From an optimization exercise on the open Yosys and OpenROAD flow, aimed at small area and a short achievable clock period; shortcuts taken in it are not production practice.
RTL that was checked went through simulation tests only; none was proved equivalent to the original.
Not every run is shown, and edits may drop behaviour that the tests do not exercise.
The RTL of runs 1 to 4 and 8 to 12 was laid out without a check of its function.

==> config.mk <==
export PLATFORM = sky130hd
export DESIGN_NAME = mas_mul_vedic_32x32
export DESIGN_NICKNAME = mas_mul_vedic_32x32
export VERILOG_FILES = /design/flow/design.v
export SDC_FILE = /design/flow/constraint.sdc
export NUM_CORES = 4
export LEC_CHECK = 0
export ABC_AREA = 1
export CAP_MARGIN = 20
export CORE_MARGIN = 2
export CORE_UTILIZATION = 40
export SLEW_MARGIN = 20
export SYNTH_HIERARCHICAL = 1
==> constraint.sdc <==
create_clock -name core_clock -period 25.0 [get_ports {clk}]
set_input_delay 5.0000 -clock core_clock [delete_from_list [all_inputs] [get_ports {clk}]]
set_output_delay 5.0000 -clock core_clock [all_outputs]
set_load 0.01 [all_outputs]
==> run.sh <==
#!/bin/bash
# synth_recipe.tcl (not shown) runs the flow's synth.tcl, then flattens the netlist and writes it again
# the make line also repeats each setting of config.mk as NAME=value (left out here)
make -C /OpenROAD-flow-scripts/flow DESIGN_CONFIG=/design/flow/config.mk WORK_HOME=/design/flow/orfs CLKGATE_MAP_FILE= SYNTH_SCRIPT=/design/flow/synth_recipe.tcl finish
==> design.v <==
module mas_ripple_carry_adder_4b (
  input  [3:0] in1,
  input  [3:0] in2,
  input        cin,
  output       cout,
  output [3:0] res
);
wire  [3:0] c  ;
wire  [3:0] tmp;
assign c[0]   = ( in1[0] & in2[0] ) | ( in1[0] ^ in2[0] ) & cin;
assign res[0] = ( in1[0] ^ in2[0] ) ^ cin;
assign c[1]   = ( in1[1] & in2[1] ) | ( in1[1] ^ in2[1] ) & c[0];
assign res[1] = ( in1[1] ^ in2[1] ) ^ c[0];
assign c[2]   = ( in1[2] & in2[2] ) | ( in1[2] ^ in2[2] ) & c[1];
assign res[2] = ( in1[2] ^ in2[2] ) ^ c[1];
assign cout   = ( in1[3] & in2[3] ) | ( in1[3] ^ in2[3] ) & c[2];
assign res[3] = ( in1[3] ^ in2[3] ) ^ c[2];
endmodule
module mas_ripple_carry_adder_8b (
  input  [7:0] in1,
  input  [7:0] in2,
  input        cin,
  output       cout,
  output [7:0] res
);
wire        c  ;
mas_ripple_carry_adder_4b 
rca0 
(
.in1(in1[3:0]), 
.in2(in2[3:0]), 
.cin(cin), 
.cout(c), 
.res(res[3:0])
);
mas_ripple_carry_adder_4b 
rca1 
(
.in1(in1[7:4]), 
.in2(in2[7:4]), 
.cin(c), 
.cout(cout), 
.res(res[7:4])
);
endmodule
module mas_ripple_carry_adder_16b (
  input  [15:0] in1,
  input  [15:0] in2,
  input        cin,
  output       cout,
  output [15:0] res
);
wire        c  ;
mas_ripple_carry_adder_8b 
rca0 
(
.in1(in1[7:0]), 
.in2(in2[7:0]), 
.cin(cin), 
.cout(c), 
.res(res[7:0])
);
mas_ripple_carry_adder_8b 
rca1 
(
.in1(in1[15:8]), 
.in2(in2[15:8]), 
.cin(c), 
.cout(cout), 
.res(res[15:8])
);
endmodule
module mas_ripple_carry_adder_32b (
  input  [31:0] in1,
  input  [31:0] in2,
  input        cin,
  output       cout,
  output [31:0] res
);
wire        c  ;
mas_ripple_carry_adder_16b 
rca0 
(
.in1(in1[15:0]), 
.in2(in2[15:0]), 
.cin(cin), 
.cout(c), 
.res(res[15:0])
);
mas_ripple_carry_adder_16b 
rca1 
(
.in1(in1[31:16]), 
.in2(in2[31:16]), 
.cin(c), 
.cout(cout), 
.res(res[31:16])
);
endmodule
module mas_mul_vedic_2x2 (
  input  [1:0] in1,
  input  [1:0] in2,
  output [3:0] res
);
assign res[0] =  in1[0] & in2[0];
assign res[1] = (in1[1] & in2[0]) ^ ( in1[0] & in2[1] );
assign res[2] = (in1[0] & in2[1]) & ( in1[1] & in2[0] ) ^ ( in1[1] & in2[1] );
assign res[3] = (in1[0] & in2[1]) & ( in1[1] & in2[0] ) & ( in1[1] & in2[1] );
endmodule
module mas_mul_vedic_4x4 (
  input  [3:0] in1,
  input  [3:0] in2,
  output [7:0] res
);
wire  [3:0] mulv_out0;
wire  [3:0] mulv_out1;
wire  [3:0] mulv_out2;
wire  [3:0] mulv_out3;
wire  [1:0] rca_cout ;
wire  [3:0] rca_out0 ;
wire  [3:0] rca_out1 ;
mas_mul_vedic_2x2 mulv_2b_0 (.in1(in1[1:0]),.in2(in2[1:0]),.res(mulv_out0));
mas_mul_vedic_2x2 mulv_2b_1 (.in1(in1[1:0]),.in2(in2[3:2]),.res(mulv_out1));
mas_mul_vedic_2x2 mulv_2b_2 (.in1(in1[3:2]),.in2(in2[1:0]),.res(mulv_out2));
mas_mul_vedic_2x2 mulv_2b_3 (.in1(in1[3:2]),.in2(in2[3:2]),.res(mulv_out3));
mas_ripple_carry_adder_4b 
add_4b_0 
(
.in1(mulv_out1),
.in2(mulv_out2),
.cin(1'b0),
.cout(rca_cout[0]),
.res(rca_out0)
);
mas_ripple_carry_adder_4b 
add_4b_1 
(
.in1({2'b0,mulv_out0[3:2]}),
.in2(rca_out0),
.cin(1'b0),
.cout(rca_cout[1]),
.res(rca_out1)
);
mas_ripple_carry_adder_4b 
add_4b_2 
(
.in1({1'b0,(rca_cout[0]|rca_cout[1]),rca_out1[3:2]}),
.in2(mulv_out3),
.cin(1'b0),
.cout(),
.res(res[7:4])
);
assign res[1:0] = mulv_out0[1:0];
assign res[3:2] = rca_out1[1:0] ;
endmodule
module mas_mul_vedic_8x8 (
  input  [7:0] in1,
  input  [7:0] in2,
  output [15:0] res
);
wire  [7:0] mulv_out0;
wire  [7:0] mulv_out1;
wire  [7:0] mulv_out2;
wire  [7:0] mulv_out3;
wire  [1:0] rca_cout ;
wire  [7:0] rca_out0 ;
wire  [7:0] rca_out1 ;
mas_mul_vedic_4x4 mulv_4b_0 (.in1(in1[3:0]),.in2(in2[3:0]),.res(mulv_out0));
mas_mul_vedic_4x4 mulv_4b_1 (.in1(in1[3:0]),.in2(in2[7:4]),.res(mulv_out1));
mas_mul_vedic_4x4 mulv_4b_2 (.in1(in1[7:4]),.in2(in2[3:0]),.res(mulv_out2));
mas_mul_vedic_4x4 mulv_4b_3 (.in1(in1[7:4]),.in2(in2[7:4]),.res(mulv_out3));
mas_ripple_carry_adder_8b 
add_8b_0 
(
.in1(mulv_out1),
.in2(mulv_out2),
.cin(1'b0),
.cout(rca_cout[0]),
.res(rca_out0)
);
mas_ripple_carry_adder_8b 
add_8b_1 
(
.in1({4'b0,mulv_out0[7:4]}),
.in2(rca_out0),
.cin(1'b0),
.cout(rca_cout[1]),
.res(rca_out1)
);
mas_ripple_carry_adder_8b 
add_8b_2 
(
.in1({3'b0,(rca_cout[0]|rca_cout[1]),rca_out1[7:4]}),
.in2(mulv_out3),
.cin(1'b0),
.cout(),
.res(res[15:8])
);
assign res[3:0] = mulv_out0[3:0];
assign res[7:4] = rca_out1[3:0] ;
endmodule
module mas_mul_vedic_16x16 (
  input  [15:0] in1,
  input  [15:0] in2,
  output [31:0] res
);
wire  [15:0] mulv_out0;
wire  [15:0] mulv_out1;
wire  [15:0] mulv_out2;
wire  [15:0] mulv_out3;
wire  [1:0] rca_cout ;
wire  [15:0] rca_out0 ;
wire  [15:0] rca_out1 ;
mas_mul_vedic_8x8 mulv_8b_0 (.in1(in1[7:0]),.in2(in2[7:0]),.res(mulv_out0));
mas_mul_vedic_8x8 mulv_8b_1 (.in1(in1[7:0]),.in2(in2[15:8]),.res(mulv_out1));
mas_mul_vedic_8x8 mulv_8b_2 (.in1(in1[15:8]),.in2(in2[7:0]),.res(mulv_out2));
mas_mul_vedic_8x8 mulv_8b_3 (.in1(in1[15:8]),.in2(in2[15:8]),.res(mulv_out3));
mas_ripple_carry_adder_16b 
add_16b_0 
(
.in1(mulv_out1),
.in2(mulv_out2),
.cin(1'b0),
.cout(rca_cout[0]),
.res(rca_out0)
);
mas_ripple_carry_adder_16b 
add_16b_1 
(
.in1({8'b0,mulv_out0[15:8]}),
.in2(rca_out0),
.cin(1'b0),
.cout(rca_cout[1]),
.res(rca_out1)
);
mas_ripple_carry_adder_16b 
add_16b_2 
(
.in1({7'b0,(rca_cout[0]|rca_cout[1]),rca_out1[15:8]}),
.in2(mulv_out3),
.cin(1'b0),
.cout(),
.res(res[31:16])
);
assign res[7:0] = mulv_out0[7:0];
assign res[15:8] = rca_out1[7:0] ;
endmodule
module mas_mul_vedic_32x32 (
  input               clk,
  input               rstn,
  input        [31:0] in1,
  input        [31:0] in2,
  output logic [63:0] res
);
logic [31:0] a;
logic [31:0] b;
wire  [63:0] p;
always_ff @(posedge clk, negedge rstn) begin
  if (!rstn) begin
    a   <= '0;
    res <= '0;
  end else begin
    a   <= in1;
    res <= p;
  end
end
always_ff @(posedge clk) begin
  b <= in2;
end
wire one_0 = b[0] ^ 1'b0;
wire two_0 = (b[1] & ~b[0] & ~1'b0) | (~b[1] & b[0] & 1'b0);
wire neg_0 = b[1];
wire pp_0_0 = ~(((one_0 & a[0]) | (two_0 & 1'b0)) ^ neg_0);
wire pp_0_1 = ~(((one_0 & a[1]) | (two_0 & a[0])) ^ neg_0);
wire pp_0_2 = ~(((one_0 & a[2]) | (two_0 & a[1])) ^ neg_0);
wire pp_0_3 = ~(((one_0 & a[3]) | (two_0 & a[2])) ^ neg_0);
wire pp_0_4 = ~(((one_0 & a[4]) | (two_0 & a[3])) ^ neg_0);
wire pp_0_5 = ~(((one_0 & a[5]) | (two_0 & a[4])) ^ neg_0);
wire pp_0_6 = ~(((one_0 & a[6]) | (two_0 & a[5])) ^ neg_0);
wire pp_0_7 = ~(((one_0 & a[7]) | (two_0 & a[6])) ^ neg_0);
wire pp_0_8 = ~(((one_0 & a[8]) | (two_0 & a[7])) ^ neg_0);
wire pp_0_9 = ~(((one_0 & a[9]) | (two_0 & a[8])) ^ neg_0);
wire pp_0_10 = ~(((one_0 & a[10]) | (two_0 & a[9])) ^ neg_0);
wire pp_0_11 = ~(((one_0 & a[11]) | (two_0 & a[10])) ^ neg_0);
wire pp_0_12 = ~(((one_0 & a[12]) | (two_0 & a[11])) ^ neg_0);
wire pp_0_13 = ~(((one_0 & a[13]) | (two_0 & a[12])) ^ neg_0);
wire pp_0_14 = ~(((one_0 & a[14]) | (two_0 & a[13])) ^ neg_0);
wire pp_0_15 = ~(((one_0 & a[15]) | (two_0 & a[14])) ^ neg_0);
wire pp_0_16 = ~(((one_0 & a[16]) | (two_0 & a[15])) ^ neg_0);
wire pp_0_17 = ~(((one_0 & a[17]) | (two_0 & a[16])) ^ neg_0);
wire pp_0_18 = ~(((one_0 & a[18]) | (two_0 & a[17])) ^ neg_0);
wire pp_0_19 = ~(((one_0 & a[19]) | (two_0 & a[18])) ^ neg_0);
wire pp_0_20 = ~(((one_0 & a[20]) | (two_0 & a[19])) ^ neg_0);
wire pp_0_21 = ~(((one_0 & a[21]) | (two_0 & a[20])) ^ neg_0);
wire pp_0_22 = ~(((one_0 & a[22]) | (two_0 & a[21])) ^ neg_0);
wire pp_0_23 = ~(((one_0 & a[23]) | (two_0 & a[22])) ^ neg_0);
wire pp_0_24 = ~(((one_0 & a[24]) | (two_0 & a[23])) ^ neg_0);
wire pp_0_25 = ~(((one_0 & a[25]) | (two_0 & a[24])) ^ neg_0);
wire pp_0_26 = ~(((one_0 & a[26]) | (two_0 & a[25])) ^ neg_0);
wire pp_0_27 = ~(((one_0 & a[27]) | (two_0 & a[26])) ^ neg_0);
wire pp_0_28 = ~(((one_0 & a[28]) | (two_0 & a[27])) ^ neg_0);
wire pp_0_29 = ~(((one_0 & a[29]) | (two_0 & a[28])) ^ neg_0);
wire pp_0_30 = ~(((one_0 & a[30]) | (two_0 & a[29])) ^ neg_0);
wire pp_0_31 = ~(((one_0 & a[31]) | (two_0 & a[30])) ^ neg_0);
wire pp_0_32 = ~(((one_0 & 1'b0) | (two_0 & a[31])) ^ neg_0);
wire nneg_0 = ~neg_0;
wire one_1 = b[2] ^ b[1];
wire two_1 = (b[3] & ~b[2] & ~b[1]) | (~b[3] & b[2] & b[1]);
wire neg_1 = b[3];
wire pp_1_0 = ~(((one_1 & a[0]) | (two_1 & 1'b0)) ^ neg_1);
wire pp_1_1 = ~(((one_1 & a[1]) | (two_1 & a[0])) ^ neg_1);
wire pp_1_2 = ~(((one_1 & a[2]) | (two_1 & a[1])) ^ neg_1);
wire pp_1_3 = ~(((one_1 & a[3]) | (two_1 & a[2])) ^ neg_1);
wire pp_1_4 = ~(((one_1 & a[4]) | (two_1 & a[3])) ^ neg_1);
wire pp_1_5 = ~(((one_1 & a[5]) | (two_1 & a[4])) ^ neg_1);
wire pp_1_6 = ~(((one_1 & a[6]) | (two_1 & a[5])) ^ neg_1);
wire pp_1_7 = ~(((one_1 & a[7]) | (two_1 & a[6])) ^ neg_1);
wire pp_1_8 = ~(((one_1 & a[8]) | (two_1 & a[7])) ^ neg_1);
wire pp_1_9 = ~(((one_1 & a[9]) | (two_1 & a[8])) ^ neg_1);
wire pp_1_10 = ~(((one_1 & a[10]) | (two_1 & a[9])) ^ neg_1);
wire pp_1_11 = ~(((one_1 & a[11]) | (two_1 & a[10])) ^ neg_1);
wire pp_1_12 = ~(((one_1 & a[12]) | (two_1 & a[11])) ^ neg_1);
wire pp_1_13 = ~(((one_1 & a[13]) | (two_1 & a[12])) ^ neg_1);
wire pp_1_14 = ~(((one_1 & a[14]) | (two_1 & a[13])) ^ neg_1);
wire pp_1_15 = ~(((one_1 & a[15]) | (two_1 & a[14])) ^ neg_1);
wire pp_1_16 = ~(((one_1 & a[16]) | (two_1 & a[15])) ^ neg_1);
wire pp_1_17 = ~(((one_1 & a[17]) | (two_1 & a[16])) ^ neg_1);
wire pp_1_18 = ~(((one_1 & a[18]) | (two_1 & a[17])) ^ neg_1);
wire pp_1_19 = ~(((one_1 & a[19]) | (two_1 & a[18])) ^ neg_1);
wire pp_1_20 = ~(((one_1 & a[20]) | (two_1 & a[19])) ^ neg_1);
wire pp_1_21 = ~(((one_1 & a[21]) | (two_1 & a[20])) ^ neg_1);
wire pp_1_22 = ~(((one_1 & a[22]) | (two_1 & a[21])) ^ neg_1);
wire pp_1_23 = ~(((one_1 & a[23]) | (two_1 & a[22])) ^ neg_1);
wire pp_1_24 = ~(((one_1 & a[24]) | (two_1 & a[23])) ^ neg_1);
wire pp_1_25 = ~(((one_1 & a[25]) | (two_1 & a[24])) ^ neg_1);
wire pp_1_26 = ~(((one_1 & a[26]) | (two_1 & a[25])) ^ neg_1);
wire pp_1_27 = ~(((one_1 & a[27]) | (two_1 & a[26])) ^ neg_1);
wire pp_1_28 = ~(((one_1 & a[28]) | (two_1 & a[27])) ^ neg_1);
wire pp_1_29 = ~(((one_1 & a[29]) | (two_1 & a[28])) ^ neg_1);
wire pp_1_30 = ~(((one_1 & a[30]) | (two_1 & a[29])) ^ neg_1);
wire pp_1_31 = ~(((one_1 & a[31]) | (two_1 & a[30])) ^ neg_1);
wire pp_1_32 = ~(((one_1 & 1'b0) | (two_1 & a[31])) ^ neg_1);
wire nneg_1 = ~neg_1;
wire one_2 = b[4] ^ b[3];
wire two_2 = (b[5] & ~b[4] & ~b[3]) | (~b[5] & b[4] & b[3]);
wire neg_2 = b[5];
wire pp_2_0 = ~(((one_2 & a[0]) | (two_2 & 1'b0)) ^ neg_2);
wire pp_2_1 = ~(((one_2 & a[1]) | (two_2 & a[0])) ^ neg_2);
wire pp_2_2 = ~(((one_2 & a[2]) | (two_2 & a[1])) ^ neg_2);
wire pp_2_3 = ~(((one_2 & a[3]) | (two_2 & a[2])) ^ neg_2);
wire pp_2_4 = ~(((one_2 & a[4]) | (two_2 & a[3])) ^ neg_2);
wire pp_2_5 = ~(((one_2 & a[5]) | (two_2 & a[4])) ^ neg_2);
wire pp_2_6 = ~(((one_2 & a[6]) | (two_2 & a[5])) ^ neg_2);
wire pp_2_7 = ~(((one_2 & a[7]) | (two_2 & a[6])) ^ neg_2);
wire pp_2_8 = ~(((one_2 & a[8]) | (two_2 & a[7])) ^ neg_2);
wire pp_2_9 = ~(((one_2 & a[9]) | (two_2 & a[8])) ^ neg_2);
wire pp_2_10 = ~(((one_2 & a[10]) | (two_2 & a[9])) ^ neg_2);
wire pp_2_11 = ~(((one_2 & a[11]) | (two_2 & a[10])) ^ neg_2);
wire pp_2_12 = ~(((one_2 & a[12]) | (two_2 & a[11])) ^ neg_2);
wire pp_2_13 = ~(((one_2 & a[13]) | (two_2 & a[12])) ^ neg_2);
wire pp_2_14 = ~(((one_2 & a[14]) | (two_2 & a[13])) ^ neg_2);
wire pp_2_15 = ~(((one_2 & a[15]) | (two_2 & a[14])) ^ neg_2);
wire pp_2_16 = ~(((one_2 & a[16]) | (two_2 & a[15])) ^ neg_2);
wire pp_2_17 = ~(((one_2 & a[17]) | (two_2 & a[16])) ^ neg_2);
wire pp_2_18 = ~(((one_2 & a[18]) | (two_2 & a[17])) ^ neg_2);
wire pp_2_19 = ~(((one_2 & a[19]) | (two_2 & a[18])) ^ neg_2);
wire pp_2_20 = ~(((one_2 & a[20]) | (two_2 & a[19])) ^ neg_2);
wire pp_2_21 = ~(((one_2 & a[21]) | (two_2 & a[20])) ^ neg_2);
wire pp_2_22 = ~(((one_2 & a[22]) | (two_2 & a[21])) ^ neg_2);
wire pp_2_23 = ~(((one_2 & a[23]) | (two_2 & a[22])) ^ neg_2);
wire pp_2_24 = ~(((one_2 & a[24]) | (two_2 & a[23])) ^ neg_2);
wire pp_2_25 = ~(((one_2 & a[25]) | (two_2 & a[24])) ^ neg_2);
wire pp_2_26 = ~(((one_2 & a[26]) | (two_2 & a[25])) ^ neg_2);
wire pp_2_27 = ~(((one_2 & a[27]) | (two_2 & a[26])) ^ neg_2);
wire pp_2_28 = ~(((one_2 & a[28]) | (two_2 & a[27])) ^ neg_2);
wire pp_2_29 = ~(((one_2 & a[29]) | (two_2 & a[28])) ^ neg_2);
wire pp_2_30 = ~(((one_2 & a[30]) | (two_2 & a[29])) ^ neg_2);
wire pp_2_31 = ~(((one_2 & a[31]) | (two_2 & a[30])) ^ neg_2);
wire pp_2_32 = ~(((one_2 & 1'b0) | (two_2 & a[31])) ^ neg_2);
wire nneg_2 = ~neg_2;
wire one_3 = b[6] ^ b[5];
wire two_3 = (b[7] & ~b[6] & ~b[5]) | (~b[7] & b[6] & b[5]);
wire neg_3 = b[7];
wire pp_3_0 = ~(((one_3 & a[0]) | (two_3 & 1'b0)) ^ neg_3);
wire pp_3_1 = ~(((one_3 & a[1]) | (two_3 & a[0])) ^ neg_3);
wire pp_3_2 = ~(((one_3 & a[2]) | (two_3 & a[1])) ^ neg_3);
wire pp_3_3 = ~(((one_3 & a[3]) | (two_3 & a[2])) ^ neg_3);
wire pp_3_4 = ~(((one_3 & a[4]) | (two_3 & a[3])) ^ neg_3);
wire pp_3_5 = ~(((one_3 & a[5]) | (two_3 & a[4])) ^ neg_3);
wire pp_3_6 = ~(((one_3 & a[6]) | (two_3 & a[5])) ^ neg_3);
wire pp_3_7 = ~(((one_3 & a[7]) | (two_3 & a[6])) ^ neg_3);
wire pp_3_8 = ~(((one_3 & a[8]) | (two_3 & a[7])) ^ neg_3);
wire pp_3_9 = ~(((one_3 & a[9]) | (two_3 & a[8])) ^ neg_3);
wire pp_3_10 = ~(((one_3 & a[10]) | (two_3 & a[9])) ^ neg_3);
wire pp_3_11 = ~(((one_3 & a[11]) | (two_3 & a[10])) ^ neg_3);
wire pp_3_12 = ~(((one_3 & a[12]) | (two_3 & a[11])) ^ neg_3);
wire pp_3_13 = ~(((one_3 & a[13]) | (two_3 & a[12])) ^ neg_3);
wire pp_3_14 = ~(((one_3 & a[14]) | (two_3 & a[13])) ^ neg_3);
wire pp_3_15 = ~(((one_3 & a[15]) | (two_3 & a[14])) ^ neg_3);
wire pp_3_16 = ~(((one_3 & a[16]) | (two_3 & a[15])) ^ neg_3);
wire pp_3_17 = ~(((one_3 & a[17]) | (two_3 & a[16])) ^ neg_3);
wire pp_3_18 = ~(((one_3 & a[18]) | (two_3 & a[17])) ^ neg_3);
wire pp_3_19 = ~(((one_3 & a[19]) | (two_3 & a[18])) ^ neg_3);
wire pp_3_20 = ~(((one_3 & a[20]) | (two_3 & a[19])) ^ neg_3);
wire pp_3_21 = ~(((one_3 & a[21]) | (two_3 & a[20])) ^ neg_3);
wire pp_3_22 = ~(((one_3 & a[22]) | (two_3 & a[21])) ^ neg_3);
wire pp_3_23 = ~(((one_3 & a[23]) | (two_3 & a[22])) ^ neg_3);
wire pp_3_24 = ~(((one_3 & a[24]) | (two_3 & a[23])) ^ neg_3);
wire pp_3_25 = ~(((one_3 & a[25]) | (two_3 & a[24])) ^ neg_3);
wire pp_3_26 = ~(((one_3 & a[26]) | (two_3 & a[25])) ^ neg_3);
wire pp_3_27 = ~(((one_3 & a[27]) | (two_3 & a[26])) ^ neg_3);
wire pp_3_28 = ~(((one_3 & a[28]) | (two_3 & a[27])) ^ neg_3);
wire pp_3_29 = ~(((one_3 & a[29]) | (two_3 & a[28])) ^ neg_3);
wire pp_3_30 = ~(((one_3 & a[30]) | (two_3 & a[29])) ^ neg_3);
wire pp_3_31 = ~(((one_3 & a[31]) | (two_3 & a[30])) ^ neg_3);
wire pp_3_32 = ~(((one_3 & 1'b0) | (two_3 & a[31])) ^ neg_3);
wire nneg_3 = ~neg_3;
wire one_4 = b[8] ^ b[7];
wire two_4 = (b[9] & ~b[8] & ~b[7]) | (~b[9] & b[8] & b[7]);
wire neg_4 = b[9];
wire pp_4_0 = ~(((one_4 & a[0]) | (two_4 & 1'b0)) ^ neg_4);
wire pp_4_1 = ~(((one_4 & a[1]) | (two_4 & a[0])) ^ neg_4);
wire pp_4_2 = ~(((one_4 & a[2]) | (two_4 & a[1])) ^ neg_4);
wire pp_4_3 = ~(((one_4 & a[3]) | (two_4 & a[2])) ^ neg_4);
wire pp_4_4 = ~(((one_4 & a[4]) | (two_4 & a[3])) ^ neg_4);
wire pp_4_5 = ~(((one_4 & a[5]) | (two_4 & a[4])) ^ neg_4);
wire pp_4_6 = ~(((one_4 & a[6]) | (two_4 & a[5])) ^ neg_4);
wire pp_4_7 = ~(((one_4 & a[7]) | (two_4 & a[6])) ^ neg_4);
wire pp_4_8 = ~(((one_4 & a[8]) | (two_4 & a[7])) ^ neg_4);
wire pp_4_9 = ~(((one_4 & a[9]) | (two_4 & a[8])) ^ neg_4);
wire pp_4_10 = ~(((one_4 & a[10]) | (two_4 & a[9])) ^ neg_4);
wire pp_4_11 = ~(((one_4 & a[11]) | (two_4 & a[10])) ^ neg_4);
wire pp_4_12 = ~(((one_4 & a[12]) | (two_4 & a[11])) ^ neg_4);
wire pp_4_13 = ~(((one_4 & a[13]) | (two_4 & a[12])) ^ neg_4);
wire pp_4_14 = ~(((one_4 & a[14]) | (two_4 & a[13])) ^ neg_4);
wire pp_4_15 = ~(((one_4 & a[15]) | (two_4 & a[14])) ^ neg_4);
wire pp_4_16 = ~(((one_4 & a[16]) | (two_4 & a[15])) ^ neg_4);
wire pp_4_17 = ~(((one_4 & a[17]) | (two_4 & a[16])) ^ neg_4);
wire pp_4_18 = ~(((one_4 & a[18]) | (two_4 & a[17])) ^ neg_4);
wire pp_4_19 = ~(((one_4 & a[19]) | (two_4 & a[18])) ^ neg_4);
wire pp_4_20 = ~(((one_4 & a[20]) | (two_4 & a[19])) ^ neg_4);
wire pp_4_21 = ~(((one_4 & a[21]) | (two_4 & a[20])) ^ neg_4);
wire pp_4_22 = ~(((one_4 & a[22]) | (two_4 & a[21])) ^ neg_4);
wire pp_4_23 = ~(((one_4 & a[23]) | (two_4 & a[22])) ^ neg_4);
wire pp_4_24 = ~(((one_4 & a[24]) | (two_4 & a[23])) ^ neg_4);
wire pp_4_25 = ~(((one_4 & a[25]) | (two_4 & a[24])) ^ neg_4);
wire pp_4_26 = ~(((one_4 & a[26]) | (two_4 & a[25])) ^ neg_4);
wire pp_4_27 = ~(((one_4 & a[27]) | (two_4 & a[26])) ^ neg_4);
wire pp_4_28 = ~(((one_4 & a[28]) | (two_4 & a[27])) ^ neg_4);
wire pp_4_29 = ~(((one_4 & a[29]) | (two_4 & a[28])) ^ neg_4);
wire pp_4_30 = ~(((one_4 & a[30]) | (two_4 & a[29])) ^ neg_4);
wire pp_4_31 = ~(((one_4 & a[31]) | (two_4 & a[30])) ^ neg_4);
wire pp_4_32 = ~(((one_4 & 1'b0) | (two_4 & a[31])) ^ neg_4);
wire nneg_4 = ~neg_4;
wire one_5 = b[10] ^ b[9];
wire two_5 = (b[11] & ~b[10] & ~b[9]) | (~b[11] & b[10] & b[9]);
wire neg_5 = b[11];
wire pp_5_0 = ~(((one_5 & a[0]) | (two_5 & 1'b0)) ^ neg_5);
wire pp_5_1 = ~(((one_5 & a[1]) | (two_5 & a[0])) ^ neg_5);
wire pp_5_2 = ~(((one_5 & a[2]) | (two_5 & a[1])) ^ neg_5);
wire pp_5_3 = ~(((one_5 & a[3]) | (two_5 & a[2])) ^ neg_5);
wire pp_5_4 = ~(((one_5 & a[4]) | (two_5 & a[3])) ^ neg_5);
wire pp_5_5 = ~(((one_5 & a[5]) | (two_5 & a[4])) ^ neg_5);
wire pp_5_6 = ~(((one_5 & a[6]) | (two_5 & a[5])) ^ neg_5);
wire pp_5_7 = ~(((one_5 & a[7]) | (two_5 & a[6])) ^ neg_5);
wire pp_5_8 = ~(((one_5 & a[8]) | (two_5 & a[7])) ^ neg_5);
wire pp_5_9 = ~(((one_5 & a[9]) | (two_5 & a[8])) ^ neg_5);
wire pp_5_10 = ~(((one_5 & a[10]) | (two_5 & a[9])) ^ neg_5);
wire pp_5_11 = ~(((one_5 & a[11]) | (two_5 & a[10])) ^ neg_5);
wire pp_5_12 = ~(((one_5 & a[12]) | (two_5 & a[11])) ^ neg_5);
wire pp_5_13 = ~(((one_5 & a[13]) | (two_5 & a[12])) ^ neg_5);
wire pp_5_14 = ~(((one_5 & a[14]) | (two_5 & a[13])) ^ neg_5);
wire pp_5_15 = ~(((one_5 & a[15]) | (two_5 & a[14])) ^ neg_5);
wire pp_5_16 = ~(((one_5 & a[16]) | (two_5 & a[15])) ^ neg_5);
wire pp_5_17 = ~(((one_5 & a[17]) | (two_5 & a[16])) ^ neg_5);
wire pp_5_18 = ~(((one_5 & a[18]) | (two_5 & a[17])) ^ neg_5);
wire pp_5_19 = ~(((one_5 & a[19]) | (two_5 & a[18])) ^ neg_5);
wire pp_5_20 = ~(((one_5 & a[20]) | (two_5 & a[19])) ^ neg_5);
wire pp_5_21 = ~(((one_5 & a[21]) | (two_5 & a[20])) ^ neg_5);
wire pp_5_22 = ~(((one_5 & a[22]) | (two_5 & a[21])) ^ neg_5);
wire pp_5_23 = ~(((one_5 & a[23]) | (two_5 & a[22])) ^ neg_5);
wire pp_5_24 = ~(((one_5 & a[24]) | (two_5 & a[23])) ^ neg_5);
wire pp_5_25 = ~(((one_5 & a[25]) | (two_5 & a[24])) ^ neg_5);
wire pp_5_26 = ~(((one_5 & a[26]) | (two_5 & a[25])) ^ neg_5);
wire pp_5_27 = ~(((one_5 & a[27]) | (two_5 & a[26])) ^ neg_5);
wire pp_5_28 = ~(((one_5 & a[28]) | (two_5 & a[27])) ^ neg_5);
wire pp_5_29 = ~(((one_5 & a[29]) | (two_5 & a[28])) ^ neg_5);
wire pp_5_30 = ~(((one_5 & a[30]) | (two_5 & a[29])) ^ neg_5);
wire pp_5_31 = ~(((one_5 & a[31]) | (two_5 & a[30])) ^ neg_5);
wire pp_5_32 = ~(((one_5 & 1'b0) | (two_5 & a[31])) ^ neg_5);
wire nneg_5 = ~neg_5;
wire one_6 = b[12] ^ b[11];
wire two_6 = (b[13] & ~b[12] & ~b[11]) | (~b[13] & b[12] & b[11]);
wire neg_6 = b[13];
wire pp_6_0 = ~(((one_6 & a[0]) | (two_6 & 1'b0)) ^ neg_6);
wire pp_6_1 = ~(((one_6 & a[1]) | (two_6 & a[0])) ^ neg_6);
wire pp_6_2 = ~(((one_6 & a[2]) | (two_6 & a[1])) ^ neg_6);
wire pp_6_3 = ~(((one_6 & a[3]) | (two_6 & a[2])) ^ neg_6);
wire pp_6_4 = ~(((one_6 & a[4]) | (two_6 & a[3])) ^ neg_6);
wire pp_6_5 = ~(((one_6 & a[5]) | (two_6 & a[4])) ^ neg_6);
wire pp_6_6 = ~(((one_6 & a[6]) | (two_6 & a[5])) ^ neg_6);
wire pp_6_7 = ~(((one_6 & a[7]) | (two_6 & a[6])) ^ neg_6);
wire pp_6_8 = ~(((one_6 & a[8]) | (two_6 & a[7])) ^ neg_6);
wire pp_6_9 = ~(((one_6 & a[9]) | (two_6 & a[8])) ^ neg_6);
wire pp_6_10 = ~(((one_6 & a[10]) | (two_6 & a[9])) ^ neg_6);
wire pp_6_11 = ~(((one_6 & a[11]) | (two_6 & a[10])) ^ neg_6);
wire pp_6_12 = ~(((one_6 & a[12]) | (two_6 & a[11])) ^ neg_6);
wire pp_6_13 = ~(((one_6 & a[13]) | (two_6 & a[12])) ^ neg_6);
wire pp_6_14 = ~(((one_6 & a[14]) | (two_6 & a[13])) ^ neg_6);
wire pp_6_15 = ~(((one_6 & a[15]) | (two_6 & a[14])) ^ neg_6);
wire pp_6_16 = ~(((one_6 & a[16]) | (two_6 & a[15])) ^ neg_6);
wire pp_6_17 = ~(((one_6 & a[17]) | (two_6 & a[16])) ^ neg_6);
wire pp_6_18 = ~(((one_6 & a[18]) | (two_6 & a[17])) ^ neg_6);
wire pp_6_19 = ~(((one_6 & a[19]) | (two_6 & a[18])) ^ neg_6);
wire pp_6_20 = ~(((one_6 & a[20]) | (two_6 & a[19])) ^ neg_6);
wire pp_6_21 = ~(((one_6 & a[21]) | (two_6 & a[20])) ^ neg_6);
wire pp_6_22 = ~(((one_6 & a[22]) | (two_6 & a[21])) ^ neg_6);
wire pp_6_23 = ~(((one_6 & a[23]) | (two_6 & a[22])) ^ neg_6);
wire pp_6_24 = ~(((one_6 & a[24]) | (two_6 & a[23])) ^ neg_6);
wire pp_6_25 = ~(((one_6 & a[25]) | (two_6 & a[24])) ^ neg_6);
wire pp_6_26 = ~(((one_6 & a[26]) | (two_6 & a[25])) ^ neg_6);
wire pp_6_27 = ~(((one_6 & a[27]) | (two_6 & a[26])) ^ neg_6);
wire pp_6_28 = ~(((one_6 & a[28]) | (two_6 & a[27])) ^ neg_6);
wire pp_6_29 = ~(((one_6 & a[29]) | (two_6 & a[28])) ^ neg_6);
wire pp_6_30 = ~(((one_6 & a[30]) | (two_6 & a[29])) ^ neg_6);
wire pp_6_31 = ~(((one_6 & a[31]) | (two_6 & a[30])) ^ neg_6);
wire pp_6_32 = ~(((one_6 & 1'b0) | (two_6 & a[31])) ^ neg_6);
wire nneg_6 = ~neg_6;
wire one_7 = b[14] ^ b[13];
wire two_7 = (b[15] & ~b[14] & ~b[13]) | (~b[15] & b[14] & b[13]);
wire neg_7 = b[15];
wire pp_7_0 = ~(((one_7 & a[0]) | (two_7 & 1'b0)) ^ neg_7);
wire pp_7_1 = ~(((one_7 & a[1]) | (two_7 & a[0])) ^ neg_7);
wire pp_7_2 = ~(((one_7 & a[2]) | (two_7 & a[1])) ^ neg_7);
wire pp_7_3 = ~(((one_7 & a[3]) | (two_7 & a[2])) ^ neg_7);
wire pp_7_4 = ~(((one_7 & a[4]) | (two_7 & a[3])) ^ neg_7);
wire pp_7_5 = ~(((one_7 & a[5]) | (two_7 & a[4])) ^ neg_7);
wire pp_7_6 = ~(((one_7 & a[6]) | (two_7 & a[5])) ^ neg_7);
wire pp_7_7 = ~(((one_7 & a[7]) | (two_7 & a[6])) ^ neg_7);
wire pp_7_8 = ~(((one_7 & a[8]) | (two_7 & a[7])) ^ neg_7);
wire pp_7_9 = ~(((one_7 & a[9]) | (two_7 & a[8])) ^ neg_7);
wire pp_7_10 = ~(((one_7 & a[10]) | (two_7 & a[9])) ^ neg_7);
wire pp_7_11 = ~(((one_7 & a[11]) | (two_7 & a[10])) ^ neg_7);
wire pp_7_12 = ~(((one_7 & a[12]) | (two_7 & a[11])) ^ neg_7);
wire pp_7_13 = ~(((one_7 & a[13]) | (two_7 & a[12])) ^ neg_7);
wire pp_7_14 = ~(((one_7 & a[14]) | (two_7 & a[13])) ^ neg_7);
wire pp_7_15 = ~(((one_7 & a[15]) | (two_7 & a[14])) ^ neg_7);
wire pp_7_16 = ~(((one_7 & a[16]) | (two_7 & a[15])) ^ neg_7);
wire pp_7_17 = ~(((one_7 & a[17]) | (two_7 & a[16])) ^ neg_7);
wire pp_7_18 = ~(((one_7 & a[18]) | (two_7 & a[17])) ^ neg_7);
wire pp_7_19 = ~(((one_7 & a[19]) | (two_7 & a[18])) ^ neg_7);
wire pp_7_20 = ~(((one_7 & a[20]) | (two_7 & a[19])) ^ neg_7);
wire pp_7_21 = ~(((one_7 & a[21]) | (two_7 & a[20])) ^ neg_7);
wire pp_7_22 = ~(((one_7 & a[22]) | (two_7 & a[21])) ^ neg_7);
wire pp_7_23 = ~(((one_7 & a[23]) | (two_7 & a[22])) ^ neg_7);
wire pp_7_24 = ~(((one_7 & a[24]) | (two_7 & a[23])) ^ neg_7);
wire pp_7_25 = ~(((one_7 & a[25]) | (two_7 & a[24])) ^ neg_7);
wire pp_7_26 = ~(((one_7 & a[26]) | (two_7 & a[25])) ^ neg_7);
wire pp_7_27 = ~(((one_7 & a[27]) | (two_7 & a[26])) ^ neg_7);
wire pp_7_28 = ~(((one_7 & a[28]) | (two_7 & a[27])) ^ neg_7);
wire pp_7_29 = ~(((one_7 & a[29]) | (two_7 & a[28])) ^ neg_7);
wire pp_7_30 = ~(((one_7 & a[30]) | (two_7 & a[29])) ^ neg_7);
wire pp_7_31 = ~(((one_7 & a[31]) | (two_7 & a[30])) ^ neg_7);
wire pp_7_32 = ~(((one_7 & 1'b0) | (two_7 & a[31])) ^ neg_7);
wire nneg_7 = ~neg_7;
wire one_8 = b[16] ^ b[15];
wire two_8 = (b[17] & ~b[16] & ~b[15]) | (~b[17] & b[16] & b[15]);
wire neg_8 = b[17];
wire pp_8_0 = ~(((one_8 & a[0]) | (two_8 & 1'b0)) ^ neg_8);
wire pp_8_1 = ~(((one_8 & a[1]) | (two_8 & a[0])) ^ neg_8);
wire pp_8_2 = ~(((one_8 & a[2]) | (two_8 & a[1])) ^ neg_8);
wire pp_8_3 = ~(((one_8 & a[3]) | (two_8 & a[2])) ^ neg_8);
wire pp_8_4 = ~(((one_8 & a[4]) | (two_8 & a[3])) ^ neg_8);
wire pp_8_5 = ~(((one_8 & a[5]) | (two_8 & a[4])) ^ neg_8);
wire pp_8_6 = ~(((one_8 & a[6]) | (two_8 & a[5])) ^ neg_8);
wire pp_8_7 = ~(((one_8 & a[7]) | (two_8 & a[6])) ^ neg_8);
wire pp_8_8 = ~(((one_8 & a[8]) | (two_8 & a[7])) ^ neg_8);
wire pp_8_9 = ~(((one_8 & a[9]) | (two_8 & a[8])) ^ neg_8);
wire pp_8_10 = ~(((one_8 & a[10]) | (two_8 & a[9])) ^ neg_8);
wire pp_8_11 = ~(((one_8 & a[11]) | (two_8 & a[10])) ^ neg_8);
wire pp_8_12 = ~(((one_8 & a[12]) | (two_8 & a[11])) ^ neg_8);
wire pp_8_13 = ~(((one_8 & a[13]) | (two_8 & a[12])) ^ neg_8);
wire pp_8_14 = ~(((one_8 & a[14]) | (two_8 & a[13])) ^ neg_8);
wire pp_8_15 = ~(((one_8 & a[15]) | (two_8 & a[14])) ^ neg_8);
wire pp_8_16 = ~(((one_8 & a[16]) | (two_8 & a[15])) ^ neg_8);
wire pp_8_17 = ~(((one_8 & a[17]) | (two_8 & a[16])) ^ neg_8);
wire pp_8_18 = ~(((one_8 & a[18]) | (two_8 & a[17])) ^ neg_8);
wire pp_8_19 = ~(((one_8 & a[19]) | (two_8 & a[18])) ^ neg_8);
wire pp_8_20 = ~(((one_8 & a[20]) | (two_8 & a[19])) ^ neg_8);
wire pp_8_21 = ~(((one_8 & a[21]) | (two_8 & a[20])) ^ neg_8);
wire pp_8_22 = ~(((one_8 & a[22]) | (two_8 & a[21])) ^ neg_8);
wire pp_8_23 = ~(((one_8 & a[23]) | (two_8 & a[22])) ^ neg_8);
wire pp_8_24 = ~(((one_8 & a[24]) | (two_8 & a[23])) ^ neg_8);
wire pp_8_25 = ~(((one_8 & a[25]) | (two_8 & a[24])) ^ neg_8);
wire pp_8_26 = ~(((one_8 & a[26]) | (two_8 & a[25])) ^ neg_8);
wire pp_8_27 = ~(((one_8 & a[27]) | (two_8 & a[26])) ^ neg_8);
wire pp_8_28 = ~(((one_8 & a[28]) | (two_8 & a[27])) ^ neg_8);
wire pp_8_29 = ~(((one_8 & a[29]) | (two_8 & a[28])) ^ neg_8);
wire pp_8_30 = ~(((one_8 & a[30]) | (two_8 & a[29])) ^ neg_8);
wire pp_8_31 = ~(((one_8 & a[31]) | (two_8 & a[30])) ^ neg_8);
wire pp_8_32 = ~(((one_8 & 1'b0) | (two_8 & a[31])) ^ neg_8);
wire nneg_8 = ~neg_8;
wire one_9 = b[18] ^ b[17];
wire two_9 = (b[19] & ~b[18] & ~b[17]) | (~b[19] & b[18] & b[17]);
wire neg_9 = b[19];
wire pp_9_0 = ~(((one_9 & a[0]) | (two_9 & 1'b0)) ^ neg_9);
wire pp_9_1 = ~(((one_9 & a[1]) | (two_9 & a[0])) ^ neg_9);
wire pp_9_2 = ~(((one_9 & a[2]) | (two_9 & a[1])) ^ neg_9);
wire pp_9_3 = ~(((one_9 & a[3]) | (two_9 & a[2])) ^ neg_9);
wire pp_9_4 = ~(((one_9 & a[4]) | (two_9 & a[3])) ^ neg_9);
wire pp_9_5 = ~(((one_9 & a[5]) | (two_9 & a[4])) ^ neg_9);
wire pp_9_6 = ~(((one_9 & a[6]) | (two_9 & a[5])) ^ neg_9);
wire pp_9_7 = ~(((one_9 & a[7]) | (two_9 & a[6])) ^ neg_9);
wire pp_9_8 = ~(((one_9 & a[8]) | (two_9 & a[7])) ^ neg_9);
wire pp_9_9 = ~(((one_9 & a[9]) | (two_9 & a[8])) ^ neg_9);
wire pp_9_10 = ~(((one_9 & a[10]) | (two_9 & a[9])) ^ neg_9);
wire pp_9_11 = ~(((one_9 & a[11]) | (two_9 & a[10])) ^ neg_9);
wire pp_9_12 = ~(((one_9 & a[12]) | (two_9 & a[11])) ^ neg_9);
wire pp_9_13 = ~(((one_9 & a[13]) | (two_9 & a[12])) ^ neg_9);
wire pp_9_14 = ~(((one_9 & a[14]) | (two_9 & a[13])) ^ neg_9);
wire pp_9_15 = ~(((one_9 & a[15]) | (two_9 & a[14])) ^ neg_9);
wire pp_9_16 = ~(((one_9 & a[16]) | (two_9 & a[15])) ^ neg_9);
wire pp_9_17 = ~(((one_9 & a[17]) | (two_9 & a[16])) ^ neg_9);
wire pp_9_18 = ~(((one_9 & a[18]) | (two_9 & a[17])) ^ neg_9);
wire pp_9_19 = ~(((one_9 & a[19]) | (two_9 & a[18])) ^ neg_9);
wire pp_9_20 = ~(((one_9 & a[20]) | (two_9 & a[19])) ^ neg_9);
wire pp_9_21 = ~(((one_9 & a[21]) | (two_9 & a[20])) ^ neg_9);
wire pp_9_22 = ~(((one_9 & a[22]) | (two_9 & a[21])) ^ neg_9);
wire pp_9_23 = ~(((one_9 & a[23]) | (two_9 & a[22])) ^ neg_9);
wire pp_9_24 = ~(((one_9 & a[24]) | (two_9 & a[23])) ^ neg_9);
wire pp_9_25 = ~(((one_9 & a[25]) | (two_9 & a[24])) ^ neg_9);
wire pp_9_26 = ~(((one_9 & a[26]) | (two_9 & a[25])) ^ neg_9);
wire pp_9_27 = ~(((one_9 & a[27]) | (two_9 & a[26])) ^ neg_9);
wire pp_9_28 = ~(((one_9 & a[28]) | (two_9 & a[27])) ^ neg_9);
wire pp_9_29 = ~(((one_9 & a[29]) | (two_9 & a[28])) ^ neg_9);
wire pp_9_30 = ~(((one_9 & a[30]) | (two_9 & a[29])) ^ neg_9);
wire pp_9_31 = ~(((one_9 & a[31]) | (two_9 & a[30])) ^ neg_9);
wire pp_9_32 = ~(((one_9 & 1'b0) | (two_9 & a[31])) ^ neg_9);
wire nneg_9 = ~neg_9;
wire one_10 = b[20] ^ b[19];
wire two_10 = (b[21] & ~b[20] & ~b[19]) | (~b[21] & b[20] & b[19]);
wire neg_10 = b[21];
wire pp_10_0 = ~(((one_10 & a[0]) | (two_10 & 1'b0)) ^ neg_10);
wire pp_10_1 = ~(((one_10 & a[1]) | (two_10 & a[0])) ^ neg_10);
wire pp_10_2 = ~(((one_10 & a[2]) | (two_10 & a[1])) ^ neg_10);
wire pp_10_3 = ~(((one_10 & a[3]) | (two_10 & a[2])) ^ neg_10);
wire pp_10_4 = ~(((one_10 & a[4]) | (two_10 & a[3])) ^ neg_10);
wire pp_10_5 = ~(((one_10 & a[5]) | (two_10 & a[4])) ^ neg_10);
wire pp_10_6 = ~(((one_10 & a[6]) | (two_10 & a[5])) ^ neg_10);
wire pp_10_7 = ~(((one_10 & a[7]) | (two_10 & a[6])) ^ neg_10);
wire pp_10_8 = ~(((one_10 & a[8]) | (two_10 & a[7])) ^ neg_10);
wire pp_10_9 = ~(((one_10 & a[9]) | (two_10 & a[8])) ^ neg_10);
wire pp_10_10 = ~(((one_10 & a[10]) | (two_10 & a[9])) ^ neg_10);
wire pp_10_11 = ~(((one_10 & a[11]) | (two_10 & a[10])) ^ neg_10);
wire pp_10_12 = ~(((one_10 & a[12]) | (two_10 & a[11])) ^ neg_10);
wire pp_10_13 = ~(((one_10 & a[13]) | (two_10 & a[12])) ^ neg_10);
wire pp_10_14 = ~(((one_10 & a[14]) | (two_10 & a[13])) ^ neg_10);
wire pp_10_15 = ~(((one_10 & a[15]) | (two_10 & a[14])) ^ neg_10);
wire pp_10_16 = ~(((one_10 & a[16]) | (two_10 & a[15])) ^ neg_10);
wire pp_10_17 = ~(((one_10 & a[17]) | (two_10 & a[16])) ^ neg_10);
wire pp_10_18 = ~(((one_10 & a[18]) | (two_10 & a[17])) ^ neg_10);
wire pp_10_19 = ~(((one_10 & a[19]) | (two_10 & a[18])) ^ neg_10);
wire pp_10_20 = ~(((one_10 & a[20]) | (two_10 & a[19])) ^ neg_10);
wire pp_10_21 = ~(((one_10 & a[21]) | (two_10 & a[20])) ^ neg_10);
wire pp_10_22 = ~(((one_10 & a[22]) | (two_10 & a[21])) ^ neg_10);
wire pp_10_23 = ~(((one_10 & a[23]) | (two_10 & a[22])) ^ neg_10);
wire pp_10_24 = ~(((one_10 & a[24]) | (two_10 & a[23])) ^ neg_10);
wire pp_10_25 = ~(((one_10 & a[25]) | (two_10 & a[24])) ^ neg_10);
wire pp_10_26 = ~(((one_10 & a[26]) | (two_10 & a[25])) ^ neg_10);
wire pp_10_27 = ~(((one_10 & a[27]) | (two_10 & a[26])) ^ neg_10);
wire pp_10_28 = ~(((one_10 & a[28]) | (two_10 & a[27])) ^ neg_10);
wire pp_10_29 = ~(((one_10 & a[29]) | (two_10 & a[28])) ^ neg_10);
wire pp_10_30 = ~(((one_10 & a[30]) | (two_10 & a[29])) ^ neg_10);
wire pp_10_31 = ~(((one_10 & a[31]) | (two_10 & a[30])) ^ neg_10);
wire pp_10_32 = ~(((one_10 & 1'b0) | (two_10 & a[31])) ^ neg_10);
wire nneg_10 = ~neg_10;
wire one_11 = b[22] ^ b[21];
wire two_11 = (b[23] & ~b[22] & ~b[21]) | (~b[23] & b[22] & b[21]);
wire neg_11 = b[23];
wire pp_11_0 = ~(((one_11 & a[0]) | (two_11 & 1'b0)) ^ neg_11);
wire pp_11_1 = ~(((one_11 & a[1]) | (two_11 & a[0])) ^ neg_11);
wire pp_11_2 = ~(((one_11 & a[2]) | (two_11 & a[1])) ^ neg_11);
wire pp_11_3 = ~(((one_11 & a[3]) | (two_11 & a[2])) ^ neg_11);
wire pp_11_4 = ~(((one_11 & a[4]) | (two_11 & a[3])) ^ neg_11);
wire pp_11_5 = ~(((one_11 & a[5]) | (two_11 & a[4])) ^ neg_11);
wire pp_11_6 = ~(((one_11 & a[6]) | (two_11 & a[5])) ^ neg_11);
wire pp_11_7 = ~(((one_11 & a[7]) | (two_11 & a[6])) ^ neg_11);
wire pp_11_8 = ~(((one_11 & a[8]) | (two_11 & a[7])) ^ neg_11);
wire pp_11_9 = ~(((one_11 & a[9]) | (two_11 & a[8])) ^ neg_11);
wire pp_11_10 = ~(((one_11 & a[10]) | (two_11 & a[9])) ^ neg_11);
wire pp_11_11 = ~(((one_11 & a[11]) | (two_11 & a[10])) ^ neg_11);
wire pp_11_12 = ~(((one_11 & a[12]) | (two_11 & a[11])) ^ neg_11);
wire pp_11_13 = ~(((one_11 & a[13]) | (two_11 & a[12])) ^ neg_11);
wire pp_11_14 = ~(((one_11 & a[14]) | (two_11 & a[13])) ^ neg_11);
wire pp_11_15 = ~(((one_11 & a[15]) | (two_11 & a[14])) ^ neg_11);
wire pp_11_16 = ~(((one_11 & a[16]) | (two_11 & a[15])) ^ neg_11);
wire pp_11_17 = ~(((one_11 & a[17]) | (two_11 & a[16])) ^ neg_11);
wire pp_11_18 = ~(((one_11 & a[18]) | (two_11 & a[17])) ^ neg_11);
wire pp_11_19 = ~(((one_11 & a[19]) | (two_11 & a[18])) ^ neg_11);
wire pp_11_20 = ~(((one_11 & a[20]) | (two_11 & a[19])) ^ neg_11);
wire pp_11_21 = ~(((one_11 & a[21]) | (two_11 & a[20])) ^ neg_11);
wire pp_11_22 = ~(((one_11 & a[22]) | (two_11 & a[21])) ^ neg_11);
wire pp_11_23 = ~(((one_11 & a[23]) | (two_11 & a[22])) ^ neg_11);
wire pp_11_24 = ~(((one_11 & a[24]) | (two_11 & a[23])) ^ neg_11);
wire pp_11_25 = ~(((one_11 & a[25]) | (two_11 & a[24])) ^ neg_11);
wire pp_11_26 = ~(((one_11 & a[26]) | (two_11 & a[25])) ^ neg_11);
wire pp_11_27 = ~(((one_11 & a[27]) | (two_11 & a[26])) ^ neg_11);
wire pp_11_28 = ~(((one_11 & a[28]) | (two_11 & a[27])) ^ neg_11);
wire pp_11_29 = ~(((one_11 & a[29]) | (two_11 & a[28])) ^ neg_11);
wire pp_11_30 = ~(((one_11 & a[30]) | (two_11 & a[29])) ^ neg_11);
wire pp_11_31 = ~(((one_11 & a[31]) | (two_11 & a[30])) ^ neg_11);
wire pp_11_32 = ~(((one_11 & 1'b0) | (two_11 & a[31])) ^ neg_11);
wire nneg_11 = ~neg_11;
wire one_12 = b[24] ^ b[23];
wire two_12 = (b[25] & ~b[24] & ~b[23]) | (~b[25] & b[24] & b[23]);
wire neg_12 = b[25];
wire pp_12_0 = ~(((one_12 & a[0]) | (two_12 & 1'b0)) ^ neg_12);
wire pp_12_1 = ~(((one_12 & a[1]) | (two_12 & a[0])) ^ neg_12);
wire pp_12_2 = ~(((one_12 & a[2]) | (two_12 & a[1])) ^ neg_12);
wire pp_12_3 = ~(((one_12 & a[3]) | (two_12 & a[2])) ^ neg_12);
wire pp_12_4 = ~(((one_12 & a[4]) | (two_12 & a[3])) ^ neg_12);
wire pp_12_5 = ~(((one_12 & a[5]) | (two_12 & a[4])) ^ neg_12);
wire pp_12_6 = ~(((one_12 & a[6]) | (two_12 & a[5])) ^ neg_12);
wire pp_12_7 = ~(((one_12 & a[7]) | (two_12 & a[6])) ^ neg_12);
wire pp_12_8 = ~(((one_12 & a[8]) | (two_12 & a[7])) ^ neg_12);
wire pp_12_9 = ~(((one_12 & a[9]) | (two_12 & a[8])) ^ neg_12);
wire pp_12_10 = ~(((one_12 & a[10]) | (two_12 & a[9])) ^ neg_12);
wire pp_12_11 = ~(((one_12 & a[11]) | (two_12 & a[10])) ^ neg_12);
wire pp_12_12 = ~(((one_12 & a[12]) | (two_12 & a[11])) ^ neg_12);
wire pp_12_13 = ~(((one_12 & a[13]) | (two_12 & a[12])) ^ neg_12);
wire pp_12_14 = ~(((one_12 & a[14]) | (two_12 & a[13])) ^ neg_12);
wire pp_12_15 = ~(((one_12 & a[15]) | (two_12 & a[14])) ^ neg_12);
wire pp_12_16 = ~(((one_12 & a[16]) | (two_12 & a[15])) ^ neg_12);
wire pp_12_17 = ~(((one_12 & a[17]) | (two_12 & a[16])) ^ neg_12);
wire pp_12_18 = ~(((one_12 & a[18]) | (two_12 & a[17])) ^ neg_12);
wire pp_12_19 = ~(((one_12 & a[19]) | (two_12 & a[18])) ^ neg_12);
wire pp_12_20 = ~(((one_12 & a[20]) | (two_12 & a[19])) ^ neg_12);
wire pp_12_21 = ~(((one_12 & a[21]) | (two_12 & a[20])) ^ neg_12);
wire pp_12_22 = ~(((one_12 & a[22]) | (two_12 & a[21])) ^ neg_12);
wire pp_12_23 = ~(((one_12 & a[23]) | (two_12 & a[22])) ^ neg_12);
wire pp_12_24 = ~(((one_12 & a[24]) | (two_12 & a[23])) ^ neg_12);
wire pp_12_25 = ~(((one_12 & a[25]) | (two_12 & a[24])) ^ neg_12);
wire pp_12_26 = ~(((one_12 & a[26]) | (two_12 & a[25])) ^ neg_12);
wire pp_12_27 = ~(((one_12 & a[27]) | (two_12 & a[26])) ^ neg_12);
wire pp_12_28 = ~(((one_12 & a[28]) | (two_12 & a[27])) ^ neg_12);
wire pp_12_29 = ~(((one_12 & a[29]) | (two_12 & a[28])) ^ neg_12);
wire pp_12_30 = ~(((one_12 & a[30]) | (two_12 & a[29])) ^ neg_12);
wire pp_12_31 = ~(((one_12 & a[31]) | (two_12 & a[30])) ^ neg_12);
wire pp_12_32 = ~(((one_12 & 1'b0) | (two_12 & a[31])) ^ neg_12);
wire nneg_12 = ~neg_12;
wire one_13 = b[26] ^ b[25];
wire two_13 = (b[27] & ~b[26] & ~b[25]) | (~b[27] & b[26] & b[25]);
wire neg_13 = b[27];
wire pp_13_0 = ~(((one_13 & a[0]) | (two_13 & 1'b0)) ^ neg_13);
wire pp_13_1 = ~(((one_13 & a[1]) | (two_13 & a[0])) ^ neg_13);
wire pp_13_2 = ~(((one_13 & a[2]) | (two_13 & a[1])) ^ neg_13);
wire pp_13_3 = ~(((one_13 & a[3]) | (two_13 & a[2])) ^ neg_13);
wire pp_13_4 = ~(((one_13 & a[4]) | (two_13 & a[3])) ^ neg_13);
wire pp_13_5 = ~(((one_13 & a[5]) | (two_13 & a[4])) ^ neg_13);
wire pp_13_6 = ~(((one_13 & a[6]) | (two_13 & a[5])) ^ neg_13);
wire pp_13_7 = ~(((one_13 & a[7]) | (two_13 & a[6])) ^ neg_13);
wire pp_13_8 = ~(((one_13 & a[8]) | (two_13 & a[7])) ^ neg_13);
wire pp_13_9 = ~(((one_13 & a[9]) | (two_13 & a[8])) ^ neg_13);
wire pp_13_10 = ~(((one_13 & a[10]) | (two_13 & a[9])) ^ neg_13);
wire pp_13_11 = ~(((one_13 & a[11]) | (two_13 & a[10])) ^ neg_13);
wire pp_13_12 = ~(((one_13 & a[12]) | (two_13 & a[11])) ^ neg_13);
wire pp_13_13 = ~(((one_13 & a[13]) | (two_13 & a[12])) ^ neg_13);
wire pp_13_14 = ~(((one_13 & a[14]) | (two_13 & a[13])) ^ neg_13);
wire pp_13_15 = ~(((one_13 & a[15]) | (two_13 & a[14])) ^ neg_13);
wire pp_13_16 = ~(((one_13 & a[16]) | (two_13 & a[15])) ^ neg_13);
wire pp_13_17 = ~(((one_13 & a[17]) | (two_13 & a[16])) ^ neg_13);
wire pp_13_18 = ~(((one_13 & a[18]) | (two_13 & a[17])) ^ neg_13);
wire pp_13_19 = ~(((one_13 & a[19]) | (two_13 & a[18])) ^ neg_13);
wire pp_13_20 = ~(((one_13 & a[20]) | (two_13 & a[19])) ^ neg_13);
wire pp_13_21 = ~(((one_13 & a[21]) | (two_13 & a[20])) ^ neg_13);
wire pp_13_22 = ~(((one_13 & a[22]) | (two_13 & a[21])) ^ neg_13);
wire pp_13_23 = ~(((one_13 & a[23]) | (two_13 & a[22])) ^ neg_13);
wire pp_13_24 = ~(((one_13 & a[24]) | (two_13 & a[23])) ^ neg_13);
wire pp_13_25 = ~(((one_13 & a[25]) | (two_13 & a[24])) ^ neg_13);
wire pp_13_26 = ~(((one_13 & a[26]) | (two_13 & a[25])) ^ neg_13);
wire pp_13_27 = ~(((one_13 & a[27]) | (two_13 & a[26])) ^ neg_13);
wire pp_13_28 = ~(((one_13 & a[28]) | (two_13 & a[27])) ^ neg_13);
wire pp_13_29 = ~(((one_13 & a[29]) | (two_13 & a[28])) ^ neg_13);
wire pp_13_30 = ~(((one_13 & a[30]) | (two_13 & a[29])) ^ neg_13);
wire pp_13_31 = ~(((one_13 & a[31]) | (two_13 & a[30])) ^ neg_13);
wire pp_13_32 = ~(((one_13 & 1'b0) | (two_13 & a[31])) ^ neg_13);
wire nneg_13 = ~neg_13;
wire one_14 = b[28] ^ b[27];
wire two_14 = (b[29] & ~b[28] & ~b[27]) | (~b[29] & b[28] & b[27]);
wire neg_14 = b[29];
wire pp_14_0 = ~(((one_14 & a[0]) | (two_14 & 1'b0)) ^ neg_14);
wire pp_14_1 = ~(((one_14 & a[1]) | (two_14 & a[0])) ^ neg_14);
wire pp_14_2 = ~(((one_14 & a[2]) | (two_14 & a[1])) ^ neg_14);
wire pp_14_3 = ~(((one_14 & a[3]) | (two_14 & a[2])) ^ neg_14);
wire pp_14_4 = ~(((one_14 & a[4]) | (two_14 & a[3])) ^ neg_14);
wire pp_14_5 = ~(((one_14 & a[5]) | (two_14 & a[4])) ^ neg_14);
wire pp_14_6 = ~(((one_14 & a[6]) | (two_14 & a[5])) ^ neg_14);
wire pp_14_7 = ~(((one_14 & a[7]) | (two_14 & a[6])) ^ neg_14);
wire pp_14_8 = ~(((one_14 & a[8]) | (two_14 & a[7])) ^ neg_14);
wire pp_14_9 = ~(((one_14 & a[9]) | (two_14 & a[8])) ^ neg_14);
wire pp_14_10 = ~(((one_14 & a[10]) | (two_14 & a[9])) ^ neg_14);
wire pp_14_11 = ~(((one_14 & a[11]) | (two_14 & a[10])) ^ neg_14);
wire pp_14_12 = ~(((one_14 & a[12]) | (two_14 & a[11])) ^ neg_14);
wire pp_14_13 = ~(((one_14 & a[13]) | (two_14 & a[12])) ^ neg_14);
wire pp_14_14 = ~(((one_14 & a[14]) | (two_14 & a[13])) ^ neg_14);
wire pp_14_15 = ~(((one_14 & a[15]) | (two_14 & a[14])) ^ neg_14);
wire pp_14_16 = ~(((one_14 & a[16]) | (two_14 & a[15])) ^ neg_14);
wire pp_14_17 = ~(((one_14 & a[17]) | (two_14 & a[16])) ^ neg_14);
wire pp_14_18 = ~(((one_14 & a[18]) | (two_14 & a[17])) ^ neg_14);
wire pp_14_19 = ~(((one_14 & a[19]) | (two_14 & a[18])) ^ neg_14);
wire pp_14_20 = ~(((one_14 & a[20]) | (two_14 & a[19])) ^ neg_14);
wire pp_14_21 = ~(((one_14 & a[21]) | (two_14 & a[20])) ^ neg_14);
wire pp_14_22 = ~(((one_14 & a[22]) | (two_14 & a[21])) ^ neg_14);
wire pp_14_23 = ~(((one_14 & a[23]) | (two_14 & a[22])) ^ neg_14);
wire pp_14_24 = ~(((one_14 & a[24]) | (two_14 & a[23])) ^ neg_14);
wire pp_14_25 = ~(((one_14 & a[25]) | (two_14 & a[24])) ^ neg_14);
wire pp_14_26 = ~(((one_14 & a[26]) | (two_14 & a[25])) ^ neg_14);
wire pp_14_27 = ~(((one_14 & a[27]) | (two_14 & a[26])) ^ neg_14);
wire pp_14_28 = ~(((one_14 & a[28]) | (two_14 & a[27])) ^ neg_14);
wire pp_14_29 = ~(((one_14 & a[29]) | (two_14 & a[28])) ^ neg_14);
wire pp_14_30 = ~(((one_14 & a[30]) | (two_14 & a[29])) ^ neg_14);
wire pp_14_31 = ~(((one_14 & a[31]) | (two_14 & a[30])) ^ neg_14);
wire pp_14_32 = ~(((one_14 & 1'b0) | (two_14 & a[31])) ^ neg_14);
wire nneg_14 = ~neg_14;
wire one_15 = b[30] ^ b[29];
wire two_15 = (b[31] & ~b[30] & ~b[29]) | (~b[31] & b[30] & b[29]);
wire neg_15 = b[31];
wire pp_15_0 = ~(((one_15 & a[0]) | (two_15 & 1'b0)) ^ neg_15);
wire pp_15_1 = ~(((one_15 & a[1]) | (two_15 & a[0])) ^ neg_15);
wire pp_15_2 = ~(((one_15 & a[2]) | (two_15 & a[1])) ^ neg_15);
wire pp_15_3 = ~(((one_15 & a[3]) | (two_15 & a[2])) ^ neg_15);
wire pp_15_4 = ~(((one_15 & a[4]) | (two_15 & a[3])) ^ neg_15);
wire pp_15_5 = ~(((one_15 & a[5]) | (two_15 & a[4])) ^ neg_15);
wire pp_15_6 = ~(((one_15 & a[6]) | (two_15 & a[5])) ^ neg_15);
wire pp_15_7 = ~(((one_15 & a[7]) | (two_15 & a[6])) ^ neg_15);
wire pp_15_8 = ~(((one_15 & a[8]) | (two_15 & a[7])) ^ neg_15);
wire pp_15_9 = ~(((one_15 & a[9]) | (two_15 & a[8])) ^ neg_15);
wire pp_15_10 = ~(((one_15 & a[10]) | (two_15 & a[9])) ^ neg_15);
wire pp_15_11 = ~(((one_15 & a[11]) | (two_15 & a[10])) ^ neg_15);
wire pp_15_12 = ~(((one_15 & a[12]) | (two_15 & a[11])) ^ neg_15);
wire pp_15_13 = ~(((one_15 & a[13]) | (two_15 & a[12])) ^ neg_15);
wire pp_15_14 = ~(((one_15 & a[14]) | (two_15 & a[13])) ^ neg_15);
wire pp_15_15 = ~(((one_15 & a[15]) | (two_15 & a[14])) ^ neg_15);
wire pp_15_16 = ~(((one_15 & a[16]) | (two_15 & a[15])) ^ neg_15);
wire pp_15_17 = ~(((one_15 & a[17]) | (two_15 & a[16])) ^ neg_15);
wire pp_15_18 = ~(((one_15 & a[18]) | (two_15 & a[17])) ^ neg_15);
wire pp_15_19 = ~(((one_15 & a[19]) | (two_15 & a[18])) ^ neg_15);
wire pp_15_20 = ~(((one_15 & a[20]) | (two_15 & a[19])) ^ neg_15);
wire pp_15_21 = ~(((one_15 & a[21]) | (two_15 & a[20])) ^ neg_15);
wire pp_15_22 = ~(((one_15 & a[22]) | (two_15 & a[21])) ^ neg_15);
wire pp_15_23 = ~(((one_15 & a[23]) | (two_15 & a[22])) ^ neg_15);
wire pp_15_24 = ~(((one_15 & a[24]) | (two_15 & a[23])) ^ neg_15);
wire pp_15_25 = ~(((one_15 & a[25]) | (two_15 & a[24])) ^ neg_15);
wire pp_15_26 = ~(((one_15 & a[26]) | (two_15 & a[25])) ^ neg_15);
wire pp_15_27 = ~(((one_15 & a[27]) | (two_15 & a[26])) ^ neg_15);
wire pp_15_28 = ~(((one_15 & a[28]) | (two_15 & a[27])) ^ neg_15);
wire pp_15_29 = ~(((one_15 & a[29]) | (two_15 & a[28])) ^ neg_15);
wire pp_15_30 = ~(((one_15 & a[30]) | (two_15 & a[29])) ^ neg_15);
wire pp_15_31 = ~(((one_15 & a[31]) | (two_15 & a[30])) ^ neg_15);
wire pp_15_32 = ~(((one_15 & 1'b0) | (two_15 & a[31])) ^ neg_15);
wire nneg_15 = ~neg_15;
wire pp_16_0 = ~(a[0] & b[31]);
wire pp_16_1 = ~(a[1] & b[31]);
wire pp_16_2 = ~(a[2] & b[31]);
wire pp_16_3 = ~(a[3] & b[31]);
wire pp_16_4 = ~(a[4] & b[31]);
wire pp_16_5 = ~(a[5] & b[31]);
wire pp_16_6 = ~(a[6] & b[31]);
wire pp_16_7 = ~(a[7] & b[31]);
wire pp_16_8 = ~(a[8] & b[31]);
wire pp_16_9 = ~(a[9] & b[31]);
wire pp_16_10 = ~(a[10] & b[31]);
wire pp_16_11 = ~(a[11] & b[31]);
wire pp_16_12 = ~(a[12] & b[31]);
wire pp_16_13 = ~(a[13] & b[31]);
wire pp_16_14 = ~(a[14] & b[31]);
wire pp_16_15 = ~(a[15] & b[31]);
wire pp_16_16 = ~(a[16] & b[31]);
wire pp_16_17 = ~(a[17] & b[31]);
wire pp_16_18 = ~(a[18] & b[31]);
wire pp_16_19 = ~(a[19] & b[31]);
wire pp_16_20 = ~(a[20] & b[31]);
wire pp_16_21 = ~(a[21] & b[31]);
wire pp_16_22 = ~(a[22] & b[31]);
wire pp_16_23 = ~(a[23] & b[31]);
wire pp_16_24 = ~(a[24] & b[31]);
wire pp_16_25 = ~(a[25] & b[31]);
wire pp_16_26 = ~(a[26] & b[31]);
wire pp_16_27 = ~(a[27] & b[31]);
wire pp_16_28 = ~(a[28] & b[31]);
wire pp_16_29 = ~(a[29] & b[31]);
wire pp_16_30 = ~(a[30] & b[31]);
wire pp_16_31 = ~(a[31] & b[31]);
wire s1, c2;
mas_mul_hai u_s1 (.a(nneg_12), .b(pp_0_24), .s(s1), .co(c2));
wire s3, c4;
mas_mul_hai u_s3 (.a(pp_0_25), .b(pp_1_23), .s(s3), .co(c4));
wire s5, c6;
mas_mul_fa u_s5 (.a(nneg_13), .b(pp_0_26), .c(pp_1_24), .s(s5), .co(c6));
wire s7, c8;
mas_mul_hai u_s7 (.a(pp_2_22), .b(pp_3_20), .s(s7), .co(c8));
wire s9, c10;
mas_mul_fa u_s9 (.a(pp_0_27), .b(pp_1_25), .c(pp_2_23), .s(s9), .co(c10));
wire s11, c12;
mas_mul_hai u_s11 (.a(pp_3_21), .b(pp_4_19), .s(s11), .co(c12));
wire s13, c14;
mas_mul_fa u_s13 (.a(nneg_14), .b(pp_0_28), .c(pp_1_26), .s(s13), .co(c14));
wire s15, c16;
mas_mul_fa u_s15 (.a(pp_2_24), .b(pp_3_22), .c(pp_4_20), .s(s15), .co(c16));
wire s17, c18;
mas_mul_hai u_s17 (.a(pp_5_18), .b(pp_6_16), .s(s17), .co(c18));
wire s19, c20;
mas_mul_fa u_s19 (.a(pp_0_29), .b(pp_1_27), .c(pp_2_25), .s(s19), .co(c20));
wire s21, c22;
mas_mul_fa u_s21 (.a(pp_3_23), .b(pp_4_21), .c(pp_5_19), .s(s21), .co(c22));
wire s23, c24;
mas_mul_hai u_s23 (.a(pp_6_17), .b(pp_7_15), .s(s23), .co(c24));
wire s25, c26;
mas_mul_fa u_s25 (.a(nneg_15), .b(pp_0_30), .c(pp_1_28), .s(s25), .co(c26));
wire s27, c28;
mas_mul_fa u_s27 (.a(pp_2_26), .b(pp_3_24), .c(pp_4_22), .s(s27), .co(c28));
wire s29, c30;
mas_mul_fa u_s29 (.a(pp_5_20), .b(pp_6_18), .c(pp_7_16), .s(s29), .co(c30));
wire s31, c32;
mas_mul_hai u_s31 (.a(pp_8_14), .b(pp_9_12), .s(s31), .co(c32));
wire s33, c34;
mas_mul_fa u_s33 (.a(pp_0_31), .b(pp_1_29), .c(pp_2_27), .s(s33), .co(c34));
wire s35, c36;
mas_mul_fa u_s35 (.a(pp_3_25), .b(pp_4_23), .c(pp_5_21), .s(s35), .co(c36));
wire s37, c38;
mas_mul_fa u_s37 (.a(pp_6_19), .b(pp_7_17), .c(pp_8_15), .s(s37), .co(c38));
wire s39, c40;
mas_mul_hai u_s39 (.a(pp_9_13), .b(pp_10_11), .s(s39), .co(c40));
wire s41, c42;
mas_mul_fa u_s41 (.a(pp_16_0), .b(pp_0_32), .c(pp_1_30), .s(s41), .co(c42));
wire s43, c44;
mas_mul_fa u_s43 (.a(pp_2_28), .b(pp_3_26), .c(pp_4_24), .s(s43), .co(c44));
wire s45, c46;
mas_mul_fa u_s45 (.a(pp_5_22), .b(pp_6_20), .c(pp_7_18), .s(s45), .co(c46));
wire s47, c48;
mas_mul_fa u_s47 (.a(pp_8_16), .b(pp_9_14), .c(pp_10_12), .s(s47), .co(c48));
wire s49, c50;
mas_mul_ha u_s49 (.a(neg_0), .b(pp_16_1), .s(s49), .co(c50));
wire s51, c52;
mas_mul_fa u_s51 (.a(pp_1_31), .b(pp_2_29), .c(pp_3_27), .s(s51), .co(c52));
wire s53, c54;
mas_mul_fa u_s53 (.a(pp_4_25), .b(pp_5_23), .c(pp_6_21), .s(s53), .co(c54));
wire s55, c56;
mas_mul_fa u_s55 (.a(pp_7_19), .b(pp_8_17), .c(pp_9_15), .s(s55), .co(c56));
wire s57, c58;
mas_mul_hai u_s57 (.a(pp_10_13), .b(pp_11_11), .s(s57), .co(c58));
wire s59, c60;
mas_mul_ha u_s59 (.a(pp_16_2), .b(pp_1_32), .s(s59), .co(c60));
wire s61, c62;
mas_mul_fa u_s61 (.a(pp_2_30), .b(pp_3_28), .c(pp_4_26), .s(s61), .co(c62));
wire s63, c64;
mas_mul_fa u_s63 (.a(pp_5_24), .b(pp_6_22), .c(pp_7_20), .s(s63), .co(c64));
wire s65, c66;
mas_mul_fa u_s65 (.a(pp_8_18), .b(pp_9_16), .c(pp_10_14), .s(s65), .co(c66));
wire s67, c68;
mas_mul_hai u_s67 (.a(pp_11_12), .b(pp_12_10), .s(s67), .co(c68));
wire s69, c70;
mas_mul_fa u_s69 (.a(neg_1), .b(pp_16_3), .c(pp_2_31), .s(s69), .co(c70));
wire s71, c72;
mas_mul_fa u_s71 (.a(pp_3_29), .b(pp_4_27), .c(pp_5_25), .s(s71), .co(c72));
wire s73, c74;
mas_mul_fa u_s73 (.a(pp_6_23), .b(pp_7_21), .c(pp_8_19), .s(s73), .co(c74));
wire s75, c76;
mas_mul_fa u_s75 (.a(pp_9_17), .b(pp_10_15), .c(pp_11_13), .s(s75), .co(c76));
wire s77, c78;
mas_mul_ha u_s77 (.a(pp_16_4), .b(pp_2_32), .s(s77), .co(c78));
wire s79, c80;
mas_mul_fa u_s79 (.a(pp_3_30), .b(pp_4_28), .c(pp_5_26), .s(s79), .co(c80));
wire s81, c82;
mas_mul_fa u_s81 (.a(pp_6_24), .b(pp_7_22), .c(pp_8_20), .s(s81), .co(c82));
wire s83, c84;
mas_mul_hai u_s83 (.a(pp_9_18), .b(pp_10_16), .s(s83), .co(c84));
wire s85, c86;
mas_mul_fa u_s85 (.a(neg_2), .b(pp_16_5), .c(pp_3_31), .s(s85), .co(c86));
wire s87, c88;
mas_mul_fa u_s87 (.a(pp_4_29), .b(pp_5_27), .c(pp_6_25), .s(s87), .co(c88));
wire s89, c90;
mas_mul_fa u_s89 (.a(pp_7_23), .b(pp_8_21), .c(pp_9_19), .s(s89), .co(c90));
wire s91, c92;
mas_mul_ha u_s91 (.a(pp_16_6), .b(pp_3_32), .s(s91), .co(c92));
wire s93, c94;
mas_mul_fa u_s93 (.a(pp_4_30), .b(pp_5_28), .c(pp_6_26), .s(s93), .co(c94));
wire s95, c96;
mas_mul_hai u_s95 (.a(pp_7_24), .b(pp_8_22), .s(s95), .co(c96));
wire s97, c98;
mas_mul_fa u_s97 (.a(neg_3), .b(pp_16_7), .c(pp_4_31), .s(s97), .co(c98));
wire s99, c100;
mas_mul_fa u_s99 (.a(pp_5_29), .b(pp_6_27), .c(pp_7_25), .s(s99), .co(c100));
wire s101, c102;
mas_mul_ha u_s101 (.a(pp_16_8), .b(pp_4_32), .s(s101), .co(c102));
wire s103, c104;
mas_mul_hai u_s103 (.a(pp_5_30), .b(pp_6_28), .s(s103), .co(c104));
wire s105, c106;
mas_mul_fa u_s105 (.a(neg_4), .b(pp_16_9), .c(pp_5_31), .s(s105), .co(c106));
wire s107 = ~pp_16_10;
wire s108, c109;
mas_mul_hai u_s108 (.a(nneg_8), .b(pp_0_16), .s(s108), .co(c109));
wire s110, c111;
mas_mul_hai u_s110 (.a(pp_0_17), .b(pp_1_15), .s(s110), .co(c111));
wire s112, c113;
mas_mul_fa u_s112 (.a(nneg_9), .b(pp_0_18), .c(pp_1_16), .s(s112), .co(c113));
wire s114, c115;
mas_mul_hai u_s114 (.a(pp_2_14), .b(pp_3_12), .s(s114), .co(c115));
wire s116, c117;
mas_mul_fa u_s116 (.a(pp_0_19), .b(pp_1_17), .c(pp_2_15), .s(s116), .co(c117));
wire s118, c119;
mas_mul_hai u_s118 (.a(pp_3_13), .b(pp_4_11), .s(s118), .co(c119));
wire s120, c121;
mas_mul_fa u_s120 (.a(nneg_10), .b(pp_0_20), .c(pp_1_18), .s(s120), .co(c121));
wire s122, c123;
mas_mul_fa u_s122 (.a(pp_2_16), .b(pp_3_14), .c(pp_4_12), .s(s122), .co(c123));
wire s124, c125;
mas_mul_hai u_s124 (.a(pp_5_10), .b(pp_6_8), .s(s124), .co(c125));
wire s126, c127;
mas_mul_fa u_s126 (.a(pp_0_21), .b(pp_1_19), .c(pp_2_17), .s(s126), .co(c127));
wire s128, c129;
mas_mul_fa u_s128 (.a(pp_3_15), .b(pp_4_13), .c(pp_5_11), .s(s128), .co(c129));
wire s130, c131;
mas_mul_hai u_s130 (.a(pp_6_9), .b(pp_7_7), .s(s130), .co(c131));
wire s132, c133;
mas_mul_fa u_s132 (.a(nneg_11), .b(pp_0_22), .c(pp_1_20), .s(s132), .co(c133));
wire s134, c135;
mas_mul_fa u_s134 (.a(pp_2_18), .b(pp_3_16), .c(pp_4_14), .s(s134), .co(c135));
wire s136, c137;
mas_mul_fa u_s136 (.a(pp_5_12), .b(pp_6_10), .c(pp_7_8), .s(s136), .co(c137));
wire s138, c139;
mas_mul_hai u_s138 (.a(pp_8_6), .b(pp_9_4), .s(s138), .co(c139));
wire s140, c141;
mas_mul_fa u_s140 (.a(pp_0_23), .b(pp_1_21), .c(pp_2_19), .s(s140), .co(c141));
wire s142, c143;
mas_mul_fa u_s142 (.a(pp_3_17), .b(pp_4_15), .c(pp_5_13), .s(s142), .co(c143));
wire s144, c145;
mas_mul_fa u_s144 (.a(pp_6_11), .b(pp_7_9), .c(pp_8_7), .s(s144), .co(c145));
wire s146, c147;
mas_mul_hai u_s146 (.a(pp_9_5), .b(pp_10_3), .s(s146), .co(c147));
wire s148, c149;
mas_mul_fa u_s148 (.a(pp_1_22), .b(pp_2_20), .c(pp_3_18), .s(s148), .co(c149));
wire s150, c151;
mas_mul_fa u_s150 (.a(pp_4_16), .b(pp_5_14), .c(pp_6_12), .s(s150), .co(c151));
wire s152, c153;
mas_mul_fa u_s152 (.a(pp_7_10), .b(pp_8_8), .c(pp_9_6), .s(s152), .co(c153));
wire s154, c155;
mas_mul_fa u_s154 (.a(pp_10_4), .b(pp_11_2), .c(pp_12_0), .s(s154), .co(c155));
wire s156, c157;
mas_mul_fa u_s156 (.a(pp_2_21), .b(pp_3_19), .c(pp_4_17), .s(s156), .co(c157));
wire s158, c159;
mas_mul_fa u_s158 (.a(pp_5_15), .b(pp_6_13), .c(pp_7_11), .s(s158), .co(c159));
wire s160, c161;
mas_mul_fa u_s160 (.a(pp_8_9), .b(pp_9_7), .c(pp_10_5), .s(s160), .co(c161));
wire s162, c163;
mas_mul_fa u_s162 (.a(pp_11_3), .b(pp_12_1), .c(c2), .s(s162), .co(c163));
wire s164, c165;
mas_mul_fa u_s164 (.a(pp_4_18), .b(pp_5_16), .c(pp_6_14), .s(s164), .co(c165));
wire s166, c167;
mas_mul_fa u_s166 (.a(pp_7_12), .b(pp_8_10), .c(pp_9_8), .s(s166), .co(c167));
wire s168, c169;
mas_mul_fa u_s168 (.a(pp_10_6), .b(pp_11_4), .c(pp_12_2), .s(s168), .co(c169));
wire s170, c171;
mas_mul_fa u_s170 (.a(pp_13_0), .b(c4), .c(s7), .s(s170), .co(c171));
wire s172, c173;
mas_mul_fa u_s172 (.a(pp_5_17), .b(pp_6_15), .c(pp_7_13), .s(s172), .co(c173));
wire s174, c175;
mas_mul_fa u_s174 (.a(pp_8_11), .b(pp_9_9), .c(pp_10_7), .s(s174), .co(c175));
wire s176, c177;
mas_mul_fa u_s176 (.a(pp_11_5), .b(pp_12_3), .c(pp_13_1), .s(s176), .co(c177));
wire s178, c179;
mas_mul_fa u_s178 (.a(c8), .b(s11), .c(c6), .s(s178), .co(c179));
wire s180, c181;
mas_mul_fa u_s180 (.a(pp_7_14), .b(pp_8_12), .c(pp_9_10), .s(s180), .co(c181));
wire s182, c183;
mas_mul_fa u_s182 (.a(pp_10_8), .b(pp_11_6), .c(pp_12_4), .s(s182), .co(c183));
wire s184, c185;
mas_mul_fa u_s184 (.a(pp_13_2), .b(pp_14_0), .c(c12), .s(s184), .co(c185));
wire s186, c187;
mas_mul_fa u_s186 (.a(s17), .b(c10), .c(s13), .s(s186), .co(c187));
wire s188, c189;
mas_mul_fa u_s188 (.a(pp_8_13), .b(pp_9_11), .c(pp_10_9), .s(s188), .co(c189));
wire s190, c191;
mas_mul_fa u_s190 (.a(pp_11_7), .b(pp_12_5), .c(pp_13_3), .s(s190), .co(c191));
wire s192, c193;
mas_mul_fa u_s192 (.a(pp_14_1), .b(c18), .c(s23), .s(s192), .co(c193));
wire s194, c195;
mas_mul_fa u_s194 (.a(c14), .b(c16), .c(s19), .s(s194), .co(c195));
wire s196, c197;
mas_mul_fa u_s196 (.a(pp_10_10), .b(pp_11_8), .c(pp_12_6), .s(s196), .co(c197));
wire s198, c199;
mas_mul_fa u_s198 (.a(pp_13_4), .b(pp_14_2), .c(pp_15_0), .s(s198), .co(c199));
wire s200, c201;
mas_mul_fa u_s200 (.a(c24), .b(s31), .c(c20), .s(s200), .co(c201));
wire s202, c203;
mas_mul_fa u_s202 (.a(c22), .b(s25), .c(s27), .s(s202), .co(c203));
wire s204, c205;
mas_mul_fa u_s204 (.a(pp_11_9), .b(pp_12_7), .c(pp_13_5), .s(s204), .co(c205));
wire s206, c207;
mas_mul_fa u_s206 (.a(pp_14_3), .b(pp_15_1), .c(c32), .s(s206), .co(c207));
wire s208, c209;
mas_mul_fa u_s208 (.a(s39), .b(c26), .c(c28), .s(s208), .co(c209));
wire s210, c211;
mas_mul_fa u_s210 (.a(c30), .b(s33), .c(s35), .s(s210), .co(c211));
wire s212, c213;
mas_mul_fa u_s212 (.a(pp_11_10), .b(pp_12_8), .c(pp_13_6), .s(s212), .co(c213));
wire s214, c215;
mas_mul_fa u_s214 (.a(pp_14_4), .b(pp_15_2), .c(c40), .s(s214), .co(c215));
wire s216, c217;
mas_mul_fa u_s216 (.a(c34), .b(c36), .c(c38), .s(s216), .co(c217));
wire s218, c219;
mas_mul_fa u_s218 (.a(s41), .b(s43), .c(s45), .s(s218), .co(c219));
wire s220, c221;
mas_mul_fa u_s220 (.a(s49), .b(pp_12_9), .c(pp_13_7), .s(s220), .co(c221));
wire s222, c223;
mas_mul_fa u_s222 (.a(pp_14_5), .b(pp_15_3), .c(s57), .s(s222), .co(c223));
wire s224, c225;
mas_mul_fa u_s224 (.a(c42), .b(c44), .c(c46), .s(s224), .co(c225));
wire s226, c227;
mas_mul_fa u_s226 (.a(c48), .b(s51), .c(s53), .s(s226), .co(c227));
wire s228, c229;
mas_mul_fa u_s228 (.a(c50), .b(pp_13_8), .c(pp_14_6), .s(s228), .co(c229));
wire s230, c231;
mas_mul_fa u_s230 (.a(pp_15_4), .b(c58), .c(s59), .s(s230), .co(c231));
wire s232, c233;
mas_mul_fa u_s232 (.a(s67), .b(c52), .c(c54), .s(s232), .co(c233));
wire s234, c235;
mas_mul_fa u_s234 (.a(c56), .b(s61), .c(s63), .s(s234), .co(c235));
wire s236, c237;
mas_mul_fa u_s236 (.a(pp_12_11), .b(pp_13_9), .c(pp_14_7), .s(s236), .co(c237));
wire s238, c239;
mas_mul_fa u_s238 (.a(pp_15_5), .b(c60), .c(c68), .s(s238), .co(c239));
wire s240, c241;
mas_mul_fa u_s240 (.a(s69), .b(c62), .c(c64), .s(s240), .co(c241));
wire s242, c243;
mas_mul_fa u_s242 (.a(c66), .b(s71), .c(s73), .s(s242), .co(c243));
wire s244, c245;
mas_mul_fa u_s244 (.a(pp_11_14), .b(pp_12_12), .c(pp_13_10), .s(s244), .co(c245));
wire s246, c247;
mas_mul_fa u_s246 (.a(pp_14_8), .b(pp_15_6), .c(c70), .s(s246), .co(c247));
wire s248, c249;
mas_mul_fa u_s248 (.a(s77), .b(s83), .c(c72), .s(s248), .co(c249));
wire s250, c251;
mas_mul_fa u_s250 (.a(c74), .b(c76), .c(s79), .s(s250), .co(c251));
wire s252, c253;
mas_mul_fa u_s252 (.a(pp_10_17), .b(pp_11_15), .c(pp_12_13), .s(s252), .co(c253));
wire s254, c255;
mas_mul_fa u_s254 (.a(pp_13_11), .b(pp_14_9), .c(pp_15_7), .s(s254), .co(c255));
wire s256, c257;
mas_mul_fa u_s256 (.a(c78), .b(c84), .c(s85), .s(s256), .co(c257));
wire s258, c259;
mas_mul_fa u_s258 (.a(c80), .b(c82), .c(s87), .s(s258), .co(c259));
wire s260, c261;
mas_mul_fa u_s260 (.a(pp_9_20), .b(pp_10_18), .c(pp_11_16), .s(s260), .co(c261));
wire s262, c263;
mas_mul_fa u_s262 (.a(pp_12_14), .b(pp_13_12), .c(pp_14_10), .s(s262), .co(c263));
wire s264, c265;
mas_mul_fa u_s264 (.a(pp_15_8), .b(c86), .c(s91), .s(s264), .co(c265));
wire s266, c267;
mas_mul_fa u_s266 (.a(s95), .b(c88), .c(c90), .s(s266), .co(c267));
wire s268, c269;
mas_mul_fa u_s268 (.a(pp_8_23), .b(pp_9_21), .c(pp_10_19), .s(s268), .co(c269));
wire s270, c271;
mas_mul_fa u_s270 (.a(pp_11_17), .b(pp_12_15), .c(pp_13_13), .s(s270), .co(c271));
wire s272, c273;
mas_mul_fa u_s272 (.a(pp_14_11), .b(pp_15_9), .c(c92), .s(s272), .co(c273));
wire s274, c275;
mas_mul_fa u_s274 (.a(c96), .b(s97), .c(c94), .s(s274), .co(c275));
wire s276, c277;
mas_mul_fa u_s276 (.a(pp_7_26), .b(pp_8_24), .c(pp_9_22), .s(s276), .co(c277));
wire s278, c279;
mas_mul_fa u_s278 (.a(pp_10_20), .b(pp_11_18), .c(pp_12_16), .s(s278), .co(c279));
wire s280, c281;
mas_mul_fa u_s280 (.a(pp_13_14), .b(pp_14_12), .c(pp_15_10), .s(s280), .co(c281));
wire s282, c283;
mas_mul_fa u_s282 (.a(c98), .b(s101), .c(s103), .s(s282), .co(c283));
wire s284, c285;
mas_mul_fa u_s284 (.a(pp_6_29), .b(pp_7_27), .c(pp_8_25), .s(s284), .co(c285));
wire s286, c287;
mas_mul_fa u_s286 (.a(pp_9_23), .b(pp_10_21), .c(pp_11_19), .s(s286), .co(c287));
wire s288, c289;
mas_mul_fa u_s288 (.a(pp_12_17), .b(pp_13_15), .c(pp_14_13), .s(s288), .co(c289));
wire s290, c291;
mas_mul_fa u_s290 (.a(pp_15_11), .b(c102), .c(c104), .s(s290), .co(c291));
wire s292, c293;
mas_mul_fa u_s292 (.a(s107), .b(pp_5_32), .c(pp_6_30), .s(s292), .co(c293));
wire s294, c295;
mas_mul_fa u_s294 (.a(pp_7_28), .b(pp_8_26), .c(pp_9_24), .s(s294), .co(c295));
wire s296, c297;
mas_mul_fa u_s296 (.a(pp_10_22), .b(pp_11_20), .c(pp_12_18), .s(s296), .co(c297));
wire s298, c299;
mas_mul_fa u_s298 (.a(pp_13_16), .b(pp_14_14), .c(pp_15_12), .s(s298), .co(c299));
wire s300, c301;
mas_mul_fa u_s300 (.a(neg_5), .b(pp_16_10), .c(pp_16_11), .s(s300), .co(c301));
wire s302, c303;
mas_mul_fa u_s302 (.a(pp_6_31), .b(pp_7_29), .c(pp_8_27), .s(s302), .co(c303));
wire s304, c305;
mas_mul_fa u_s304 (.a(pp_9_25), .b(pp_10_23), .c(pp_11_21), .s(s304), .co(c305));
wire s306, c307;
mas_mul_fa u_s306 (.a(pp_12_19), .b(pp_13_17), .c(pp_14_15), .s(s306), .co(c307));
wire s308, c309;
mas_mul_ha u_s308 (.a(pp_16_12), .b(pp_6_32), .s(s308), .co(c309));
wire s310, c311;
mas_mul_fa u_s310 (.a(pp_7_30), .b(pp_8_28), .c(pp_9_26), .s(s310), .co(c311));
wire s312, c313;
mas_mul_fa u_s312 (.a(pp_10_24), .b(pp_11_22), .c(pp_12_20), .s(s312), .co(c313));
wire s314, c315;
mas_mul_hai u_s314 (.a(pp_13_18), .b(pp_14_16), .s(s314), .co(c315));
wire s316, c317;
mas_mul_fa u_s316 (.a(neg_6), .b(pp_16_13), .c(pp_7_31), .s(s316), .co(c317));
wire s318, c319;
mas_mul_fa u_s318 (.a(pp_8_29), .b(pp_9_27), .c(pp_10_25), .s(s318), .co(c319));
wire s320, c321;
mas_mul_fa u_s320 (.a(pp_11_23), .b(pp_12_21), .c(pp_13_19), .s(s320), .co(c321));
wire s322, c323;
mas_mul_ha u_s322 (.a(pp_16_14), .b(pp_7_32), .s(s322), .co(c323));
wire s324, c325;
mas_mul_fa u_s324 (.a(pp_8_30), .b(pp_9_28), .c(pp_10_26), .s(s324), .co(c325));
wire s326, c327;
mas_mul_hai u_s326 (.a(pp_11_24), .b(pp_12_22), .s(s326), .co(c327));
wire s328, c329;
mas_mul_fa u_s328 (.a(neg_7), .b(pp_16_15), .c(pp_8_31), .s(s328), .co(c329));
wire s330, c331;
mas_mul_fa u_s330 (.a(pp_9_29), .b(pp_10_27), .c(pp_11_25), .s(s330), .co(c331));
wire s332, c333;
mas_mul_ha u_s332 (.a(pp_16_16), .b(pp_8_32), .s(s332), .co(c333));
wire s334, c335;
mas_mul_hai u_s334 (.a(pp_9_30), .b(pp_10_28), .s(s334), .co(c335));
wire s336, c337;
mas_mul_fa u_s336 (.a(neg_8), .b(pp_16_17), .c(pp_9_31), .s(s336), .co(c337));
wire s338 = ~pp_16_18;
wire s339, c340;
mas_mul_hai u_s339 (.a(nneg_5), .b(pp_0_10), .s(s339), .co(c340));
wire s341, c342;
mas_mul_hai u_s341 (.a(pp_0_11), .b(pp_1_9), .s(s341), .co(c342));
wire s343, c344;
mas_mul_fa u_s343 (.a(nneg_6), .b(pp_0_12), .c(pp_1_10), .s(s343), .co(c344));
wire s345, c346;
mas_mul_hai u_s345 (.a(pp_2_8), .b(pp_3_6), .s(s345), .co(c346));
wire s347, c348;
mas_mul_fa u_s347 (.a(pp_0_13), .b(pp_1_11), .c(pp_2_9), .s(s347), .co(c348));
wire s349, c350;
mas_mul_hai u_s349 (.a(pp_3_7), .b(pp_4_5), .s(s349), .co(c350));
wire s351, c352;
mas_mul_fa u_s351 (.a(nneg_7), .b(pp_0_14), .c(pp_1_12), .s(s351), .co(c352));
wire s353, c354;
mas_mul_fa u_s353 (.a(pp_2_10), .b(pp_3_8), .c(pp_4_6), .s(s353), .co(c354));
wire s355, c356;
mas_mul_hai u_s355 (.a(pp_5_4), .b(pp_6_2), .s(s355), .co(c356));
wire s357, c358;
mas_mul_fa u_s357 (.a(pp_0_15), .b(pp_1_13), .c(pp_2_11), .s(s357), .co(c358));
wire s359, c360;
mas_mul_fa u_s359 (.a(pp_3_9), .b(pp_4_7), .c(pp_5_5), .s(s359), .co(c360));
wire s361, c362;
mas_mul_hai u_s361 (.a(pp_6_3), .b(pp_7_1), .s(s361), .co(c362));
wire s363, c364;
mas_mul_fa u_s363 (.a(pp_1_14), .b(pp_2_12), .c(pp_3_10), .s(s363), .co(c364));
wire s365, c366;
mas_mul_fa u_s365 (.a(pp_4_8), .b(pp_5_6), .c(pp_6_4), .s(s365), .co(c366));
wire s367, c368;
mas_mul_fa u_s367 (.a(pp_7_2), .b(pp_8_0), .c(s108), .s(s367), .co(c368));
wire s369, c370;
mas_mul_fa u_s369 (.a(pp_2_13), .b(pp_3_11), .c(pp_4_9), .s(s369), .co(c370));
wire s371, c372;
mas_mul_fa u_s371 (.a(pp_5_7), .b(pp_6_5), .c(pp_7_3), .s(s371), .co(c372));
wire s373, c374;
mas_mul_fa u_s373 (.a(pp_8_1), .b(c109), .c(s110), .s(s373), .co(c374));
wire s375, c376;
mas_mul_fa u_s375 (.a(pp_4_10), .b(pp_5_8), .c(pp_6_6), .s(s375), .co(c376));
wire s377, c378;
mas_mul_fa u_s377 (.a(pp_7_4), .b(pp_8_2), .c(pp_9_0), .s(s377), .co(c378));
wire s379, c380;
mas_mul_fa u_s379 (.a(c111), .b(s114), .c(s112), .s(s379), .co(c380));
wire s381, c382;
mas_mul_fa u_s381 (.a(pp_5_9), .b(pp_6_7), .c(pp_7_5), .s(s381), .co(c382));
wire s383, c384;
mas_mul_fa u_s383 (.a(pp_8_3), .b(pp_9_1), .c(c115), .s(s383), .co(c384));
wire s385, c386;
mas_mul_fa u_s385 (.a(s118), .b(c113), .c(s116), .s(s385), .co(c386));
wire s387, c388;
mas_mul_fa u_s387 (.a(pp_7_6), .b(pp_8_4), .c(pp_9_2), .s(s387), .co(c388));
wire s389, c390;
mas_mul_fa u_s389 (.a(pp_10_0), .b(c119), .c(s124), .s(s389), .co(c390));
wire s391, c392;
mas_mul_fa u_s391 (.a(c117), .b(s120), .c(s122), .s(s391), .co(c392));
wire s393, c394;
mas_mul_fa u_s393 (.a(pp_8_5), .b(pp_9_3), .c(pp_10_1), .s(s393), .co(c394));
wire s395, c396;
mas_mul_fa u_s395 (.a(c125), .b(s130), .c(c121), .s(s395), .co(c396));
wire s397, c398;
mas_mul_fa u_s397 (.a(c123), .b(s126), .c(s128), .s(s397), .co(c398));
wire s399, c400;
mas_mul_fa u_s399 (.a(pp_10_2), .b(pp_11_0), .c(c131), .s(s399), .co(c400));
wire s401, c402;
mas_mul_fa u_s401 (.a(s138), .b(c127), .c(c129), .s(s401), .co(c402));
wire s403, c404;
mas_mul_fa u_s403 (.a(s132), .b(s134), .c(s136), .s(s403), .co(c404));
wire s405, c406;
mas_mul_fa u_s405 (.a(pp_11_1), .b(c139), .c(s146), .s(s405), .co(c406));
wire s407, c408;
mas_mul_fa u_s407 (.a(c133), .b(c135), .c(c137), .s(s407), .co(c408));
wire s409, c410;
mas_mul_fa u_s409 (.a(s140), .b(s142), .c(s144), .s(s409), .co(c410));
wire s411, c412;
mas_mul_fa u_s411 (.a(c147), .b(s1), .c(c141), .s(s411), .co(c412));
wire s413, c414;
mas_mul_fa u_s413 (.a(c143), .b(c145), .c(s148), .s(s413), .co(c414));
wire s415, c416;
mas_mul_fa u_s415 (.a(s150), .b(s152), .c(s154), .s(s415), .co(c416));
wire s417, c418;
mas_mul_fa u_s417 (.a(s3), .b(c149), .c(c151), .s(s417), .co(c418));
wire s419, c420;
mas_mul_fa u_s419 (.a(c153), .b(c155), .c(s156), .s(s419), .co(c420));
wire s421, c422;
mas_mul_fa u_s421 (.a(s158), .b(s160), .c(s162), .s(s421), .co(c422));
wire s423, c424;
mas_mul_fa u_s423 (.a(c157), .b(c159), .c(c161), .s(s423), .co(c424));
wire s425, c426;
mas_mul_fa u_s425 (.a(s164), .b(s166), .c(s168), .s(s425), .co(c426));
wire s427, c428;
mas_mul_fa u_s427 (.a(s5), .b(c163), .c(s170), .s(s427), .co(c428));
wire s429, c430;
mas_mul_fa u_s429 (.a(c165), .b(c167), .c(c169), .s(s429), .co(c430));
wire s431, c432;
mas_mul_fa u_s431 (.a(s172), .b(s174), .c(s176), .s(s431), .co(c432));
wire s433, c434;
mas_mul_fa u_s433 (.a(s9), .b(c171), .c(s178), .s(s433), .co(c434));
wire s435, c436;
mas_mul_fa u_s435 (.a(c173), .b(c175), .c(c177), .s(s435), .co(c436));
wire s437, c438;
mas_mul_fa u_s437 (.a(s180), .b(s182), .c(s15), .s(s437), .co(c438));
wire s439, c440;
mas_mul_fa u_s439 (.a(s184), .b(c179), .c(s186), .s(s439), .co(c440));
wire s441, c442;
mas_mul_fa u_s441 (.a(c181), .b(c183), .c(s188), .s(s441), .co(c442));
wire s443, c444;
mas_mul_fa u_s443 (.a(s190), .b(s21), .c(c185), .s(s443), .co(c444));
wire s445, c446;
mas_mul_fa u_s445 (.a(s192), .b(c187), .c(s194), .s(s445), .co(c446));
wire s447, c448;
mas_mul_fa u_s447 (.a(c189), .b(c191), .c(s196), .s(s447), .co(c448));
wire s449, c450;
mas_mul_fa u_s449 (.a(s198), .b(s29), .c(c193), .s(s449), .co(c450));
wire s451, c452;
mas_mul_fa u_s451 (.a(s200), .b(c195), .c(s202), .s(s451), .co(c452));
wire s453, c454;
mas_mul_fa u_s453 (.a(c197), .b(c199), .c(s204), .s(s453), .co(c454));
wire s455, c456;
mas_mul_fa u_s455 (.a(s37), .b(s206), .c(c201), .s(s455), .co(c456));
wire s457, c458;
mas_mul_fa u_s457 (.a(c203), .b(s208), .c(s210), .s(s457), .co(c458));
wire s459, c460;
mas_mul_fa u_s459 (.a(c205), .b(s212), .c(s47), .s(s459), .co(c460));
wire s461, c462;
mas_mul_fa u_s461 (.a(c207), .b(s214), .c(c209), .s(s461), .co(c462));
wire s463, c464;
mas_mul_fa u_s463 (.a(c211), .b(s216), .c(s218), .s(s463), .co(c464));
wire s465, c466;
mas_mul_fa u_s465 (.a(c213), .b(s220), .c(s55), .s(s465), .co(c466));
wire s467, c468;
mas_mul_fa u_s467 (.a(c215), .b(s222), .c(c217), .s(s467), .co(c468));
wire s469, c470;
mas_mul_fa u_s469 (.a(c219), .b(s224), .c(s226), .s(s469), .co(c470));
wire s471, c472;
mas_mul_fa u_s471 (.a(c221), .b(s228), .c(s65), .s(s471), .co(c472));
wire s473, c474;
mas_mul_fa u_s473 (.a(c223), .b(s230), .c(c225), .s(s473), .co(c474));
wire s475, c476;
mas_mul_fa u_s475 (.a(c227), .b(s232), .c(s234), .s(s475), .co(c476));
wire s477, c478;
mas_mul_fa u_s477 (.a(c229), .b(s236), .c(s75), .s(s477), .co(c478));
wire s479, c480;
mas_mul_fa u_s479 (.a(c231), .b(s238), .c(c233), .s(s479), .co(c480));
wire s481, c482;
mas_mul_fa u_s481 (.a(c235), .b(s240), .c(s242), .s(s481), .co(c482));
wire s483, c484;
mas_mul_fa u_s483 (.a(c237), .b(s244), .c(s81), .s(s483), .co(c484));
wire s485, c486;
mas_mul_fa u_s485 (.a(s246), .b(c239), .c(s248), .s(s485), .co(c486));
wire s487, c488;
mas_mul_fa u_s487 (.a(c241), .b(c243), .c(s250), .s(s487), .co(c488));
wire s489, c490;
mas_mul_fa u_s489 (.a(c245), .b(s252), .c(s254), .s(s489), .co(c490));
wire s491, c492;
mas_mul_fa u_s491 (.a(s89), .b(c247), .c(c249), .s(s491), .co(c492));
wire s493, c494;
mas_mul_fa u_s493 (.a(s256), .b(c251), .c(s258), .s(s493), .co(c494));
wire s495, c496;
mas_mul_fa u_s495 (.a(c253), .b(c255), .c(s260), .s(s495), .co(c496));
wire s497, c498;
mas_mul_fa u_s497 (.a(s262), .b(s93), .c(c257), .s(s497), .co(c498));
wire s499, c500;
mas_mul_fa u_s499 (.a(s264), .b(c259), .c(s266), .s(s499), .co(c500));
wire s501, c502;
mas_mul_fa u_s501 (.a(c261), .b(c263), .c(s268), .s(s501), .co(c502));
wire s503, c504;
mas_mul_fa u_s503 (.a(s270), .b(s99), .c(s272), .s(s503), .co(c504));
wire s505, c506;
mas_mul_fa u_s505 (.a(c265), .b(s274), .c(c267), .s(s505), .co(c506));
wire s507, c508;
mas_mul_fa u_s507 (.a(c269), .b(c271), .c(c100), .s(s507), .co(c508));
wire s509, c510;
mas_mul_fa u_s509 (.a(s276), .b(s278), .c(s280), .s(s509), .co(c510));
wire s511, c512;
mas_mul_fa u_s511 (.a(c273), .b(c275), .c(s282), .s(s511), .co(c512));
wire s513, c514;
mas_mul_fa u_s513 (.a(s105), .b(c277), .c(c279), .s(s513), .co(c514));
wire s515, c516;
mas_mul_fa u_s515 (.a(c281), .b(s284), .c(s286), .s(s515), .co(c516));
wire s517, c518;
mas_mul_fa u_s517 (.a(s288), .b(c283), .c(s290), .s(s517), .co(c518));
wire s519, c520;
mas_mul_fa u_s519 (.a(c106), .b(c285), .c(c287), .s(s519), .co(c520));
wire s521, c522;
mas_mul_fa u_s521 (.a(c289), .b(s292), .c(s294), .s(s521), .co(c522));
wire s523, c524;
mas_mul_fa u_s523 (.a(s296), .b(s298), .c(c291), .s(s523), .co(c524));
wire s525, c526;
mas_mul_fa u_s525 (.a(pp_15_13), .b(s300), .c(c293), .s(s525), .co(c526));
wire s527, c528;
mas_mul_fa u_s527 (.a(c295), .b(c297), .c(c299), .s(s527), .co(c528));
wire s529, c530;
mas_mul_fa u_s529 (.a(s302), .b(s304), .c(s306), .s(s529), .co(c530));
wire s531, c532;
mas_mul_fa u_s531 (.a(c301), .b(pp_15_14), .c(s308), .s(s531), .co(c532));
wire s533, c534;
mas_mul_fa u_s533 (.a(s314), .b(c303), .c(c305), .s(s533), .co(c534));
wire s535, c536;
mas_mul_fa u_s535 (.a(c307), .b(s310), .c(s312), .s(s535), .co(c536));
wire s537, c538;
mas_mul_fa u_s537 (.a(pp_14_17), .b(pp_15_15), .c(c309), .s(s537), .co(c538));
wire s539, c540;
mas_mul_fa u_s539 (.a(c315), .b(s316), .c(c311), .s(s539), .co(c540));
wire s541, c542;
mas_mul_fa u_s541 (.a(c313), .b(s318), .c(s320), .s(s541), .co(c542));
wire s543, c544;
mas_mul_fa u_s543 (.a(pp_13_20), .b(pp_14_18), .c(pp_15_16), .s(s543), .co(c544));
wire s545, c546;
mas_mul_fa u_s545 (.a(c317), .b(s322), .c(s326), .s(s545), .co(c546));
wire s547, c548;
mas_mul_fa u_s547 (.a(c319), .b(c321), .c(s324), .s(s547), .co(c548));
wire s549, c550;
mas_mul_fa u_s549 (.a(pp_12_23), .b(pp_13_21), .c(pp_14_19), .s(s549), .co(c550));
wire s551, c552;
mas_mul_fa u_s551 (.a(pp_15_17), .b(c323), .c(c327), .s(s551), .co(c552));
wire s553, c554;
mas_mul_fa u_s553 (.a(s328), .b(c325), .c(s330), .s(s553), .co(c554));
wire s555, c556;
mas_mul_fa u_s555 (.a(pp_11_26), .b(pp_12_24), .c(pp_13_22), .s(s555), .co(c556));
wire s557, c558;
mas_mul_fa u_s557 (.a(pp_14_20), .b(pp_15_18), .c(c329), .s(s557), .co(c558));
wire s559, c560;
mas_mul_fa u_s559 (.a(s332), .b(s334), .c(c331), .s(s559), .co(c560));
wire s561, c562;
mas_mul_fa u_s561 (.a(pp_10_29), .b(pp_11_27), .c(pp_12_25), .s(s561), .co(c562));
wire s563, c564;
mas_mul_fa u_s563 (.a(pp_13_23), .b(pp_14_21), .c(pp_15_19), .s(s563), .co(c564));
wire s565, c566;
mas_mul_fa u_s565 (.a(c333), .b(c335), .c(s336), .s(s565), .co(c566));
wire s567, c568;
mas_mul_fa u_s567 (.a(s338), .b(pp_9_32), .c(pp_10_30), .s(s567), .co(c568));
wire s569, c570;
mas_mul_fa u_s569 (.a(pp_11_28), .b(pp_12_26), .c(pp_13_24), .s(s569), .co(c570));
wire s571, c572;
mas_mul_fa u_s571 (.a(pp_14_22), .b(pp_15_20), .c(c337), .s(s571), .co(c572));
wire s573, c574;
mas_mul_fa u_s573 (.a(neg_9), .b(pp_16_18), .c(pp_16_19), .s(s573), .co(c574));
wire s575, c576;
mas_mul_fa u_s575 (.a(pp_10_31), .b(pp_11_29), .c(pp_12_27), .s(s575), .co(c576));
wire s577, c578;
mas_mul_fa u_s577 (.a(pp_13_25), .b(pp_14_23), .c(pp_15_21), .s(s577), .co(c578));
wire s579, c580;
mas_mul_ha u_s579 (.a(pp_16_20), .b(pp_10_32), .s(s579), .co(c580));
wire s581, c582;
mas_mul_fa u_s581 (.a(pp_11_30), .b(pp_12_28), .c(pp_13_26), .s(s581), .co(c582));
wire s583, c584;
mas_mul_hai u_s583 (.a(pp_14_24), .b(pp_15_22), .s(s583), .co(c584));
wire s585, c586;
mas_mul_fa u_s585 (.a(neg_10), .b(pp_16_21), .c(pp_11_31), .s(s585), .co(c586));
wire s587, c588;
mas_mul_fa u_s587 (.a(pp_12_29), .b(pp_13_27), .c(pp_14_25), .s(s587), .co(c588));
wire s589, c590;
mas_mul_ha u_s589 (.a(pp_16_22), .b(pp_11_32), .s(s589), .co(c590));
wire s591, c592;
mas_mul_hai u_s591 (.a(pp_12_30), .b(pp_13_28), .s(s591), .co(c592));
wire s593, c594;
mas_mul_fa u_s593 (.a(neg_11), .b(pp_16_23), .c(pp_12_31), .s(s593), .co(c594));
wire s595 = ~pp_16_24;
wire s596, c597;
mas_mul_hai u_s596 (.a(nneg_3), .b(pp_0_6), .s(s596), .co(c597));
wire s598, c599;
mas_mul_hai u_s598 (.a(pp_0_7), .b(pp_1_5), .s(s598), .co(c599));
wire s600, c601;
mas_mul_fa u_s600 (.a(nneg_4), .b(pp_0_8), .c(pp_1_6), .s(s600), .co(c601));
wire s602, c603;
mas_mul_hai u_s602 (.a(pp_2_4), .b(pp_3_2), .s(s602), .co(c603));
wire s604, c605;
mas_mul_fa u_s604 (.a(pp_0_9), .b(pp_1_7), .c(pp_2_5), .s(s604), .co(c605));
wire s606, c607;
mas_mul_hai u_s606 (.a(pp_3_3), .b(pp_4_1), .s(s606), .co(c607));
wire s608, c609;
mas_mul_fa u_s608 (.a(pp_1_8), .b(pp_2_6), .c(pp_3_4), .s(s608), .co(c609));
wire s610, c611;
mas_mul_fa u_s610 (.a(pp_4_2), .b(pp_5_0), .c(s339), .s(s610), .co(c611));
wire s612, c613;
mas_mul_fa u_s612 (.a(pp_2_7), .b(pp_3_5), .c(pp_4_3), .s(s612), .co(c613));
wire s614, c615;
mas_mul_fa u_s614 (.a(pp_5_1), .b(c340), .c(s341), .s(s614), .co(c615));
wire s616, c617;
mas_mul_fa u_s616 (.a(pp_4_4), .b(pp_5_2), .c(pp_6_0), .s(s616), .co(c617));
wire s618, c619;
mas_mul_fa u_s618 (.a(c342), .b(s345), .c(s343), .s(s618), .co(c619));
wire s620, c621;
mas_mul_fa u_s620 (.a(pp_5_3), .b(pp_6_1), .c(c346), .s(s620), .co(c621));
wire s622, c623;
mas_mul_fa u_s622 (.a(s349), .b(c344), .c(s347), .s(s622), .co(c623));
wire s624, c625;
mas_mul_fa u_s624 (.a(pp_7_0), .b(c350), .c(s355), .s(s624), .co(c625));
wire s626, c627;
mas_mul_fa u_s626 (.a(c348), .b(s351), .c(s353), .s(s626), .co(c627));
wire s628, c629;
mas_mul_fa u_s628 (.a(c356), .b(s361), .c(c352), .s(s628), .co(c629));
wire s630, c631;
mas_mul_fa u_s630 (.a(c354), .b(s357), .c(s359), .s(s630), .co(c631));
wire s632, c633;
mas_mul_fa u_s632 (.a(c362), .b(c358), .c(c360), .s(s632), .co(c633));
wire s634, c635;
mas_mul_fa u_s634 (.a(s363), .b(s365), .c(s367), .s(s634), .co(c635));
wire s636, c637;
mas_mul_fa u_s636 (.a(c364), .b(c366), .c(s369), .s(s636), .co(c637));
wire s638, c639;
mas_mul_fa u_s638 (.a(s371), .b(c368), .c(s373), .s(s638), .co(c639));
wire s640, c641;
mas_mul_fa u_s640 (.a(c370), .b(c372), .c(s375), .s(s640), .co(c641));
wire s642, c643;
mas_mul_fa u_s642 (.a(s377), .b(c374), .c(s379), .s(s642), .co(c643));
wire s644, c645;
mas_mul_fa u_s644 (.a(c376), .b(c378), .c(s381), .s(s644), .co(c645));
wire s646, c647;
mas_mul_fa u_s646 (.a(s383), .b(c380), .c(s385), .s(s646), .co(c647));
wire s648, c649;
mas_mul_fa u_s648 (.a(c382), .b(s387), .c(c384), .s(s648), .co(c649));
wire s650, c651;
mas_mul_fa u_s650 (.a(s389), .b(c386), .c(s391), .s(s650), .co(c651));
wire s652, c653;
mas_mul_fa u_s652 (.a(c388), .b(s393), .c(c390), .s(s652), .co(c653));
wire s654, c655;
mas_mul_fa u_s654 (.a(s395), .b(c392), .c(s397), .s(s654), .co(c655));
wire s656, c657;
mas_mul_fa u_s656 (.a(c394), .b(s399), .c(c396), .s(s656), .co(c657));
wire s658, c659;
mas_mul_fa u_s658 (.a(c398), .b(s401), .c(s403), .s(s658), .co(c659));
wire s660, c661;
mas_mul_fa u_s660 (.a(c400), .b(s405), .c(c402), .s(s660), .co(c661));
wire s662, c663;
mas_mul_fa u_s662 (.a(c404), .b(s407), .c(s409), .s(s662), .co(c663));
wire s664, c665;
mas_mul_fa u_s664 (.a(c406), .b(s411), .c(c408), .s(s664), .co(c665));
wire s666, c667;
mas_mul_fa u_s666 (.a(c410), .b(s413), .c(s415), .s(s666), .co(c667));
wire s668, c669;
mas_mul_fa u_s668 (.a(c412), .b(c414), .c(c416), .s(s668), .co(c669));
wire s670, c671;
mas_mul_fa u_s670 (.a(s417), .b(s419), .c(s421), .s(s670), .co(c671));
wire s672, c673;
mas_mul_fa u_s672 (.a(c418), .b(c420), .c(s423), .s(s672), .co(c673));
wire s674, c675;
mas_mul_fa u_s674 (.a(c422), .b(s425), .c(s427), .s(s674), .co(c675));
wire s676, c677;
mas_mul_fa u_s676 (.a(c424), .b(c426), .c(s429), .s(s676), .co(c677));
wire s678, c679;
mas_mul_fa u_s678 (.a(s431), .b(c428), .c(s433), .s(s678), .co(c679));
wire s680, c681;
mas_mul_fa u_s680 (.a(c430), .b(c432), .c(s435), .s(s680), .co(c681));
wire s682, c683;
mas_mul_fa u_s682 (.a(s437), .b(c434), .c(s439), .s(s682), .co(c683));
wire s684, c685;
mas_mul_fa u_s684 (.a(c436), .b(c438), .c(s441), .s(s684), .co(c685));
wire s686, c687;
mas_mul_fa u_s686 (.a(s443), .b(c440), .c(s445), .s(s686), .co(c687));
wire s688, c689;
mas_mul_fa u_s688 (.a(c442), .b(c444), .c(s447), .s(s688), .co(c689));
wire s690, c691;
mas_mul_fa u_s690 (.a(s449), .b(c446), .c(s451), .s(s690), .co(c691));
wire s692, c693;
mas_mul_fa u_s692 (.a(c448), .b(s453), .c(c450), .s(s692), .co(c693));
wire s694, c695;
mas_mul_fa u_s694 (.a(s455), .b(c452), .c(s457), .s(s694), .co(c695));
wire s696, c697;
mas_mul_fa u_s696 (.a(c454), .b(s459), .c(c456), .s(s696), .co(c697));
wire s698, c699;
mas_mul_fa u_s698 (.a(s461), .b(c458), .c(s463), .s(s698), .co(c699));
wire s700, c701;
mas_mul_fa u_s700 (.a(c460), .b(s465), .c(c462), .s(s700), .co(c701));
wire s702, c703;
mas_mul_fa u_s702 (.a(s467), .b(c464), .c(s469), .s(s702), .co(c703));
wire s704, c705;
mas_mul_fa u_s704 (.a(c466), .b(s471), .c(c468), .s(s704), .co(c705));
wire s706, c707;
mas_mul_fa u_s706 (.a(s473), .b(c470), .c(s475), .s(s706), .co(c707));
wire s708, c709;
mas_mul_fa u_s708 (.a(c472), .b(s477), .c(c474), .s(s708), .co(c709));
wire s710, c711;
mas_mul_fa u_s710 (.a(s479), .b(c476), .c(s481), .s(s710), .co(c711));
wire s712, c713;
mas_mul_fa u_s712 (.a(c478), .b(s483), .c(c480), .s(s712), .co(c713));
wire s714, c715;
mas_mul_fa u_s714 (.a(s485), .b(c482), .c(s487), .s(s714), .co(c715));
wire s716, c717;
mas_mul_fa u_s716 (.a(c484), .b(s489), .c(s491), .s(s716), .co(c717));
wire s718, c719;
mas_mul_fa u_s718 (.a(c486), .b(c488), .c(s493), .s(s718), .co(c719));
wire s720, c721;
mas_mul_fa u_s720 (.a(c490), .b(s495), .c(c492), .s(s720), .co(c721));
wire s722, c723;
mas_mul_fa u_s722 (.a(s497), .b(c494), .c(s499), .s(s722), .co(c723));
wire s724, c725;
mas_mul_fa u_s724 (.a(c496), .b(s501), .c(s503), .s(s724), .co(c725));
wire s726, c727;
mas_mul_fa u_s726 (.a(c498), .b(c500), .c(s505), .s(s726), .co(c727));
wire s728, c729;
mas_mul_fa u_s728 (.a(c502), .b(s507), .c(c504), .s(s728), .co(c729));
wire s730, c731;
mas_mul_fa u_s730 (.a(s509), .b(s511), .c(c506), .s(s730), .co(c731));
wire s732, c733;
mas_mul_fa u_s732 (.a(c508), .b(c510), .c(s513), .s(s732), .co(c733));
wire s734, c735;
mas_mul_fa u_s734 (.a(s515), .b(c512), .c(s517), .s(s734), .co(c735));
wire s736, c737;
mas_mul_fa u_s736 (.a(c514), .b(c516), .c(s519), .s(s736), .co(c737));
wire s738, c739;
mas_mul_fa u_s738 (.a(s521), .b(s523), .c(c518), .s(s738), .co(c739));
wire s740, c741;
mas_mul_fa u_s740 (.a(s525), .b(c520), .c(c522), .s(s740), .co(c741));
wire s742, c743;
mas_mul_fa u_s742 (.a(s527), .b(s529), .c(c524), .s(s742), .co(c743));
wire s744, c745;
mas_mul_fa u_s744 (.a(s531), .b(c526), .c(c528), .s(s744), .co(c745));
wire s746, c747;
mas_mul_fa u_s746 (.a(c530), .b(s533), .c(s535), .s(s746), .co(c747));
wire s748, c749;
mas_mul_fa u_s748 (.a(c532), .b(s537), .c(s539), .s(s748), .co(c749));
wire s750, c751;
mas_mul_fa u_s750 (.a(c534), .b(c536), .c(s541), .s(s750), .co(c751));
wire s752, c753;
mas_mul_fa u_s752 (.a(s543), .b(c538), .c(c540), .s(s752), .co(c753));
wire s754, c755;
mas_mul_fa u_s754 (.a(s545), .b(c542), .c(s547), .s(s754), .co(c755));
wire s756, c757;
mas_mul_fa u_s756 (.a(c544), .b(s549), .c(c546), .s(s756), .co(c757));
wire s758, c759;
mas_mul_fa u_s758 (.a(s551), .b(c548), .c(s553), .s(s758), .co(c759));
wire s760, c761;
mas_mul_fa u_s760 (.a(c550), .b(s555), .c(s557), .s(s760), .co(c761));
wire s762, c763;
mas_mul_fa u_s762 (.a(c552), .b(s559), .c(c554), .s(s762), .co(c763));
wire s764, c765;
mas_mul_fa u_s764 (.a(c556), .b(s561), .c(s563), .s(s764), .co(c765));
wire s766, c767;
mas_mul_fa u_s766 (.a(c558), .b(c560), .c(s565), .s(s766), .co(c767));
wire s768, c769;
mas_mul_fa u_s768 (.a(c562), .b(c564), .c(s567), .s(s768), .co(c769));
wire s770, c771;
mas_mul_fa u_s770 (.a(s569), .b(s571), .c(c566), .s(s770), .co(c771));
wire s772, c773;
mas_mul_fa u_s772 (.a(s573), .b(c568), .c(c570), .s(s772), .co(c773));
wire s774, c775;
mas_mul_fa u_s774 (.a(s575), .b(s577), .c(c572), .s(s774), .co(c775));
wire s776, c777;
mas_mul_fa u_s776 (.a(c574), .b(s579), .c(s583), .s(s776), .co(c777));
wire s778, c779;
mas_mul_fa u_s778 (.a(c576), .b(c578), .c(s581), .s(s778), .co(c779));
wire s780, c781;
mas_mul_fa u_s780 (.a(pp_15_23), .b(c580), .c(c584), .s(s780), .co(c781));
wire s782, c783;
mas_mul_fa u_s782 (.a(s585), .b(c582), .c(s587), .s(s782), .co(c783));
wire s784, c785;
mas_mul_fa u_s784 (.a(pp_14_26), .b(pp_15_24), .c(c586), .s(s784), .co(c785));
wire s786, c787;
mas_mul_fa u_s786 (.a(s589), .b(s591), .c(c588), .s(s786), .co(c787));
wire s788, c789;
mas_mul_fa u_s788 (.a(pp_13_29), .b(pp_14_27), .c(pp_15_25), .s(s788), .co(c789));
wire s790, c791;
mas_mul_fa u_s790 (.a(c590), .b(c592), .c(s593), .s(s790), .co(c791));
wire s792, c793;
mas_mul_fa u_s792 (.a(s595), .b(pp_12_32), .c(pp_13_30), .s(s792), .co(c793));
wire s794, c795;
mas_mul_fa u_s794 (.a(pp_14_28), .b(pp_15_26), .c(c594), .s(s794), .co(c795));
wire s796, c797;
mas_mul_fa u_s796 (.a(neg_12), .b(pp_16_24), .c(pp_16_25), .s(s796), .co(c797));
wire s798, c799;
mas_mul_fa u_s798 (.a(pp_13_31), .b(pp_14_29), .c(pp_15_27), .s(s798), .co(c799));
wire s800, c801;
mas_mul_ha u_s800 (.a(pp_16_26), .b(pp_13_32), .s(s800), .co(c801));
wire s802, c803;
mas_mul_hai u_s802 (.a(pp_14_30), .b(pp_15_28), .s(s802), .co(c803));
wire s804, c805;
mas_mul_fa u_s804 (.a(neg_13), .b(pp_16_27), .c(pp_14_31), .s(s804), .co(c805));
wire s806 = ~pp_16_28;
wire s807, c808;
mas_mul_hai u_s807 (.a(nneg_2), .b(pp_0_4), .s(s807), .co(c808));
wire s809, c810;
mas_mul_hai u_s809 (.a(pp_0_5), .b(pp_1_3), .s(s809), .co(c810));
wire s811, c812;
mas_mul_fa u_s811 (.a(pp_1_4), .b(pp_2_2), .c(pp_3_0), .s(s811), .co(c812));
wire s813, c814;
mas_mul_fa u_s813 (.a(pp_2_3), .b(pp_3_1), .c(c597), .s(s813), .co(c814));
wire s815, c816;
mas_mul_fa u_s815 (.a(pp_4_0), .b(c599), .c(s602), .s(s815), .co(c816));
wire s817, c818;
mas_mul_fa u_s817 (.a(c603), .b(s606), .c(c601), .s(s817), .co(c818));
wire s819, c820;
mas_mul_fa u_s819 (.a(c607), .b(c605), .c(s608), .s(s819), .co(c820));
wire s821, c822;
mas_mul_fa u_s821 (.a(c609), .b(s612), .c(c611), .s(s821), .co(c822));
wire s823, c824;
mas_mul_fa u_s823 (.a(c613), .b(s616), .c(c615), .s(s823), .co(c824));
wire s825, c826;
mas_mul_fa u_s825 (.a(c617), .b(s620), .c(c619), .s(s825), .co(c826));
wire s827, c828;
mas_mul_fa u_s827 (.a(c621), .b(s624), .c(c623), .s(s827), .co(c828));
wire s829, c830;
mas_mul_fa u_s829 (.a(c625), .b(s628), .c(c627), .s(s829), .co(c830));
wire s831, c832;
mas_mul_fa u_s831 (.a(c629), .b(c631), .c(s632), .s(s831), .co(c832));
wire s833, c834;
mas_mul_fa u_s833 (.a(c633), .b(s636), .c(c635), .s(s833), .co(c834));
wire s835, c836;
mas_mul_fa u_s835 (.a(c637), .b(s640), .c(c639), .s(s835), .co(c836));
wire s837, c838;
mas_mul_fa u_s837 (.a(c641), .b(s644), .c(c643), .s(s837), .co(c838));
wire s839, c840;
mas_mul_fa u_s839 (.a(c645), .b(s648), .c(c647), .s(s839), .co(c840));
wire s841, c842;
mas_mul_fa u_s841 (.a(c649), .b(s652), .c(c651), .s(s841), .co(c842));
wire s843, c844;
mas_mul_fa u_s843 (.a(c653), .b(s656), .c(c655), .s(s843), .co(c844));
wire s845, c846;
mas_mul_fa u_s845 (.a(c657), .b(s660), .c(c659), .s(s845), .co(c846));
wire s847, c848;
mas_mul_fa u_s847 (.a(c661), .b(s664), .c(c663), .s(s847), .co(c848));
wire s849, c850;
mas_mul_fa u_s849 (.a(c665), .b(s668), .c(c667), .s(s849), .co(c850));
wire s851, c852;
mas_mul_fa u_s851 (.a(c669), .b(s672), .c(c671), .s(s851), .co(c852));
wire s853, c854;
mas_mul_fa u_s853 (.a(c673), .b(s676), .c(c675), .s(s853), .co(c854));
wire s855, c856;
mas_mul_fa u_s855 (.a(c677), .b(s680), .c(c679), .s(s855), .co(c856));
wire s857, c858;
mas_mul_fa u_s857 (.a(c681), .b(s684), .c(c683), .s(s857), .co(c858));
wire s859, c860;
mas_mul_fa u_s859 (.a(c685), .b(s688), .c(c687), .s(s859), .co(c860));
wire s861, c862;
mas_mul_fa u_s861 (.a(c689), .b(s692), .c(c691), .s(s861), .co(c862));
wire s863, c864;
mas_mul_fa u_s863 (.a(c693), .b(s696), .c(c695), .s(s863), .co(c864));
wire s865, c866;
mas_mul_fa u_s865 (.a(c697), .b(s700), .c(c699), .s(s865), .co(c866));
wire s867, c868;
mas_mul_fa u_s867 (.a(c701), .b(s704), .c(c703), .s(s867), .co(c868));
wire s869, c870;
mas_mul_fa u_s869 (.a(c705), .b(s708), .c(c707), .s(s869), .co(c870));
wire s871, c872;
mas_mul_fa u_s871 (.a(c709), .b(s712), .c(c711), .s(s871), .co(c872));
wire s873, c874;
mas_mul_fa u_s873 (.a(c713), .b(s716), .c(c715), .s(s873), .co(c874));
wire s875, c876;
mas_mul_fa u_s875 (.a(c717), .b(s720), .c(c719), .s(s875), .co(c876));
wire s877, c878;
mas_mul_fa u_s877 (.a(c721), .b(s724), .c(c723), .s(s877), .co(c878));
wire s879, c880;
mas_mul_fa u_s879 (.a(c725), .b(s728), .c(c727), .s(s879), .co(c880));
wire s881, c882;
mas_mul_fa u_s881 (.a(c729), .b(s732), .c(c731), .s(s881), .co(c882));
wire s883, c884;
mas_mul_fa u_s883 (.a(c733), .b(s736), .c(s738), .s(s883), .co(c884));
wire s885, c886;
mas_mul_fa u_s885 (.a(c737), .b(s740), .c(s742), .s(s885), .co(c886));
wire s887, c888;
mas_mul_fa u_s887 (.a(s744), .b(c741), .c(c743), .s(s887), .co(c888));
wire s889, c890;
mas_mul_fa u_s889 (.a(c745), .b(s748), .c(c747), .s(s889), .co(c890));
wire s891, c892;
mas_mul_fa u_s891 (.a(s752), .b(c749), .c(c751), .s(s891), .co(c892));
wire s893, c894;
mas_mul_fa u_s893 (.a(c753), .b(s756), .c(c755), .s(s893), .co(c894));
wire s895, c896;
mas_mul_fa u_s895 (.a(c757), .b(s760), .c(c759), .s(s895), .co(c896));
wire s897, c898;
mas_mul_fa u_s897 (.a(s764), .b(c761), .c(s766), .s(s897), .co(c898));
wire s899, c900;
mas_mul_fa u_s899 (.a(c765), .b(s768), .c(c767), .s(s899), .co(c900));
wire s901, c902;
mas_mul_fa u_s901 (.a(c769), .b(s772), .c(s774), .s(s901), .co(c902));
wire s903, c904;
mas_mul_fa u_s903 (.a(s776), .b(c773), .c(s778), .s(s903), .co(c904));
wire s905, c906;
mas_mul_fa u_s905 (.a(c777), .b(s780), .c(c779), .s(s905), .co(c906));
wire s907, c908;
mas_mul_fa u_s907 (.a(s784), .b(c781), .c(s786), .s(s907), .co(c908));
wire s909, c910;
mas_mul_fa u_s909 (.a(s788), .b(c785), .c(c787), .s(s909), .co(c910));
wire s911, c912;
mas_mul_fa u_s911 (.a(c789), .b(s792), .c(s794), .s(s911), .co(c912));
wire s913, c914;
mas_mul_fa u_s913 (.a(s796), .b(c793), .c(s798), .s(s913), .co(c914));
wire s915, c916;
mas_mul_fa u_s915 (.a(c797), .b(s800), .c(s802), .s(s915), .co(c916));
wire s917, c918;
mas_mul_fa u_s917 (.a(pp_15_29), .b(c801), .c(c803), .s(s917), .co(c918));
wire s919, c920;
mas_mul_fa u_s919 (.a(s806), .b(pp_14_32), .c(pp_15_30), .s(s919), .co(c920));
wire s921, c922;
mas_mul_fa u_s921 (.a(neg_14), .b(pp_16_28), .c(pp_16_29), .s(s921), .co(c922));
wire s923 = ~pp_16_30;
wire s924, c925;
mas_mul_hai u_s924 (.a(nneg_1), .b(pp_0_2), .s(s924), .co(c925));
wire s926, c927;
mas_mul_hai u_s926 (.a(pp_0_3), .b(pp_1_1), .s(s926), .co(c927));
wire s928, c929;
mas_mul_fa u_s928 (.a(pp_1_2), .b(pp_2_0), .c(s807), .s(s928), .co(c929));
wire s930, c931;
mas_mul_fa u_s930 (.a(pp_2_1), .b(c808), .c(s809), .s(s930), .co(c931));
wire s932, c933;
mas_mul_fa u_s932 (.a(c810), .b(s596), .c(s811), .s(s932), .co(c933));
wire s934, c935;
mas_mul_fa u_s934 (.a(s598), .b(c812), .c(s813), .s(s934), .co(c935));
wire s936, c937;
mas_mul_fa u_s936 (.a(s600), .b(c814), .c(s815), .s(s936), .co(c937));
wire s938, c939;
mas_mul_fa u_s938 (.a(s604), .b(c816), .c(s817), .s(s938), .co(c939));
wire s940, c941;
mas_mul_fa u_s940 (.a(s610), .b(c818), .c(s819), .s(s940), .co(c941));
wire s942, c943;
mas_mul_fa u_s942 (.a(s614), .b(c820), .c(s821), .s(s942), .co(c943));
wire s944, c945;
mas_mul_fa u_s944 (.a(s618), .b(c822), .c(s823), .s(s944), .co(c945));
wire s946, c947;
mas_mul_fa u_s946 (.a(s622), .b(c824), .c(s825), .s(s946), .co(c947));
wire s948, c949;
mas_mul_fa u_s948 (.a(s626), .b(c826), .c(s827), .s(s948), .co(c949));
wire s950, c951;
mas_mul_fa u_s950 (.a(s630), .b(c828), .c(s829), .s(s950), .co(c951));
wire s952, c953;
mas_mul_fa u_s952 (.a(s634), .b(c830), .c(s831), .s(s952), .co(c953));
wire s954, c955;
mas_mul_fa u_s954 (.a(s638), .b(c832), .c(s833), .s(s954), .co(c955));
wire s956, c957;
mas_mul_fa u_s956 (.a(s642), .b(c834), .c(s835), .s(s956), .co(c957));
wire s958, c959;
mas_mul_fa u_s958 (.a(s646), .b(c836), .c(s837), .s(s958), .co(c959));
wire s960, c961;
mas_mul_fa u_s960 (.a(s650), .b(c838), .c(s839), .s(s960), .co(c961));
wire s962, c963;
mas_mul_fa u_s962 (.a(s654), .b(c840), .c(s841), .s(s962), .co(c963));
wire s964, c965;
mas_mul_fa u_s964 (.a(s658), .b(c842), .c(s843), .s(s964), .co(c965));
wire s966, c967;
mas_mul_fa u_s966 (.a(s662), .b(c844), .c(s845), .s(s966), .co(c967));
wire s968, c969;
mas_mul_fa u_s968 (.a(s666), .b(c846), .c(s847), .s(s968), .co(c969));
wire s970, c971;
mas_mul_fa u_s970 (.a(s670), .b(c848), .c(s849), .s(s970), .co(c971));
wire s972, c973;
mas_mul_fa u_s972 (.a(s674), .b(c850), .c(s851), .s(s972), .co(c973));
wire s974, c975;
mas_mul_fa u_s974 (.a(s678), .b(c852), .c(s853), .s(s974), .co(c975));
wire s976, c977;
mas_mul_fa u_s976 (.a(s682), .b(c854), .c(s855), .s(s976), .co(c977));
wire s978, c979;
mas_mul_fa u_s978 (.a(s686), .b(c856), .c(s857), .s(s978), .co(c979));
wire s980, c981;
mas_mul_fa u_s980 (.a(s690), .b(c858), .c(s859), .s(s980), .co(c981));
wire s982, c983;
mas_mul_fa u_s982 (.a(s694), .b(c860), .c(s861), .s(s982), .co(c983));
wire s984, c985;
mas_mul_fa u_s984 (.a(s698), .b(c862), .c(s863), .s(s984), .co(c985));
wire s986, c987;
mas_mul_fa u_s986 (.a(s702), .b(c864), .c(s865), .s(s986), .co(c987));
wire s988, c989;
mas_mul_fa u_s988 (.a(s706), .b(c866), .c(s867), .s(s988), .co(c989));
wire s990, c991;
mas_mul_fa u_s990 (.a(s710), .b(c868), .c(s869), .s(s990), .co(c991));
wire s992, c993;
mas_mul_fa u_s992 (.a(s714), .b(c870), .c(s871), .s(s992), .co(c993));
wire s994, c995;
mas_mul_fa u_s994 (.a(s718), .b(c872), .c(s873), .s(s994), .co(c995));
wire s996, c997;
mas_mul_fa u_s996 (.a(s722), .b(c874), .c(s875), .s(s996), .co(c997));
wire s998, c999;
mas_mul_fa u_s998 (.a(s726), .b(c876), .c(s877), .s(s998), .co(c999));
wire s1000, c1001;
mas_mul_fa u_s1000 (.a(s730), .b(c878), .c(s879), .s(s1000), .co(c1001));
wire s1002, c1003;
mas_mul_fa u_s1002 (.a(s734), .b(c880), .c(s881), .s(s1002), .co(c1003));
wire s1004, c1005;
mas_mul_fa u_s1004 (.a(c735), .b(s883), .c(c882), .s(s1004), .co(c1005));
wire s1006, c1007;
mas_mul_fa u_s1006 (.a(c739), .b(s885), .c(c884), .s(s1006), .co(c1007));
wire s1008, c1009;
mas_mul_fa u_s1008 (.a(s746), .b(c886), .c(s887), .s(s1008), .co(c1009));
wire s1010, c1011;
mas_mul_fa u_s1010 (.a(s750), .b(c888), .c(s889), .s(s1010), .co(c1011));
wire s1012, c1013;
mas_mul_fa u_s1012 (.a(s754), .b(c890), .c(s891), .s(s1012), .co(c1013));
wire s1014, c1015;
mas_mul_fa u_s1014 (.a(s758), .b(c892), .c(s893), .s(s1014), .co(c1015));
wire s1016, c1017;
mas_mul_fa u_s1016 (.a(s762), .b(c894), .c(s895), .s(s1016), .co(c1017));
wire s1018, c1019;
mas_mul_fa u_s1018 (.a(c763), .b(c896), .c(s897), .s(s1018), .co(c1019));
wire s1020, c1021;
mas_mul_fa u_s1020 (.a(s770), .b(c898), .c(s899), .s(s1020), .co(c1021));
wire s1022, c1023;
mas_mul_fa u_s1022 (.a(c771), .b(s901), .c(c900), .s(s1022), .co(c1023));
wire s1024, c1025;
mas_mul_fa u_s1024 (.a(c775), .b(s903), .c(c902), .s(s1024), .co(c1025));
wire s1026, c1027;
mas_mul_fa u_s1026 (.a(s782), .b(s905), .c(c904), .s(s1026), .co(c1027));
wire s1028, c1029;
mas_mul_fa u_s1028 (.a(c783), .b(c906), .c(s907), .s(s1028), .co(c1029));
wire s1030, c1031;
mas_mul_fa u_s1030 (.a(s790), .b(s909), .c(c908), .s(s1030), .co(c1031));
wire s1032, c1033;
mas_mul_fa u_s1032 (.a(c791), .b(c910), .c(s911), .s(s1032), .co(c1033));
wire s1034, c1035;
mas_mul_fa u_s1034 (.a(c795), .b(s913), .c(c912), .s(s1034), .co(c1035));
wire s1036, c1037;
mas_mul_fa u_s1036 (.a(c799), .b(s915), .c(c914), .s(s1036), .co(c1037));
wire s1038, c1039;
mas_mul_fa u_s1038 (.a(s804), .b(c916), .c(s917), .s(s1038), .co(c1039));
wire s1040, c1041;
mas_mul_fa u_s1040 (.a(c805), .b(s919), .c(c918), .s(s1040), .co(c1041));
wire s1042, c1043;
mas_mul_fa u_s1042 (.a(pp_15_31), .b(s921), .c(c920), .s(s1042), .co(c1043));
wire s1044, c1045;
mas_mul_fa u_s1044 (.a(s923), .b(c922), .c(pp_15_32), .s(s1044), .co(c1045));
wire s1046, c1047;
mas_mul_fa u_s1046 (.a(neg_15), .b(pp_16_30), .c(pp_16_31), .s(s1046), .co(c1047));
wire [63:0] nx = {c1045, c1043, c1041, c1039, c1037, c1035, c1033, c1031, c1029, c1027, c1025, c1023, c1021, c1019, c1017, c1015, c1013, c1011, c1009, c1007, c1005, c1003, c1001, c999, c997, c995, c993, c991, c989, c987, c985, c983, c981, c979, c977, c975, c973, c971, c969, c967, c965, c963, c961, c959, c957, c955, c953, c951, c949, c947, c945, c943, c941, c939, c937, c935, c933, c931, c929, c927, c925, s924, pp_0_1, nneg_0};
wire [63:0] ny = {s1046, s1044, s1042, s1040, s1038, s1036, s1034, s1032, s1030, s1028, s1026, s1024, s1022, s1020, s1018, s1016, s1014, s1012, s1010, s1008, s1006, s1004, s1002, s1000, s998, s996, s994, s992, s990, s988, s986, s984, s982, s980, s978, s976, s974, s972, s970, s968, s966, s964, s962, s960, s958, s956, s954, s952, s950, s948, s946, s944, s942, s940, s938, s936, s934, s932, s930, s928, s926, pp_1_0, 1'b1, pp_0_0};
wire [64:0] sm = {nx, 1'b1} + {ny, 1'b1};
assign p = ~sm[64:1];
endmodule
module mas_mul_fa (input a, input b, input c, output s, output co);
assign s  = a ^ b ^ c;
assign co = (a & b) | (a & c) | (b & c);
endmodule
module mas_mul_ha (input a, input b, output s, output co);
assign s  = a ^ b;
assign co = a & b;
endmodule
module mas_mul_hai (input a, input b, output s, output co);
assign s  = ~(a ^ b);
assign co = a | b;
endmodule
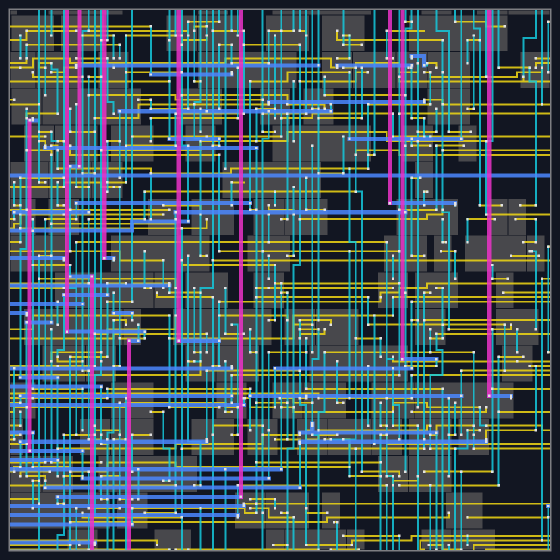
*Zoomed window, run 1*
Window x 114 to 154, y 61 to 101 um. Cells in gray, sequential cells in the stronger gray; small squares are vias.
[met4] magenta
[met1] yellow
[met3] blue
[met2] cyan
sequential cells in the window: 0
cells with their middle in the window: 105
most frequent: o22ai_1 (38), xor2_1 (36), fa_1 (13)

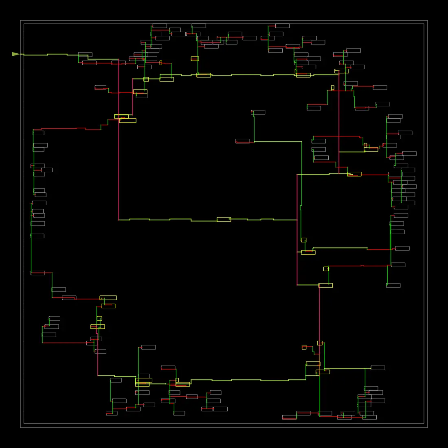
*Clock nets, run 1*
clk_skew: 0.0200 ns
Clk Latency, worst-skew pair: 0.50 ns

==> summary.txt, run 1 <==
- # fillers: ~6900
- Met1 wire length: between 40000 and 50000 um
- Post-synthesis sequential area ratio: 0.109
- CP required: approximately 25 ns
- Antenna viol nets, final: 0
- Final hold violation count: 0
- Worst-path clk slew: 0.07 ns
- Final core utilization: 0.439
- Global-route wire length before repair: ~160000 um
- Postcts setup bufs: 0
- DRT Wirelength: 106000 um
- Synth Area in Simple Gates: 0.0861
- Antenna violations before repair: 2
- Outcome: no timing/DRC/antenna violations
- Worst-margin pin slew: 1.16 ns
- Syn Area/Cell: between 8 and 9 um^2
- Final instance area: just over 30000 um^2
- Most frequent cells in the layout: xor2_1, o22ai_1, fa_1, inv_1, nand2_1
- Final worst setup slack: 18.25 ns
- Core Region: roughly 70000 um^2
- GRT overflow: 0
- Yosys reg bits: between 100 and 150
- DRC violation count after routing: 0
- Die X: ~270 um
- Fin. max-slew vios: 0
- IO Count: between 100 and 150
- Cell count after synthesis: around 3200
- DP Cell Count: a little over 4000
- Vias in the first global route: around 25000
- Synth Cell Area: about 28000 um^2
- MaxCap Viol Count: 0
- First-pass DRT Iterations: 6
- Worst Path Arrival: slightly above 7 ns
- Crit path max-delay family: adder cells
- Warnings, synthesis: 7
- M1 GR Usage: 0.386
- GRT met2 Usage: 0.457
- H-tree depth: 4
- Relative slew slack: 0.224
- Gr busiest metal: met2
- Post-cts gate resize count: 0
- Max Clk Rate: around 0.15 GHz
- Most common cell after layout, fill and taps aside: xor2_1
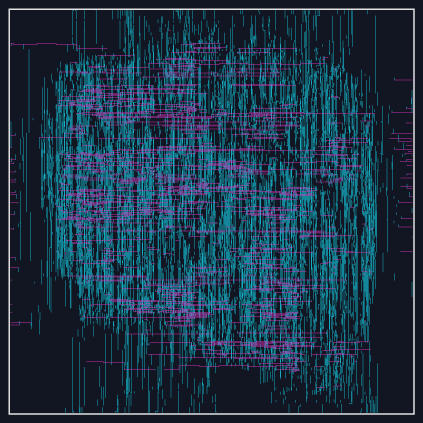
*Routed metal, one color a layer, run 1*
Drawn at 1.5 px/um. Only two layers are drawn.
[met2] cyan | wire length: 46.9 mm
[met3] magenta | wire length: 11100 um

-- run 1: Yosys stat by module, one instance, submodules excluded --
module	area, um^2	copies in the design	flip-flops and latches
mas_mul_vedic_32x32	17400	1	128
mas_mul_hai	27.5	41	0
mas_mul_fa	20.0	469	0
mas_mul_ha	12.5	11	0
-- run 1: cell type report --
class,instances,area [um^2],area share
antenna,2,5.00,0.000164
tap,940,1180,0.0384
sequential,128,3040,0.0994
timing repair buffer,195,1780,0.0583
clock buffer,20,447,0.0146
inverter,386,1450,0.0473
clock inverter,12,156,0.00511
multi-input combinational,2451,22500,0.737
-- run 1: flip-flops by register name (all words and copies together) (netlist names) --
signal  cells
res        64
b          32
a          32
-- run 1: worst paths after layout --
kind,end,cells past startpoint
min reg2reg,res[0]$_DFF_PN0_,1
min in group asynchronous,a[18]$_DFF_PN0_,1
max in group asynchronous,res[15]$_DFF_PN0_,2
max,res[62]$_DFF_PN0_,20
max reg2reg,res[62]$_DFF_PN0_,20
min,res[0]$_DFF_PN0_,1
==> inputs of run 2 (changes only) <==
--- a/design.v
+++ b/design.v
@@ -253,8 +253,9 @@
   output logic [63:0] res
 );
 logic [31:0] a;
-logic [31:0] b;
 wire  [63:0] p;
+wire  [15:0] eone, etwo, eneg;
+logic [15:0] bone, btwo, bneg;
 always_ff @(posedge clk, negedge rstn) begin
   if (!rstn) begin
     a   <= '0;
@@ -265,11 +266,61 @@
   end
 end
 always_ff @(posedge clk) begin
-  b <= in2;
+  bone <= eone;
+  btwo <= etwo;
+  bneg <= eneg;
 end
-wire one_0 = b[0] ^ 1'b0;
-wire two_0 = (b[1] & ~b[0] & ~1'b0) | (~b[1] & b[0] & 1'b0);
-wire neg_0 = b[1];
+assign eone[0] = in2[0] ^ 1'b0;
+assign etwo[0] = (in2[1] & ~in2[0] & ~1'b0) | (~in2[1] & in2[0] & 1'b0);
+assign eneg[0] = in2[1];
+assign eone[1] = in2[2] ^ in2[1];
+assign etwo[1] = (in2[3] & ~in2[2] & ~in2[1]) | (~in2[3] & in2[2] & in2[1]);
+assign eneg[1] = in2[3];
+assign eone[2] = in2[4] ^ in2[3];
+assign etwo[2] = (in2[5] & ~in2[4] & ~in2[3]) | (~in2[5] & in2[4] & in2[3]);
+assign eneg[2] = in2[5];
+assign eone[3] = in2[6] ^ in2[5];
+assign etwo[3] = (in2[7] & ~in2[6] & ~in2[5]) | (~in2[7] & in2[6] & in2[5]);
+assign eneg[3] = in2[7];
+assign eone[4] = in2[8] ^ in2[7];
+assign etwo[4] = (in2[9] & ~in2[8] & ~in2[7]) | (~in2[9] & in2[8] & in2[7]);
+assign eneg[4] = in2[9];
+assign eone[5] = in2[10] ^ in2[9];
+assign etwo[5] = (in2[11] & ~in2[10] & ~in2[9]) | (~in2[11] & in2[10] & in2[9]);
+assign eneg[5] = in2[11];
+assign eone[6] = in2[12] ^ in2[11];
+assign etwo[6] = (in2[13] & ~in2[12] & ~in2[11]) | (~in2[13] & in2[12] & in2[11]);
+assign eneg[6] = in2[13];
+assign eone[7] = in2[14] ^ in2[13];
+assign etwo[7] = (in2[15] & ~in2[14] & ~in2[13]) | (~in2[15] & in2[14] & in2[13]);
+assign eneg[7] = in2[15];
+assign eone[8] = in2[16] ^ in2[15];
+assign etwo[8] = (in2[17] & ~in2[16] & ~in2[15]) | (~in2[17] & in2[16] & in2[15]);
+assign eneg[8] = in2[17];
+assign eone[9] = in2[18] ^ in2[17];
+assign etwo[9] = (in2[19] & ~in2[18] & ~in2[17]) | (~in2[19] & in2[18] & in2[17]);
+assign eneg[9] = in2[19];
+assign eone[10] = in2[20] ^ in2[19];
+assign etwo[10] = (in2[21] & ~in2[20] & ~in2[19]) | (~in2[21] & in2[20] & in2[19]);
+assign eneg[10] = in2[21];
+assign eone[11] = in2[22] ^ in2[21];
+assign etwo[11] = (in2[23] & ~in2[22] & ~in2[21]) | (~in2[23] & in2[22] & in2[21]);
+assign eneg[11] = in2[23];
+assign eone[12] = in2[24] ^ in2[23];
+assign etwo[12] = (in2[25] & ~in2[24] & ~in2[23]) | (~in2[25] & in2[24] & in2[23]);
+assign eneg[12] = in2[25];
+assign eone[13] = in2[26] ^ in2[25];
+assign etwo[13] = (in2[27] & ~in2[26] & ~in2[25]) | (~in2[27] & in2[26] & in2[25]);
+assign eneg[13] = in2[27];
+assign eone[14] = in2[28] ^ in2[27];
+assign etwo[14] = (in2[29] & ~in2[28] & ~in2[27]) | (~in2[29] & in2[28] & in2[27]);
+assign eneg[14] = in2[29];
+assign eone[15] = in2[30] ^ in2[29];
+assign etwo[15] = (in2[31] & ~in2[30] & ~in2[29]) | (~in2[31] & in2[30] & in2[29]);
+assign eneg[15] = in2[31];
+wire one_0 = bone[0];
+wire two_0 = btwo[0];
+wire neg_0 = bneg[0];
 wire pp_0_0 = ~(((one_0 & a[0]) | (two_0 & 1'b0)) ^ neg_0);
 wire pp_0_1 = ~(((one_0 & a[1]) | (two_0 & a[0])) ^ neg_0);
 wire pp_0_2 = ~(((one_0 & a[2]) | (two_0 & a[1])) ^ neg_0);
@@ -304,9 +355,9 @@
 wire pp_0_31 = ~(((one_0 & a[31]) | (two_0 & a[30])) ^ neg_0);
 wire pp_0_32 = ~(((one_0 & 1'b0) | (two_0 & a[31])) ^ neg_0);
 wire nneg_0 = ~neg_0;
-wire one_1 = b[2] ^ b[1];
-wire two_1 = (b[3] & ~b[2] & ~b[1]) | (~b[3] & b[2] & b[1]);
-wire neg_1 = b[3];
+wire one_1 = bone[1];
+wire two_1 = btwo[1];
+wire neg_1 = bneg[1];
 wire pp_1_0 = ~(((one_1 & a[0]) | (two_1 & 1'b0)) ^ neg_1);
 wire pp_1_1 = ~(((one_1 & a[1]) | (two_1 & a[0])) ^ neg_1);
 wire pp_1_2 = ~(((one_1 & a[2]) | (two_1 & a[1])) ^ neg_1);
@@ -341,9 +392,9 @@
 wire pp_1_31 = ~(((one_1 & a[31]) | (two_1 & a[30])) ^ neg_1);
 wire pp_1_32 = ~(((one_1 & 1'b0) | (two_1 & a[31])) ^ neg_1);
 wire nneg_1 = ~neg_1;
-wire one_2 = b[4] ^ b[3];
-wire two_2 = (b[5] & ~b[4] & ~b[3]) | (~b[5] & b[4] & b[3]);
-wire neg_2 = b[5];
+wire one_2 = bone[2];
+wire two_2 = btwo[2];
+wire neg_2 = bneg[2];
 wire pp_2_0 = ~(((one_2 & a[0]) | (two_2 & 1'b0)) ^ neg_2);
 wire pp_2_1 = ~(((one_2 & a[1]) | (two_2 & a[0])) ^ neg_2);
 wire pp_2_2 = ~(((one_2 & a[2]) | (two_2 & a[1])) ^ neg_2);
@@ -378,9 +429,9 @@
 wire pp_2_31 = ~(((one_2 & a[31]) | (two_2 & a[30])) ^ neg_2);
 wire pp_2_32 = ~(((one_2 & 1'b0) | (two_2 & a[31])) ^ neg_2);
 wire nneg_2 = ~neg_2;
-wire one_3 = b[6] ^ b[5];
-wire two_3 = (b[7] & ~b[6] & ~b[5]) | (~b[7] & b[6] & b[5]);
-wire neg_3 = b[7];
+wire one_3 = bone[3];
+wire two_3 = btwo[3];
+wire neg_3 = bneg[3];
 wire pp_3_0 = ~(((one_3 & a[0]) | (two_3 & 1'b0)) ^ neg_3);
 wire pp_3_1 = ~(((one_3 & a[1]) | (two_3 & a[0])) ^ neg_3);
 wire pp_3_2 = ~(((one_3 & a[2]) | (two_3 & a[1])) ^ neg_3);
@@ -415,9 +466,9 @@
 wire pp_3_31 = ~(((one_3 & a[31]) | (two_3 & a[30])) ^ neg_3);
 wire pp_3_32 = ~(((one_3 & 1'b0) | (two_3 & a[31])) ^ neg_3);
 wire nneg_3 = ~neg_3;
-wire one_4 = b[8] ^ b[7];
-wire two_4 = (b[9] & ~b[8] & ~b[7]) | (~b[9] & b[8] & b[7]);
-wire neg_4 = b[9];
+wire one_4 = bone[4];
+wire two_4 = btwo[4];
+wire neg_4 = bneg[4];
 wire pp_4_0 = ~(((one_4 & a[0]) | (two_4 & 1'b0)) ^ neg_4);
 wire pp_4_1 = ~(((one_4 & a[1]) | (two_4 & a[0])) ^ neg_4);
 wire pp_4_2 = ~(((one_4 & a[2]) | (two_4 & a[1])) ^ neg_4);
@@ -452,9 +503,9 @@
 wire pp_4_31 = ~(((one_4 & a[31]) | (two_4 & a[30])) ^ neg_4);
 wire pp_4_32 = ~(((one_4 & 1'b0) | (two_4 & a[31])) ^ neg_4);
 wire nneg_4 = ~neg_4;
-wire one_5 = b[10] ^ b[9];
-wire two_5 = (b[11] & ~b[10] & ~b[9]) | (~b[11] & b[10] & b[9]);
-wire neg_5 = b[11];
+wire one_5 = bone[5];
+wire two_5 = btwo[5];
+wire neg_5 = bneg[5];
 wire pp_5_0 = ~(((one_5 & a[0]) | (two_5 & 1'b0)) ^ neg_5);
 wire pp_5_1 = ~(((one_5 & a[1]) | (two_5 & a[0])) ^ neg_5);
 wire pp_5_2 = ~(((one_5 & a[2]) | (two_5 & a[1])) ^ neg_5);
@@ -489,9 +540,9 @@
 wire pp_5_31 = ~(((one_5 & a[31]) | (two_5 & a[30])) ^ neg_5);
 wire pp_5_32 = ~(((one_5 & 1'b0) | (two_5 & a[31])) ^ neg_5);
 wire nneg_5 = ~neg_5;
-wire one_6 = b[12] ^ b[11];
-wire two_6 = (b[13] & ~b[12] & ~b[11]) | (~b[13] & b[12] & b[11]);
-wire neg_6 = b[13];
+wire one_6 = bone[6];
+wire two_6 = btwo[6];
+wire neg_6 = bneg[6];
 wire pp_6_0 = ~(((one_6 & a[0]) | (two_6 & 1'b0)) ^ neg_6);
 wire pp_6_1 = ~(((one_6 & a[1]) | (two_6 & a[0])) ^ neg_6);
 wire pp_6_2 = ~(((one_6 & a[2]) | (two_6 & a[1])) ^ neg_6);
@@ -526,9 +577,9 @@
 wire pp_6_31 = ~(((one_6 & a[31]) | (two_6 & a[30])) ^ neg_6);
 wire pp_6_32 = ~(((one_6 & 1'b0) | (two_6 & a[31])) ^ neg_6);
 wire nneg_6 = ~neg_6;
-wire one_7 = b[14] ^ b[13];
-wire two_7 = (b[15] & ~b[14] & ~b[13]) | (~b[15] & b[14] & b[13]);
-wire neg_7 = b[15];
+wire one_7 = bone[7];
+wire two_7 = btwo[7];
+wire neg_7 = bneg[7];
 wire pp_7_0 = ~(((one_7 & a[0]) | (two_7 & 1'b0)) ^ neg_7);
 wire pp_7_1 = ~(((one_7 & a[1]) | (two_7 & a[0])) ^ neg_7);
 wire pp_7_2 = ~(((one_7 & a[2]) | (two_7 & a[1])) ^ neg_7);
@@ -563,9 +614,9 @@
 wire pp_7_31 = ~(((one_7 & a[31]) | (two_7 & a[30])) ^ neg_7);
 wire pp_7_32 = ~(((one_7 & 1'b0) | (two_7 & a[31])) ^ neg_7);
 wire nneg_7 = ~neg_7;
-wire one_8 = b[16] ^ b[15];
-wire two_8 = (b[17] & ~b[16] & ~b[15]) | (~b[17] & b[16] & b[15]);
-wire neg_8 = b[17];
+wire one_8 = bone[8];
+wire two_8 = btwo[8];
+wire neg_8 = bneg[8];
 wire pp_8_0 = ~(((one_8 & a[0]) | (two_8 & 1'b0)) ^ neg_8);
 wire pp_8_1 = ~(((one_8 & a[1]) | (two_8 & a[0])) ^ neg_8);
 wire pp_8_2 = ~(((one_8 & a[2]) | (two_8 & a[1])) ^ neg_8);
@@ -600,9 +651,9 @@
 wire pp_8_31 = ~(((one_8 & a[31]) | (two_8 & a[30])) ^ neg_8);
 wire pp_8_32 = ~(((one_8 & 1'b0) | (two_8 & a[31])) ^ neg_8);
 wire nneg_8 = ~neg_8;
-wire one_9 = b[18] ^ b[17];
-wire two_9 = (b[19] & ~b[18] & ~b[17]) | (~b[19] & b[18] & b[17]);
-wire neg_9 = b[19];
+wire one_9 = bone[9];
+wire two_9 = btwo[9];
+wire neg_9 = bneg[9];
 wire pp_9_0 = ~(((one_9 & a[0]) | (two_9 & 1'b0)) ^ neg_9);
 wire pp_9_1 = ~(((one_9 & a[1]) | (two_9 & a[0])) ^ neg_9);
 wire pp_9_2 = ~(((one_9 & a[2]) | (two_9 & a[1])) ^ neg_9);
@@ -637,9 +688,9 @@
 wire pp_9_31 = ~(((one_9 & a[31]) | (two_9 & a[30])) ^ neg_9);
 wire pp_9_32 = ~(((one_9 & 1'b0) | (two_9 & a[31])) ^ neg_9);
 wire nneg_9 = ~neg_9;
-wire one_10 = b[20] ^ b[19];
-wire two_10 = (b[21] & ~b[20] & ~b[19]) | (~b[21] & b[20] & b[19]);
-wire neg_10 = b[21];
+wire one_10 = bone[10];
+wire two_10 = btwo[10];
+wire neg_10 = bneg[10];
 wire pp_10_0 = ~(((one_10 & a[0]) | (two_10 & 1'b0)) ^ neg_10);
 wire pp_10_1 = ~(((one_10 & a[1]) | (two_10 & a[0])) ^ neg_10);
 wire pp_10_2 = ~(((one_10 & a[2]) | (two_10 & a[1])) ^ neg_10);
@@ -674,9 +725,9 @@
 wire pp_10_31 = ~(((one_10 & a[31]) | (two_10 & a[30])) ^ neg_10);
 wire pp_10_32 = ~(((one_10 & 1'b0) | (two_10 & a[31])) ^ neg_10);
 wire nneg_10 = ~neg_10;
-wire one_11 = b[22] ^ b[21];
-wire two_11 = (b[23] & ~b[22] & ~b[21]) | (~b[23] & b[22] & b[21]);
-wire neg_11 = b[23];
+wire one_11 = bone[11];
+wire two_11 = btwo[11];
+wire neg_11 = bneg[11];
 wire pp_11_0 = ~(((one_11 & a[0]) | (two_11 & 1'b0)) ^ neg_11);
 wire pp_11_1 = ~(((one_11 & a[1]) | (two_11 & a[0])) ^ neg_11);
 wire pp_11_2 = ~(((one_11 & a[2]) | (two_11 & a[1])) ^ neg_11);
@@ -711,9 +762,9 @@
 wire pp_11_31 = ~(((one_11 & a[31]) | (two_11 & a[30])) ^ neg_11);
 wire pp_11_32 = ~(((one_11 & 1'b0) | (two_11 & a[31])) ^ neg_11);
 wire nneg_11 = ~neg_11;
-wire one_12 = b[24] ^ b[23];
-wire two_12 = (b[25] & ~b[24] & ~b[23]) | (~b[25] & b[24] & b[23]);
-wire neg_12 = b[25];
+wire one_12 = bone[12];
+wire two_12 = btwo[12];
+wire neg_12 = bneg[12];
 wire pp_12_0 = ~(((one_12 & a[0]) | (two_12 & 1'b0)) ^ neg_12);
 wire pp_12_1 = ~(((one_12 & a[1]) | (two_12 & a[0])) ^ neg_12);
 wire pp_12_2 = ~(((one_12 & a[2]) | (two_12 & a[1])) ^ neg_12);
@@ -748,9 +799,9 @@
 wire pp_12_31 = ~(((one_12 & a[31]) | (two_12 & a[30])) ^ neg_12);
 wire pp_12_32 = ~(((one_12 & 1'b0) | (two_12 & a[31])) ^ neg_12);
 wire nneg_12 = ~neg_12;
-wire one_13 = b[26] ^ b[25];
-wire two_13 = (b[27] & ~b[26] & ~b[25]) | (~b[27] & b[26] & b[25]);
-wire neg_13 = b[27];
+wire one_13 = bone[13];
+wire two_13 = btwo[13];
+wire neg_13 = bneg[13];
 wire pp_13_0 = ~(((one_13 & a[0]) | (two_13 & 1'b0)) ^ neg_13);
 wire pp_13_1 = ~(((one_13 & a[1]) | (two_13 & a[0])) ^ neg_13);
 wire pp_13_2 = ~(((one_13 & a[2]) | (two_13 & a[1])) ^ neg_13);
@@ -785,9 +836,9 @@
 wire pp_13_31 = ~(((one_13 & a[31]) | (two_13 & a[30])) ^ neg_13);
 wire pp_13_32 = ~(((one_13 & 1'b0) | (two_13 & a[31])) ^ neg_13);
 wire nneg_13 = ~neg_13;
-wire one_14 = b[28] ^ b[27];
-wire two_14 = (b[29] & ~b[28] & ~b[27]) | (~b[29] & b[28] & b[27]);
-wire neg_14 = b[29];
+wire one_14 = bone[14];
+wire two_14 = btwo[14];
+wire neg_14 = bneg[14];
 wire pp_14_0 = ~(((one_14 & a[0]) | (two_14 & 1'b0)) ^ neg_14);
 wire pp_14_1 = ~(((one_14 & a[1]) | (two_14 & a[0])) ^ neg_14);
 wire pp_14_2 = ~(((one_14 & a[2]) | (two_14 & a[1])) ^ neg_14);
@@ -822,9 +873,9 @@
 wire pp_14_31 = ~(((one_14 & a[31]) | (two_14 & a[30])) ^ neg_14);
 wire pp_14_32 = ~(((one_14 & 1'b0) | (two_14 & a[31])) ^ neg_14);
 wire nneg_14 = ~neg_14;
-wire one_15 = b[30] ^ b[29];
-wire two_15 = (b[31] & ~b[30] & ~b[29]) | (~b[31] & b[30] & b[29]);
-wire neg_15 = b[31];
+wire one_15 = bone[15];
+wire two_15 = btwo[15];
+wire neg_15 = bneg[15];
 wire pp_15_0 = ~(((one_15 & a[0]) | (two_15 & 1'b0)) ^ neg_15);
 wire pp_15_1 = ~(((one_15 & a[1]) | (two_15 & a[0])) ^ neg_15);
 wire pp_15_2 = ~(((one_15 & a[2]) | (two_15 & a[1])) ^ neg_15);
@@ -859,38 +910,38 @@
 wire pp_15_31 = ~(((one_15 & a[31]) | (two_15 & a[30])) ^ neg_15);
 wire pp_15_32 = ~(((one_15 & 1'b0) | (two_15 & a[31])) ^ neg_15);
 wire nneg_15 = ~neg_15;
-wire pp_16_0 = ~(a[0] & b[31]);
-wire pp_16_1 = ~(a[1] & b[31]);
-wire pp_16_2 = ~(a[2] & b[31]);
-wire pp_16_3 = ~(a[3] & b[31]);
-wire pp_16_4 = ~(a[4] & b[31]);
-wire pp_16_5 = ~(a[5] & b[31]);
-wire pp_16_6 = ~(a[6] & b[31]);
-wire pp_16_7 = ~(a[7] & b[31]);
-wire pp_16_8 = ~(a[8] & b[31]);
-wire pp_16_9 = ~(a[9] & b[31]);
-wire pp_16_10 = ~(a[10] & b[31]);
-wire pp_16_11 = ~(a[11] & b[31]);
-wire pp_16_12 = ~(a[12] & b[31]);
-wire pp_16_13 = ~(a[13] & b[31]);
-wire pp_16_14 = ~(a[14] & b[31]);
-wire pp_16_15 = ~(a[15] & b[31]);
-wire pp_16_16 = ~(a[16] & b[31]);
-wire pp_16_17 = ~(a[17] & b[31]);
-wire pp_16_18 = ~(a[18] & b[31]);
-wire pp_16_19 = ~(a[19] & b[31]);
-wire pp_16_20 = ~(a[20] & b[31]);
-wire pp_16_21 = ~(a[21] & b[31]);
-wire pp_16_22 = ~(a[22] & b[31]);
-wire pp_16_23 = ~(a[23] & b[31]);
-wire pp_16_24 = ~(a[24] & b[31]);
-wire pp_16_25 = ~(a[25] & b[31]);
-wire pp_16_26 = ~(a[26] & b[31]);
-wire pp_16_27 = ~(a[27] & b[31]);
-wire pp_16_28 = ~(a[28] & b[31]);
-wire pp_16_29 = ~(a[29] & b[31]);
-wire pp_16_30 = ~(a[30] & b[31]);
-wire pp_16_31 = ~(a[31] & b[31]);
+wire pp_16_0 = ~(a[0] & bneg[15]);
+wire pp_16_1 = ~(a[1] & bneg[15]);
+wire pp_16_2 = ~(a[2] & bneg[15]);
+wire pp_16_3 = ~(a[3] & bneg[15]);
+wire pp_16_4 = ~(a[4] & bneg[15]);
+wire pp_16_5 = ~(a[5] & bneg[15]);
+wire pp_16_6 = ~(a[6] & bneg[15]);
+wire pp_16_7 = ~(a[7] & bneg[15]);
+wire pp_16_8 = ~(a[8] & bneg[15]);
+wire pp_16_9 = ~(a[9] & bneg[15]);
+wire pp_16_10 = ~(a[10] & bneg[15]);
+wire pp_16_11 = ~(a[11] & bneg[15]);
+wire pp_16_12 = ~(a[12] & bneg[15]);
+wire pp_16_13 = ~(a[13] & bneg[15]);
+wire pp_16_14 = ~(a[14] & bneg[15]);
+wire pp_16_15 = ~(a[15] & bneg[15]);
+wire pp_16_16 = ~(a[16] & bneg[15]);
+wire pp_16_17 = ~(a[17] & bneg[15]);
+wire pp_16_18 = ~(a[18] & bneg[15]);
+wire pp_16_19 = ~(a[19] & bneg[15]);
+wire pp_16_20 = ~(a[20] & bneg[15]);
+wire pp_16_21 = ~(a[21] & bneg[15]);
+wire pp_16_22 = ~(a[22] & bneg[15]);
+wire pp_16_23 = ~(a[23] & bneg[15]);
+wire pp_16_24 = ~(a[24] & bneg[15]);
+wire pp_16_25 = ~(a[25] & bneg[15]);
+wire pp_16_26 = ~(a[26] & bneg[15]);
+wire pp_16_27 = ~(a[27] & bneg[15]);
+wire pp_16_28 = ~(a[28] & bneg[15]);
+wire pp_16_29 = ~(a[29] & bneg[15]);
+wire pp_16_30 = ~(a[30] & bneg[15]);
+wire pp_16_31 = ~(a[31] & bneg[15]);
 wire s1, c2;
 mas_mul_hai u_s1 (.a(nneg_12), .b(pp_0_24), .s(s1), .co(c2));
 wire s3, c4;
@@ -1951,6 +2002,12 @@
 assign s  = a ^ b;
 assign co = a & b;
 endmodule
+module mas_mul_bsel (input one, input two, input neg, input x1, input x0, output pp);
+assign pp = ((one & x1) | (two & x0)) ^ neg;
+endmodule
+module mas_mul_bseli (input one, input two, input neg, input x1, input x0, output pp);
+assign pp = ~(((one & x1) | (two & x0)) ^ neg);
+endmodule
 module mas_mul_hai (input a, input b, output s, output co);
 assign s  = ~(a ^ b);
 assign co = a | b;
==> flow/run.sh (new file) <==
#!/bin/bash
# The standard layout, with plain buffers (not delay cells) on the ports.
export BUFFER_PORTS_ARGS="-buffer_cell sky130_fd_sc_hd__buf_2"
bash standard.sh > standard.log 2>&1
==> standard.sh (new file) <==
#!/bin/bash
# synth_recipe.tcl (not shown) runs the flow's synth.tcl, then flattens the netlist and writes it again
# the make line also repeats each setting of config.mk as NAME=value (left out here)
make -C /OpenROAD-flow-scripts/flow DESIGN_CONFIG=/design/flow/config.mk WORK_HOME=/design/flow/orfs CLKGATE_MAP_FILE= SYNTH_SCRIPT=/design/flow/synth_recipe.tcl "${@:-finish}"
--- a/config.mk
+++ b/config.mk
@@ -5,7 +5,6 @@
 export SDC_FILE = /design/flow/constraint.sdc
 export NUM_CORES = 4
 export LEC_CHECK = 0
-export ABC_AREA = 1
 export CAP_MARGIN = 20
 export CORE_MARGIN = 2
 export CORE_UTILIZATION = 40
removed: run.sh
==> run 2 against run 1 <==
Against the previous run:
- setup slack worse by 0.65 ns
- first-iteration DRC count up 2.0%
- clock-buffer cell count down 3
- final area down 3.3%
- global-route usage down 2.1 points
- fmax down 8.8%
- cell count down 11%
- clock skew up 0.0029 ns
- synthesized cell count down 13%
- register-to-register slack worse by 0.65 ns
- critical path depth down 1
==> summary.txt, run 2 <==
- Outcome: no timing/DRC/antenna violations
- CP required: 25.44 ns
- Most frequent cell after synthesis: xnor2_1
- GRT met2 Usage: 0.442
- Postcts setup bufs: 0
- Met1 wire length: roughly 37000 um
- Final instance area: just under 30000 um^2
- Fin. max-slew vios: 0
- Syn Area/Cell: 9.90 um^2
- # diodes: 0
- GRT overflow: 0
- First-pass DRT Iterations: 6
- Relative slew slack: 0.270
- Most common cell after layout, fill and taps aside: xnor2_1
- DRC violation count after routing: 0
- Die area: roughly 71000 um^2
- Core Region: slightly below 70000 um^2
- Vias in the first global route: roughly 24000
- IO Count: between 100 and 150
- Worst setup EP type: flip-flop
- Clk_skew: about 0.023 ns
- Global-route wire length before repair: between 100000 and 150000 um
- Post-synthesis sequential area ratio: 0.121
- Antenna viol nets, final: 0
- Reg with most FFs: res
- Max Clk Rate: 0.135 GHz
- Synth unique cells: 56
- Yosys reg bits: 144
- Antenna violations before repair: 1
- DRT Wirelength: 98300 um
- Max reg flops: 64
- Worst Path Arrival: ~7.8 ns
- H-tree depth: 4
- Warnings, synthesis: 7
- DP HPWL: roughly 64000 um
- Top flop regs: res x64, a x32
- Die X: between 200 and 300 um
- Final worst setup slack: 17.60 ns
- Clk Latency, worst-skew pair: 0.52 ns
- Post-cts gate resize count: 0
- MaxCap Viol Count: 0
- Synth Cell Area: 27700 um^2
- Worst-margin pin slew: between 1 and 1.5 ns
- M1 GR Usage: 0.349
- Worst-path clk slew: 0.09 ns
- Synth Area in Simple Gates: 0.0408
[run 2: critical path: cells and delay by family, from the launching register on]
| family | cells | cell delay [ns] |
|---|---|---|
| compound gates | 8 | 2.65 |
| simple gates | 2 | 0.36 |
| xor+xnor | 2 | 0.36 |
| fa+ha+maj | 6 | 2.77 |
| buf+inv | 1 | 0.77 |
| flops | 1 | 0.34 |
[run 2: path summary, 6_finish.rpt]
kind / cells past startpoint / from / to
min: 2 / bone[0]$_DFF_P_ / res[0]$_DFF_PN0_
max in group asynchronous: 2 / rstn / a[28]$_DFF_PN0_
max: 19 / bneg[2]$_DFF_P_ / res[60]$_DFF_PN0_
min reg2reg: 2 / bone[0]$_DFF_P_ / res[0]$_DFF_PN0_
max reg2reg: 19 / bneg[2]$_DFF_P_ / res[60]$_DFF_PN0_
min in group asynchronous: 1 / rstn / a[2]$_DFF_PN0_
[run 2: area by class of cell]
cell class | instances | area, um^2
clock buffer | 17 | 425
multi-input combinational | 2154 | 22500
inverter | 203 | 762
fill | 6583 | 39000
clock inverter | 15 | 165
sequential | 144 | 3380
timing repair buffer | 205 | 1220
tap | 931 | 1160
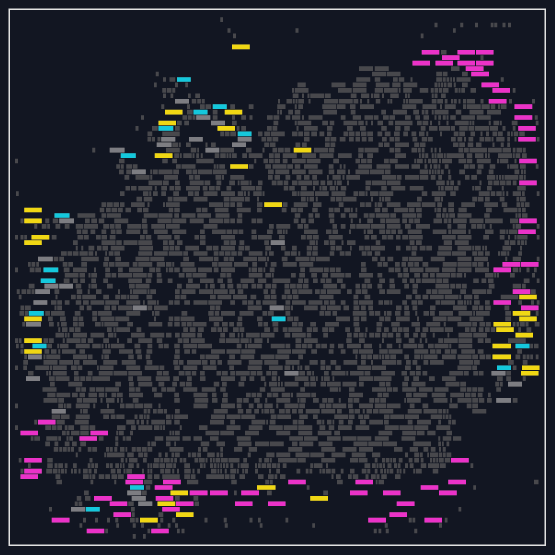
*Register map, names as in the netlist, run 2*
Drawn at 2 px/um.
[`res`] magenta | placed flops: 64 | where: widely spread
[`bone`] cyan | placed flops: 16
[`a`] yellow | placed flops: 32 | where: widely spread
not colored: 32
sequential cell area share: 0.114
final core utilization: 0.431
sequential cell area: 3380 um^2

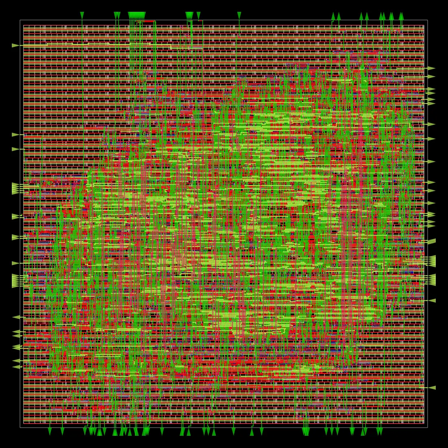
*Routing view, run 2*
Max Used Layer: met4
WL/cell: 26.8 um
DR WL met3: 9800 um

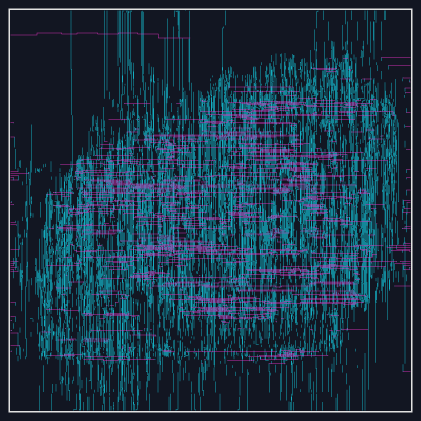
*Routed metal, one color a layer, run 2*
Drawn at 1.5 px/um. Only two layers are drawn.
[met3] magenta | wire length: 9800 um
[met2] cyan | wire length: 45.6 mm

==> inputs of run 3 (changes only) <==
==> run.sh (new file) <==
#!/bin/bash
# synth_recipe.tcl (not shown) runs the flow's synth.tcl, then flattens the netlist and writes it again
# the make line also repeats each setting of config.mk as NAME=value (left out here)
make -C /OpenROAD-flow-scripts/flow DESIGN_CONFIG=/design/flow/config.mk WORK_HOME=/design/flow/orfs CLKGATE_MAP_FILE= SYNTH_SCRIPT=/design/flow/synth_recipe.tcl finish
removed: flow/run.sh
removed: standard.sh
==> run 3 against run 2 <==
Against the previous run:
- still clean
- via count decreased by 0.23%
- core utilization is 1.0 points higher
- worst hold slack gained 0.010 ns
- non-clock buffer count is 3 higher
- fmax down 2.4%
- final area is 2.3% higher
- setup slack worse by 0.18 ns
- first-iteration DRC count shrank 5.3%
- synthesized cell count unchanged
- critical path type unchanged
==> summary.txt, run 3 <==
- GRT overflow: 0
- Final worst setup slack: between 15 and 20 ns
- First-pass DRT Iterations: 7
- Most frequent cells in the layout: xnor2_1, a22oi_1, fa_1, inv_1, clkdlybuf4s50_1
- Number of tapcells: between 900 and 1000
- Die area: 71400 um^2
- Fin. max-slew vios: 0
- Synth unique cells: 56
- IO Count: 130
- CP required: around 25 ns
- Vias in the first global route: approximately 24000
- Syn Area/Cell: between 9 and 10 um^2
- Layout clock buffer count: 17
- Cell count after synthesis: ~2800
- Synth Area in Simple Gates: 0.0408
- Multi-input gate share of total cell area: 0.742
- Worst Path Arrival: between 7 and 8 ns
- Post-synthesis sequential area ratio: 0.121
- Antenna violations before repair: 1
- Worst-margin pin slew: around 1.1 ns
- Top cell category: multi-input gates
- Bufs w/o clock: ~210
- DP HPWL: 64300 um
- Synth Cell Area: 27700 um^2
- Multi-In Gates: around 2200
- CP bufs+invs: 0
- Antenna viol nets, final: 0
- Postcts setup bufs: 0
- Final hold violation count: 0
- Area occupied by multi-input gates: around 22000 um^2
- Post-cts gate resize count: 0
- # diodes: 1
- Warnings, synthesis: 7
- Relative slew slack: 0.298
- Inverters, non-clock: roughly 200
- MaxCap Viol Count: 0
- Core Region: ~70000 um^2
- Most frequent cell after synthesis: xnor2_1
- Most common cell after layout, fill and taps aside: xnor2_1
- Worst-path clk slew: 0.08 ns
- Die X: 267 um
- Yosys reg bits: between 100 and 150
- Top flop regs: res x64, a x32
- Crit path max-delay family: adder cells
- Max Clk Rate: 0.132 GHz
- Clk cell area share: 0.0202
- DRC violation count after routing: 0
- Max reg flops: 64
- Reg with most FFs: res
- Outcome: no timing/DRC/antenna violations
-- run 3: cell counts after synthesis --
No cell type changed its count.
-- run 3: layer usage --
layer | vias up | wire [um] | global-route usage
met1 | 11479 | 36700 | 0.356
met4 | 0 | 5770 | 0.157
li1 | 9245 | - | -
met3 | 315 | 9960 | 0.0603
met5 | - | 0 | 0
met2 | 1553 | 45300 | 0.436
-- run 3: worst paths after layout --
check / startpoint / to / slack, ns / cells past startpoint
setup / recovery: a[28]$_DFF_PN0_ / res[59]$_DFF_PN0_ / 17.42 / 18
hold / removal: bone[0]$_DFF_P_ / res[0]$_DFF_PN0_ / 0.87 / 2
setup reg to reg: a[28]$_DFF_PN0_ / res[59]$_DFF_PN0_ / 17.42 / 18
hold reg to reg: bone[0]$_DFF_P_ / res[0]$_DFF_PN0_ / 0.87 / 2
max in group asynchronous: rstn / a[28]$_DFF_PN0_ / 19.20 / 2
min in group asynchronous: rstn / a[16]$_DFF_PN0_ / 4.58 / 1
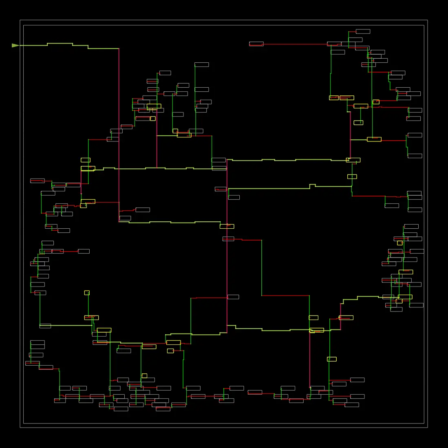
*Clock nets, run 3*
Clk Latency, worst-skew pair: 0.51 ns
seq_cells: 144
number of CTS-inserted buffers: 17
clk_skew: 0.0234 ns

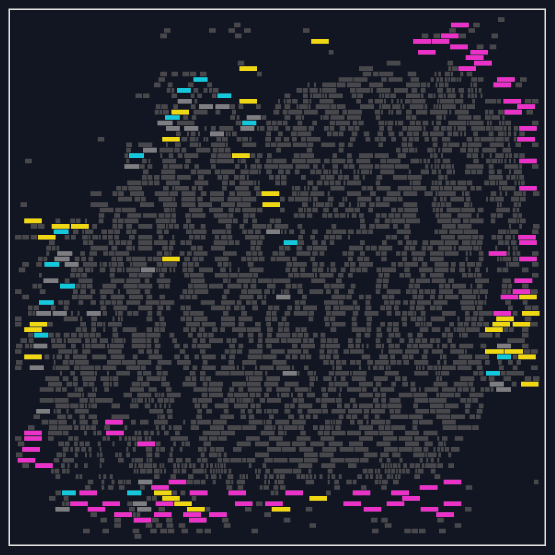
*Register map, names as in the netlist, run 3*
Drawn at 2 px/um.
sequential cell area share: 0.112
final core utilization: 0.441

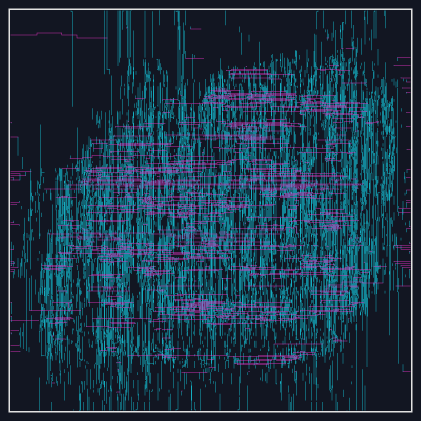
*Routed metal, one color a layer, run 3*
Drawn at 1.5 px/um. Only two layers are drawn.
[met2] cyan | wire length: 45.3 mm
[met3] magenta | wire length: 9960 um
WL/cell: 26.6 um
Via Count: 22592
gr usage total: 0.278
DRT Wirelength: 97800 um

==> inputs of run 4 (changes only) <==
--- a/design.v
+++ b/design.v
@@ -1991,8 +1991,251 @@
 mas_mul_fa u_s1046 (.a(neg_15), .b(pp_16_30), .c(pp_16_31), .s(s1046), .co(c1047));
 wire [63:0] nx = {c1045, c1043, c1041, c1039, c1037, c1035, c1033, c1031, c1029, c1027, c1025, c1023, c1021, c1019, c1017, c1015, c1013, c1011, c1009, c1007, c1005, c1003, c1001, c999, c997, c995, c993, c991, c989, c987, c985, c983, c981, c979, c977, c975, c973, c971, c969, c967, c965, c963, c961, c959, c957, c955, c953, c951, c949, c947, c945, c943, c941, c939, c937, c935, c933, c931, c929, c927, c925, s924, pp_0_1, nneg_0};
 wire [63:0] ny = {s1046, s1044, s1042, s1040, s1038, s1036, s1034, s1032, s1030, s1028, s1026, s1024, s1022, s1020, s1018, s1016, s1014, s1012, s1010, s1008, s1006, s1004, s1002, s1000, s998, s996, s994, s992, s990, s988, s986, s984, s982, s980, s978, s976, s974, s972, s970, s968, s966, s964, s962, s960, s958, s956, s954, s952, s950, s948, s946, s944, s942, s940, s938, s936, s934, s932, s930, s928, s926, pp_1_0, 1'b1, pp_0_0};
-wire [64:0] sm = {nx, 1'b1} + {ny, 1'b1};
-assign p = ~sm[64:1];
+wire [63:0] g0 = nx & ny;
+wire [63:0] p0 = nx ^ ny;
+wire gg0 = g0[0] | p0[0];
+wire bg1048 = g0[1] | (p0[1] & gg0);
+wire bp1049 = p0[1] & p0[0];
+wire bg1050 = g0[3] | (p0[3] & g0[2]);
+wire bp1051 = p0[3] & p0[2];
+wire bg1052 = g0[5] | (p0[5] & g0[4]);
+wire bp1053 = p0[5] & p0[4];
+wire bg1054 = g0[7] | (p0[7] & g0[6]);
+wire bp1055 = p0[7] & p0[6];
+wire bg1056 = g0[9] | (p0[9] & g0[8]);
+wire bp1057 = p0[9] & p0[8];
+wire bg1058 = g0[11] | (p0[11] & g0[10]);
+wire bp1059 = p0[11] & p0[10];
+wire bg1060 = g0[13] | (p0[13] & g0[12]);
+wire bp1061 = p0[13] & p0[12];
+wire bg1062 = g0[15] | (p0[15] & g0[14]);
+wire bp1063 = p0[15] & p0[14];
+wire bg1064 = g0[17] | (p0[17] & g0[16]);
+wire bp1065 = p0[17] & p0[16];
+wire bg1066 = g0[19] | (p0[19] & g0[18]);
+wire bp1067 = p0[19] & p0[18];
+wire bg1068 = g0[21] | (p0[21] & g0[20]);
+wire bp1069 = p0[21] & p0[20];
+wire bg1070 = g0[23] | (p0[23] & g0[22]);
+wire bp1071 = p0[23] & p0[22];
+wire bg1072 = g0[25] | (p0[25] & g0[24]);
+wire bp1073 = p0[25] & p0[24];
+wire bg1074 = g0[27] | (p0[27] & g0[26]);
+wire bp1075 = p0[27] & p0[26];
+wire bg1076 = g0[29] | (p0[29] & g0[28]);
+wire bp1077 = p0[29] & p0[28];
+wire bg1078 = g0[31] | (p0[31] & g0[30]);
+wire bp1079 = p0[31] & p0[30];
+wire bg1080 = g0[33] | (p0[33] & g0[32]);
+wire bp1081 = p0[33] & p0[32];
+wire bg1082 = g0[35] | (p0[35] & g0[34]);
+wire bp1083 = p0[35] & p0[34];
+wire bg1084 = g0[37] | (p0[37] & g0[36]);
+wire bp1085 = p0[37] & p0[36];
+wire bg1086 = g0[39] | (p0[39] & g0[38]);
+wire bp1087 = p0[39] & p0[38];
+wire bg1088 = g0[41] | (p0[41] & g0[40]);
+wire bp1089 = p0[41] & p0[40];
+wire bg1090 = g0[43] | (p0[43] & g0[42]);
+wire bp1091 = p0[43] & p0[42];
+wire bg1092 = g0[45] | (p0[45] & g0[44]);
+wire bp1093 = p0[45] & p0[44];
+wire bg1094 = g0[47] | (p0[47] & g0[46]);
+wire bp1095 = p0[47] & p0[46];
+wire bg1096 = g0[49] | (p0[49] & g0[48]);
+wire bp1097 = p0[49] & p0[48];
+wire bg1098 = g0[51] | (p0[51] & g0[50]);
+wire bp1099 = p0[51] & p0[50];
+wire bg1100 = g0[53] | (p0[53] & g0[52]);
+wire bp1101 = p0[53] & p0[52];
+wire bg1102 = g0[55] | (p0[55] & g0[54]);
+wire bp1103 = p0[55] & p0[54];
+wire bg1104 = g0[57] | (p0[57] & g0[56]);
+wire bp1105 = p0[57] & p0[56];
+wire bg1106 = g0[59] | (p0[59] & g0[58]);
+wire bp1107 = p0[59] & p0[58];
+wire bg1108 = g0[61] | (p0[61] & g0[60]);
+wire bp1109 = p0[61] & p0[60];
+wire bg1110 = g0[63] | (p0[63] & g0[62]);
+wire bp1111 = p0[63] & p0[62];
+wire bg1112 = bg1050 | (bp1051 & bg1048);
+wire bp1113 = bp1051 & bp1049;
+wire bg1114 = bg1054 | (bp1055 & bg1052);
+wire bp1115 = bp1055 & bp1053;
+wire bg1116 = bg1058 | (bp1059 & bg1056);
+wire bp1117 = bp1059 & bp1057;
+wire bg1118 = bg1062 | (bp1063 & bg1060);
+wire bp1119 = bp1063 & bp1061;
+wire bg1120 = bg1066 | (bp1067 & bg1064);
+wire bp1121 = bp1067 & bp1065;
+wire bg1122 = bg1070 | (bp1071 & bg1068);
+wire bp1123 = bp1071 & bp1069;
+wire bg1124 = bg1074 | (bp1075 & bg1072);
+wire bp1125 = bp1075 & bp1073;
+wire bg1126 = bg1078 | (bp1079 & bg1076);
+wire bp1127 = bp1079 & bp1077;
+wire bg1128 = bg1082 | (bp1083 & bg1080);
+wire bp1129 = bp1083 & bp1081;
+wire bg1130 = bg1086 | (bp1087 & bg1084);
+wire bp1131 = bp1087 & bp1085;
+wire bg1132 = bg1090 | (bp1091 & bg1088);
+wire bp1133 = bp1091 & bp1089;
+wire bg1134 = bg1094 | (bp1095 & bg1092);
+wire bp1135 = bp1095 & bp1093;
+wire bg1136 = bg1098 | (bp1099 & bg1096);
+wire bp1137 = bp1099 & bp1097;
+wire bg1138 = bg1102 | (bp1103 & bg1100);
+wire bp1139 = bp1103 & bp1101;
+wire bg1140 = bg1106 | (bp1107 & bg1104);
+wire bp1141 = bp1107 & bp1105;
+wire bg1142 = bg1110 | (bp1111 & bg1108);
+wire bp1143 = bp1111 & bp1109;
+wire bg1144 = bg1114 | (bp1115 & bg1112);
+wire bp1145 = bp1115 & bp1113;
+wire bg1146 = bg1118 | (bp1119 & bg1116);
+wire bp1147 = bp1119 & bp1117;
+wire bg1148 = bg1122 | (bp1123 & bg1120);
+wire bp1149 = bp1123 & bp1121;
+wire bg1150 = bg1126 | (bp1127 & bg1124);
+wire bp1151 = bp1127 & bp1125;
+wire bg1152 = bg1130 | (bp1131 & bg1128);
+wire bp1153 = bp1131 & bp1129;
+wire bg1154 = bg1134 | (bp1135 & bg1132);
+wire bp1155 = bp1135 & bp1133;
+wire bg1156 = bg1138 | (bp1139 & bg1136);
+wire bp1157 = bp1139 & bp1137;
+wire bg1158 = bg1142 | (bp1143 & bg1140);
+wire bp1159 = bp1143 & bp1141;
+wire bg1160 = bg1146 | (bp1147 & bg1144);
+wire bp1161 = bp1147 & bp1145;
+wire bg1162 = bg1150 | (bp1151 & bg1148);
+wire bp1163 = bp1151 & bp1149;
+wire bg1164 = bg1154 | (bp1155 & bg1152);
+wire bp1165 = bp1155 & bp1153;
+wire bg1166 = bg1158 | (bp1159 & bg1156);
+wire bp1167 = bp1159 & bp1157;
+wire bg1168 = bg1162 | (bp1163 & bg1160);
+wire bp1169 = bp1163 & bp1161;
+wire bg1170 = bg1166 | (bp1167 & bg1164);
+wire bp1171 = bp1167 & bp1165;
+wire bg1172 = bg1170 | (bp1171 & bg1168);
+wire bp1173 = bp1171 & bp1169;
+wire bg1174 = bg1164 | (bp1165 & bg1168);
+wire bp1175 = bp1165 & bp1169;
+wire bg1176 = bg1148 | (bp1149 & bg1160);
+wire bp1177 = bp1149 & bp1161;
+wire bg1178 = bg1152 | (bp1153 & bg1168);
+wire bp1179 = bp1153 & bp1169;
+wire bg1180 = bg1156 | (bp1157 & bg1174);
+wire bp1181 = bp1157 & bp1175;
+wire bg1182 = bg1116 | (bp1117 & bg1144);
+wire bp1183 = bp1117 & bp1145;
+wire bg1184 = bg1120 | (bp1121 & bg1160);
+wire bp1185 = bp1121 & bp1161;
+wire bg1186 = bg1124 | (bp1125 & bg1176);
+wire bp1187 = bp1125 & bp1177;
+wire bg1188 = bg1128 | (bp1129 & bg1168);
+wire bp1189 = bp1129 & bp1169;
+wire bg1190 = bg1132 | (bp1133 & bg1178);
+wire bp1191 = bp1133 & bp1179;
+wire bg1192 = bg1136 | (bp1137 & bg1174);
+wire bp1193 = bp1137 & bp1175;
+wire bg1194 = bg1140 | (bp1141 & bg1180);
+wire bp1195 = bp1141 & bp1181;
+wire bg1196 = bg1052 | (bp1053 & bg1112);
+wire bp1197 = bp1053 & bp1113;
+wire bg1198 = bg1056 | (bp1057 & bg1144);
+wire bp1199 = bp1057 & bp1145;
+wire bg1200 = bg1060 | (bp1061 & bg1182);
+wire bp1201 = bp1061 & bp1183;
+wire bg1202 = bg1064 | (bp1065 & bg1160);
+wire bp1203 = bp1065 & bp1161;
+wire bg1204 = bg1068 | (bp1069 & bg1184);
+wire bp1205 = bp1069 & bp1185;
+wire bg1206 = bg1072 | (bp1073 & bg1176);
+wire bp1207 = bp1073 & bp1177;
+wire bg1208 = bg1076 | (bp1077 & bg1186);
+wire bp1209 = bp1077 & bp1187;
+wire bg1210 = bg1080 | (bp1081 & bg1168);
+wire bp1211 = bp1081 & bp1169;
+wire bg1212 = bg1084 | (bp1085 & bg1188);
+wire bp1213 = bp1085 & bp1189;
+wire bg1214 = bg1088 | (bp1089 & bg1178);
+wire bp1215 = bp1089 & bp1179;
+wire bg1216 = bg1092 | (bp1093 & bg1190);
+wire bp1217 = bp1093 & bp1191;
+wire bg1218 = bg1096 | (bp1097 & bg1174);
+wire bp1219 = bp1097 & bp1175;
+wire bg1220 = bg1100 | (bp1101 & bg1192);
+wire bp1221 = bp1101 & bp1193;
+wire bg1222 = bg1104 | (bp1105 & bg1180);
+wire bp1223 = bp1105 & bp1181;
+wire bg1224 = bg1108 | (bp1109 & bg1194);
+wire bp1225 = bp1109 & bp1195;
+wire bg1226 = g0[2] | (p0[2] & bg1048);
+wire bp1227 = p0[2] & bp1049;
+wire bg1228 = g0[4] | (p0[4] & bg1112);
+wire bp1229 = p0[4] & bp1113;
+wire bg1230 = g0[6] | (p0[6] & bg1196);
+wire bp1231 = p0[6] & bp1197;
+wire bg1232 = g0[8] | (p0[8] & bg1144);
+wire bp1233 = p0[8] & bp1145;
+wire bg1234 = g0[10] | (p0[10] & bg1198);
+wire bp1235 = p0[10] & bp1199;
+wire bg1236 = g0[12] | (p0[12] & bg1182);
+wire bp1237 = p0[12] & bp1183;
+wire bg1238 = g0[14] | (p0[14] & bg1200);
+wire bp1239 = p0[14] & bp1201;
+wire bg1240 = g0[16] | (p0[16] & bg1160);
+wire bp1241 = p0[16] & bp1161;
+wire bg1242 = g0[18] | (p0[18] & bg1202);
+wire bp1243 = p0[18] & bp1203;
+wire bg1244 = g0[20] | (p0[20] & bg1184);
+wire bp1245 = p0[20] & bp1185;
+wire bg1246 = g0[22] | (p0[22] & bg1204);
+wire bp1247 = p0[22] & bp1205;
+wire bg1248 = g0[24] | (p0[24] & bg1176);
+wire bp1249 = p0[24] & bp1177;
+wire bg1250 = g0[26] | (p0[26] & bg1206);
+wire bp1251 = p0[26] & bp1207;
+wire bg1252 = g0[28] | (p0[28] & bg1186);
+wire bp1253 = p0[28] & bp1187;
+wire bg1254 = g0[30] | (p0[30] & bg1208);
+wire bp1255 = p0[30] & bp1209;
+wire bg1256 = g0[32] | (p0[32] & bg1168);
+wire bp1257 = p0[32] & bp1169;
+wire bg1258 = g0[34] | (p0[34] & bg1210);
+wire bp1259 = p0[34] & bp1211;
+wire bg1260 = g0[36] | (p0[36] & bg1188);
+wire bp1261 = p0[36] & bp1189;
+wire bg1262 = g0[38] | (p0[38] & bg1212);
+wire bp1263 = p0[38] & bp1213;
+wire bg1264 = g0[40] | (p0[40] & bg1178);
+wire bp1265 = p0[40] & bp1179;
+wire bg1266 = g0[42] | (p0[42] & bg1214);
+wire bp1267 = p0[42] & bp1215;
+wire bg1268 = g0[44] | (p0[44] & bg1190);
+wire bp1269 = p0[44] & bp1191;
+wire bg1270 = g0[46] | (p0[46] & bg1216);
+wire bp1271 = p0[46] & bp1217;
+wire bg1272 = g0[48] | (p0[48] & bg1174);
+wire bp1273 = p0[48] & bp1175;
+wire bg1274 = g0[50] | (p0[50] & bg1218);
+wire bp1275 = p0[50] & bp1219;
+wire bg1276 = g0[52] | (p0[52] & bg1192);
+wire bp1277 = p0[52] & bp1193;
+wire bg1278 = g0[54] | (p0[54] & bg1220);
+wire bp1279 = p0[54] & bp1221;
+wire bg1280 = g0[56] | (p0[56] & bg1180);
+wire bp1281 = p0[56] & bp1181;
+wire bg1282 = g0[58] | (p0[58] & bg1222);
+wire bp1283 = p0[58] & bp1223;
+wire bg1284 = g0[60] | (p0[60] & bg1194);
+wire bp1285 = p0[60] & bp1195;
+wire bg1286 = g0[62] | (p0[62] & bg1224);
+wire bp1287 = p0[62] & bp1225;
+wire [63:0] cc = {bg1286, bg1224, bg1284, bg1194, bg1282, bg1222, bg1280, bg1180, bg1278, bg1220, bg1276, bg1192, bg1274, bg1218, bg1272, bg1174, bg1270, bg1216, bg1268, bg1190, bg1266, bg1214, bg1264, bg1178, bg1262, bg1212, bg1260, bg1188, bg1258, bg1210, bg1256, bg1168, bg1254, bg1208, bg1252, bg1186, bg1250, bg1206, bg1248, bg1176, bg1246, bg1204, bg1244, bg1184, bg1242, bg1202, bg1240, bg1160, bg1238, bg1200, bg1236, bg1182, bg1234, bg1198, bg1232, bg1144, bg1230, bg1196, bg1228, bg1112, bg1226, bg1048, gg0, 1'b1};
+assign p = ~(p0 ^ cc);
 endmodule
 module mas_mul_fa (input a, input b, input c, output s, output co);
 assign s  = a ^ b ^ c;
==> flow/run.sh (new file) <==
#!/bin/bash
# The standard layout, with plain buffers (not delay cells) on the ports.
export BUFFER_PORTS_ARGS="-buffer_cell sky130_fd_sc_hd__buf_2"
bash standard.sh > standard.log 2>&1
==> standard.sh (new file) <==
#!/bin/bash
# synth_recipe.tcl (not shown) runs the flow's synth.tcl, then flattens the netlist and writes it again
# the make line also repeats each setting of config.mk as NAME=value (left out here)
make -C /OpenROAD-flow-scripts/flow DESIGN_CONFIG=/design/flow/config.mk WORK_HOME=/design/flow/orfs CLKGATE_MAP_FILE= SYNTH_SCRIPT=/design/flow/synth_recipe.tcl "${@:-finish}"
--- a/config.mk
+++ b/config.mk
@@ -5,6 +5,7 @@
 export SDC_FILE = /design/flow/constraint.sdc
 export NUM_CORES = 4
 export LEC_CHECK = 0
+export ABC_AREA = 1
 export CAP_MARGIN = 20
 export CORE_MARGIN = 2
 export CORE_UTILIZATION = 40
removed: run.sh
==> run 4 against run 3 <==
Against the previous run:
- still clean on timing, DRC and antenna
- register-to-register slack better by 0.49 ns
- largest cell class unchanged
- synthesized cell count down 4.1%
==> summary.txt, run 4 <==
- Outcome: no timing/DRC/antenna violations
- First-pass DRT Iterations: 7
- R2r endpoint: res[61]$_DFF_PN0_
- Die area: slightly below 70000 um^2
- H-tree depth: 4
- # fillers: about 6300
- Core Region: ~66000 um^2
- Worst hold stages: 2
- Antenna violations before repair: 1
- Fin. max-slew vios: 0
- Gr busiest metal: met2
- R2r setup slk: 17.91 ns
- Via Count: between 20000 and 25000
- Final hold violation count: 0
- DRC violation count after routing: 0
- Number of CTS-inserted buffers: 17
- Post-synthesis sequential area ratio: 0.127
- Yosys reg bits: 144
- GRT overflow: 0
- MaxCap Viol Count: 0
- Area occupied by multi-input gates: around 21000 um^2
- WL met2: around 44000 um
- DP HPWL: ~63000 um
- Most frequent cell after synthesis: xor2_1
- Final worst setup slack: ~18 ns
- Sequential cell area: around 3400 um^2
- Final instance area: roughly 29000 um^2
- Vias in the first global route: approximately 24000
- CP required: 25.38 ns
- Worst-path clk slew: approximately 0.070 ns
[run 4: per-module statistics from Yosys (local to each module, per instance)]
module / cell area, um^2 / cells / times used / flops+latches
mas_mul_fa: 20.0 / 1 / 469 / 0
mas_mul_ha: 12.5 / 1 / 11 / 0
mas_mul_hai: 27.5 / 5 / 41 / 0
mas_mul_vedic_32x32: 15900 / 2000 / 1 / 144
[run 4: critical path, stage by stage (launching register included)]
cell	delay [ns]
dfrtp_1	0.74
clkinv_1	0.77
o22ai_1	0.44
xor2_1	0.24
fa_1	0.45
fa_1	0.53
fa_1	0.44
fa_1	0.39
fa_1	0.51
fa_1	0.47
ha_1	0.34
nand4_1	0.18
nor2_1	0.14
inv_1	0.11
nor3_4	0.16
nand2_4	0.07
nand2_4	0.13
nand2_4	0.06
nand2_4	0.08
nand2_2	0.05
nand2_2	0.08
inv_1	0.06
fa_1	0.38
xor2_1	0.15
[run 4: area by class of cell]
cell class              count  area share
clock inverters            15     0.00689
flip-flops and latches    144       0.118
multi-input cells        1947       0.733
repair buffers            207      0.0433
inverters                 350      0.0462
clock buffers              17      0.0149
well taps                 864      0.0379
diodes                      1   0.0000878
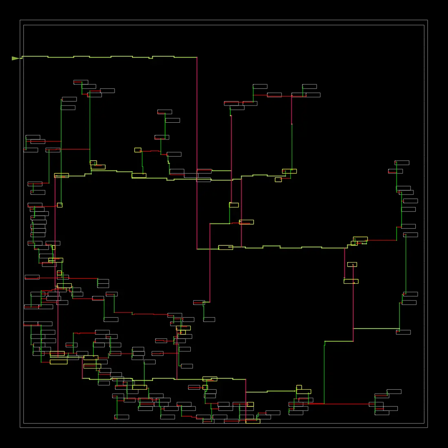
*Clock nets, run 4*
layout clock buffer count: 17
clk_skew: 0.0176 ns
Clk Latency, worst-skew pair: 0.50 ns

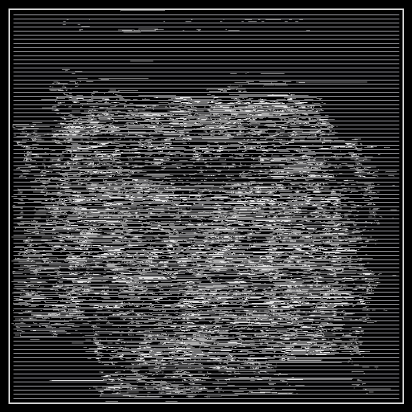
*The metal 1 layer, run 4*
Drawn at 1.5 px/um. Supply wires on this layer in gray.
main direction: horizontal
share of all routed wire: 36%

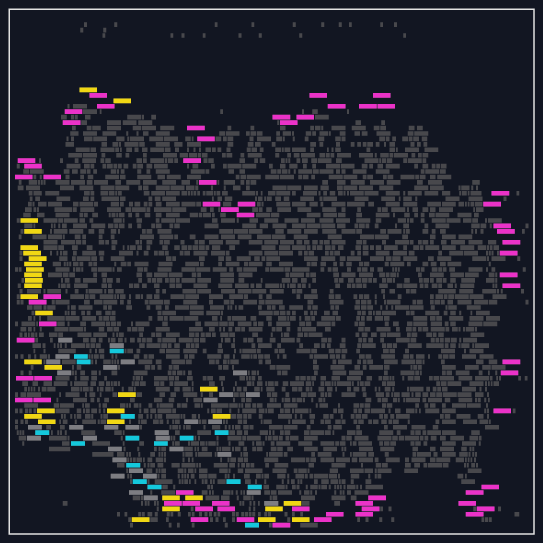
*Register map, names as in the netlist, run 4*
Drawn at 2 px/um.
[`res`] magenta | placed flops: 64 | where: widely spread
[`bone`] cyan | placed flops: 16 | where: bottom left
[`a`] yellow | placed flops: 32
sequential cell area share: 0.118

==> run 5: too many edits to list; what changed since run 4 <==
design.v: 2257 -> 2401 lines; modules unchanged: 13
  mas_mul_vedic_32x32: edited, 1992 -> 2136 lines
==> run 5 against run 4 <==
Against the previous run:
- still clean
- setup slack improved by 0.37 ns
- clock skew is 0.0056 ns higher
- critical path type unchanged
- critical endpoint is now res[52]$_DFF_PN0_
==> summary.txt, run 5 <==
- Outcome: no timing/DRC/antenna violations
- Hold Path End: res[0]$_DFF_PN0_
- Synth unique cells: 39
- Gr usage total: 0.271
- Worst path depth: 22
- Worst setup EP type: flip-flop
- Final instance area: 29300 um^2
- Cell count after synthesis: around 3000
- Reg with most FFs: res
- Max Clk Rate: 0.149 GHz
- GRT overflow: 0
- Critical path origin: a[31]$_DFF_PN0_
- Die area: roughly 70000 um^2
- Max reg flops: 64
- Worst-margin pin slew: between 1 and 1.5 ns
- Final hold violation count: 0
- Antenna violations before repair: 0
- Worst r2r src: a[31]$_DFF_PN0_
- Top flop regs: res x64, a x32
- First-pass DRT Iterations: 8
- CP Cell Sequence: clkinv_1, o22ai_1, xor2_1, fa_1, fa_1, fa_1, fa_1, fa_1, fa_1, ha_1, nand2_1, nand2_1, nand2_1, nand2_2, nand2_1, nand2_2, nand2_2, nand2_4, a21oi_1, nand2_1, nand2_1, nand2_1
- Global-route wire length before repair: ~140000 um
- CP bufs+invs: 1
- DP HPWL: between 60000 and 70000 um
- Number of CTS-inserted buffers: 17
- Crit-path most repeated cell: nand2_1
- Area occupied by multi-input gates: ~22000 um^2
- Yosys reg bits: around 140
- DRC violation count after routing: 0
- Worst-path clk slew: roughly 0.080 ns
- Die X: about 270 um
- Worst hold stages: 2
- Via Count: 22791
- DP Cell Count: between 3000 and 4000
- Worst Path Arrival: a little over 7 ns
- Antenna viol nets, final: 0
- Core Region: slightly below 70000 um^2
- R2r setup slk: between 15 and 20 ns
- Sequential cell area: 3360 um^2
- Fin. max-slew vios: 0
- Clk_skew: approximately 0.023 ns
- Final core utilization: 0.434
- # diodes: 0
-- run 5: changes by cell type after synthesis, sizes merged, moves of 5 or more --
cell,before,now
nand3,10,49
nor3,1,14
nor2,53,88
inv,347,379
nand2,146,362
buf,53,63
a21o,9,4
a31oi,7,2
xor2,545,536
a21oi,21,58
fa,500,474
clkbuf,191,186
-- run 5: layout make-up --
type                            instances  share of cell area
Inverter                              383              0.0490
Clock buffer                           18              0.0150
Sequential cell                       144               0.115
Multi-Input combinational cell       2238               0.736
Tap cell                              873              0.0373
Timing Repair Buffer                  208              0.0423
Clock inverter                         14             0.00546
-- run 5: metal layers --
metal | vias up | share of wire | global-route usage
li1 | 9723 | - | -
met1 | 11134 | 0.37 | 0.337
met2 | 1583 | 0.45 | 0.417
met3 | 351 | 0.12 | 0.0812
met4 | 0 | 0.063 | 0.158
met5 | - | 0 | 0
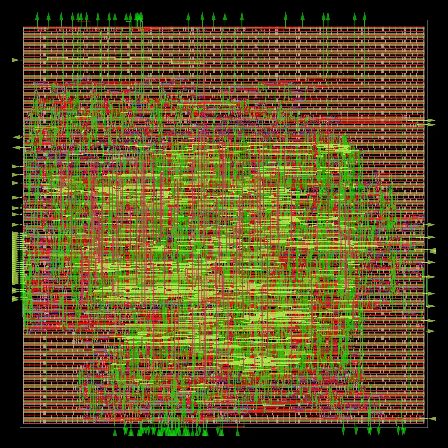
*Routing view, run 5*
DRT Wirelength: 93900 um
WL/cell: 24.2 um

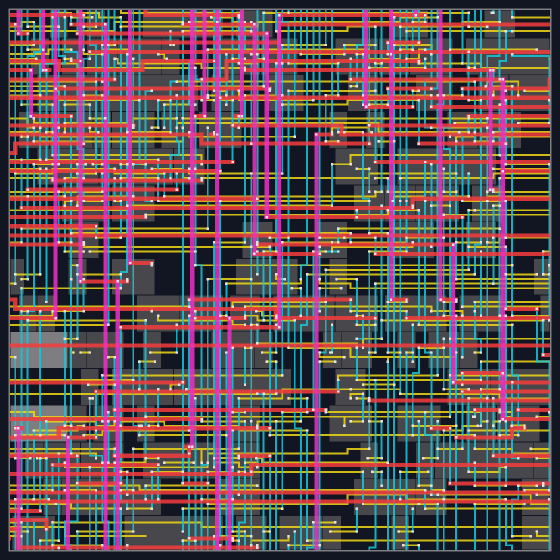
*Zoomed window, run 5*
Window x 113 to 153, y 60 to 100 um. Cells in gray, sequential cells in the stronger gray; small squares are vias.
[met4] magenta
[met2] cyan
[met3] red
[met1] yellow
sequential cells in the window: 2
netlist names of flops here include: `btwo` (2)
most frequent: xor2_1 (33), o22ai_1 (31), inv_1 (22)
cells with their middle in the window: 119

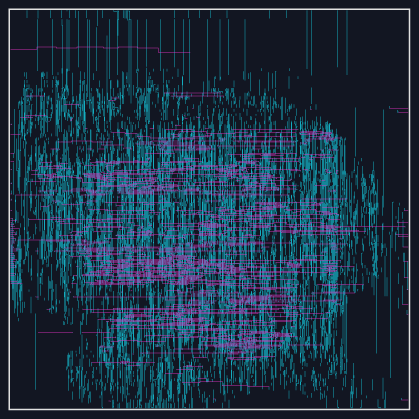
*Routed metal, one color a layer, run 5*
Drawn at 1.5 px/um. Only two layers are drawn.
[met2] cyan | wire length: 42.4 mm
[met3] magenta | wire length: 11400 um

==> inputs of run 6 (changes only) <==
--- a/config.mk
+++ b/config.mk
@@ -9,5 +9,5 @@
 export CAP_MARGIN = 20
 export CORE_MARGIN = 2
 export CORE_UTILIZATION = 40
-export SLEW_MARGIN = 20
+export SLEW_MARGIN = 80
 export SYNTH_HIERARCHICAL = 1
==> run 6 against run 5 <==
Against the previous run:
- clock-buffer cell count grew 3
- fmax up 11%
- flip-flop and latch count unchanged
- die area unchanged
- synthesized area unchanged
- cell count up 1.3%
- synthesized cell count unchanged
- clock skew down 0.0094 ns
==> summary.txt, run 6 <==
- Outcome: no timing/DRC/antenna violations
- Worst setup EP type: output port
- Vias in the first global route: around 24000
- Gr busiest metal: met2
- Core Region: 67500 um^2
- MaxCap Viol Count: 0
- Synth Cell Area: 27400 um^2
- Most frequent cell after synthesis: xor2_1
- Max reg flops: 64
- Most frequent cells in the layout: xor2_1, o22ai_1, fa_1, nand2_1, inv_1
- Die area: roughly 70000 um^2
- Post-cts gate resize count: 0
- Synth unique cells: 39
- Max incr delay on CP: around 0.4 ns
- CP Cell Sequence: buf_2
- Postcts setup bufs: 0
- Final worst setup slack: approximately 19 ns
- Most common cell after layout, fill and taps aside: xor2_1
- Antenna violations before repair: 0
- Clk_skew: approximately 0.014 ns
- Global-route wire length before repair: 144000 um
- Post-synthesis sequential area ratio: 0.123
- First-pass DRT Iterations: 6
- Antenna viol nets, final: 0
- Synth Area in Simple Gates: 0.0788
- Yosys reg bits: roughly 140
- Final hold violation count: 0
- Crit path max-delay family: flip-flops
- GRT overflow: 0
- Worst-path clk slew: approximately 0.070 ns
- Max Clk Rate: roughly 0.17 GHz
- Cell count after synthesis: ~3000
- CP required: around 20 ns
- Warnings, synthesis: 7
- Slowest CP cell: dfrtp_1
- H-tree depth: 4
- GRT met2 Usage: 0.417
- CP bufs+invs: 1
- Final instance area: between 30000 and 40000 um^2
- Top flop regs: res x64, a x32
- Syn Area/Cell: approximately 9 um^2
## run 6: changes by cell type in the layout (fill, tap and decap cells not counted), sizes merged
cell / before / now
inv: 379 / 377
clkbuf: 18 / 27
bufinv: 1 / 0
buf: 208 / 253
## run 6: final timing paths
check | depth (start not counted) | start | slack [ns] | endpoint
max | 1 | res[50]$_DFF_PN0_ | 18.95 | res[50]
min | 2 | bone[0]$_DFF_P_ | 0.45 | res[0]$_DFF_PN0_
max reg2reg | 19 | btwo[0]$_DFF_P_ | 19.11 | res[33]$_DFF_PN0_
min reg2reg | 2 | bone[0]$_DFF_P_ | 0.45 | res[0]$_DFF_PN0_
max in group asynchronous | 4 | rstn | 20.04 | a[20]$_DFF_PN0_
min in group asynchronous | 1 | rstn | 4.29 | res[24]$_DFF_PN0_
## run 6: metrics by stage
step                cells
global route         3929
CTS                  3910
detailed placement   3878
floorplan            3014
finish               3929
global placement     3846
## run 6: area by class of cell
class	count	area [um^2]
Clock inverter	11	110
Sequential cell	144	3390
Inverter	383	1490
Timing Repair Buffer	259	2950
Multi-Input combinational cell	2238	21800
Clock buffer	21	493
Tap cell	873	1090
Fill cell	6310	36200
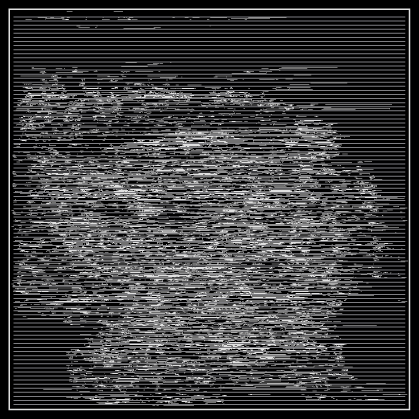
*The metal 1 layer, run 6*
Drawn at 1.5 px/um. Supply wires on this layer in gray.
M1 GR Usage: 0.342
Via Count: 23101
DRT Wirelength: 94700 um

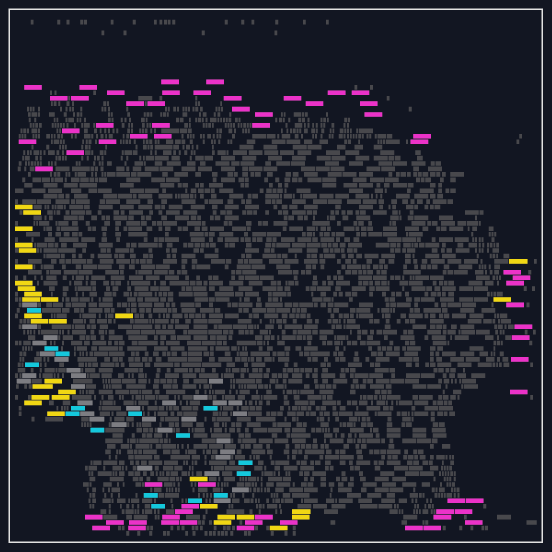
*Register map, names as in the netlist, run 6*
Drawn at 2 px/um.
[`bone`] cyan | placed flops: 16
[`res`] magenta | placed flops: 64 | where: widely spread
[`a`] yellow | placed flops: 32
sequential cell area: 3390 um^2
sequential cell area share: 0.108
final core utilization: 0.464

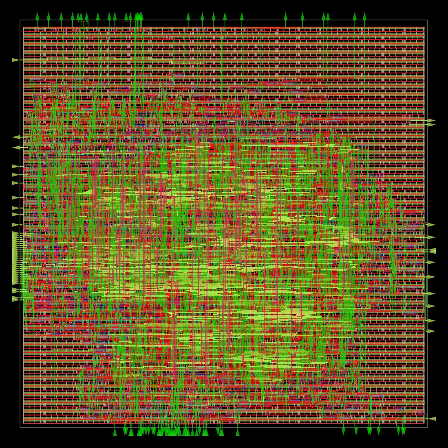
*Routing view, run 6*
WL met2: 43200 um
gr usage total: 0.271
WL/cell: 24.1 um
DR WL met3: 10100 um
met1 wire length: 35800 um

==> inputs of run 7 (changes only) <==
--- a/config.mk
+++ b/config.mk
@@ -6,8 +6,8 @@
 export NUM_CORES = 4
 export LEC_CHECK = 0
 export ABC_AREA = 1
-export CAP_MARGIN = 20
+export CAP_MARGIN = 60
 export CORE_MARGIN = 2
 export CORE_UTILIZATION = 40
-export SLEW_MARGIN = 80
+export SLEW_MARGIN = 60
 export SYNTH_HIERARCHICAL = 1
==> run 7 against run 6 <==
Against the previous run:
- still clean
- synthesized cell count unchanged
- worst hold slack got worse by 0.0010 ns
- critical endpoint is now res[32]$_DFF_PN0_
- largest cell class unchanged
==> summary.txt, run 7 <==
- Outcome: no timing/DRC/antenna violations
- Final hold violation count: 0
- Synth Cell Area: roughly 27000 um^2
- Worst setup EP type: flip-flop
- Yosys reg bits: 144
- Gr busiest metal: met2
- Most frequent cell after synthesis: xor2_1
- M1 GR Usage: 0.338
- First-pass DRT Iterations: 6
- Final non-filler cell total: just under 4000
- GRT met2 Usage: 0.419
- Top flop regs: res x64, a x32
- Hold Path Origin: bone[0]$_DFF_P_
- GRT overflow: 0
- WL met2: approximately 42000 um
- Most common cell after layout, fill and taps aside: xor2_1
- DRC violation count after routing: 0
- Post-synthesis sequential area ratio: 0.123
- Worst r2r path cells: 18
- CP Cell Sequence: inv_2, buf_4, xor2_1, fa_1, fa_1, fa_1, fa_1, fa_1, fa_1, ha_1, nand2_1, nor2_1, nand2_1, nor2_1, nand2_2, nand2_4, fa_1, inv_1
- Final instance area: 29400 um^2
- Max incr delay on CP: 0.67 ns
- Warnings, synthesis: 7
- Hold Path End: res[0]$_DFF_PN0_
- DP Cell Count: just under 4000
- Met3 Track Usage GR: 0.0787
- Relative slew slack: 0.526
- Postcts setup bufs: 0
- Antenna violations before repair: 1
- Synth unique cells: 39
- R2r endpoint: res[32]$_DFF_PN0_
- Antenna viol nets, final: 0
- R2r setup slk: approximately 19 ns
- Slowest CP cell: dfxtp_1
- Max reg flops: 64
- MaxCap Viol Count: 0
- # diodes: 0
- Gr usage total: 0.271
- Critical path origin: bneg[1]$_DFF_P_
- Crit path max-delay family: adder cells
- Clk Latency, worst-skew pair: roughly 0.49 ns
- Max Clk Rate: ~0.16 GHz
- Crit-path most repeated cell: fa_1
- Worst-path clk slew: approximately 0.08 ns
- Die X: between 200 and 300 um
- Post-cts gate resize count: 0
- WL/cell: 24.3 um
- Clk_skew: between 0.015 and 0.02 ns
- Syn Area/Cell: 9.10 um^2
run 7: cell families (layout without fill, tap and decap cells):
group / count (synthesis) / after routing / share of synthesized area
AOI/OAI and AO/OA: 570 / 570 / 0.129
xor gates and xnor gates: 547 / 547 / 0.175
DFF: 144 / 144 / 0.123
muxes: 15 / 15 / 0.00616
and+or+nand+nor: 518 / 518 / 0.0788
adders and majority gates: 588 / 588 / 0.398
buffers and inverters: 632 / 624 / 0.0901
run 7: final cells by class:
| cell class | instances | area [um^2] |
|---|---|---|
| inverters | 383 | 1460 |
| clock inverters | 11 | 111 |
| flip-flops and latches | 144 | 3360 |
| repair buffers | 209 | 1300 |
| well taps | 873 | 1090 |
| multi-input cells | 2238 | 21600 |
| fillers | 6636 | 38100 |
| clock buffers | 21 | 493 |
run 7: worst max-delay path by stage:
stage | depth (start not counted) | endpoint | slack, ns
after floorplan | 3 | btwo[10]$_DFF_P_ | 19.56
after global placement | 22 | res[50]$_DFF_PN0_ | 18.50
after detailed placement | 22 | res[51]$_DFF_PN0_ | 18.78
after CTS | 22 | res[51]$_DFF_PN0_ | 18.78
after global routing | 18 | res[33]$_DFF_PN0_ | 18.57
final | 18 | res[32]$_DFF_PN0_ | 18.84
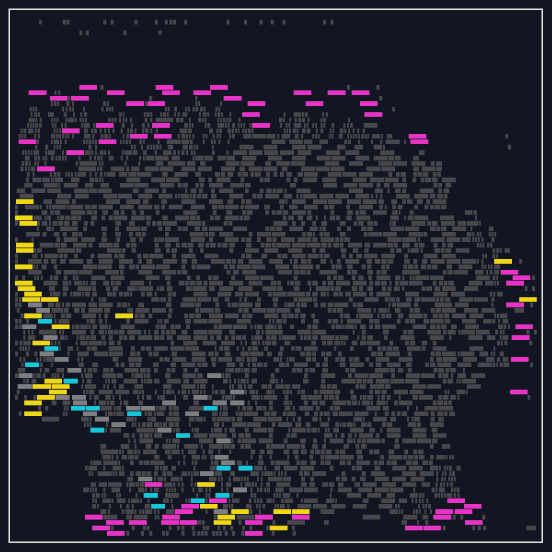
*Register map, names as in the netlist, run 7*
Drawn at 2 px/um.
[`res`] magenta | placed flops: 64 | where: widely spread
[`a`] yellow | placed flops: 32
[`bone`] cyan | placed flops: 16
not colored: 32

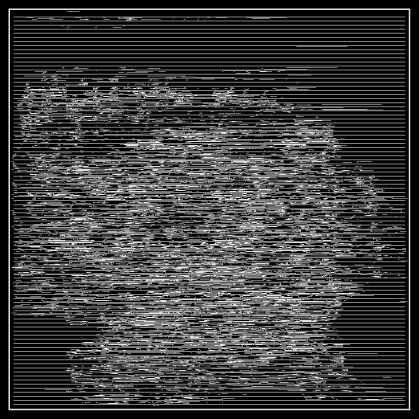
*The metal 1 layer, run 7*
Drawn at 1.5 px/um. Supply wires on this layer in gray.
share of all routed wire: 37%
wire length on this layer: 35.3 mm

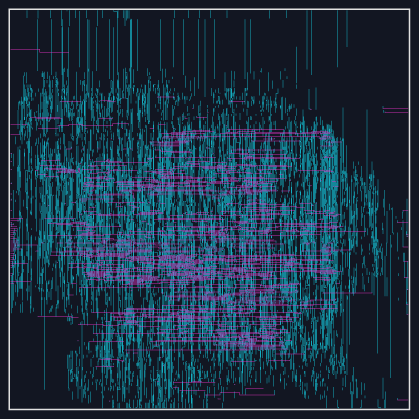
*Routed metal, one color a layer, run 7*
Drawn at 1.5 px/um. Only two layers are drawn.
[met3] magenta | wire length: 10500 um
[met2] cyan | wire length: 42.5 mm

## Run 8: large edit since run 7, in outline
design.v: 2401 -> 2420 lines; modules unchanged: 13
  mas_mul_vedic_32x32: edited, 2136 -> 2155 lines
==> run 8 against run 7 <==
Against the previous run:
- still clean
- die area up 3.1%
- setup slack worse by 0.030 ns
- first-iteration DRC count increased by 17%
- critical path depth is 1 lower
- synthesized cell count up 1.1%
- clock skew is 0.0028 ns higher
- core utilization is 0.49 points lower
- clock-buffer cell count is the same
- fmax shrank 0.49%
- critical path type unchanged
- critical endpoint is now res[33]$_DFF_PN0_
==> summary.txt, run 8 <==
- Outcome: no timing/DRC/antenna violations
- Clk cell area share: 0.0181
- Worst r2r src: bneg_e[0]$_DFF_P_
- Number of tapcells: between 900 and 1000
- Max reg flops: 64
- Multi-input gate share of total cell area: 0.719
- CP bufs+invs: 2
- Gr usage total: 0.270
- Warnings, synthesis: 7
- Die X: between 200 and 300 um
- Final core utilization: 0.431
- R2r setup slk: roughly 19 ns
- Slowest CP cell: fa_1
- Most frequent cells in the layout: xor2_1, o22ai_1, fa_1, inv_1, nand2_1
- # fillers: a little under 7000
- Worst-margin pin slew: roughly 0.64 ns
- Area occupied by multi-input gates: 21700 um^2
- R2r endpoint: res[33]$_DFF_PN0_
- Antenna viol nets, final: 0
- DP HPWL: between 60000 and 70000 um
- Critical path origin: bneg_e[0]$_DFF_P_
- Layout non-clock buf frac: 0.0416
- Most frequent cell after synthesis: xor2_1
- Clk_skew: roughly 0.022 ns
- Crit-path most repeated cell: fa_1
- Crit path max-delay family: adder cells
- First-pass DRT Iterations: 6
- Hold Path End: res[0]$_DFF_PN0_
- Post-synthesis sequential area ratio: 0.148
- Seq_cells: between 150 and 200
- Top cell category: multi-input gates
- Worst Path Arrival: ~6.6 ns
- Global-route wire length before repair: around 150000 um
- Cell count after synthesis: slightly above 3000
- Top flop regs: res x64, na x32, nb x32
- Antenna violations before repair: 1
- Reg with most FFs: res
- Vias in the first global route: 23896
- # diodes: 0
- Most common cell after layout, fill and taps aside: xor2_1
- Worst hold stages: 1
- Postcts setup bufs: 0
- WL/cell: roughly 25 um
run 8: changes by cell type after synthesis, moves of 24 or more:
| cell | before | now |
|---|---|---|
| inv_1 | 355 | 315 |
| nand2_1 | 342 | 286 |
| dfstp_2 | 0 | 48 |
| clkbuf_1 | 186 | 227 |
| or2_2 | 0 | 28 |
| nor2_1 | 80 | 118 |
| dfrtp_1 | 96 | 72 |
run 8: routing by layer:
metal | global-route usage | wire (um) | up-vias
met2 | 0.422 | 43500 | 1535
li1 | - | - | 9748
met5 | 0 | 0 | -
met3 | 0.0652 | 10600 | 419
met1 | 0.330 | 35400 | 11271
met4 | 0.182 | 7510 | 0
run 8: per-stage QoR:
stage	hold slack (ns)	worst slack, ns	instances
floorplan	0.512	19.38	3048
global placement	0.547	18.63	3907
detailed placement	0.557	18.82	3908
CTS	0.570	18.81	3940
global route	0.594	18.48	3940
finish	0.568	18.81	3940
run 8: cell families after synthesis:
kind of cell	Yosys count	share of synthesized area
AOI/OAI and AO/OA	579	0.127
buffers and inverters	615	0.0845
DFF	176	0.148
adders and majority gates	589	0.386
and+or+nand+nor	525	0.0798
xor gates and xnor gates	564	0.175
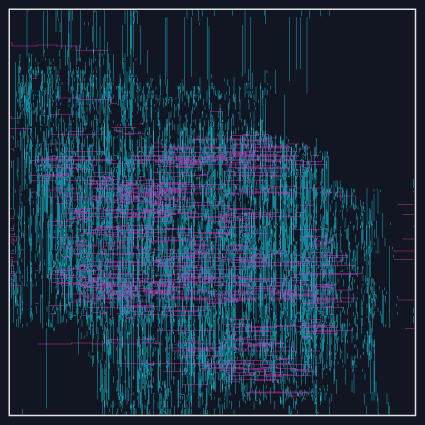
*Routed metal, one color a layer, run 8*
Drawn at 1.5 px/um. Only two layers are drawn.
[met2] cyan | wire length: 43.5 mm
[met3] magenta | wire length: 10600 um

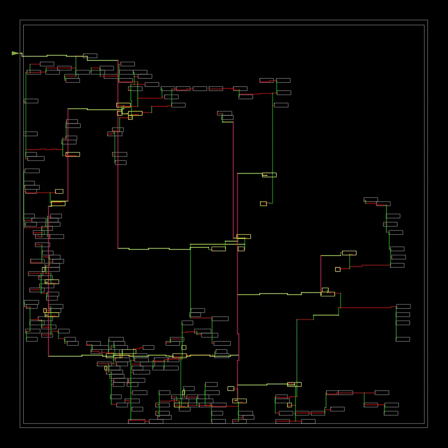
*Clock nets, run 8*
layout clock buffer count: 21
Clk Latency, worst-skew pair: 0.51 ns

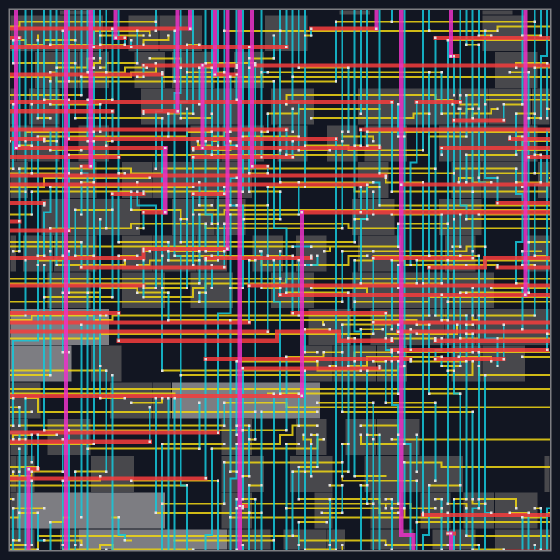
*Zoomed window, run 8*
Window x 115 to 155, y 61 to 101 um. Cells in gray, sequential cells in the stronger gray; small squares are vias.
[met3] red
[met2] cyan
[met4] magenta
[met1] yellow
most frequent: xor2_1 (35), o22ai_1 (32), fa_1 (10)
cells with their middle in the window: 96
sequential cells in the window: 5
netlist names of flops here include: `btwo_o` (2)

--- run 9: outline of the changes from run 8 ---
design.v: 2420 -> 2396 lines; modules unchanged: 12
  mas_mul_vedic_32x32: edited, 2155 -> 2135 lines
  removed: mas_mul_hai
==> run 9 against run 8 <==
Against the previous run:
- still clean on timing, DRC and antenna
- routed wire length decreased by 5.1%
- clock-buffer cell count fell by 3
- sequential share of layout area down 1.8 points
==> summary.txt, run 9 <==
- # diodes: 0
- Worst-path clk slew: around 0.09 ns
- CP bufs+invs: 3
- Hold WS: 0.829 ns
- Critical path origin: bneg[15]$_DFF_P_
- Yosys reg bits: 144
- Die X: ~260 um
- Met1 wire length: between 30000 and 40000 um
- Final worst setup slack: 18.74 ns
- GRT overflow: 0
- MaxCap Viol Count: 0
- Outcome: no timing/DRC/antenna violations
- Synth Cell Area: ~27000 um^2
- Top flop regs: res x64, na x32
- Post-synthesis adder-cell area fraction: 0.409
- CP Cell Sequence: buf_6, inv_1, buf_4, nor2_1, fa_1, fa_1, fa_1, fa_1, fa_1, fa_1, ha_1, nand2_1, nor2_1, nand2_2, nor3_2, nand2_1, nor2_1, nand2_1, nand2_1, nand2_1, nand2_1
- DR WL met3: just over 10000 um
- Antenna violations before repair: 0
- Synth Area in Simple Gates: 0.0784
- Relative slew slack: 0.582
- Area occupied by multi-input gates: between 20000 and 25000 um^2
- Vias in the first global route: 24855
- Most common cell after layout, fill and taps aside: xor2_1
- Met3 Track Usage GR: 0.0774
- R2r endpoint: res[52]$_DFF_PN0_
- Worst setup EP type: flip-flop
- Crit path to: res[52]$_DFF_PN0_
- First-pass DRT Iterations: 6
- Global-route wire length before repair: ~140000 um
- Post-cts gate resize count: 0
- Final hold violation count: 0
- GRT met2 Usage: 0.430
- Warnings, synthesis: 7
- Antenna viol nets, final: 0
- Gr busiest metal: met2
- Xor/xnor share of the synthesized area: 0.184
- Worst Path Arrival: roughly 6.7 ns
- Fin. max-slew vios: 0
- Gr usage total: 0.269
- Syn Area/Cell: between 9 and 10 um^2
- Max Clk Rate: 0.160 GHz
- Core Region: approximately 67000 um^2
- Slowest CP cell: fa_1
- DP HPWL: between 50000 and 60000 um
- Reg with most FFs: res
- Hold Path Origin: bneg[0]$_DFF_P_
- Worst r2r src: bneg[15]$_DFF_P_
- Pre-CTS setup slack: 18.84 ns
- Worst-margin pin slew: between 0.6 and 0.7 ns
- H-tree depth: 4
- Compound-gate portion of the synthesized area: 0.135
- Post-synthesis sequential area ratio: 0.126
- Post-synthesis mux area share: 0
- WL/cell: roughly 25 um
-- run 9: cell types whose count changed in the layout (fill, tap and decap cells not counted), sizes merged, moves of 7 or more --
cell   change
buf        -7
conb      +11
dfrtp      -8
dfstp     -16
dfxtp      -8
fa        +11
ha        -11
inv      -169
nor2      +25
or2       -25
xnor2      -8
xor2       +9
-- run 9: layout make-up --
class | instances | share of cell area
Clock buffer | 18 | 0.0149
Clock inverter | 14 | 0.00691
Inverter | 162 | 0.0211
Multi-Input combinational cell | 2270 | 0.755
Sequential cell | 144 | 0.122
Tap cell | 873 | 0.0379
Timing Repair Buffer | 195 | 0.0419
-- run 9: tightest hold or removal path, delay by kind of cell (launching register included) --
family    cells  cell delay (ns)
flops         1             0.33
xor+xnor      1             0.19
buf+inv       1             0.24
-- run 9: logic make-up after synthesis --
family / Yosys count
xor+xnor: 565
compound gates: 585
other cells: 1
buf+inv: 458
flops: 144
fa+ha+maj: 589
simple gates: 520
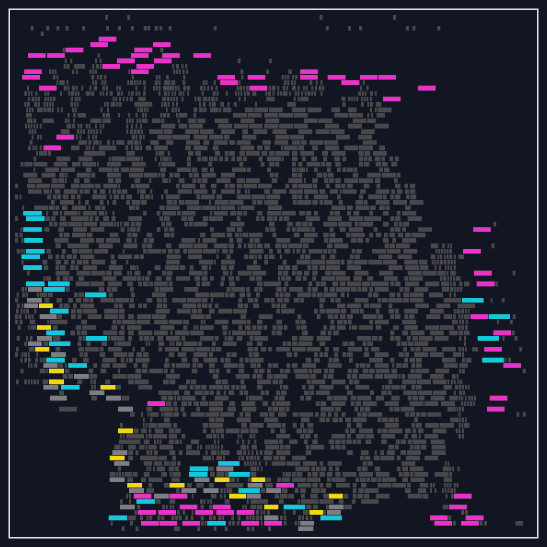
*Register map, names as in the netlist, run 9*
Drawn at 2 px/um.
sequential cell area share: 0.122
final core utilization: 0.430

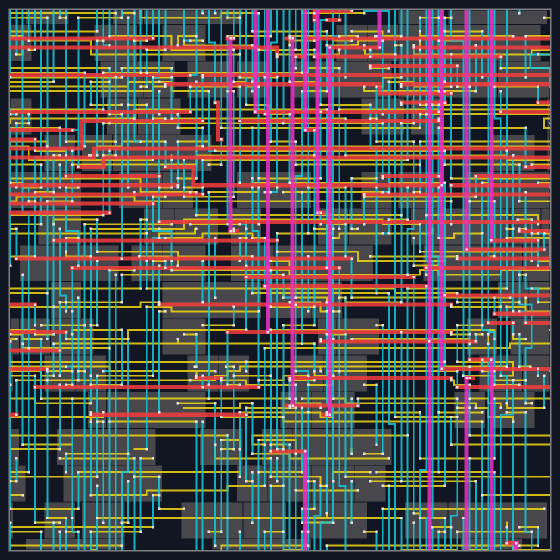
*Zoomed window, run 9*
Window x 112 to 152, y 59 to 99 um. Cells in gray, sequential cells in the stronger gray; small squares are vias.
[met2] cyan
[met1] yellow
[met4] magenta
[met3] red
cells with their middle in the window: 87
sequential cells in the window: 0
most frequent: xor2_1 (34), o22ai_1 (33), fa_1 (16)

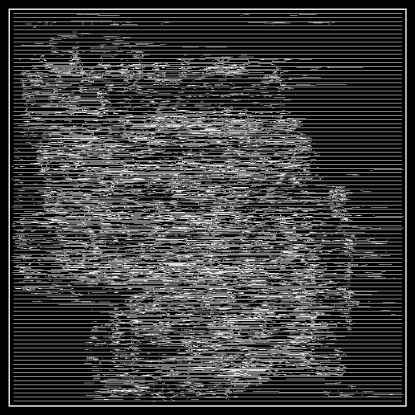
*The metal 1 layer, run 9*
Drawn at 1.5 px/um. Supply wires on this layer in gray.
M1 GR Usage: 0.328
DRT Wirelength: 92000 um
Via Count: 22621

==> inputs of run 10 (changes only) <==
--- a/config.mk
+++ b/config.mk
@@ -8,6 +8,6 @@
 export ABC_AREA = 1
 export CAP_MARGIN = 60
 export CORE_MARGIN = 2
-export CORE_UTILIZATION = 40
+export CORE_UTILIZATION = 55
 export SLEW_MARGIN = 60
 export SYNTH_HIERARCHICAL = 1
==> run 10 against run 9 <==
Against the previous run:
- routed wire length down 3.7%
- core utilization up 15 points
- sequential share of layout area rose by 0.15 points
- die area decreased by 27%
- highest routed layer is now met5
==> summary.txt, run 10 <==
- CP Cell Sequence: buf_6, inv_2, nor2_1, fa_1, fa_1, fa_1, fa_1, fa_1, fa_1, ha_1, nand2_1, nor2_1, nand2_2, inv_1, nand2_1, nor3_1, nand2_1, nand3_1, nand2_1
- CP bufs+invs: 3
- Worst-margin pin slew: between 0.6 and 0.7 ns
- DP HPWL: 58400 um
- Worst setup EP type: flip-flop
- Clk_skew: roughly 0.026 ns
- Reg with most FFs: res
- Clk Latency, worst-skew pair: 0.51 ns
- MaxCap Viol Count: 0
- Global-route wire length before repair: about 140000 um
- # diodes: 0
- Pre-CTS setup slack: approximately 19 ns
- Fin. max-slew vios: 0
- Worst-path clk slew: about 0.07 ns
- DP Cell Count: ~3400
- Relative slew slack: 0.599
- Worst r2r src: bneg[15]$_DFF_P_
- Synth unique cells: 38
- GRT overflow: 0
- First-pass DRT Iterations: 6
- WL met2: ~39000 um
- Max Clk Rate: 0.161 GHz
- Die area: around 50000 um^2
- Outcome: no timing/DRC/antenna violations
- H-tree depth: 4
- Final instance area: between 20000 and 30000 um^2
- Post-synthesis mux area share: 0
- Met1 wire length: between 30000 and 40000 um
- DR WL met3: just under 10000 um
- Xor/xnor share of the synthesized area: 0.184
- Antenna viol nets, final: 0
- IO Count: 130
- Postcts setup bufs: 0
- Synth Cell Area: around 27000 um^2
- Max incr delay on CP: around 0.6 ns
- Max reg flops: 64
- Final non-filler cell total: between 3000 and 4000
- Slowest CP cell: fa_1
- Top flop regs: res x64, na x32
- Crit-path most repeated cell: fa_1
- Met3 Track Usage GR: 0.0913
==> run 10: cell counts after synthesis <==
Identical to the previous run, type by type.
==> run 10: area by class of cell <==
class                           instances  area (um^2)  area share
Clock buffer                           18          450      0.0158
Clock inverter                         14          133     0.00466
Inverter                              162          608      0.0214
Multi-Input combinational cell       2270        21800       0.765
Sequential cell                       144         3510       0.123
Tap cell                              622          778      0.0274
Timing Repair Buffer                  196         1220      0.0429
==> run 10: worst min path at each step <==
stage / from / end / slack, ns / depth (start not counted)
final: bneg[0]$_DFF_P_ / res[0]$_DFF_PN0_ / 0.76 / 2
after global routing: bneg[0]$_DFF_P_ / res[0]$_DFF_PN0_ / 0.80 / 2
after CTS: bneg[0]$_DFF_P_ / res[0]$_DFF_PN0_ / 0.77 / 2
after detailed placement: bneg[0]$_DFF_P_ / res[0]$_DFF_PN0_ / 0.75 / 2
after global placement: bneg[0]$_DFF_P_ / res[0]$_DFF_PN0_ / 0.87 / 2
after floorplan: bneg[0]$_DFF_P_ / res[0]$_DFF_PN0_ / 0.54 / 2
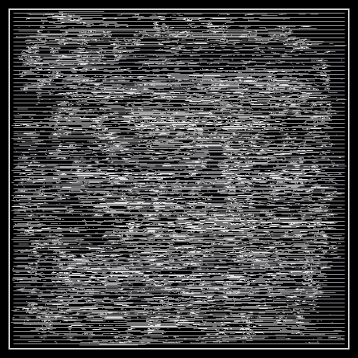
*The metal 1 layer, run 10*
Drawn at 1.5 px/um. Supply wires on this layer in gray.
nets with wire on the layer: 3080
share of all routed wire: 40%
main direction: horizontal
longest straight run: 85.1 um
wire length on this layer: 35.5 mm
Via Count: 22373
M1 GR Usage: 0.489
DRT Wirelength: 88600 um

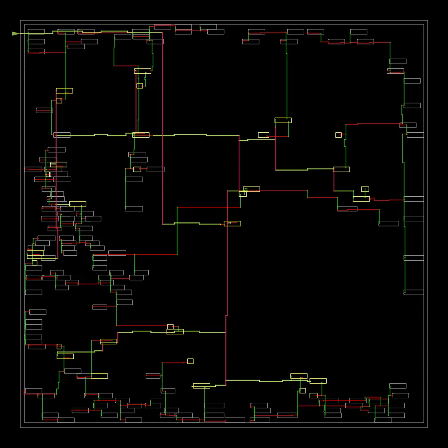
*Clock nets, run 10*
CTS Sinks: 144

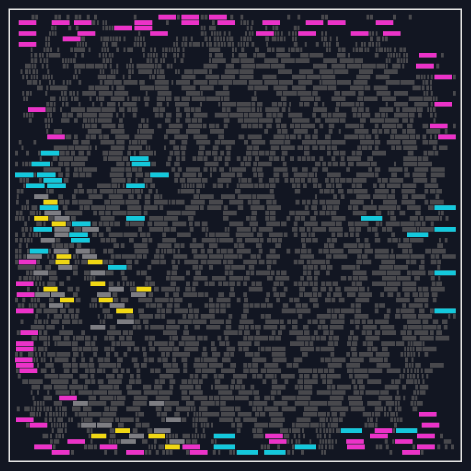
*Register map, names as in the netlist, run 10*
Drawn at 2 px/um.
sequential cell area: 3510 um^2
sequential cell area share: 0.123

==> inputs of run 11 (changes only) <==
--- a/design.v
+++ b/design.v
@@ -255,6 +255,7 @@
 wire  [63:0] p;
 wire  [15:0] eone, etwo, eneg;
 logic [15:0] bone, btwo, bneg;    
+logic        nb31;                
 logic [31:0] na;                  
 always_ff @(posedge clk, negedge rstn) begin
   if (!rstn) begin
@@ -270,6 +271,9 @@
   btwo <= etwo;
   bneg <= eneg;
 end
+always_ff @(posedge clk) begin
+  nb31 <= ~in2[31];
+end
 assign eone[0] = ~(in2[0] ^ 1'b0);
 assign etwo[0] = ~((in2[1] & ~in2[0] & ~1'b0) | (~in2[1] & in2[0] & 1'b0));
 assign eneg[0] = in2[1];
@@ -910,38 +914,38 @@
 wire pp_15_31 = (~((one_15 | na[31]) & (two_15 | na[30]))) ^ neg_15;
 wire pp_15_32 = (~((one_15 | 1'b1) & (two_15 | na[31]))) ^ neg_15;
 wire nneg_15 = ~neg_15;
-wire pp_16_0 = ~na[0] & bneg[15];
-wire pp_16_1 = ~na[1] & bneg[15];
-wire pp_16_2 = ~na[2] & bneg[15];
-wire pp_16_3 = ~na[3] & bneg[15];
-wire pp_16_4 = ~na[4] & bneg[15];
-wire pp_16_5 = ~na[5] & bneg[15];
-wire pp_16_6 = ~na[6] & bneg[15];
-wire pp_16_7 = ~na[7] & bneg[15];
-wire pp_16_8 = ~na[8] & bneg[15];
-wire pp_16_9 = ~na[9] & bneg[15];
-wire pp_16_10 = ~na[10] & bneg[15];
-wire pp_16_11 = ~na[11] & bneg[15];
-wire pp_16_12 = ~na[12] & bneg[15];
-wire pp_16_13 = ~na[13] & bneg[15];
-wire pp_16_14 = ~na[14] & bneg[15];
-wire pp_16_15 = ~na[15] & bneg[15];
-wire pp_16_16 = ~na[16] & bneg[15];
-wire pp_16_17 = ~na[17] & bneg[15];
-wire pp_16_18 = ~na[18] & bneg[15];
-wire pp_16_19 = ~na[19] & bneg[15];
-wire pp_16_20 = ~na[20] & bneg[15];
-wire pp_16_21 = ~na[21] & bneg[15];
-wire pp_16_22 = ~na[22] & bneg[15];
-wire pp_16_23 = ~na[23] & bneg[15];
-wire pp_16_24 = ~na[24] & bneg[15];
-wire pp_16_25 = ~na[25] & bneg[15];
-wire pp_16_26 = ~na[26] & bneg[15];
-wire pp_16_27 = ~na[27] & bneg[15];
-wire pp_16_28 = ~na[28] & bneg[15];
-wire pp_16_29 = ~na[29] & bneg[15];
-wire pp_16_30 = ~na[30] & bneg[15];
-wire pp_16_31 = ~na[31] & bneg[15];
+wire pp_16_0 = ~(na[0] | nb31);
+wire pp_16_1 = ~(na[1] | nb31);
+wire pp_16_2 = ~(na[2] | nb31);
+wire pp_16_3 = ~(na[3] | nb31);
+wire pp_16_4 = ~(na[4] | nb31);
+wire pp_16_5 = ~(na[5] | nb31);
+wire pp_16_6 = ~(na[6] | nb31);
+wire pp_16_7 = ~(na[7] | nb31);
+wire pp_16_8 = ~(na[8] | nb31);
+wire pp_16_9 = ~(na[9] | nb31);
+wire pp_16_10 = ~(na[10] | nb31);
+wire pp_16_11 = ~(na[11] | nb31);
+wire pp_16_12 = ~(na[12] | nb31);
+wire pp_16_13 = ~(na[13] | nb31);
+wire pp_16_14 = ~(na[14] | nb31);
+wire pp_16_15 = ~(na[15] | nb31);
+wire pp_16_16 = ~(na[16] | nb31);
+wire pp_16_17 = ~(na[17] | nb31);
+wire pp_16_18 = ~(na[18] | nb31);
+wire pp_16_19 = ~(na[19] | nb31);
+wire pp_16_20 = ~(na[20] | nb31);
+wire pp_16_21 = ~(na[21] | nb31);
+wire pp_16_22 = ~(na[22] | nb31);
+wire pp_16_23 = ~(na[23] | nb31);
+wire pp_16_24 = ~(na[24] | nb31);
+wire pp_16_25 = ~(na[25] | nb31);
+wire pp_16_26 = ~(na[26] | nb31);
+wire pp_16_27 = ~(na[27] | nb31);
+wire pp_16_28 = ~(na[28] | nb31);
+wire pp_16_29 = ~(na[29] | nb31);
+wire pp_16_30 = ~(na[30] | nb31);
+wire pp_16_31 = ~(na[31] | nb31);
 wire s1, c2;
 mas_mul_ha u_s1 (.a(neg_12), .b(pp_0_24), .s(s1), .co(c2));
 wire s3, c4;
==> run 11 against run 10 <==
Against the previous run:
- core utilization rose by 0.13 points
- synthesized area rose by 0.37%
- die area rose by 0.36%
- fmax rose by 2.3%
- via count fell by 0.37%
- register-to-register slack improved by 0.14 ns
- synthesized cell count barely moved
- flip-flop and latch count rose by 1
==> summary.txt, run 11 <==
- Outcome: no timing/DRC/antenna violations
- Worst Path Arrival: between 6 and 7 ns
- Core Region: 48700 um^2
- Relative slew slack: 0.604
- IO Count: 130
- Crit-path most repeated cell: fa_1
- First-pass DRT Iterations: 6
- Fin. max-slew vios: 0
- Worst setup EP type: flip-flop
- Pre-CTS setup slack: 19.00 ns
- Max Used Layer: met5
- Final core utilization: 0.586
- Max Clk Rate: roughly 0.16 GHz
- Vias in the first global route: roughly 24000
- Worst-path clk slew: roughly 0.080 ns
- Clk Latency, worst-skew pair: between 0.5 and 0.6 ns
- Most common cell after layout, fill and taps aside: xor2_1
- Final worst setup slack: 18.91 ns
- Slowest CP cell: fa_1
- GRT overflow: 0
- Worst-margin pin slew: 0.594 ns
- Max reg flops: 64
- DRC violation count after routing: 0
- H-tree depth: 4
- Yosys reg bits: 145
- Most frequent cell after synthesis: xor2_1
- R2r setup slk: 18.91 ns
- Reg with most FFs: res
## run 11: final timing paths
check,from,to,depth (start not counted)
hold reg to reg,bneg[0]$_DFF_P_,res[0]$_DFF_PN0_,2
max in group asynchronous,rstn,na[16]$_DFF_PN1_,3
setup / recovery,na[27]$_DFF_PN1_,res[33]$_DFF_PN0_,20
hold / removal,bneg[0]$_DFF_P_,res[0]$_DFF_PN0_,2
min in group asynchronous,rstn,res[32]$_DFF_PN0_,1
setup reg to reg,na[27]$_DFF_PN1_,res[33]$_DFF_PN0_,20
## run 11: logic make-up after synthesis
kind of cell / synth area share
DFF: 0.127
other: 0.000139
and+or+nand+nor: 0.0806
AOI/OAI and AO/OA: 0.134
buffers and inverters: 0.0675
adders and majority gates: 0.407
xor gates and xnor gates: 0.183
## run 11: cell type report
| class | count | area [um^2] | area share |
|---|---|---|---|
| inverter | 163 | 612 | 0.0214 |
| clock inverter | 15 | 208 | 0.00727 |
| sequential | 145 | 3570 | 0.125 |
| multi-input combinational | 2268 | 21800 | 0.763 |
| timing repair buffer | 181 | 1120 | 0.0391 |
| clock buffer | 17 | 425 | 0.0149 |
| tap | 664 | 831 | 0.0291 |
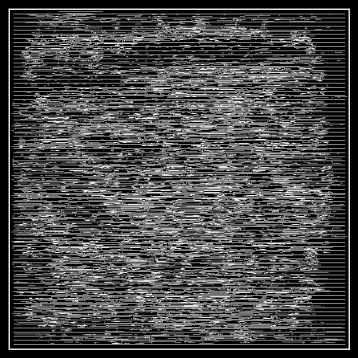
*The metal 1 layer, run 11*
Drawn at 1.5 px/um. Supply wires on this layer in gray.
DRT Wirelength: 88400 um
Via Count: 22290
M1 GR Usage: 0.472

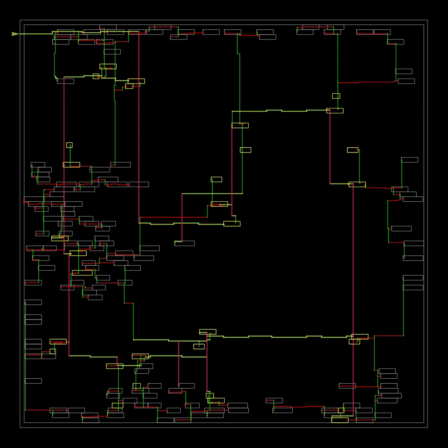
*Clock nets, run 11*
clk_skew: 0.0217 ns

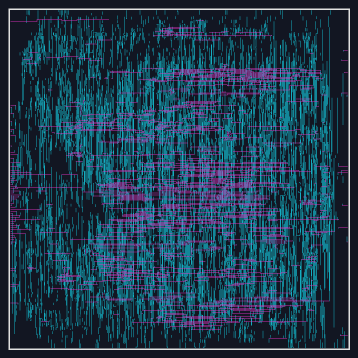
*Routed metal, one color a layer, run 11*
Drawn at 1.5 px/um. Only two layers are drawn.
[met3] magenta | wire length: 9680 um
[met2] cyan | wire length: 40.3 mm
WL/cell: 25.6 um
gr usage total: 0.362

==> inputs of run 12 (changes only) <==
--- a/config.mk
+++ b/config.mk
@@ -9,5 +9,6 @@
 export CAP_MARGIN = 60
 export CORE_MARGIN = 2
 export CORE_UTILIZATION = 55
+export CTS_BUF_LIST = sky130_fd_sc_hd__clkbuf_8
 export SLEW_MARGIN = 60
 export SYNTH_HIERARCHICAL = 1
==> run 12 against run 11 <==
Against the previous run:
- largest cell class unchanged
- core utilization fell by 0.39 points
- worst hold slack improved by 0.0018 ns
- still clean on timing, DRC and antenna
- global-route usage fell by 0.063 points
- via count fell by 0.17%
- die area did not move
- fmax fell by 0.96%
- first-iteration DRC count fell by 2.3%
- highest routed layer unchanged
==> summary.txt, run 12 <==
- Worst Path Arrival: 6.62 ns
- Pre-CTS setup slack: between 15 and 20 ns
- IO Count: 130
- Compound-gate portion of the synthesized area: 0.134
- Gr busiest metal: met2
- DR WL met3: 9870 um
- Die area: a little over 50000 um^2
- Antenna violations before repair: 1
- First-pass DRT Iterations: 6
- Cell count after synthesis: 2863
- Max reg flops: 64
- Sequential cell area: between 3000 and 4000 um^2
- GRT overflow: 0
- Hold WS: 0.784 ns
- Syn Area/Cell: 9.44 um^2
- Yosys reg bits: approximately 150
- Final core utilization: 0.582
- R2r setup slk: about 19 ns
- DP HPWL: 57400 um
- Via Count: between 20000 and 25000
- Hold Path Origin: bneg[0]$_DFF_P_
- Most frequent cell after synthesis: xor2_1
- WL met2: between 40000 and 50000 um
- Post-cts gate resize count: 0
- Post-synthesis sequential area ratio: 0.127
- CP bufs+invs: 2
- Worst setup EP type: flip-flop
- CTS Sinks: 145
- Warnings, synthesis: 7
- Outcome: no timing/DRC/antenna violations
- Crit path to: res[33]$_DFF_PN0_
- DP Cell Count: approximately 3400
- Post-synthesis mux area share: 0
==> run 12: changes by cell type in the layout (fill, tap and decap cells not counted) <==
cell | previous run | this run
clkbuf_16 | 17 | 0
clkbuf_8 | 1 | 18
==> run 12: worst min-delay path: cells and delay by family (launching register included) <==
family                    cells  cell delay [ns]
xor gates and xnor gates      1             0.20
buffers and inverters         1             0.21
DFF                           1             0.33
==> run 12: cell type report <==
class / count / share of cell area
clock inverters: 15 / 0.00732
inverters: 163 / 0.0216
repair buffers: 181 / 0.0394
clock buffers: 17 / 0.00824
flip-flops and latches: 145 / 0.126
well taps: 664 / 0.0293
multi-input cells: 2268 / 0.769
==> run 12: per-module statistics from Yosys, one instance, submodules excluded <==
module | copies in the design | cells inside
mas_mul_ha | 41 | 1
mas_mul_vedic_32x32 | 1 | 2342
mas_mul_fa | 480 | 1
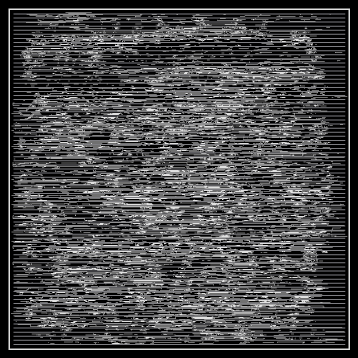
*The metal 1 layer, run 12*
Drawn at 1.5 px/um. Supply wires on this layer in gray.
DRT Wirelength: 88400 um
M1 GR Usage: 0.472

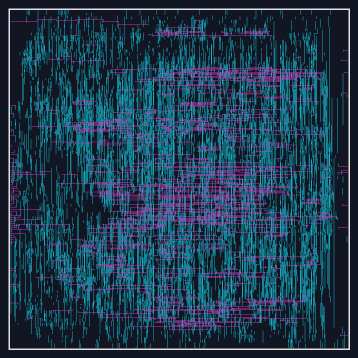
*Routed metal, one color a layer, run 12*
Drawn at 1.5 px/um. Only two layers are drawn.
[met2] cyan | wire length: 40.5 mm
[met3] magenta | wire length: 9870 um

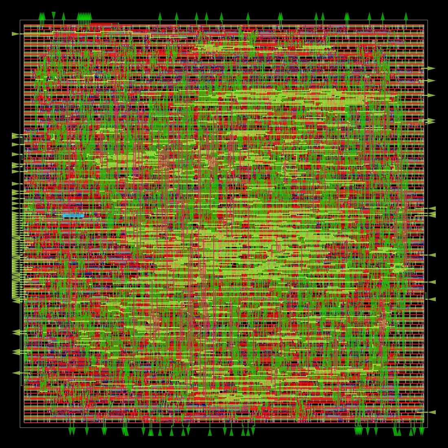
*Routing view, run 12*
met1 wire length: 34500 um
WL/cell: 25.6 um
gr usage total: 0.362
Max Used Layer: met5

==> inputs of run 13 (changes only) <==
--- a/design.v
+++ b/design.v
@@ -258,13 +258,11 @@
 logic        nb31;                
 logic [31:0] na;                  
 always_ff @(posedge clk, negedge rstn) begin
-  if (!rstn) begin
-    na  <= '1;
-    res <= '0;
-  end else begin
-    na  <= ~in1;
-    res <= p;
-  end
+  if (!rstn) res <= '0;
+  else       res <= p;
+end
+always_ff @(posedge clk) begin
+  na <= ~(in1 & {32{rstn}});
 end
 always_ff @(posedge clk) begin
   bone <= eone;
--- a/config.mk
+++ b/config.mk
@@ -9,6 +9,5 @@
 export CAP_MARGIN = 60
 export CORE_MARGIN = 2
 export CORE_UTILIZATION = 55
-export CTS_BUF_LIST = sky130_fd_sc_hd__clkbuf_8
 export SLEW_MARGIN = 60
 export SYNTH_HIERARCHICAL = 1
==> run 13 against run 12 <==
Against the previous run:
- critical endpoint is now res[32]$_DFF_PN0_
- largest cell class unchanged
- routed wire length shrank 2.1%
- setup slack better by 0.091 ns
- sequential share of layout area down 0.83 points
- global-route usage down 1.0 points
- core utilization up 0.92 points
- worst hold slack gained 0.022 ns
- clock-buffer cell count increased by 2
- highest routed layer unchanged
==> summary.txt, run 13 <==
- Clk_skew: 0.0250 ns
- Final non-filler cell total: approximately 3400
- Final hold violation count: 0
- CP required: 25.37 ns
- Max reg flops: 64
- Number of CTS-inserted buffers: 17
- Cell count after synthesis: 2866
- R2r setup slk: between 15 and 20 ns
- Top flop regs: res x64, na x32
- Final core utilization: 0.591
- Crit path to: res[32]$_DFF_PN0_
- Antenna viol nets, final: 0
- IO Count: 130
- Syn Area/Cell: ~9.4 um^2
- Worst-margin pin slew: just over 0.6 ns
- Pre-CTS setup slack: about 19 ns
- Hold Path End: res[0]$_DFF_PN0_
- Fin. max-slew vios: 0
- Global-route wire length before repair: ~130000 um
- Clk Latency, worst-skew pair: 0.52 ns
- Antenna violations before repair: 5
- DP HPWL: around 57000 um
- Vias in the first global route: 23004
- Final worst setup slack: 18.94 ns
- # fillers: just over 4000
- Worst r2r src: na[20]$_DFF_P_
- Most frequent cells in the layout: xor2_1, o22ai_1, fa_1, nand2_1, nor2_1
- Synth Cell Area: between 20000 and 30000 um^2
- Via Count: ~22000
- Worst Path Arrival: between 6 and 7 ns
- Reg with most FFs: res
- DP Cell Count: 3384
- Max incr delay on CP: ~0.65 ns
- Worst-path clk slew: 0.07 ns
- Relative slew slack: 0.590
- CP Cell Sequence: buf_4, o22ai_1, xor2_1, fa_1, fa_1, fa_1, fa_1, fa_1, fa_1, ha_1, nand2_1, nor2_1, nand2_1, nor2_1, nand2_2, nand2_4, fa_1
- R2r endpoint: res[32]$_DFF_PN0_
- Hold Path Origin: bneg[0]$_DFF_P_
- Outcome: no timing/DRC/antenna violations
- Warnings, synthesis: 7
- Crit path max-delay family: adder cells
- Hold WS: 0.806 ns
- Worst path depth: 17
- Worst setup EP type: flip-flop
- Final instance area: roughly 28000 um^2
-- run 13: logic make-up (layout without fill, tap and decap cells) --
| kind of cell | after synthesis | after routing | synth area share |
|---|---|---|---|
| flip-flops | 145 | 145 | 0.120 |
| buffers and inverters | 431 | 356 | 0.0640 |
| adder cells (fa/ha/maj) | 589 | 589 | 0.410 |
| AO/OA/AOI/OAI | 585 | 585 | 0.135 |
| XOR/XNOR | 565 | 565 | 0.184 |
| other | 1 | 14 | 0.000140 |
| AND/OR/NAND/NOR | 550 | 550 | 0.0857 |
-- run 13: metal layers --
layer | routed length (um) | track usage | up-vias
met5 | 13 | 0 | -
met4 | 3810 | 0.167 | 2
met3 | 9490 | 0.0956 | 280
met2 | 39100 | 0.530 | 1429
met1 | 34200 | 0.471 | 11010
li1 | - | - | 9355
-- run 13: area by class of cell --
cell class / count / area, um^2 / share of cell area
clock inverters: 13 / 154 / 0.00543
flip-flops and latches: 145 / 3330 / 0.117
inverters: 131 / 492 / 0.0173
clock buffers: 19 / 475 / 0.0168
multi-input cells: 2300 / 21900 / 0.774
well taps: 615 / 769 / 0.0271
repair buffers: 193 / 1190 / 0.0421
diodes: 3 / 7.51 / 0.000265
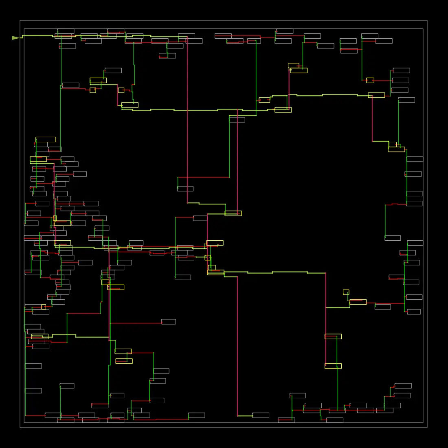
*Clock nets, run 13*
layout clock buffer count: 19
CTS Sinks: 145

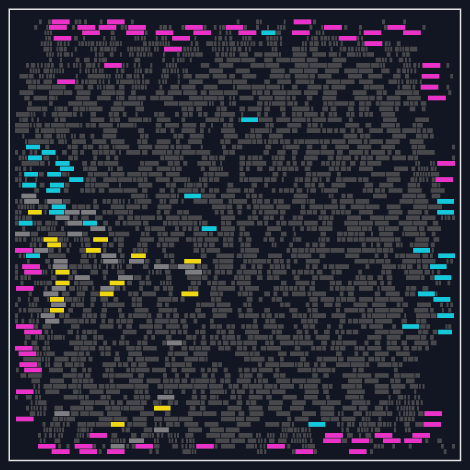
*Register map, names as in the netlist, run 13*
Drawn at 2 px/um.
[`na`] cyan | placed flops: 32
[`bone`] yellow | placed flops: 16 | where: left middle
[`res`] magenta | placed flops: 64 | where: widely spread
not colored: 33

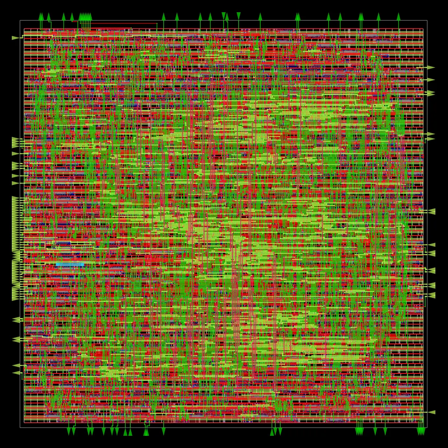
*Routing view, run 13*
WL/cell: 25.3 um
gr usage total: 0.351
met1 wire length: 34200 um
DRT Wirelength: 86600 um
WL met2: 39100 um

==> inputs of run 14 (changes only) <==
--- a/config.mk
+++ b/config.mk
@@ -6,8 +6,8 @@
 export NUM_CORES = 4
 export LEC_CHECK = 0
 export ABC_AREA = 1
-export CAP_MARGIN = 60
+export CAP_MARGIN = 50
 export CORE_MARGIN = 2
 export CORE_UTILIZATION = 55
-export SLEW_MARGIN = 60
+export SLEW_MARGIN = 50
 export SYNTH_HIERARCHICAL = 1
==> run 14 against run 13 <==
Against the previous run:
- still clean
- worst hold slack better by 0.11 ns
- first-iteration DRC count down 4.6%
- clock-buffer cell count unchanged
- sequential share of layout area about the same
- register-to-register slack worse by 0.02 ns
- routed wire length down 0.35%
==> summary.txt, run 14 <==
- CP required: 25.37 ns
- Post-synthesis sequential area ratio: 0.120
- Seq_cells: 145
- Synth unique cells: 36
- R2r setup slk: approximately 19 ns
- Most common cell after layout, fill and taps aside: xor2_1
- Outcome: no timing/DRC/antenna violations
- Relative slew slack: 0.500
- DRT Wirelength: between 80000 and 90000 um
- Max Used Layer: met5
- GRT overflow: 0
- DP Cell Count: around 3400
- Number of tapcells: roughly 620
- Area occupied by multi-input gates: between 20000 and 25000 um^2
- Layout non-clock buf frac: 0.0420
- Most frequent cells in the layout: xor2_1, o22ai_1, fa_1, nand2_1, nor2_1
- Final hold violation count: 0
- Worst path depth: 16
- Worst setup EP type: flip-flop
- Hold Path End: res[0]$_DFF_PN0_
- Worst r2r src: bneg[3]$_DFF_P_
- Syn Area/Cell: between 9 and 10 um^2
- Vias in the first global route: roughly 23000
- Number of CTS-inserted buffers: 17
- Post-cts gate resize count: 0
- Worst r2r path cells: 16
- R2r endpoint: res[32]$_DFF_PN0_
- Max incr delay on CP: 0.61 ns
- Worst Path Arrival: approximately 6.4 ns
- Crit-path most repeated cell: fa_1
-- run 14: routing by layer --
layer | up-vias | GRT usage
met3 | 274 | 0.0941
met2 | 1409 | 0.540
met4 | 2 | 0.147
met1 | 10945 | 0.473
met5 | - | 0
li1 | 9348 | -
-- run 14: kinds of logic (layout without fill, tap and decap cells) --
logic type / count (synthesis) / after routing / share of synthesized area
AO/OA/AOI/OAI: 585 / 585 / 0.135
flip-flops: 145 / 145 / 0.120
adder cells (fa/ha/maj): 589 / 589 / 0.410
XOR/XNOR: 565 / 565 / 0.184
buffers and inverters: 431 / 358 / 0.0640
other: 1 / 14 / 0.000140
AND/OR/NAND/NOR: 550 / 550 / 0.0857
-- run 14: modules after synthesis, one instance, submodules excluded --
module               area, um^2  cells
mas_mul_vedic_32x32       16700   2345
mas_mul_ha                 12.5      1
mas_mul_fa                 20.0      1
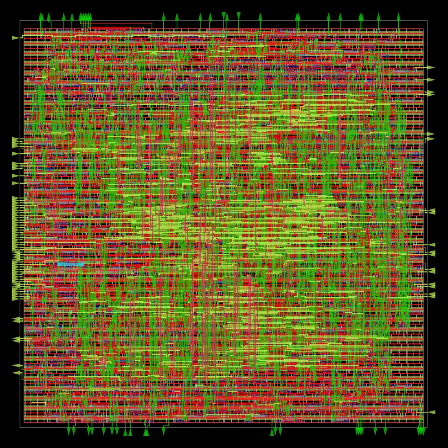
*Routing view, run 14*
WL met2: 39400 um
gr usage total: 0.352
WL/cell: 25.2 um
Via Count: 21978

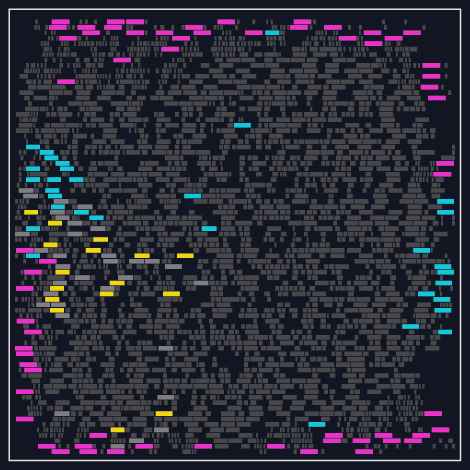
*Register map, names as in the netlist, run 14*
Drawn at 2 px/um.
[`bone`] yellow | placed flops: 16
[`na`] cyan | placed flops: 32
[`res`] magenta | placed flops: 64 | where: widely spread

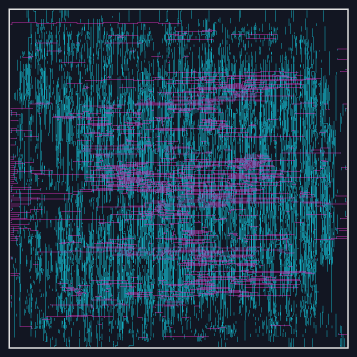
*Routed metal, one color a layer, run 14*
Drawn at 1.5 px/um. Only two layers are drawn.
[met3] magenta | wire length: 9010 um
[met2] cyan | wire length: 39.4 mm

==> inputs of run 15 (changes only) <==
--- a/config.mk
+++ b/config.mk
@@ -6,8 +6,8 @@
 export NUM_CORES = 4
 export LEC_CHECK = 0
 export ABC_AREA = 1
-export CAP_MARGIN = 50
+export CAP_MARGIN = 60
 export CORE_MARGIN = 2
-export CORE_UTILIZATION = 55
-export SLEW_MARGIN = 50
+export CORE_UTILIZATION = 68
+export SLEW_MARGIN = 60
 export SYNTH_HIERARCHICAL = 1
==> run 15 against run 14 <==
Against the previous run:
- fmax fell by 0.72%
- critical path depth rose by 2
- register-to-register slack got worse by 0.04 ns
- critical path type unchanged
- highest routed layer unchanged
==> summary.txt, run 15 <==
- Compound-gate portion of the synthesized area: 0.135
- DRC violation count after routing: 0
- WL met2: around 38000 um
- Worst-margin pin slew: a little under 0.6 ns
- CP required: approximately 25 ns
- Die area: ~40000 um^2
- Most common cell after layout, fill and taps aside: xor2_1
- Core Region: 38800 um^2
- Crit path max-delay family: adder cells
- Number of CTS-inserted buffers: 17
- Worst hold stages: 2
- DRT Wirelength: around 85000 um
- Vias in the first global route: about 25000
- Crit path to: res[33]$_DFF_PN0_
- Largest family of logic cells by synthesized area: adder cells
- Clk_skew: roughly 0.018 ns
- Yosys reg bits: 145
- Outcome: no timing/DRC/antenna violations
- CP bufs+invs: 1
- Critical path origin: na[29]$_DFF_P_
- Final hold violation count: 0
- GRT overflow: 0
- First-pass DRT Iterations: 7
- Max incr delay on CP: approximately 0.6 ns
- H-tree depth: 4
run 15: per-stage QoR:
stage | utilization | std cells | cell area, um^2
after floorplan | - | 2876 | 26900
after global placement | 0.707 | 3285 | 27500
after detailed placement | 0.710 | 3285 | 27600
after CTS | 0.725 | 3317 | 28100
after global routing | 0.725 | 3320 | 28200
final | 0.725 | 3323 | 28200
run 15: area by class of cell:
class / count / share of cell area
multi-input cells: 2300 / 0.779
diodes: 6 / 0.000533
well taps: 518 / 0.0230
clock inverters: 14 / 0.00431
flip-flops and latches: 145 / 0.118
clock buffers: 18 / 0.0156
repair buffers: 191 / 0.0419
inverters: 131 / 0.0175
run 15: worst reg2reg max path: cells and delay by family (launching register included):
kind	cells	cell delay, ns
buffers and inverters	1	0.43
adders and majority gates	8	3.83
DFF	1	0.41
AOI/OAI and AO/OA	2	0.34
and+or+nand+nor	5	0.66
xor gates and xnor gates	2	0.33
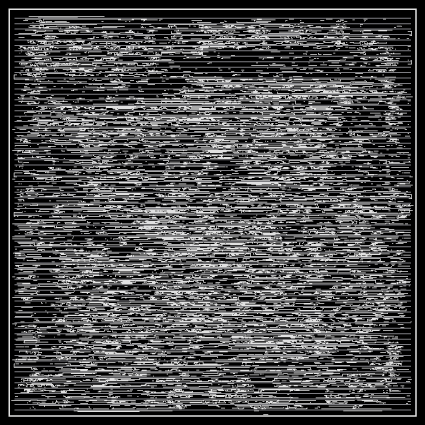
*The metal 1 layer, run 15*
Drawn at 2 px/um. Supply wires on this layer in gray.
longest straight run: 67.6 um
nets with wire on the layer: 3086
wire length on this layer: 30.6 mm
share of all routed wire: 36%
main direction: horizontal

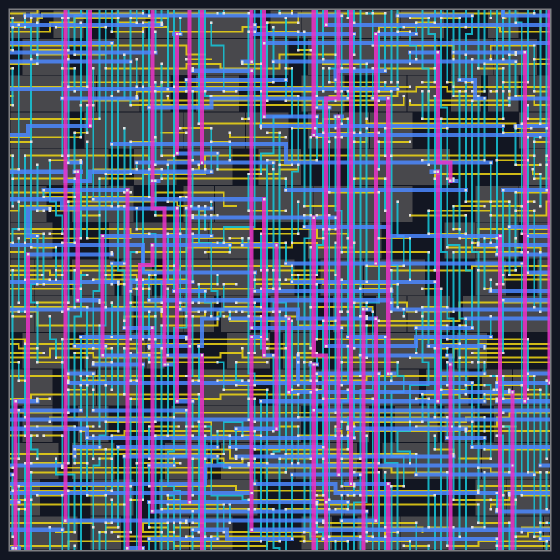
*Zoomed window, run 15*
Window x 81 to 121, y 41 to 81 um. Cells in gray, sequential cells in the stronger gray; small squares are vias.
[met3] blue
[met1] yellow
[met2] cyan
[met4] magenta
most frequent: o22ai_1 (43), xor2_1 (40), fa_1 (24)
sequential cells in the window: 0
cells with their middle in the window: 115

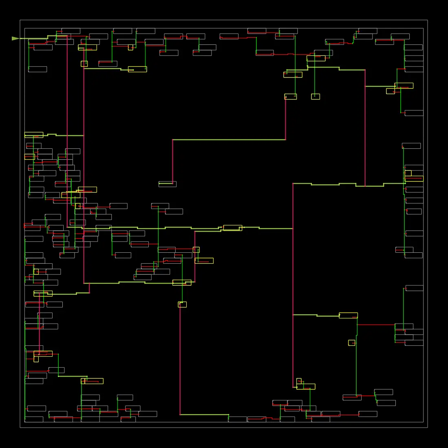
*Clock nets, run 15*
layout clock buffer count: 18
seq_cells: 145

==> inputs of run 16 (changes only) <==
--- a/config.mk
+++ b/config.mk
@@ -8,6 +8,6 @@
 export ABC_AREA = 1
 export CAP_MARGIN = 60
 export CORE_MARGIN = 2
-export CORE_UTILIZATION = 68
+export CORE_UTILIZATION = 40
 export SLEW_MARGIN = 60
 export SYNTH_HIERARCHICAL = 1
==> run 16 against run 15 <==
Against the previous run:
- critical endpoint is now res[25]
- largest cell class unchanged
- die area increased by 68%
- clock skew is 0.0067 ns higher
- register-to-register slack improved by 0.13 ns
- worst hold slack worse by 0.056 ns
==> summary.txt, run 16 <==
- Global-route wire length before repair: roughly 140000 um
- Postcts setup bufs: 0
- CP Cell Sequence: buf_2
- Worst Path Arrival: 1.03 ns
- IO Count: 130
- Number of CTS-inserted buffers: 17
- Fin. max-slew vios: 0
- Antenna violations before repair: 0
- WL met2: between 40000 and 50000 um
- H-tree depth: 4
- Vias in the first global route: 24499
- Worst setup EP type: output port
- Most common cell after layout, fill and taps aside: xor2_1
- Top flop regs: res x64, na x32
- Warnings, synthesis: 7
- Die X: roughly 260 um
- Gr busiest metal: met2
- Core Region: roughly 66000 um^2
- Outcome: no timing/DRC/antenna violations
- Compound-gate portion of the synthesized area: 0.135
- DR WL met3: 11300 um
- Synth Cell Area: between 20000 and 30000 um^2
- Slowest CP cell: dfrtp_1
- Final hold violation count: 0
- CP bufs+invs: 1
- Relative slew slack: 0.577
==> run 16: cell counts after synthesis <==
No cell type changed its count.
==> run 16: kinds of logic after synthesis <==
group / Yosys count
fa+ha+maj: 589
compound gates: 585
xor+xnor: 565
simple gates: 550
buf+inv: 431
flops: 145
other cells: 1
==> run 16: cell type report <==
cell class	count	area [um^2]
well taps	864	1080
multi-input cells	2300	21900
inverters	131	492
fillers	6331	37300
repair buffers	201	1320
flip-flops and latches	145	3330
clock inverters	13	145
clock buffers	19	454
==> run 16: path summary, 6_finish.rpt <==
check,startpoint,end,slack (ns),cells after the start
worst min-delay path,bneg[0]$_DFF_P_,res[0]$_DFF_PN0_,0.78,2
worst min register to register,bneg[0]$_DFF_P_,res[0]$_DFF_PN0_,0.78,2
min in group asynchronous,rstn,res[24]$_DFF_PN0_,4.41,1
max in group asynchronous,rstn,res[19]$_DFF_PN0_,19.71,2
worst max register to register,na[22]$_DFF_P_,res[32]$_DFF_PN0_,19.02,17
worst max-delay path,res[25]$_DFF_PN0_,res[25],18.97,1
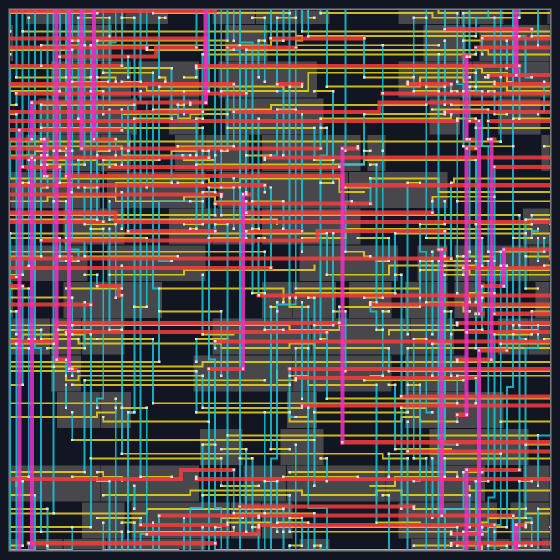
*Zoomed window, run 16*
Window x 112 to 152, y 59 to 99 um. Cells in gray, sequential cells in the stronger gray; small squares are vias.
[met4] magenta
[met2] cyan
[met1] yellow
[met3] red
cells with their middle in the window: 75
sequential cells in the window: 0
most frequent: fa_1 (25), xor2_1 (24), o22ai_1 (21)

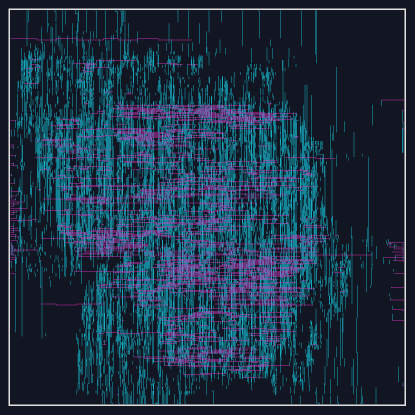
*Routed metal, one color a layer, run 16*
Drawn at 1.5 px/um. Only two layers are drawn.
Via Count: 22798
gr usage total: 0.266
WL/cell: 25.2 um
DRT Wirelength: 92600 um

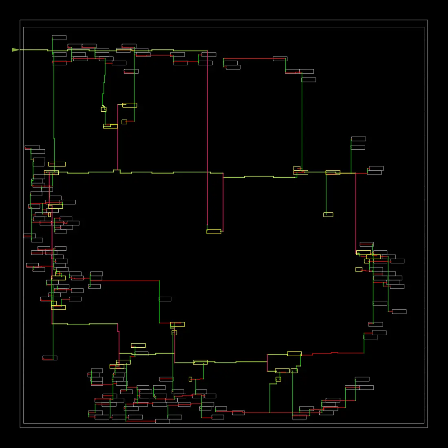
*Clock nets, run 16*
clk_skew: 0.0243 ns

==> inputs of run 17 (changes only) <==
--- a/config.mk
+++ b/config.mk
@@ -8,6 +8,6 @@
 export ABC_AREA = 1
 export CAP_MARGIN = 60
 export CORE_MARGIN = 2
-export CORE_UTILIZATION = 40
+export CORE_UTILIZATION = 45
 export SLEW_MARGIN = 60
 export SYNTH_HIERARCHICAL = 1
==> run 17 against run 16 <==
Against the previous run:
- critical path depth stayed put
- critical endpoint is now res[48]
- first-iteration DRC count is 15% lower
- non-clock buffer count is 3 lower
- still clean
- synthesized cell count stayed put
- via count is 0.87% lower
- routed wire length is 3.3% lower
- clock-buffer cell count is 1 lower
==> summary.txt, run 17 <==
- Clk_skew: ~0.027 ns
- Post-synthesis adder-cell area fraction: 0.410
- Syn Area/Cell: about 9.4 um^2
- Final instance area: ~29000 um^2
- DP Cell Count: around 3500
- Largest family of logic cells by synthesized area: adder cells
- Synth Area in Simple Gates: 0.0857
- Outcome: no timing/DRC/antenna violations
- Hold WS: approximately 0.83 ns
- Final non-filler cell total: ~3600
- H-tree depth: 4
- Gr busiest metal: met2
- Cell count after synthesis: 2866
- Core Region: approximately 59000 um^2
- Worst-margin pin slew: 0.613 ns
- Warnings, synthesis: 7
- Final worst setup slack: between 15 and 20 ns
- Max Clk Rate: 0.166 GHz
- Final core utilization: 0.484
- Via Count: ~23000
- Most frequent cells in the layout: xor2_1, o22ai_1, fa_1, nand2_1, nor2_1
- # diodes: 0
- Yosys reg bits: 145
- IO Count: 130
- WL/cell: roughly 25 um
- Worst setup EP type: output port
- Die X: ~250 um
- Clk Latency, worst-skew pair: about 0.51 ns
- Reg with most FFs: res
- GRT met2 Usage: 0.464
- Postcts setup bufs: 0
- Placed cell area: around 28000 um^2
- Worst Path Arrival: between 1 and 1.5 ns
- Slowest CP cell: dfrtp_1
- Synth unique cells: 36
- Die area: approximately 60000 um^2
- Relative slew slack: 0.592
- Global-route wire length before repair: between 100000 and 150000 um
- Antenna violations before repair: 1
## run 17: cell counts after synthesis
No cell type changed its count.
## run 17: Yosys stat by module (local to each module, per instance)
module	copies in the design	cells inside	flops+latches
mas_mul_vedic_32x32	1	2345	145
mas_mul_fa	480	1	0
mas_mul_ha	41	1	0
## run 17: path summary, 6_finish.rpt
kind / startpoint / end / slack, ns / cells after the start
setup / recovery: res[48]$_DFF_PN0_ / res[48] / 18.97 / 1
hold / removal: bneg[0]$_DFF_P_ / res[0]$_DFF_PN0_ / 0.83 / 2
setup reg to reg: na[13]$_DFF_P_ / res[61]$_DFF_PN0_ / 19.07 / 19
hold reg to reg: bneg[0]$_DFF_P_ / res[0]$_DFF_PN0_ / 0.83 / 2
max in group asynchronous: rstn / res[20]$_DFF_PN0_ / 19.75 / 2
min in group asynchronous: rstn / res[27]$_DFF_PN0_ / 4.43 / 1
## run 17: cell type report
cell class              instances  area [um^2]  area share
clock inverters                14          166     0.00582
clock buffers                  18          429      0.0150
inverters                     131          492      0.0172
well taps                     773          967      0.0338
multi-input cells            2300        21900       0.767
repair buffers                198         1260      0.0440
flip-flops and latches        145         3330       0.117
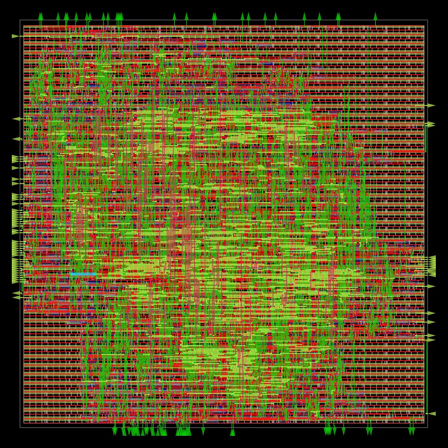
*Routing view, run 17*
WL met2: 40900 um
gr usage total: 0.297
DR WL met3: 10400 um
met1 wire length: 34600 um

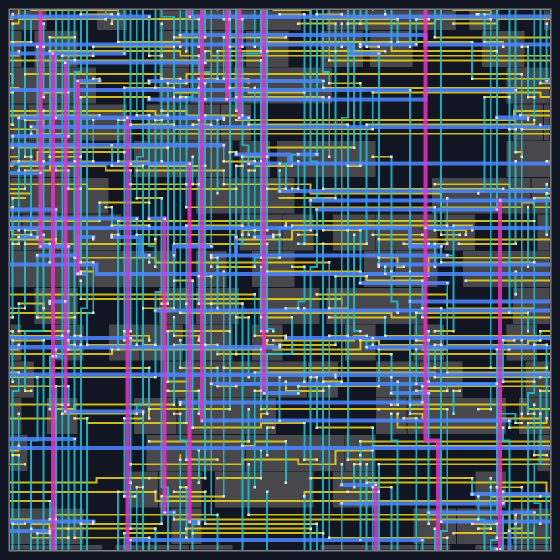
*Zoomed window, run 17*
Window x 104 to 144, y 54 to 94 um. Cells in gray, sequential cells in the stronger gray; small squares are vias.

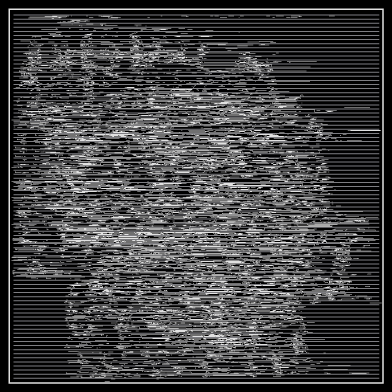
*The metal 1 layer, run 17*
Drawn at 1.5 px/um. Supply wires on this layer in gray.
longest straight run: 71.8 um
nets with wire on the layer: 3090
share of all routed wire: 39%
M1 GR Usage: 0.383
DRT Wirelength: 89600 um

==> static timing again, ports no longer ideal <==
How much do the figures lean on ideal ports? The routed layouts below were timed once more, with nothing changed but the port constraints. Step 1 assumes that a clkbuf_16 drives the clock port and a buf_2 every other input. Step 2 times the ports against the registers' clock, not the clock port: input delays grow and output delays shrink by t, the midpoint of the rising clock arrivals with the driver on. a / b / c = ideal / step 1 / step 2; a / b = the first two.
| run | t, ns | setup slack, ns | hold WS [ns] | latest minus earliest clock arrival (ns) | pins driven straight from the clock port |
|---|---|---|---|---|---|
| run 1 | 0.559 | 18.248 / 18.248 / 18.248 | 0.677 / 0.677 / 0.677 | 0.020 / 0.021 | 1 |
| run 2 | 0.574 | 17.600 / 17.600 / 17.600 | 0.862 / 0.862 / 0.862 | 0.024 / 0.024 | 1 |
| run 3 | 0.565 | 17.421 / 17.421 / 17.421 | 0.872 / 0.872 / 0.872 | 0.024 / 0.024 | 1 |
| run 4 | 0.554 | 17.908 / 17.908 / 17.908 | 0.471 / 0.471 / 0.471 | 0.017 / 0.017 | 1 |
| run 5 | 0.551 | 18.274 / 18.274 / 18.274 | 0.457 / 0.457 / 0.457 | 0.023 / 0.023 | 1 |
| run 6 | 0.550 | 18.948 / 18.888 / 19.105 | 0.451 / 0.451 / 0.451 | 0.013 / 0.013 | 1 |
| run 7 | 0.548 | 18.841 / 18.841 / 18.841 | 0.450 / 0.450 / 0.450 | 0.020 / 0.019 | 1 |
| run 8 | 0.571 | 18.810 / 18.810 / 18.810 | 0.568 / 0.568 / 0.568 | 0.022 / 0.023 | 1 |
| run 9 | 0.554 | 18.740 / 18.740 / 18.740 | 0.829 / 0.829 / 0.829 | 0.026 / 0.026 | 1 |
| run 10 | 0.564 | 18.773 / 18.773 / 18.773 | 0.763 / 0.763 / 0.763 | 0.026 / 0.025 | 1 |
| run 11 | 0.575 | 18.912 / 18.899 / 18.912 | 0.782 / 0.782 / 0.782 | 0.022 / 0.021 | 1 |
| run 12 | 0.631 | 18.853 / 18.833 / 18.853 | 0.784 / 0.784 / 0.784 | 0.022 / 0.021 | 1 |
| run 13 | 0.562 | 18.944 / 18.909 / 18.944 | 0.806 / 0.806 / 0.806 | 0.025 / 0.026 | 1 |
| run 14 | 0.561 | 18.929 / 18.919 / 18.929 | 0.915 / 0.915 / 0.915 | 0.027 / 0.028 | 1 |
| run 15 | 0.559 | 18.885 / 18.885 / 18.885 | 0.831 / 0.831 / 0.831 | 0.018 / 0.018 | 1 |
| run 16 | 0.551 | 18.972 / 18.912 / 18.830 | 0.775 / 0.775 / 0.775 | 0.024 / 0.024 | 1 |
| run 17 | 0.557 | 18.966 / 18.905 / 18.826 | 0.830 / 0.830 / 0.830 | 0.028 / 0.028 | 1 |
After both steps setup and hold are still met in every run listed. The setup slack of run 16, which loses most, moves by -0.060 ns with the drivers and by -0.142 ns with both steps.
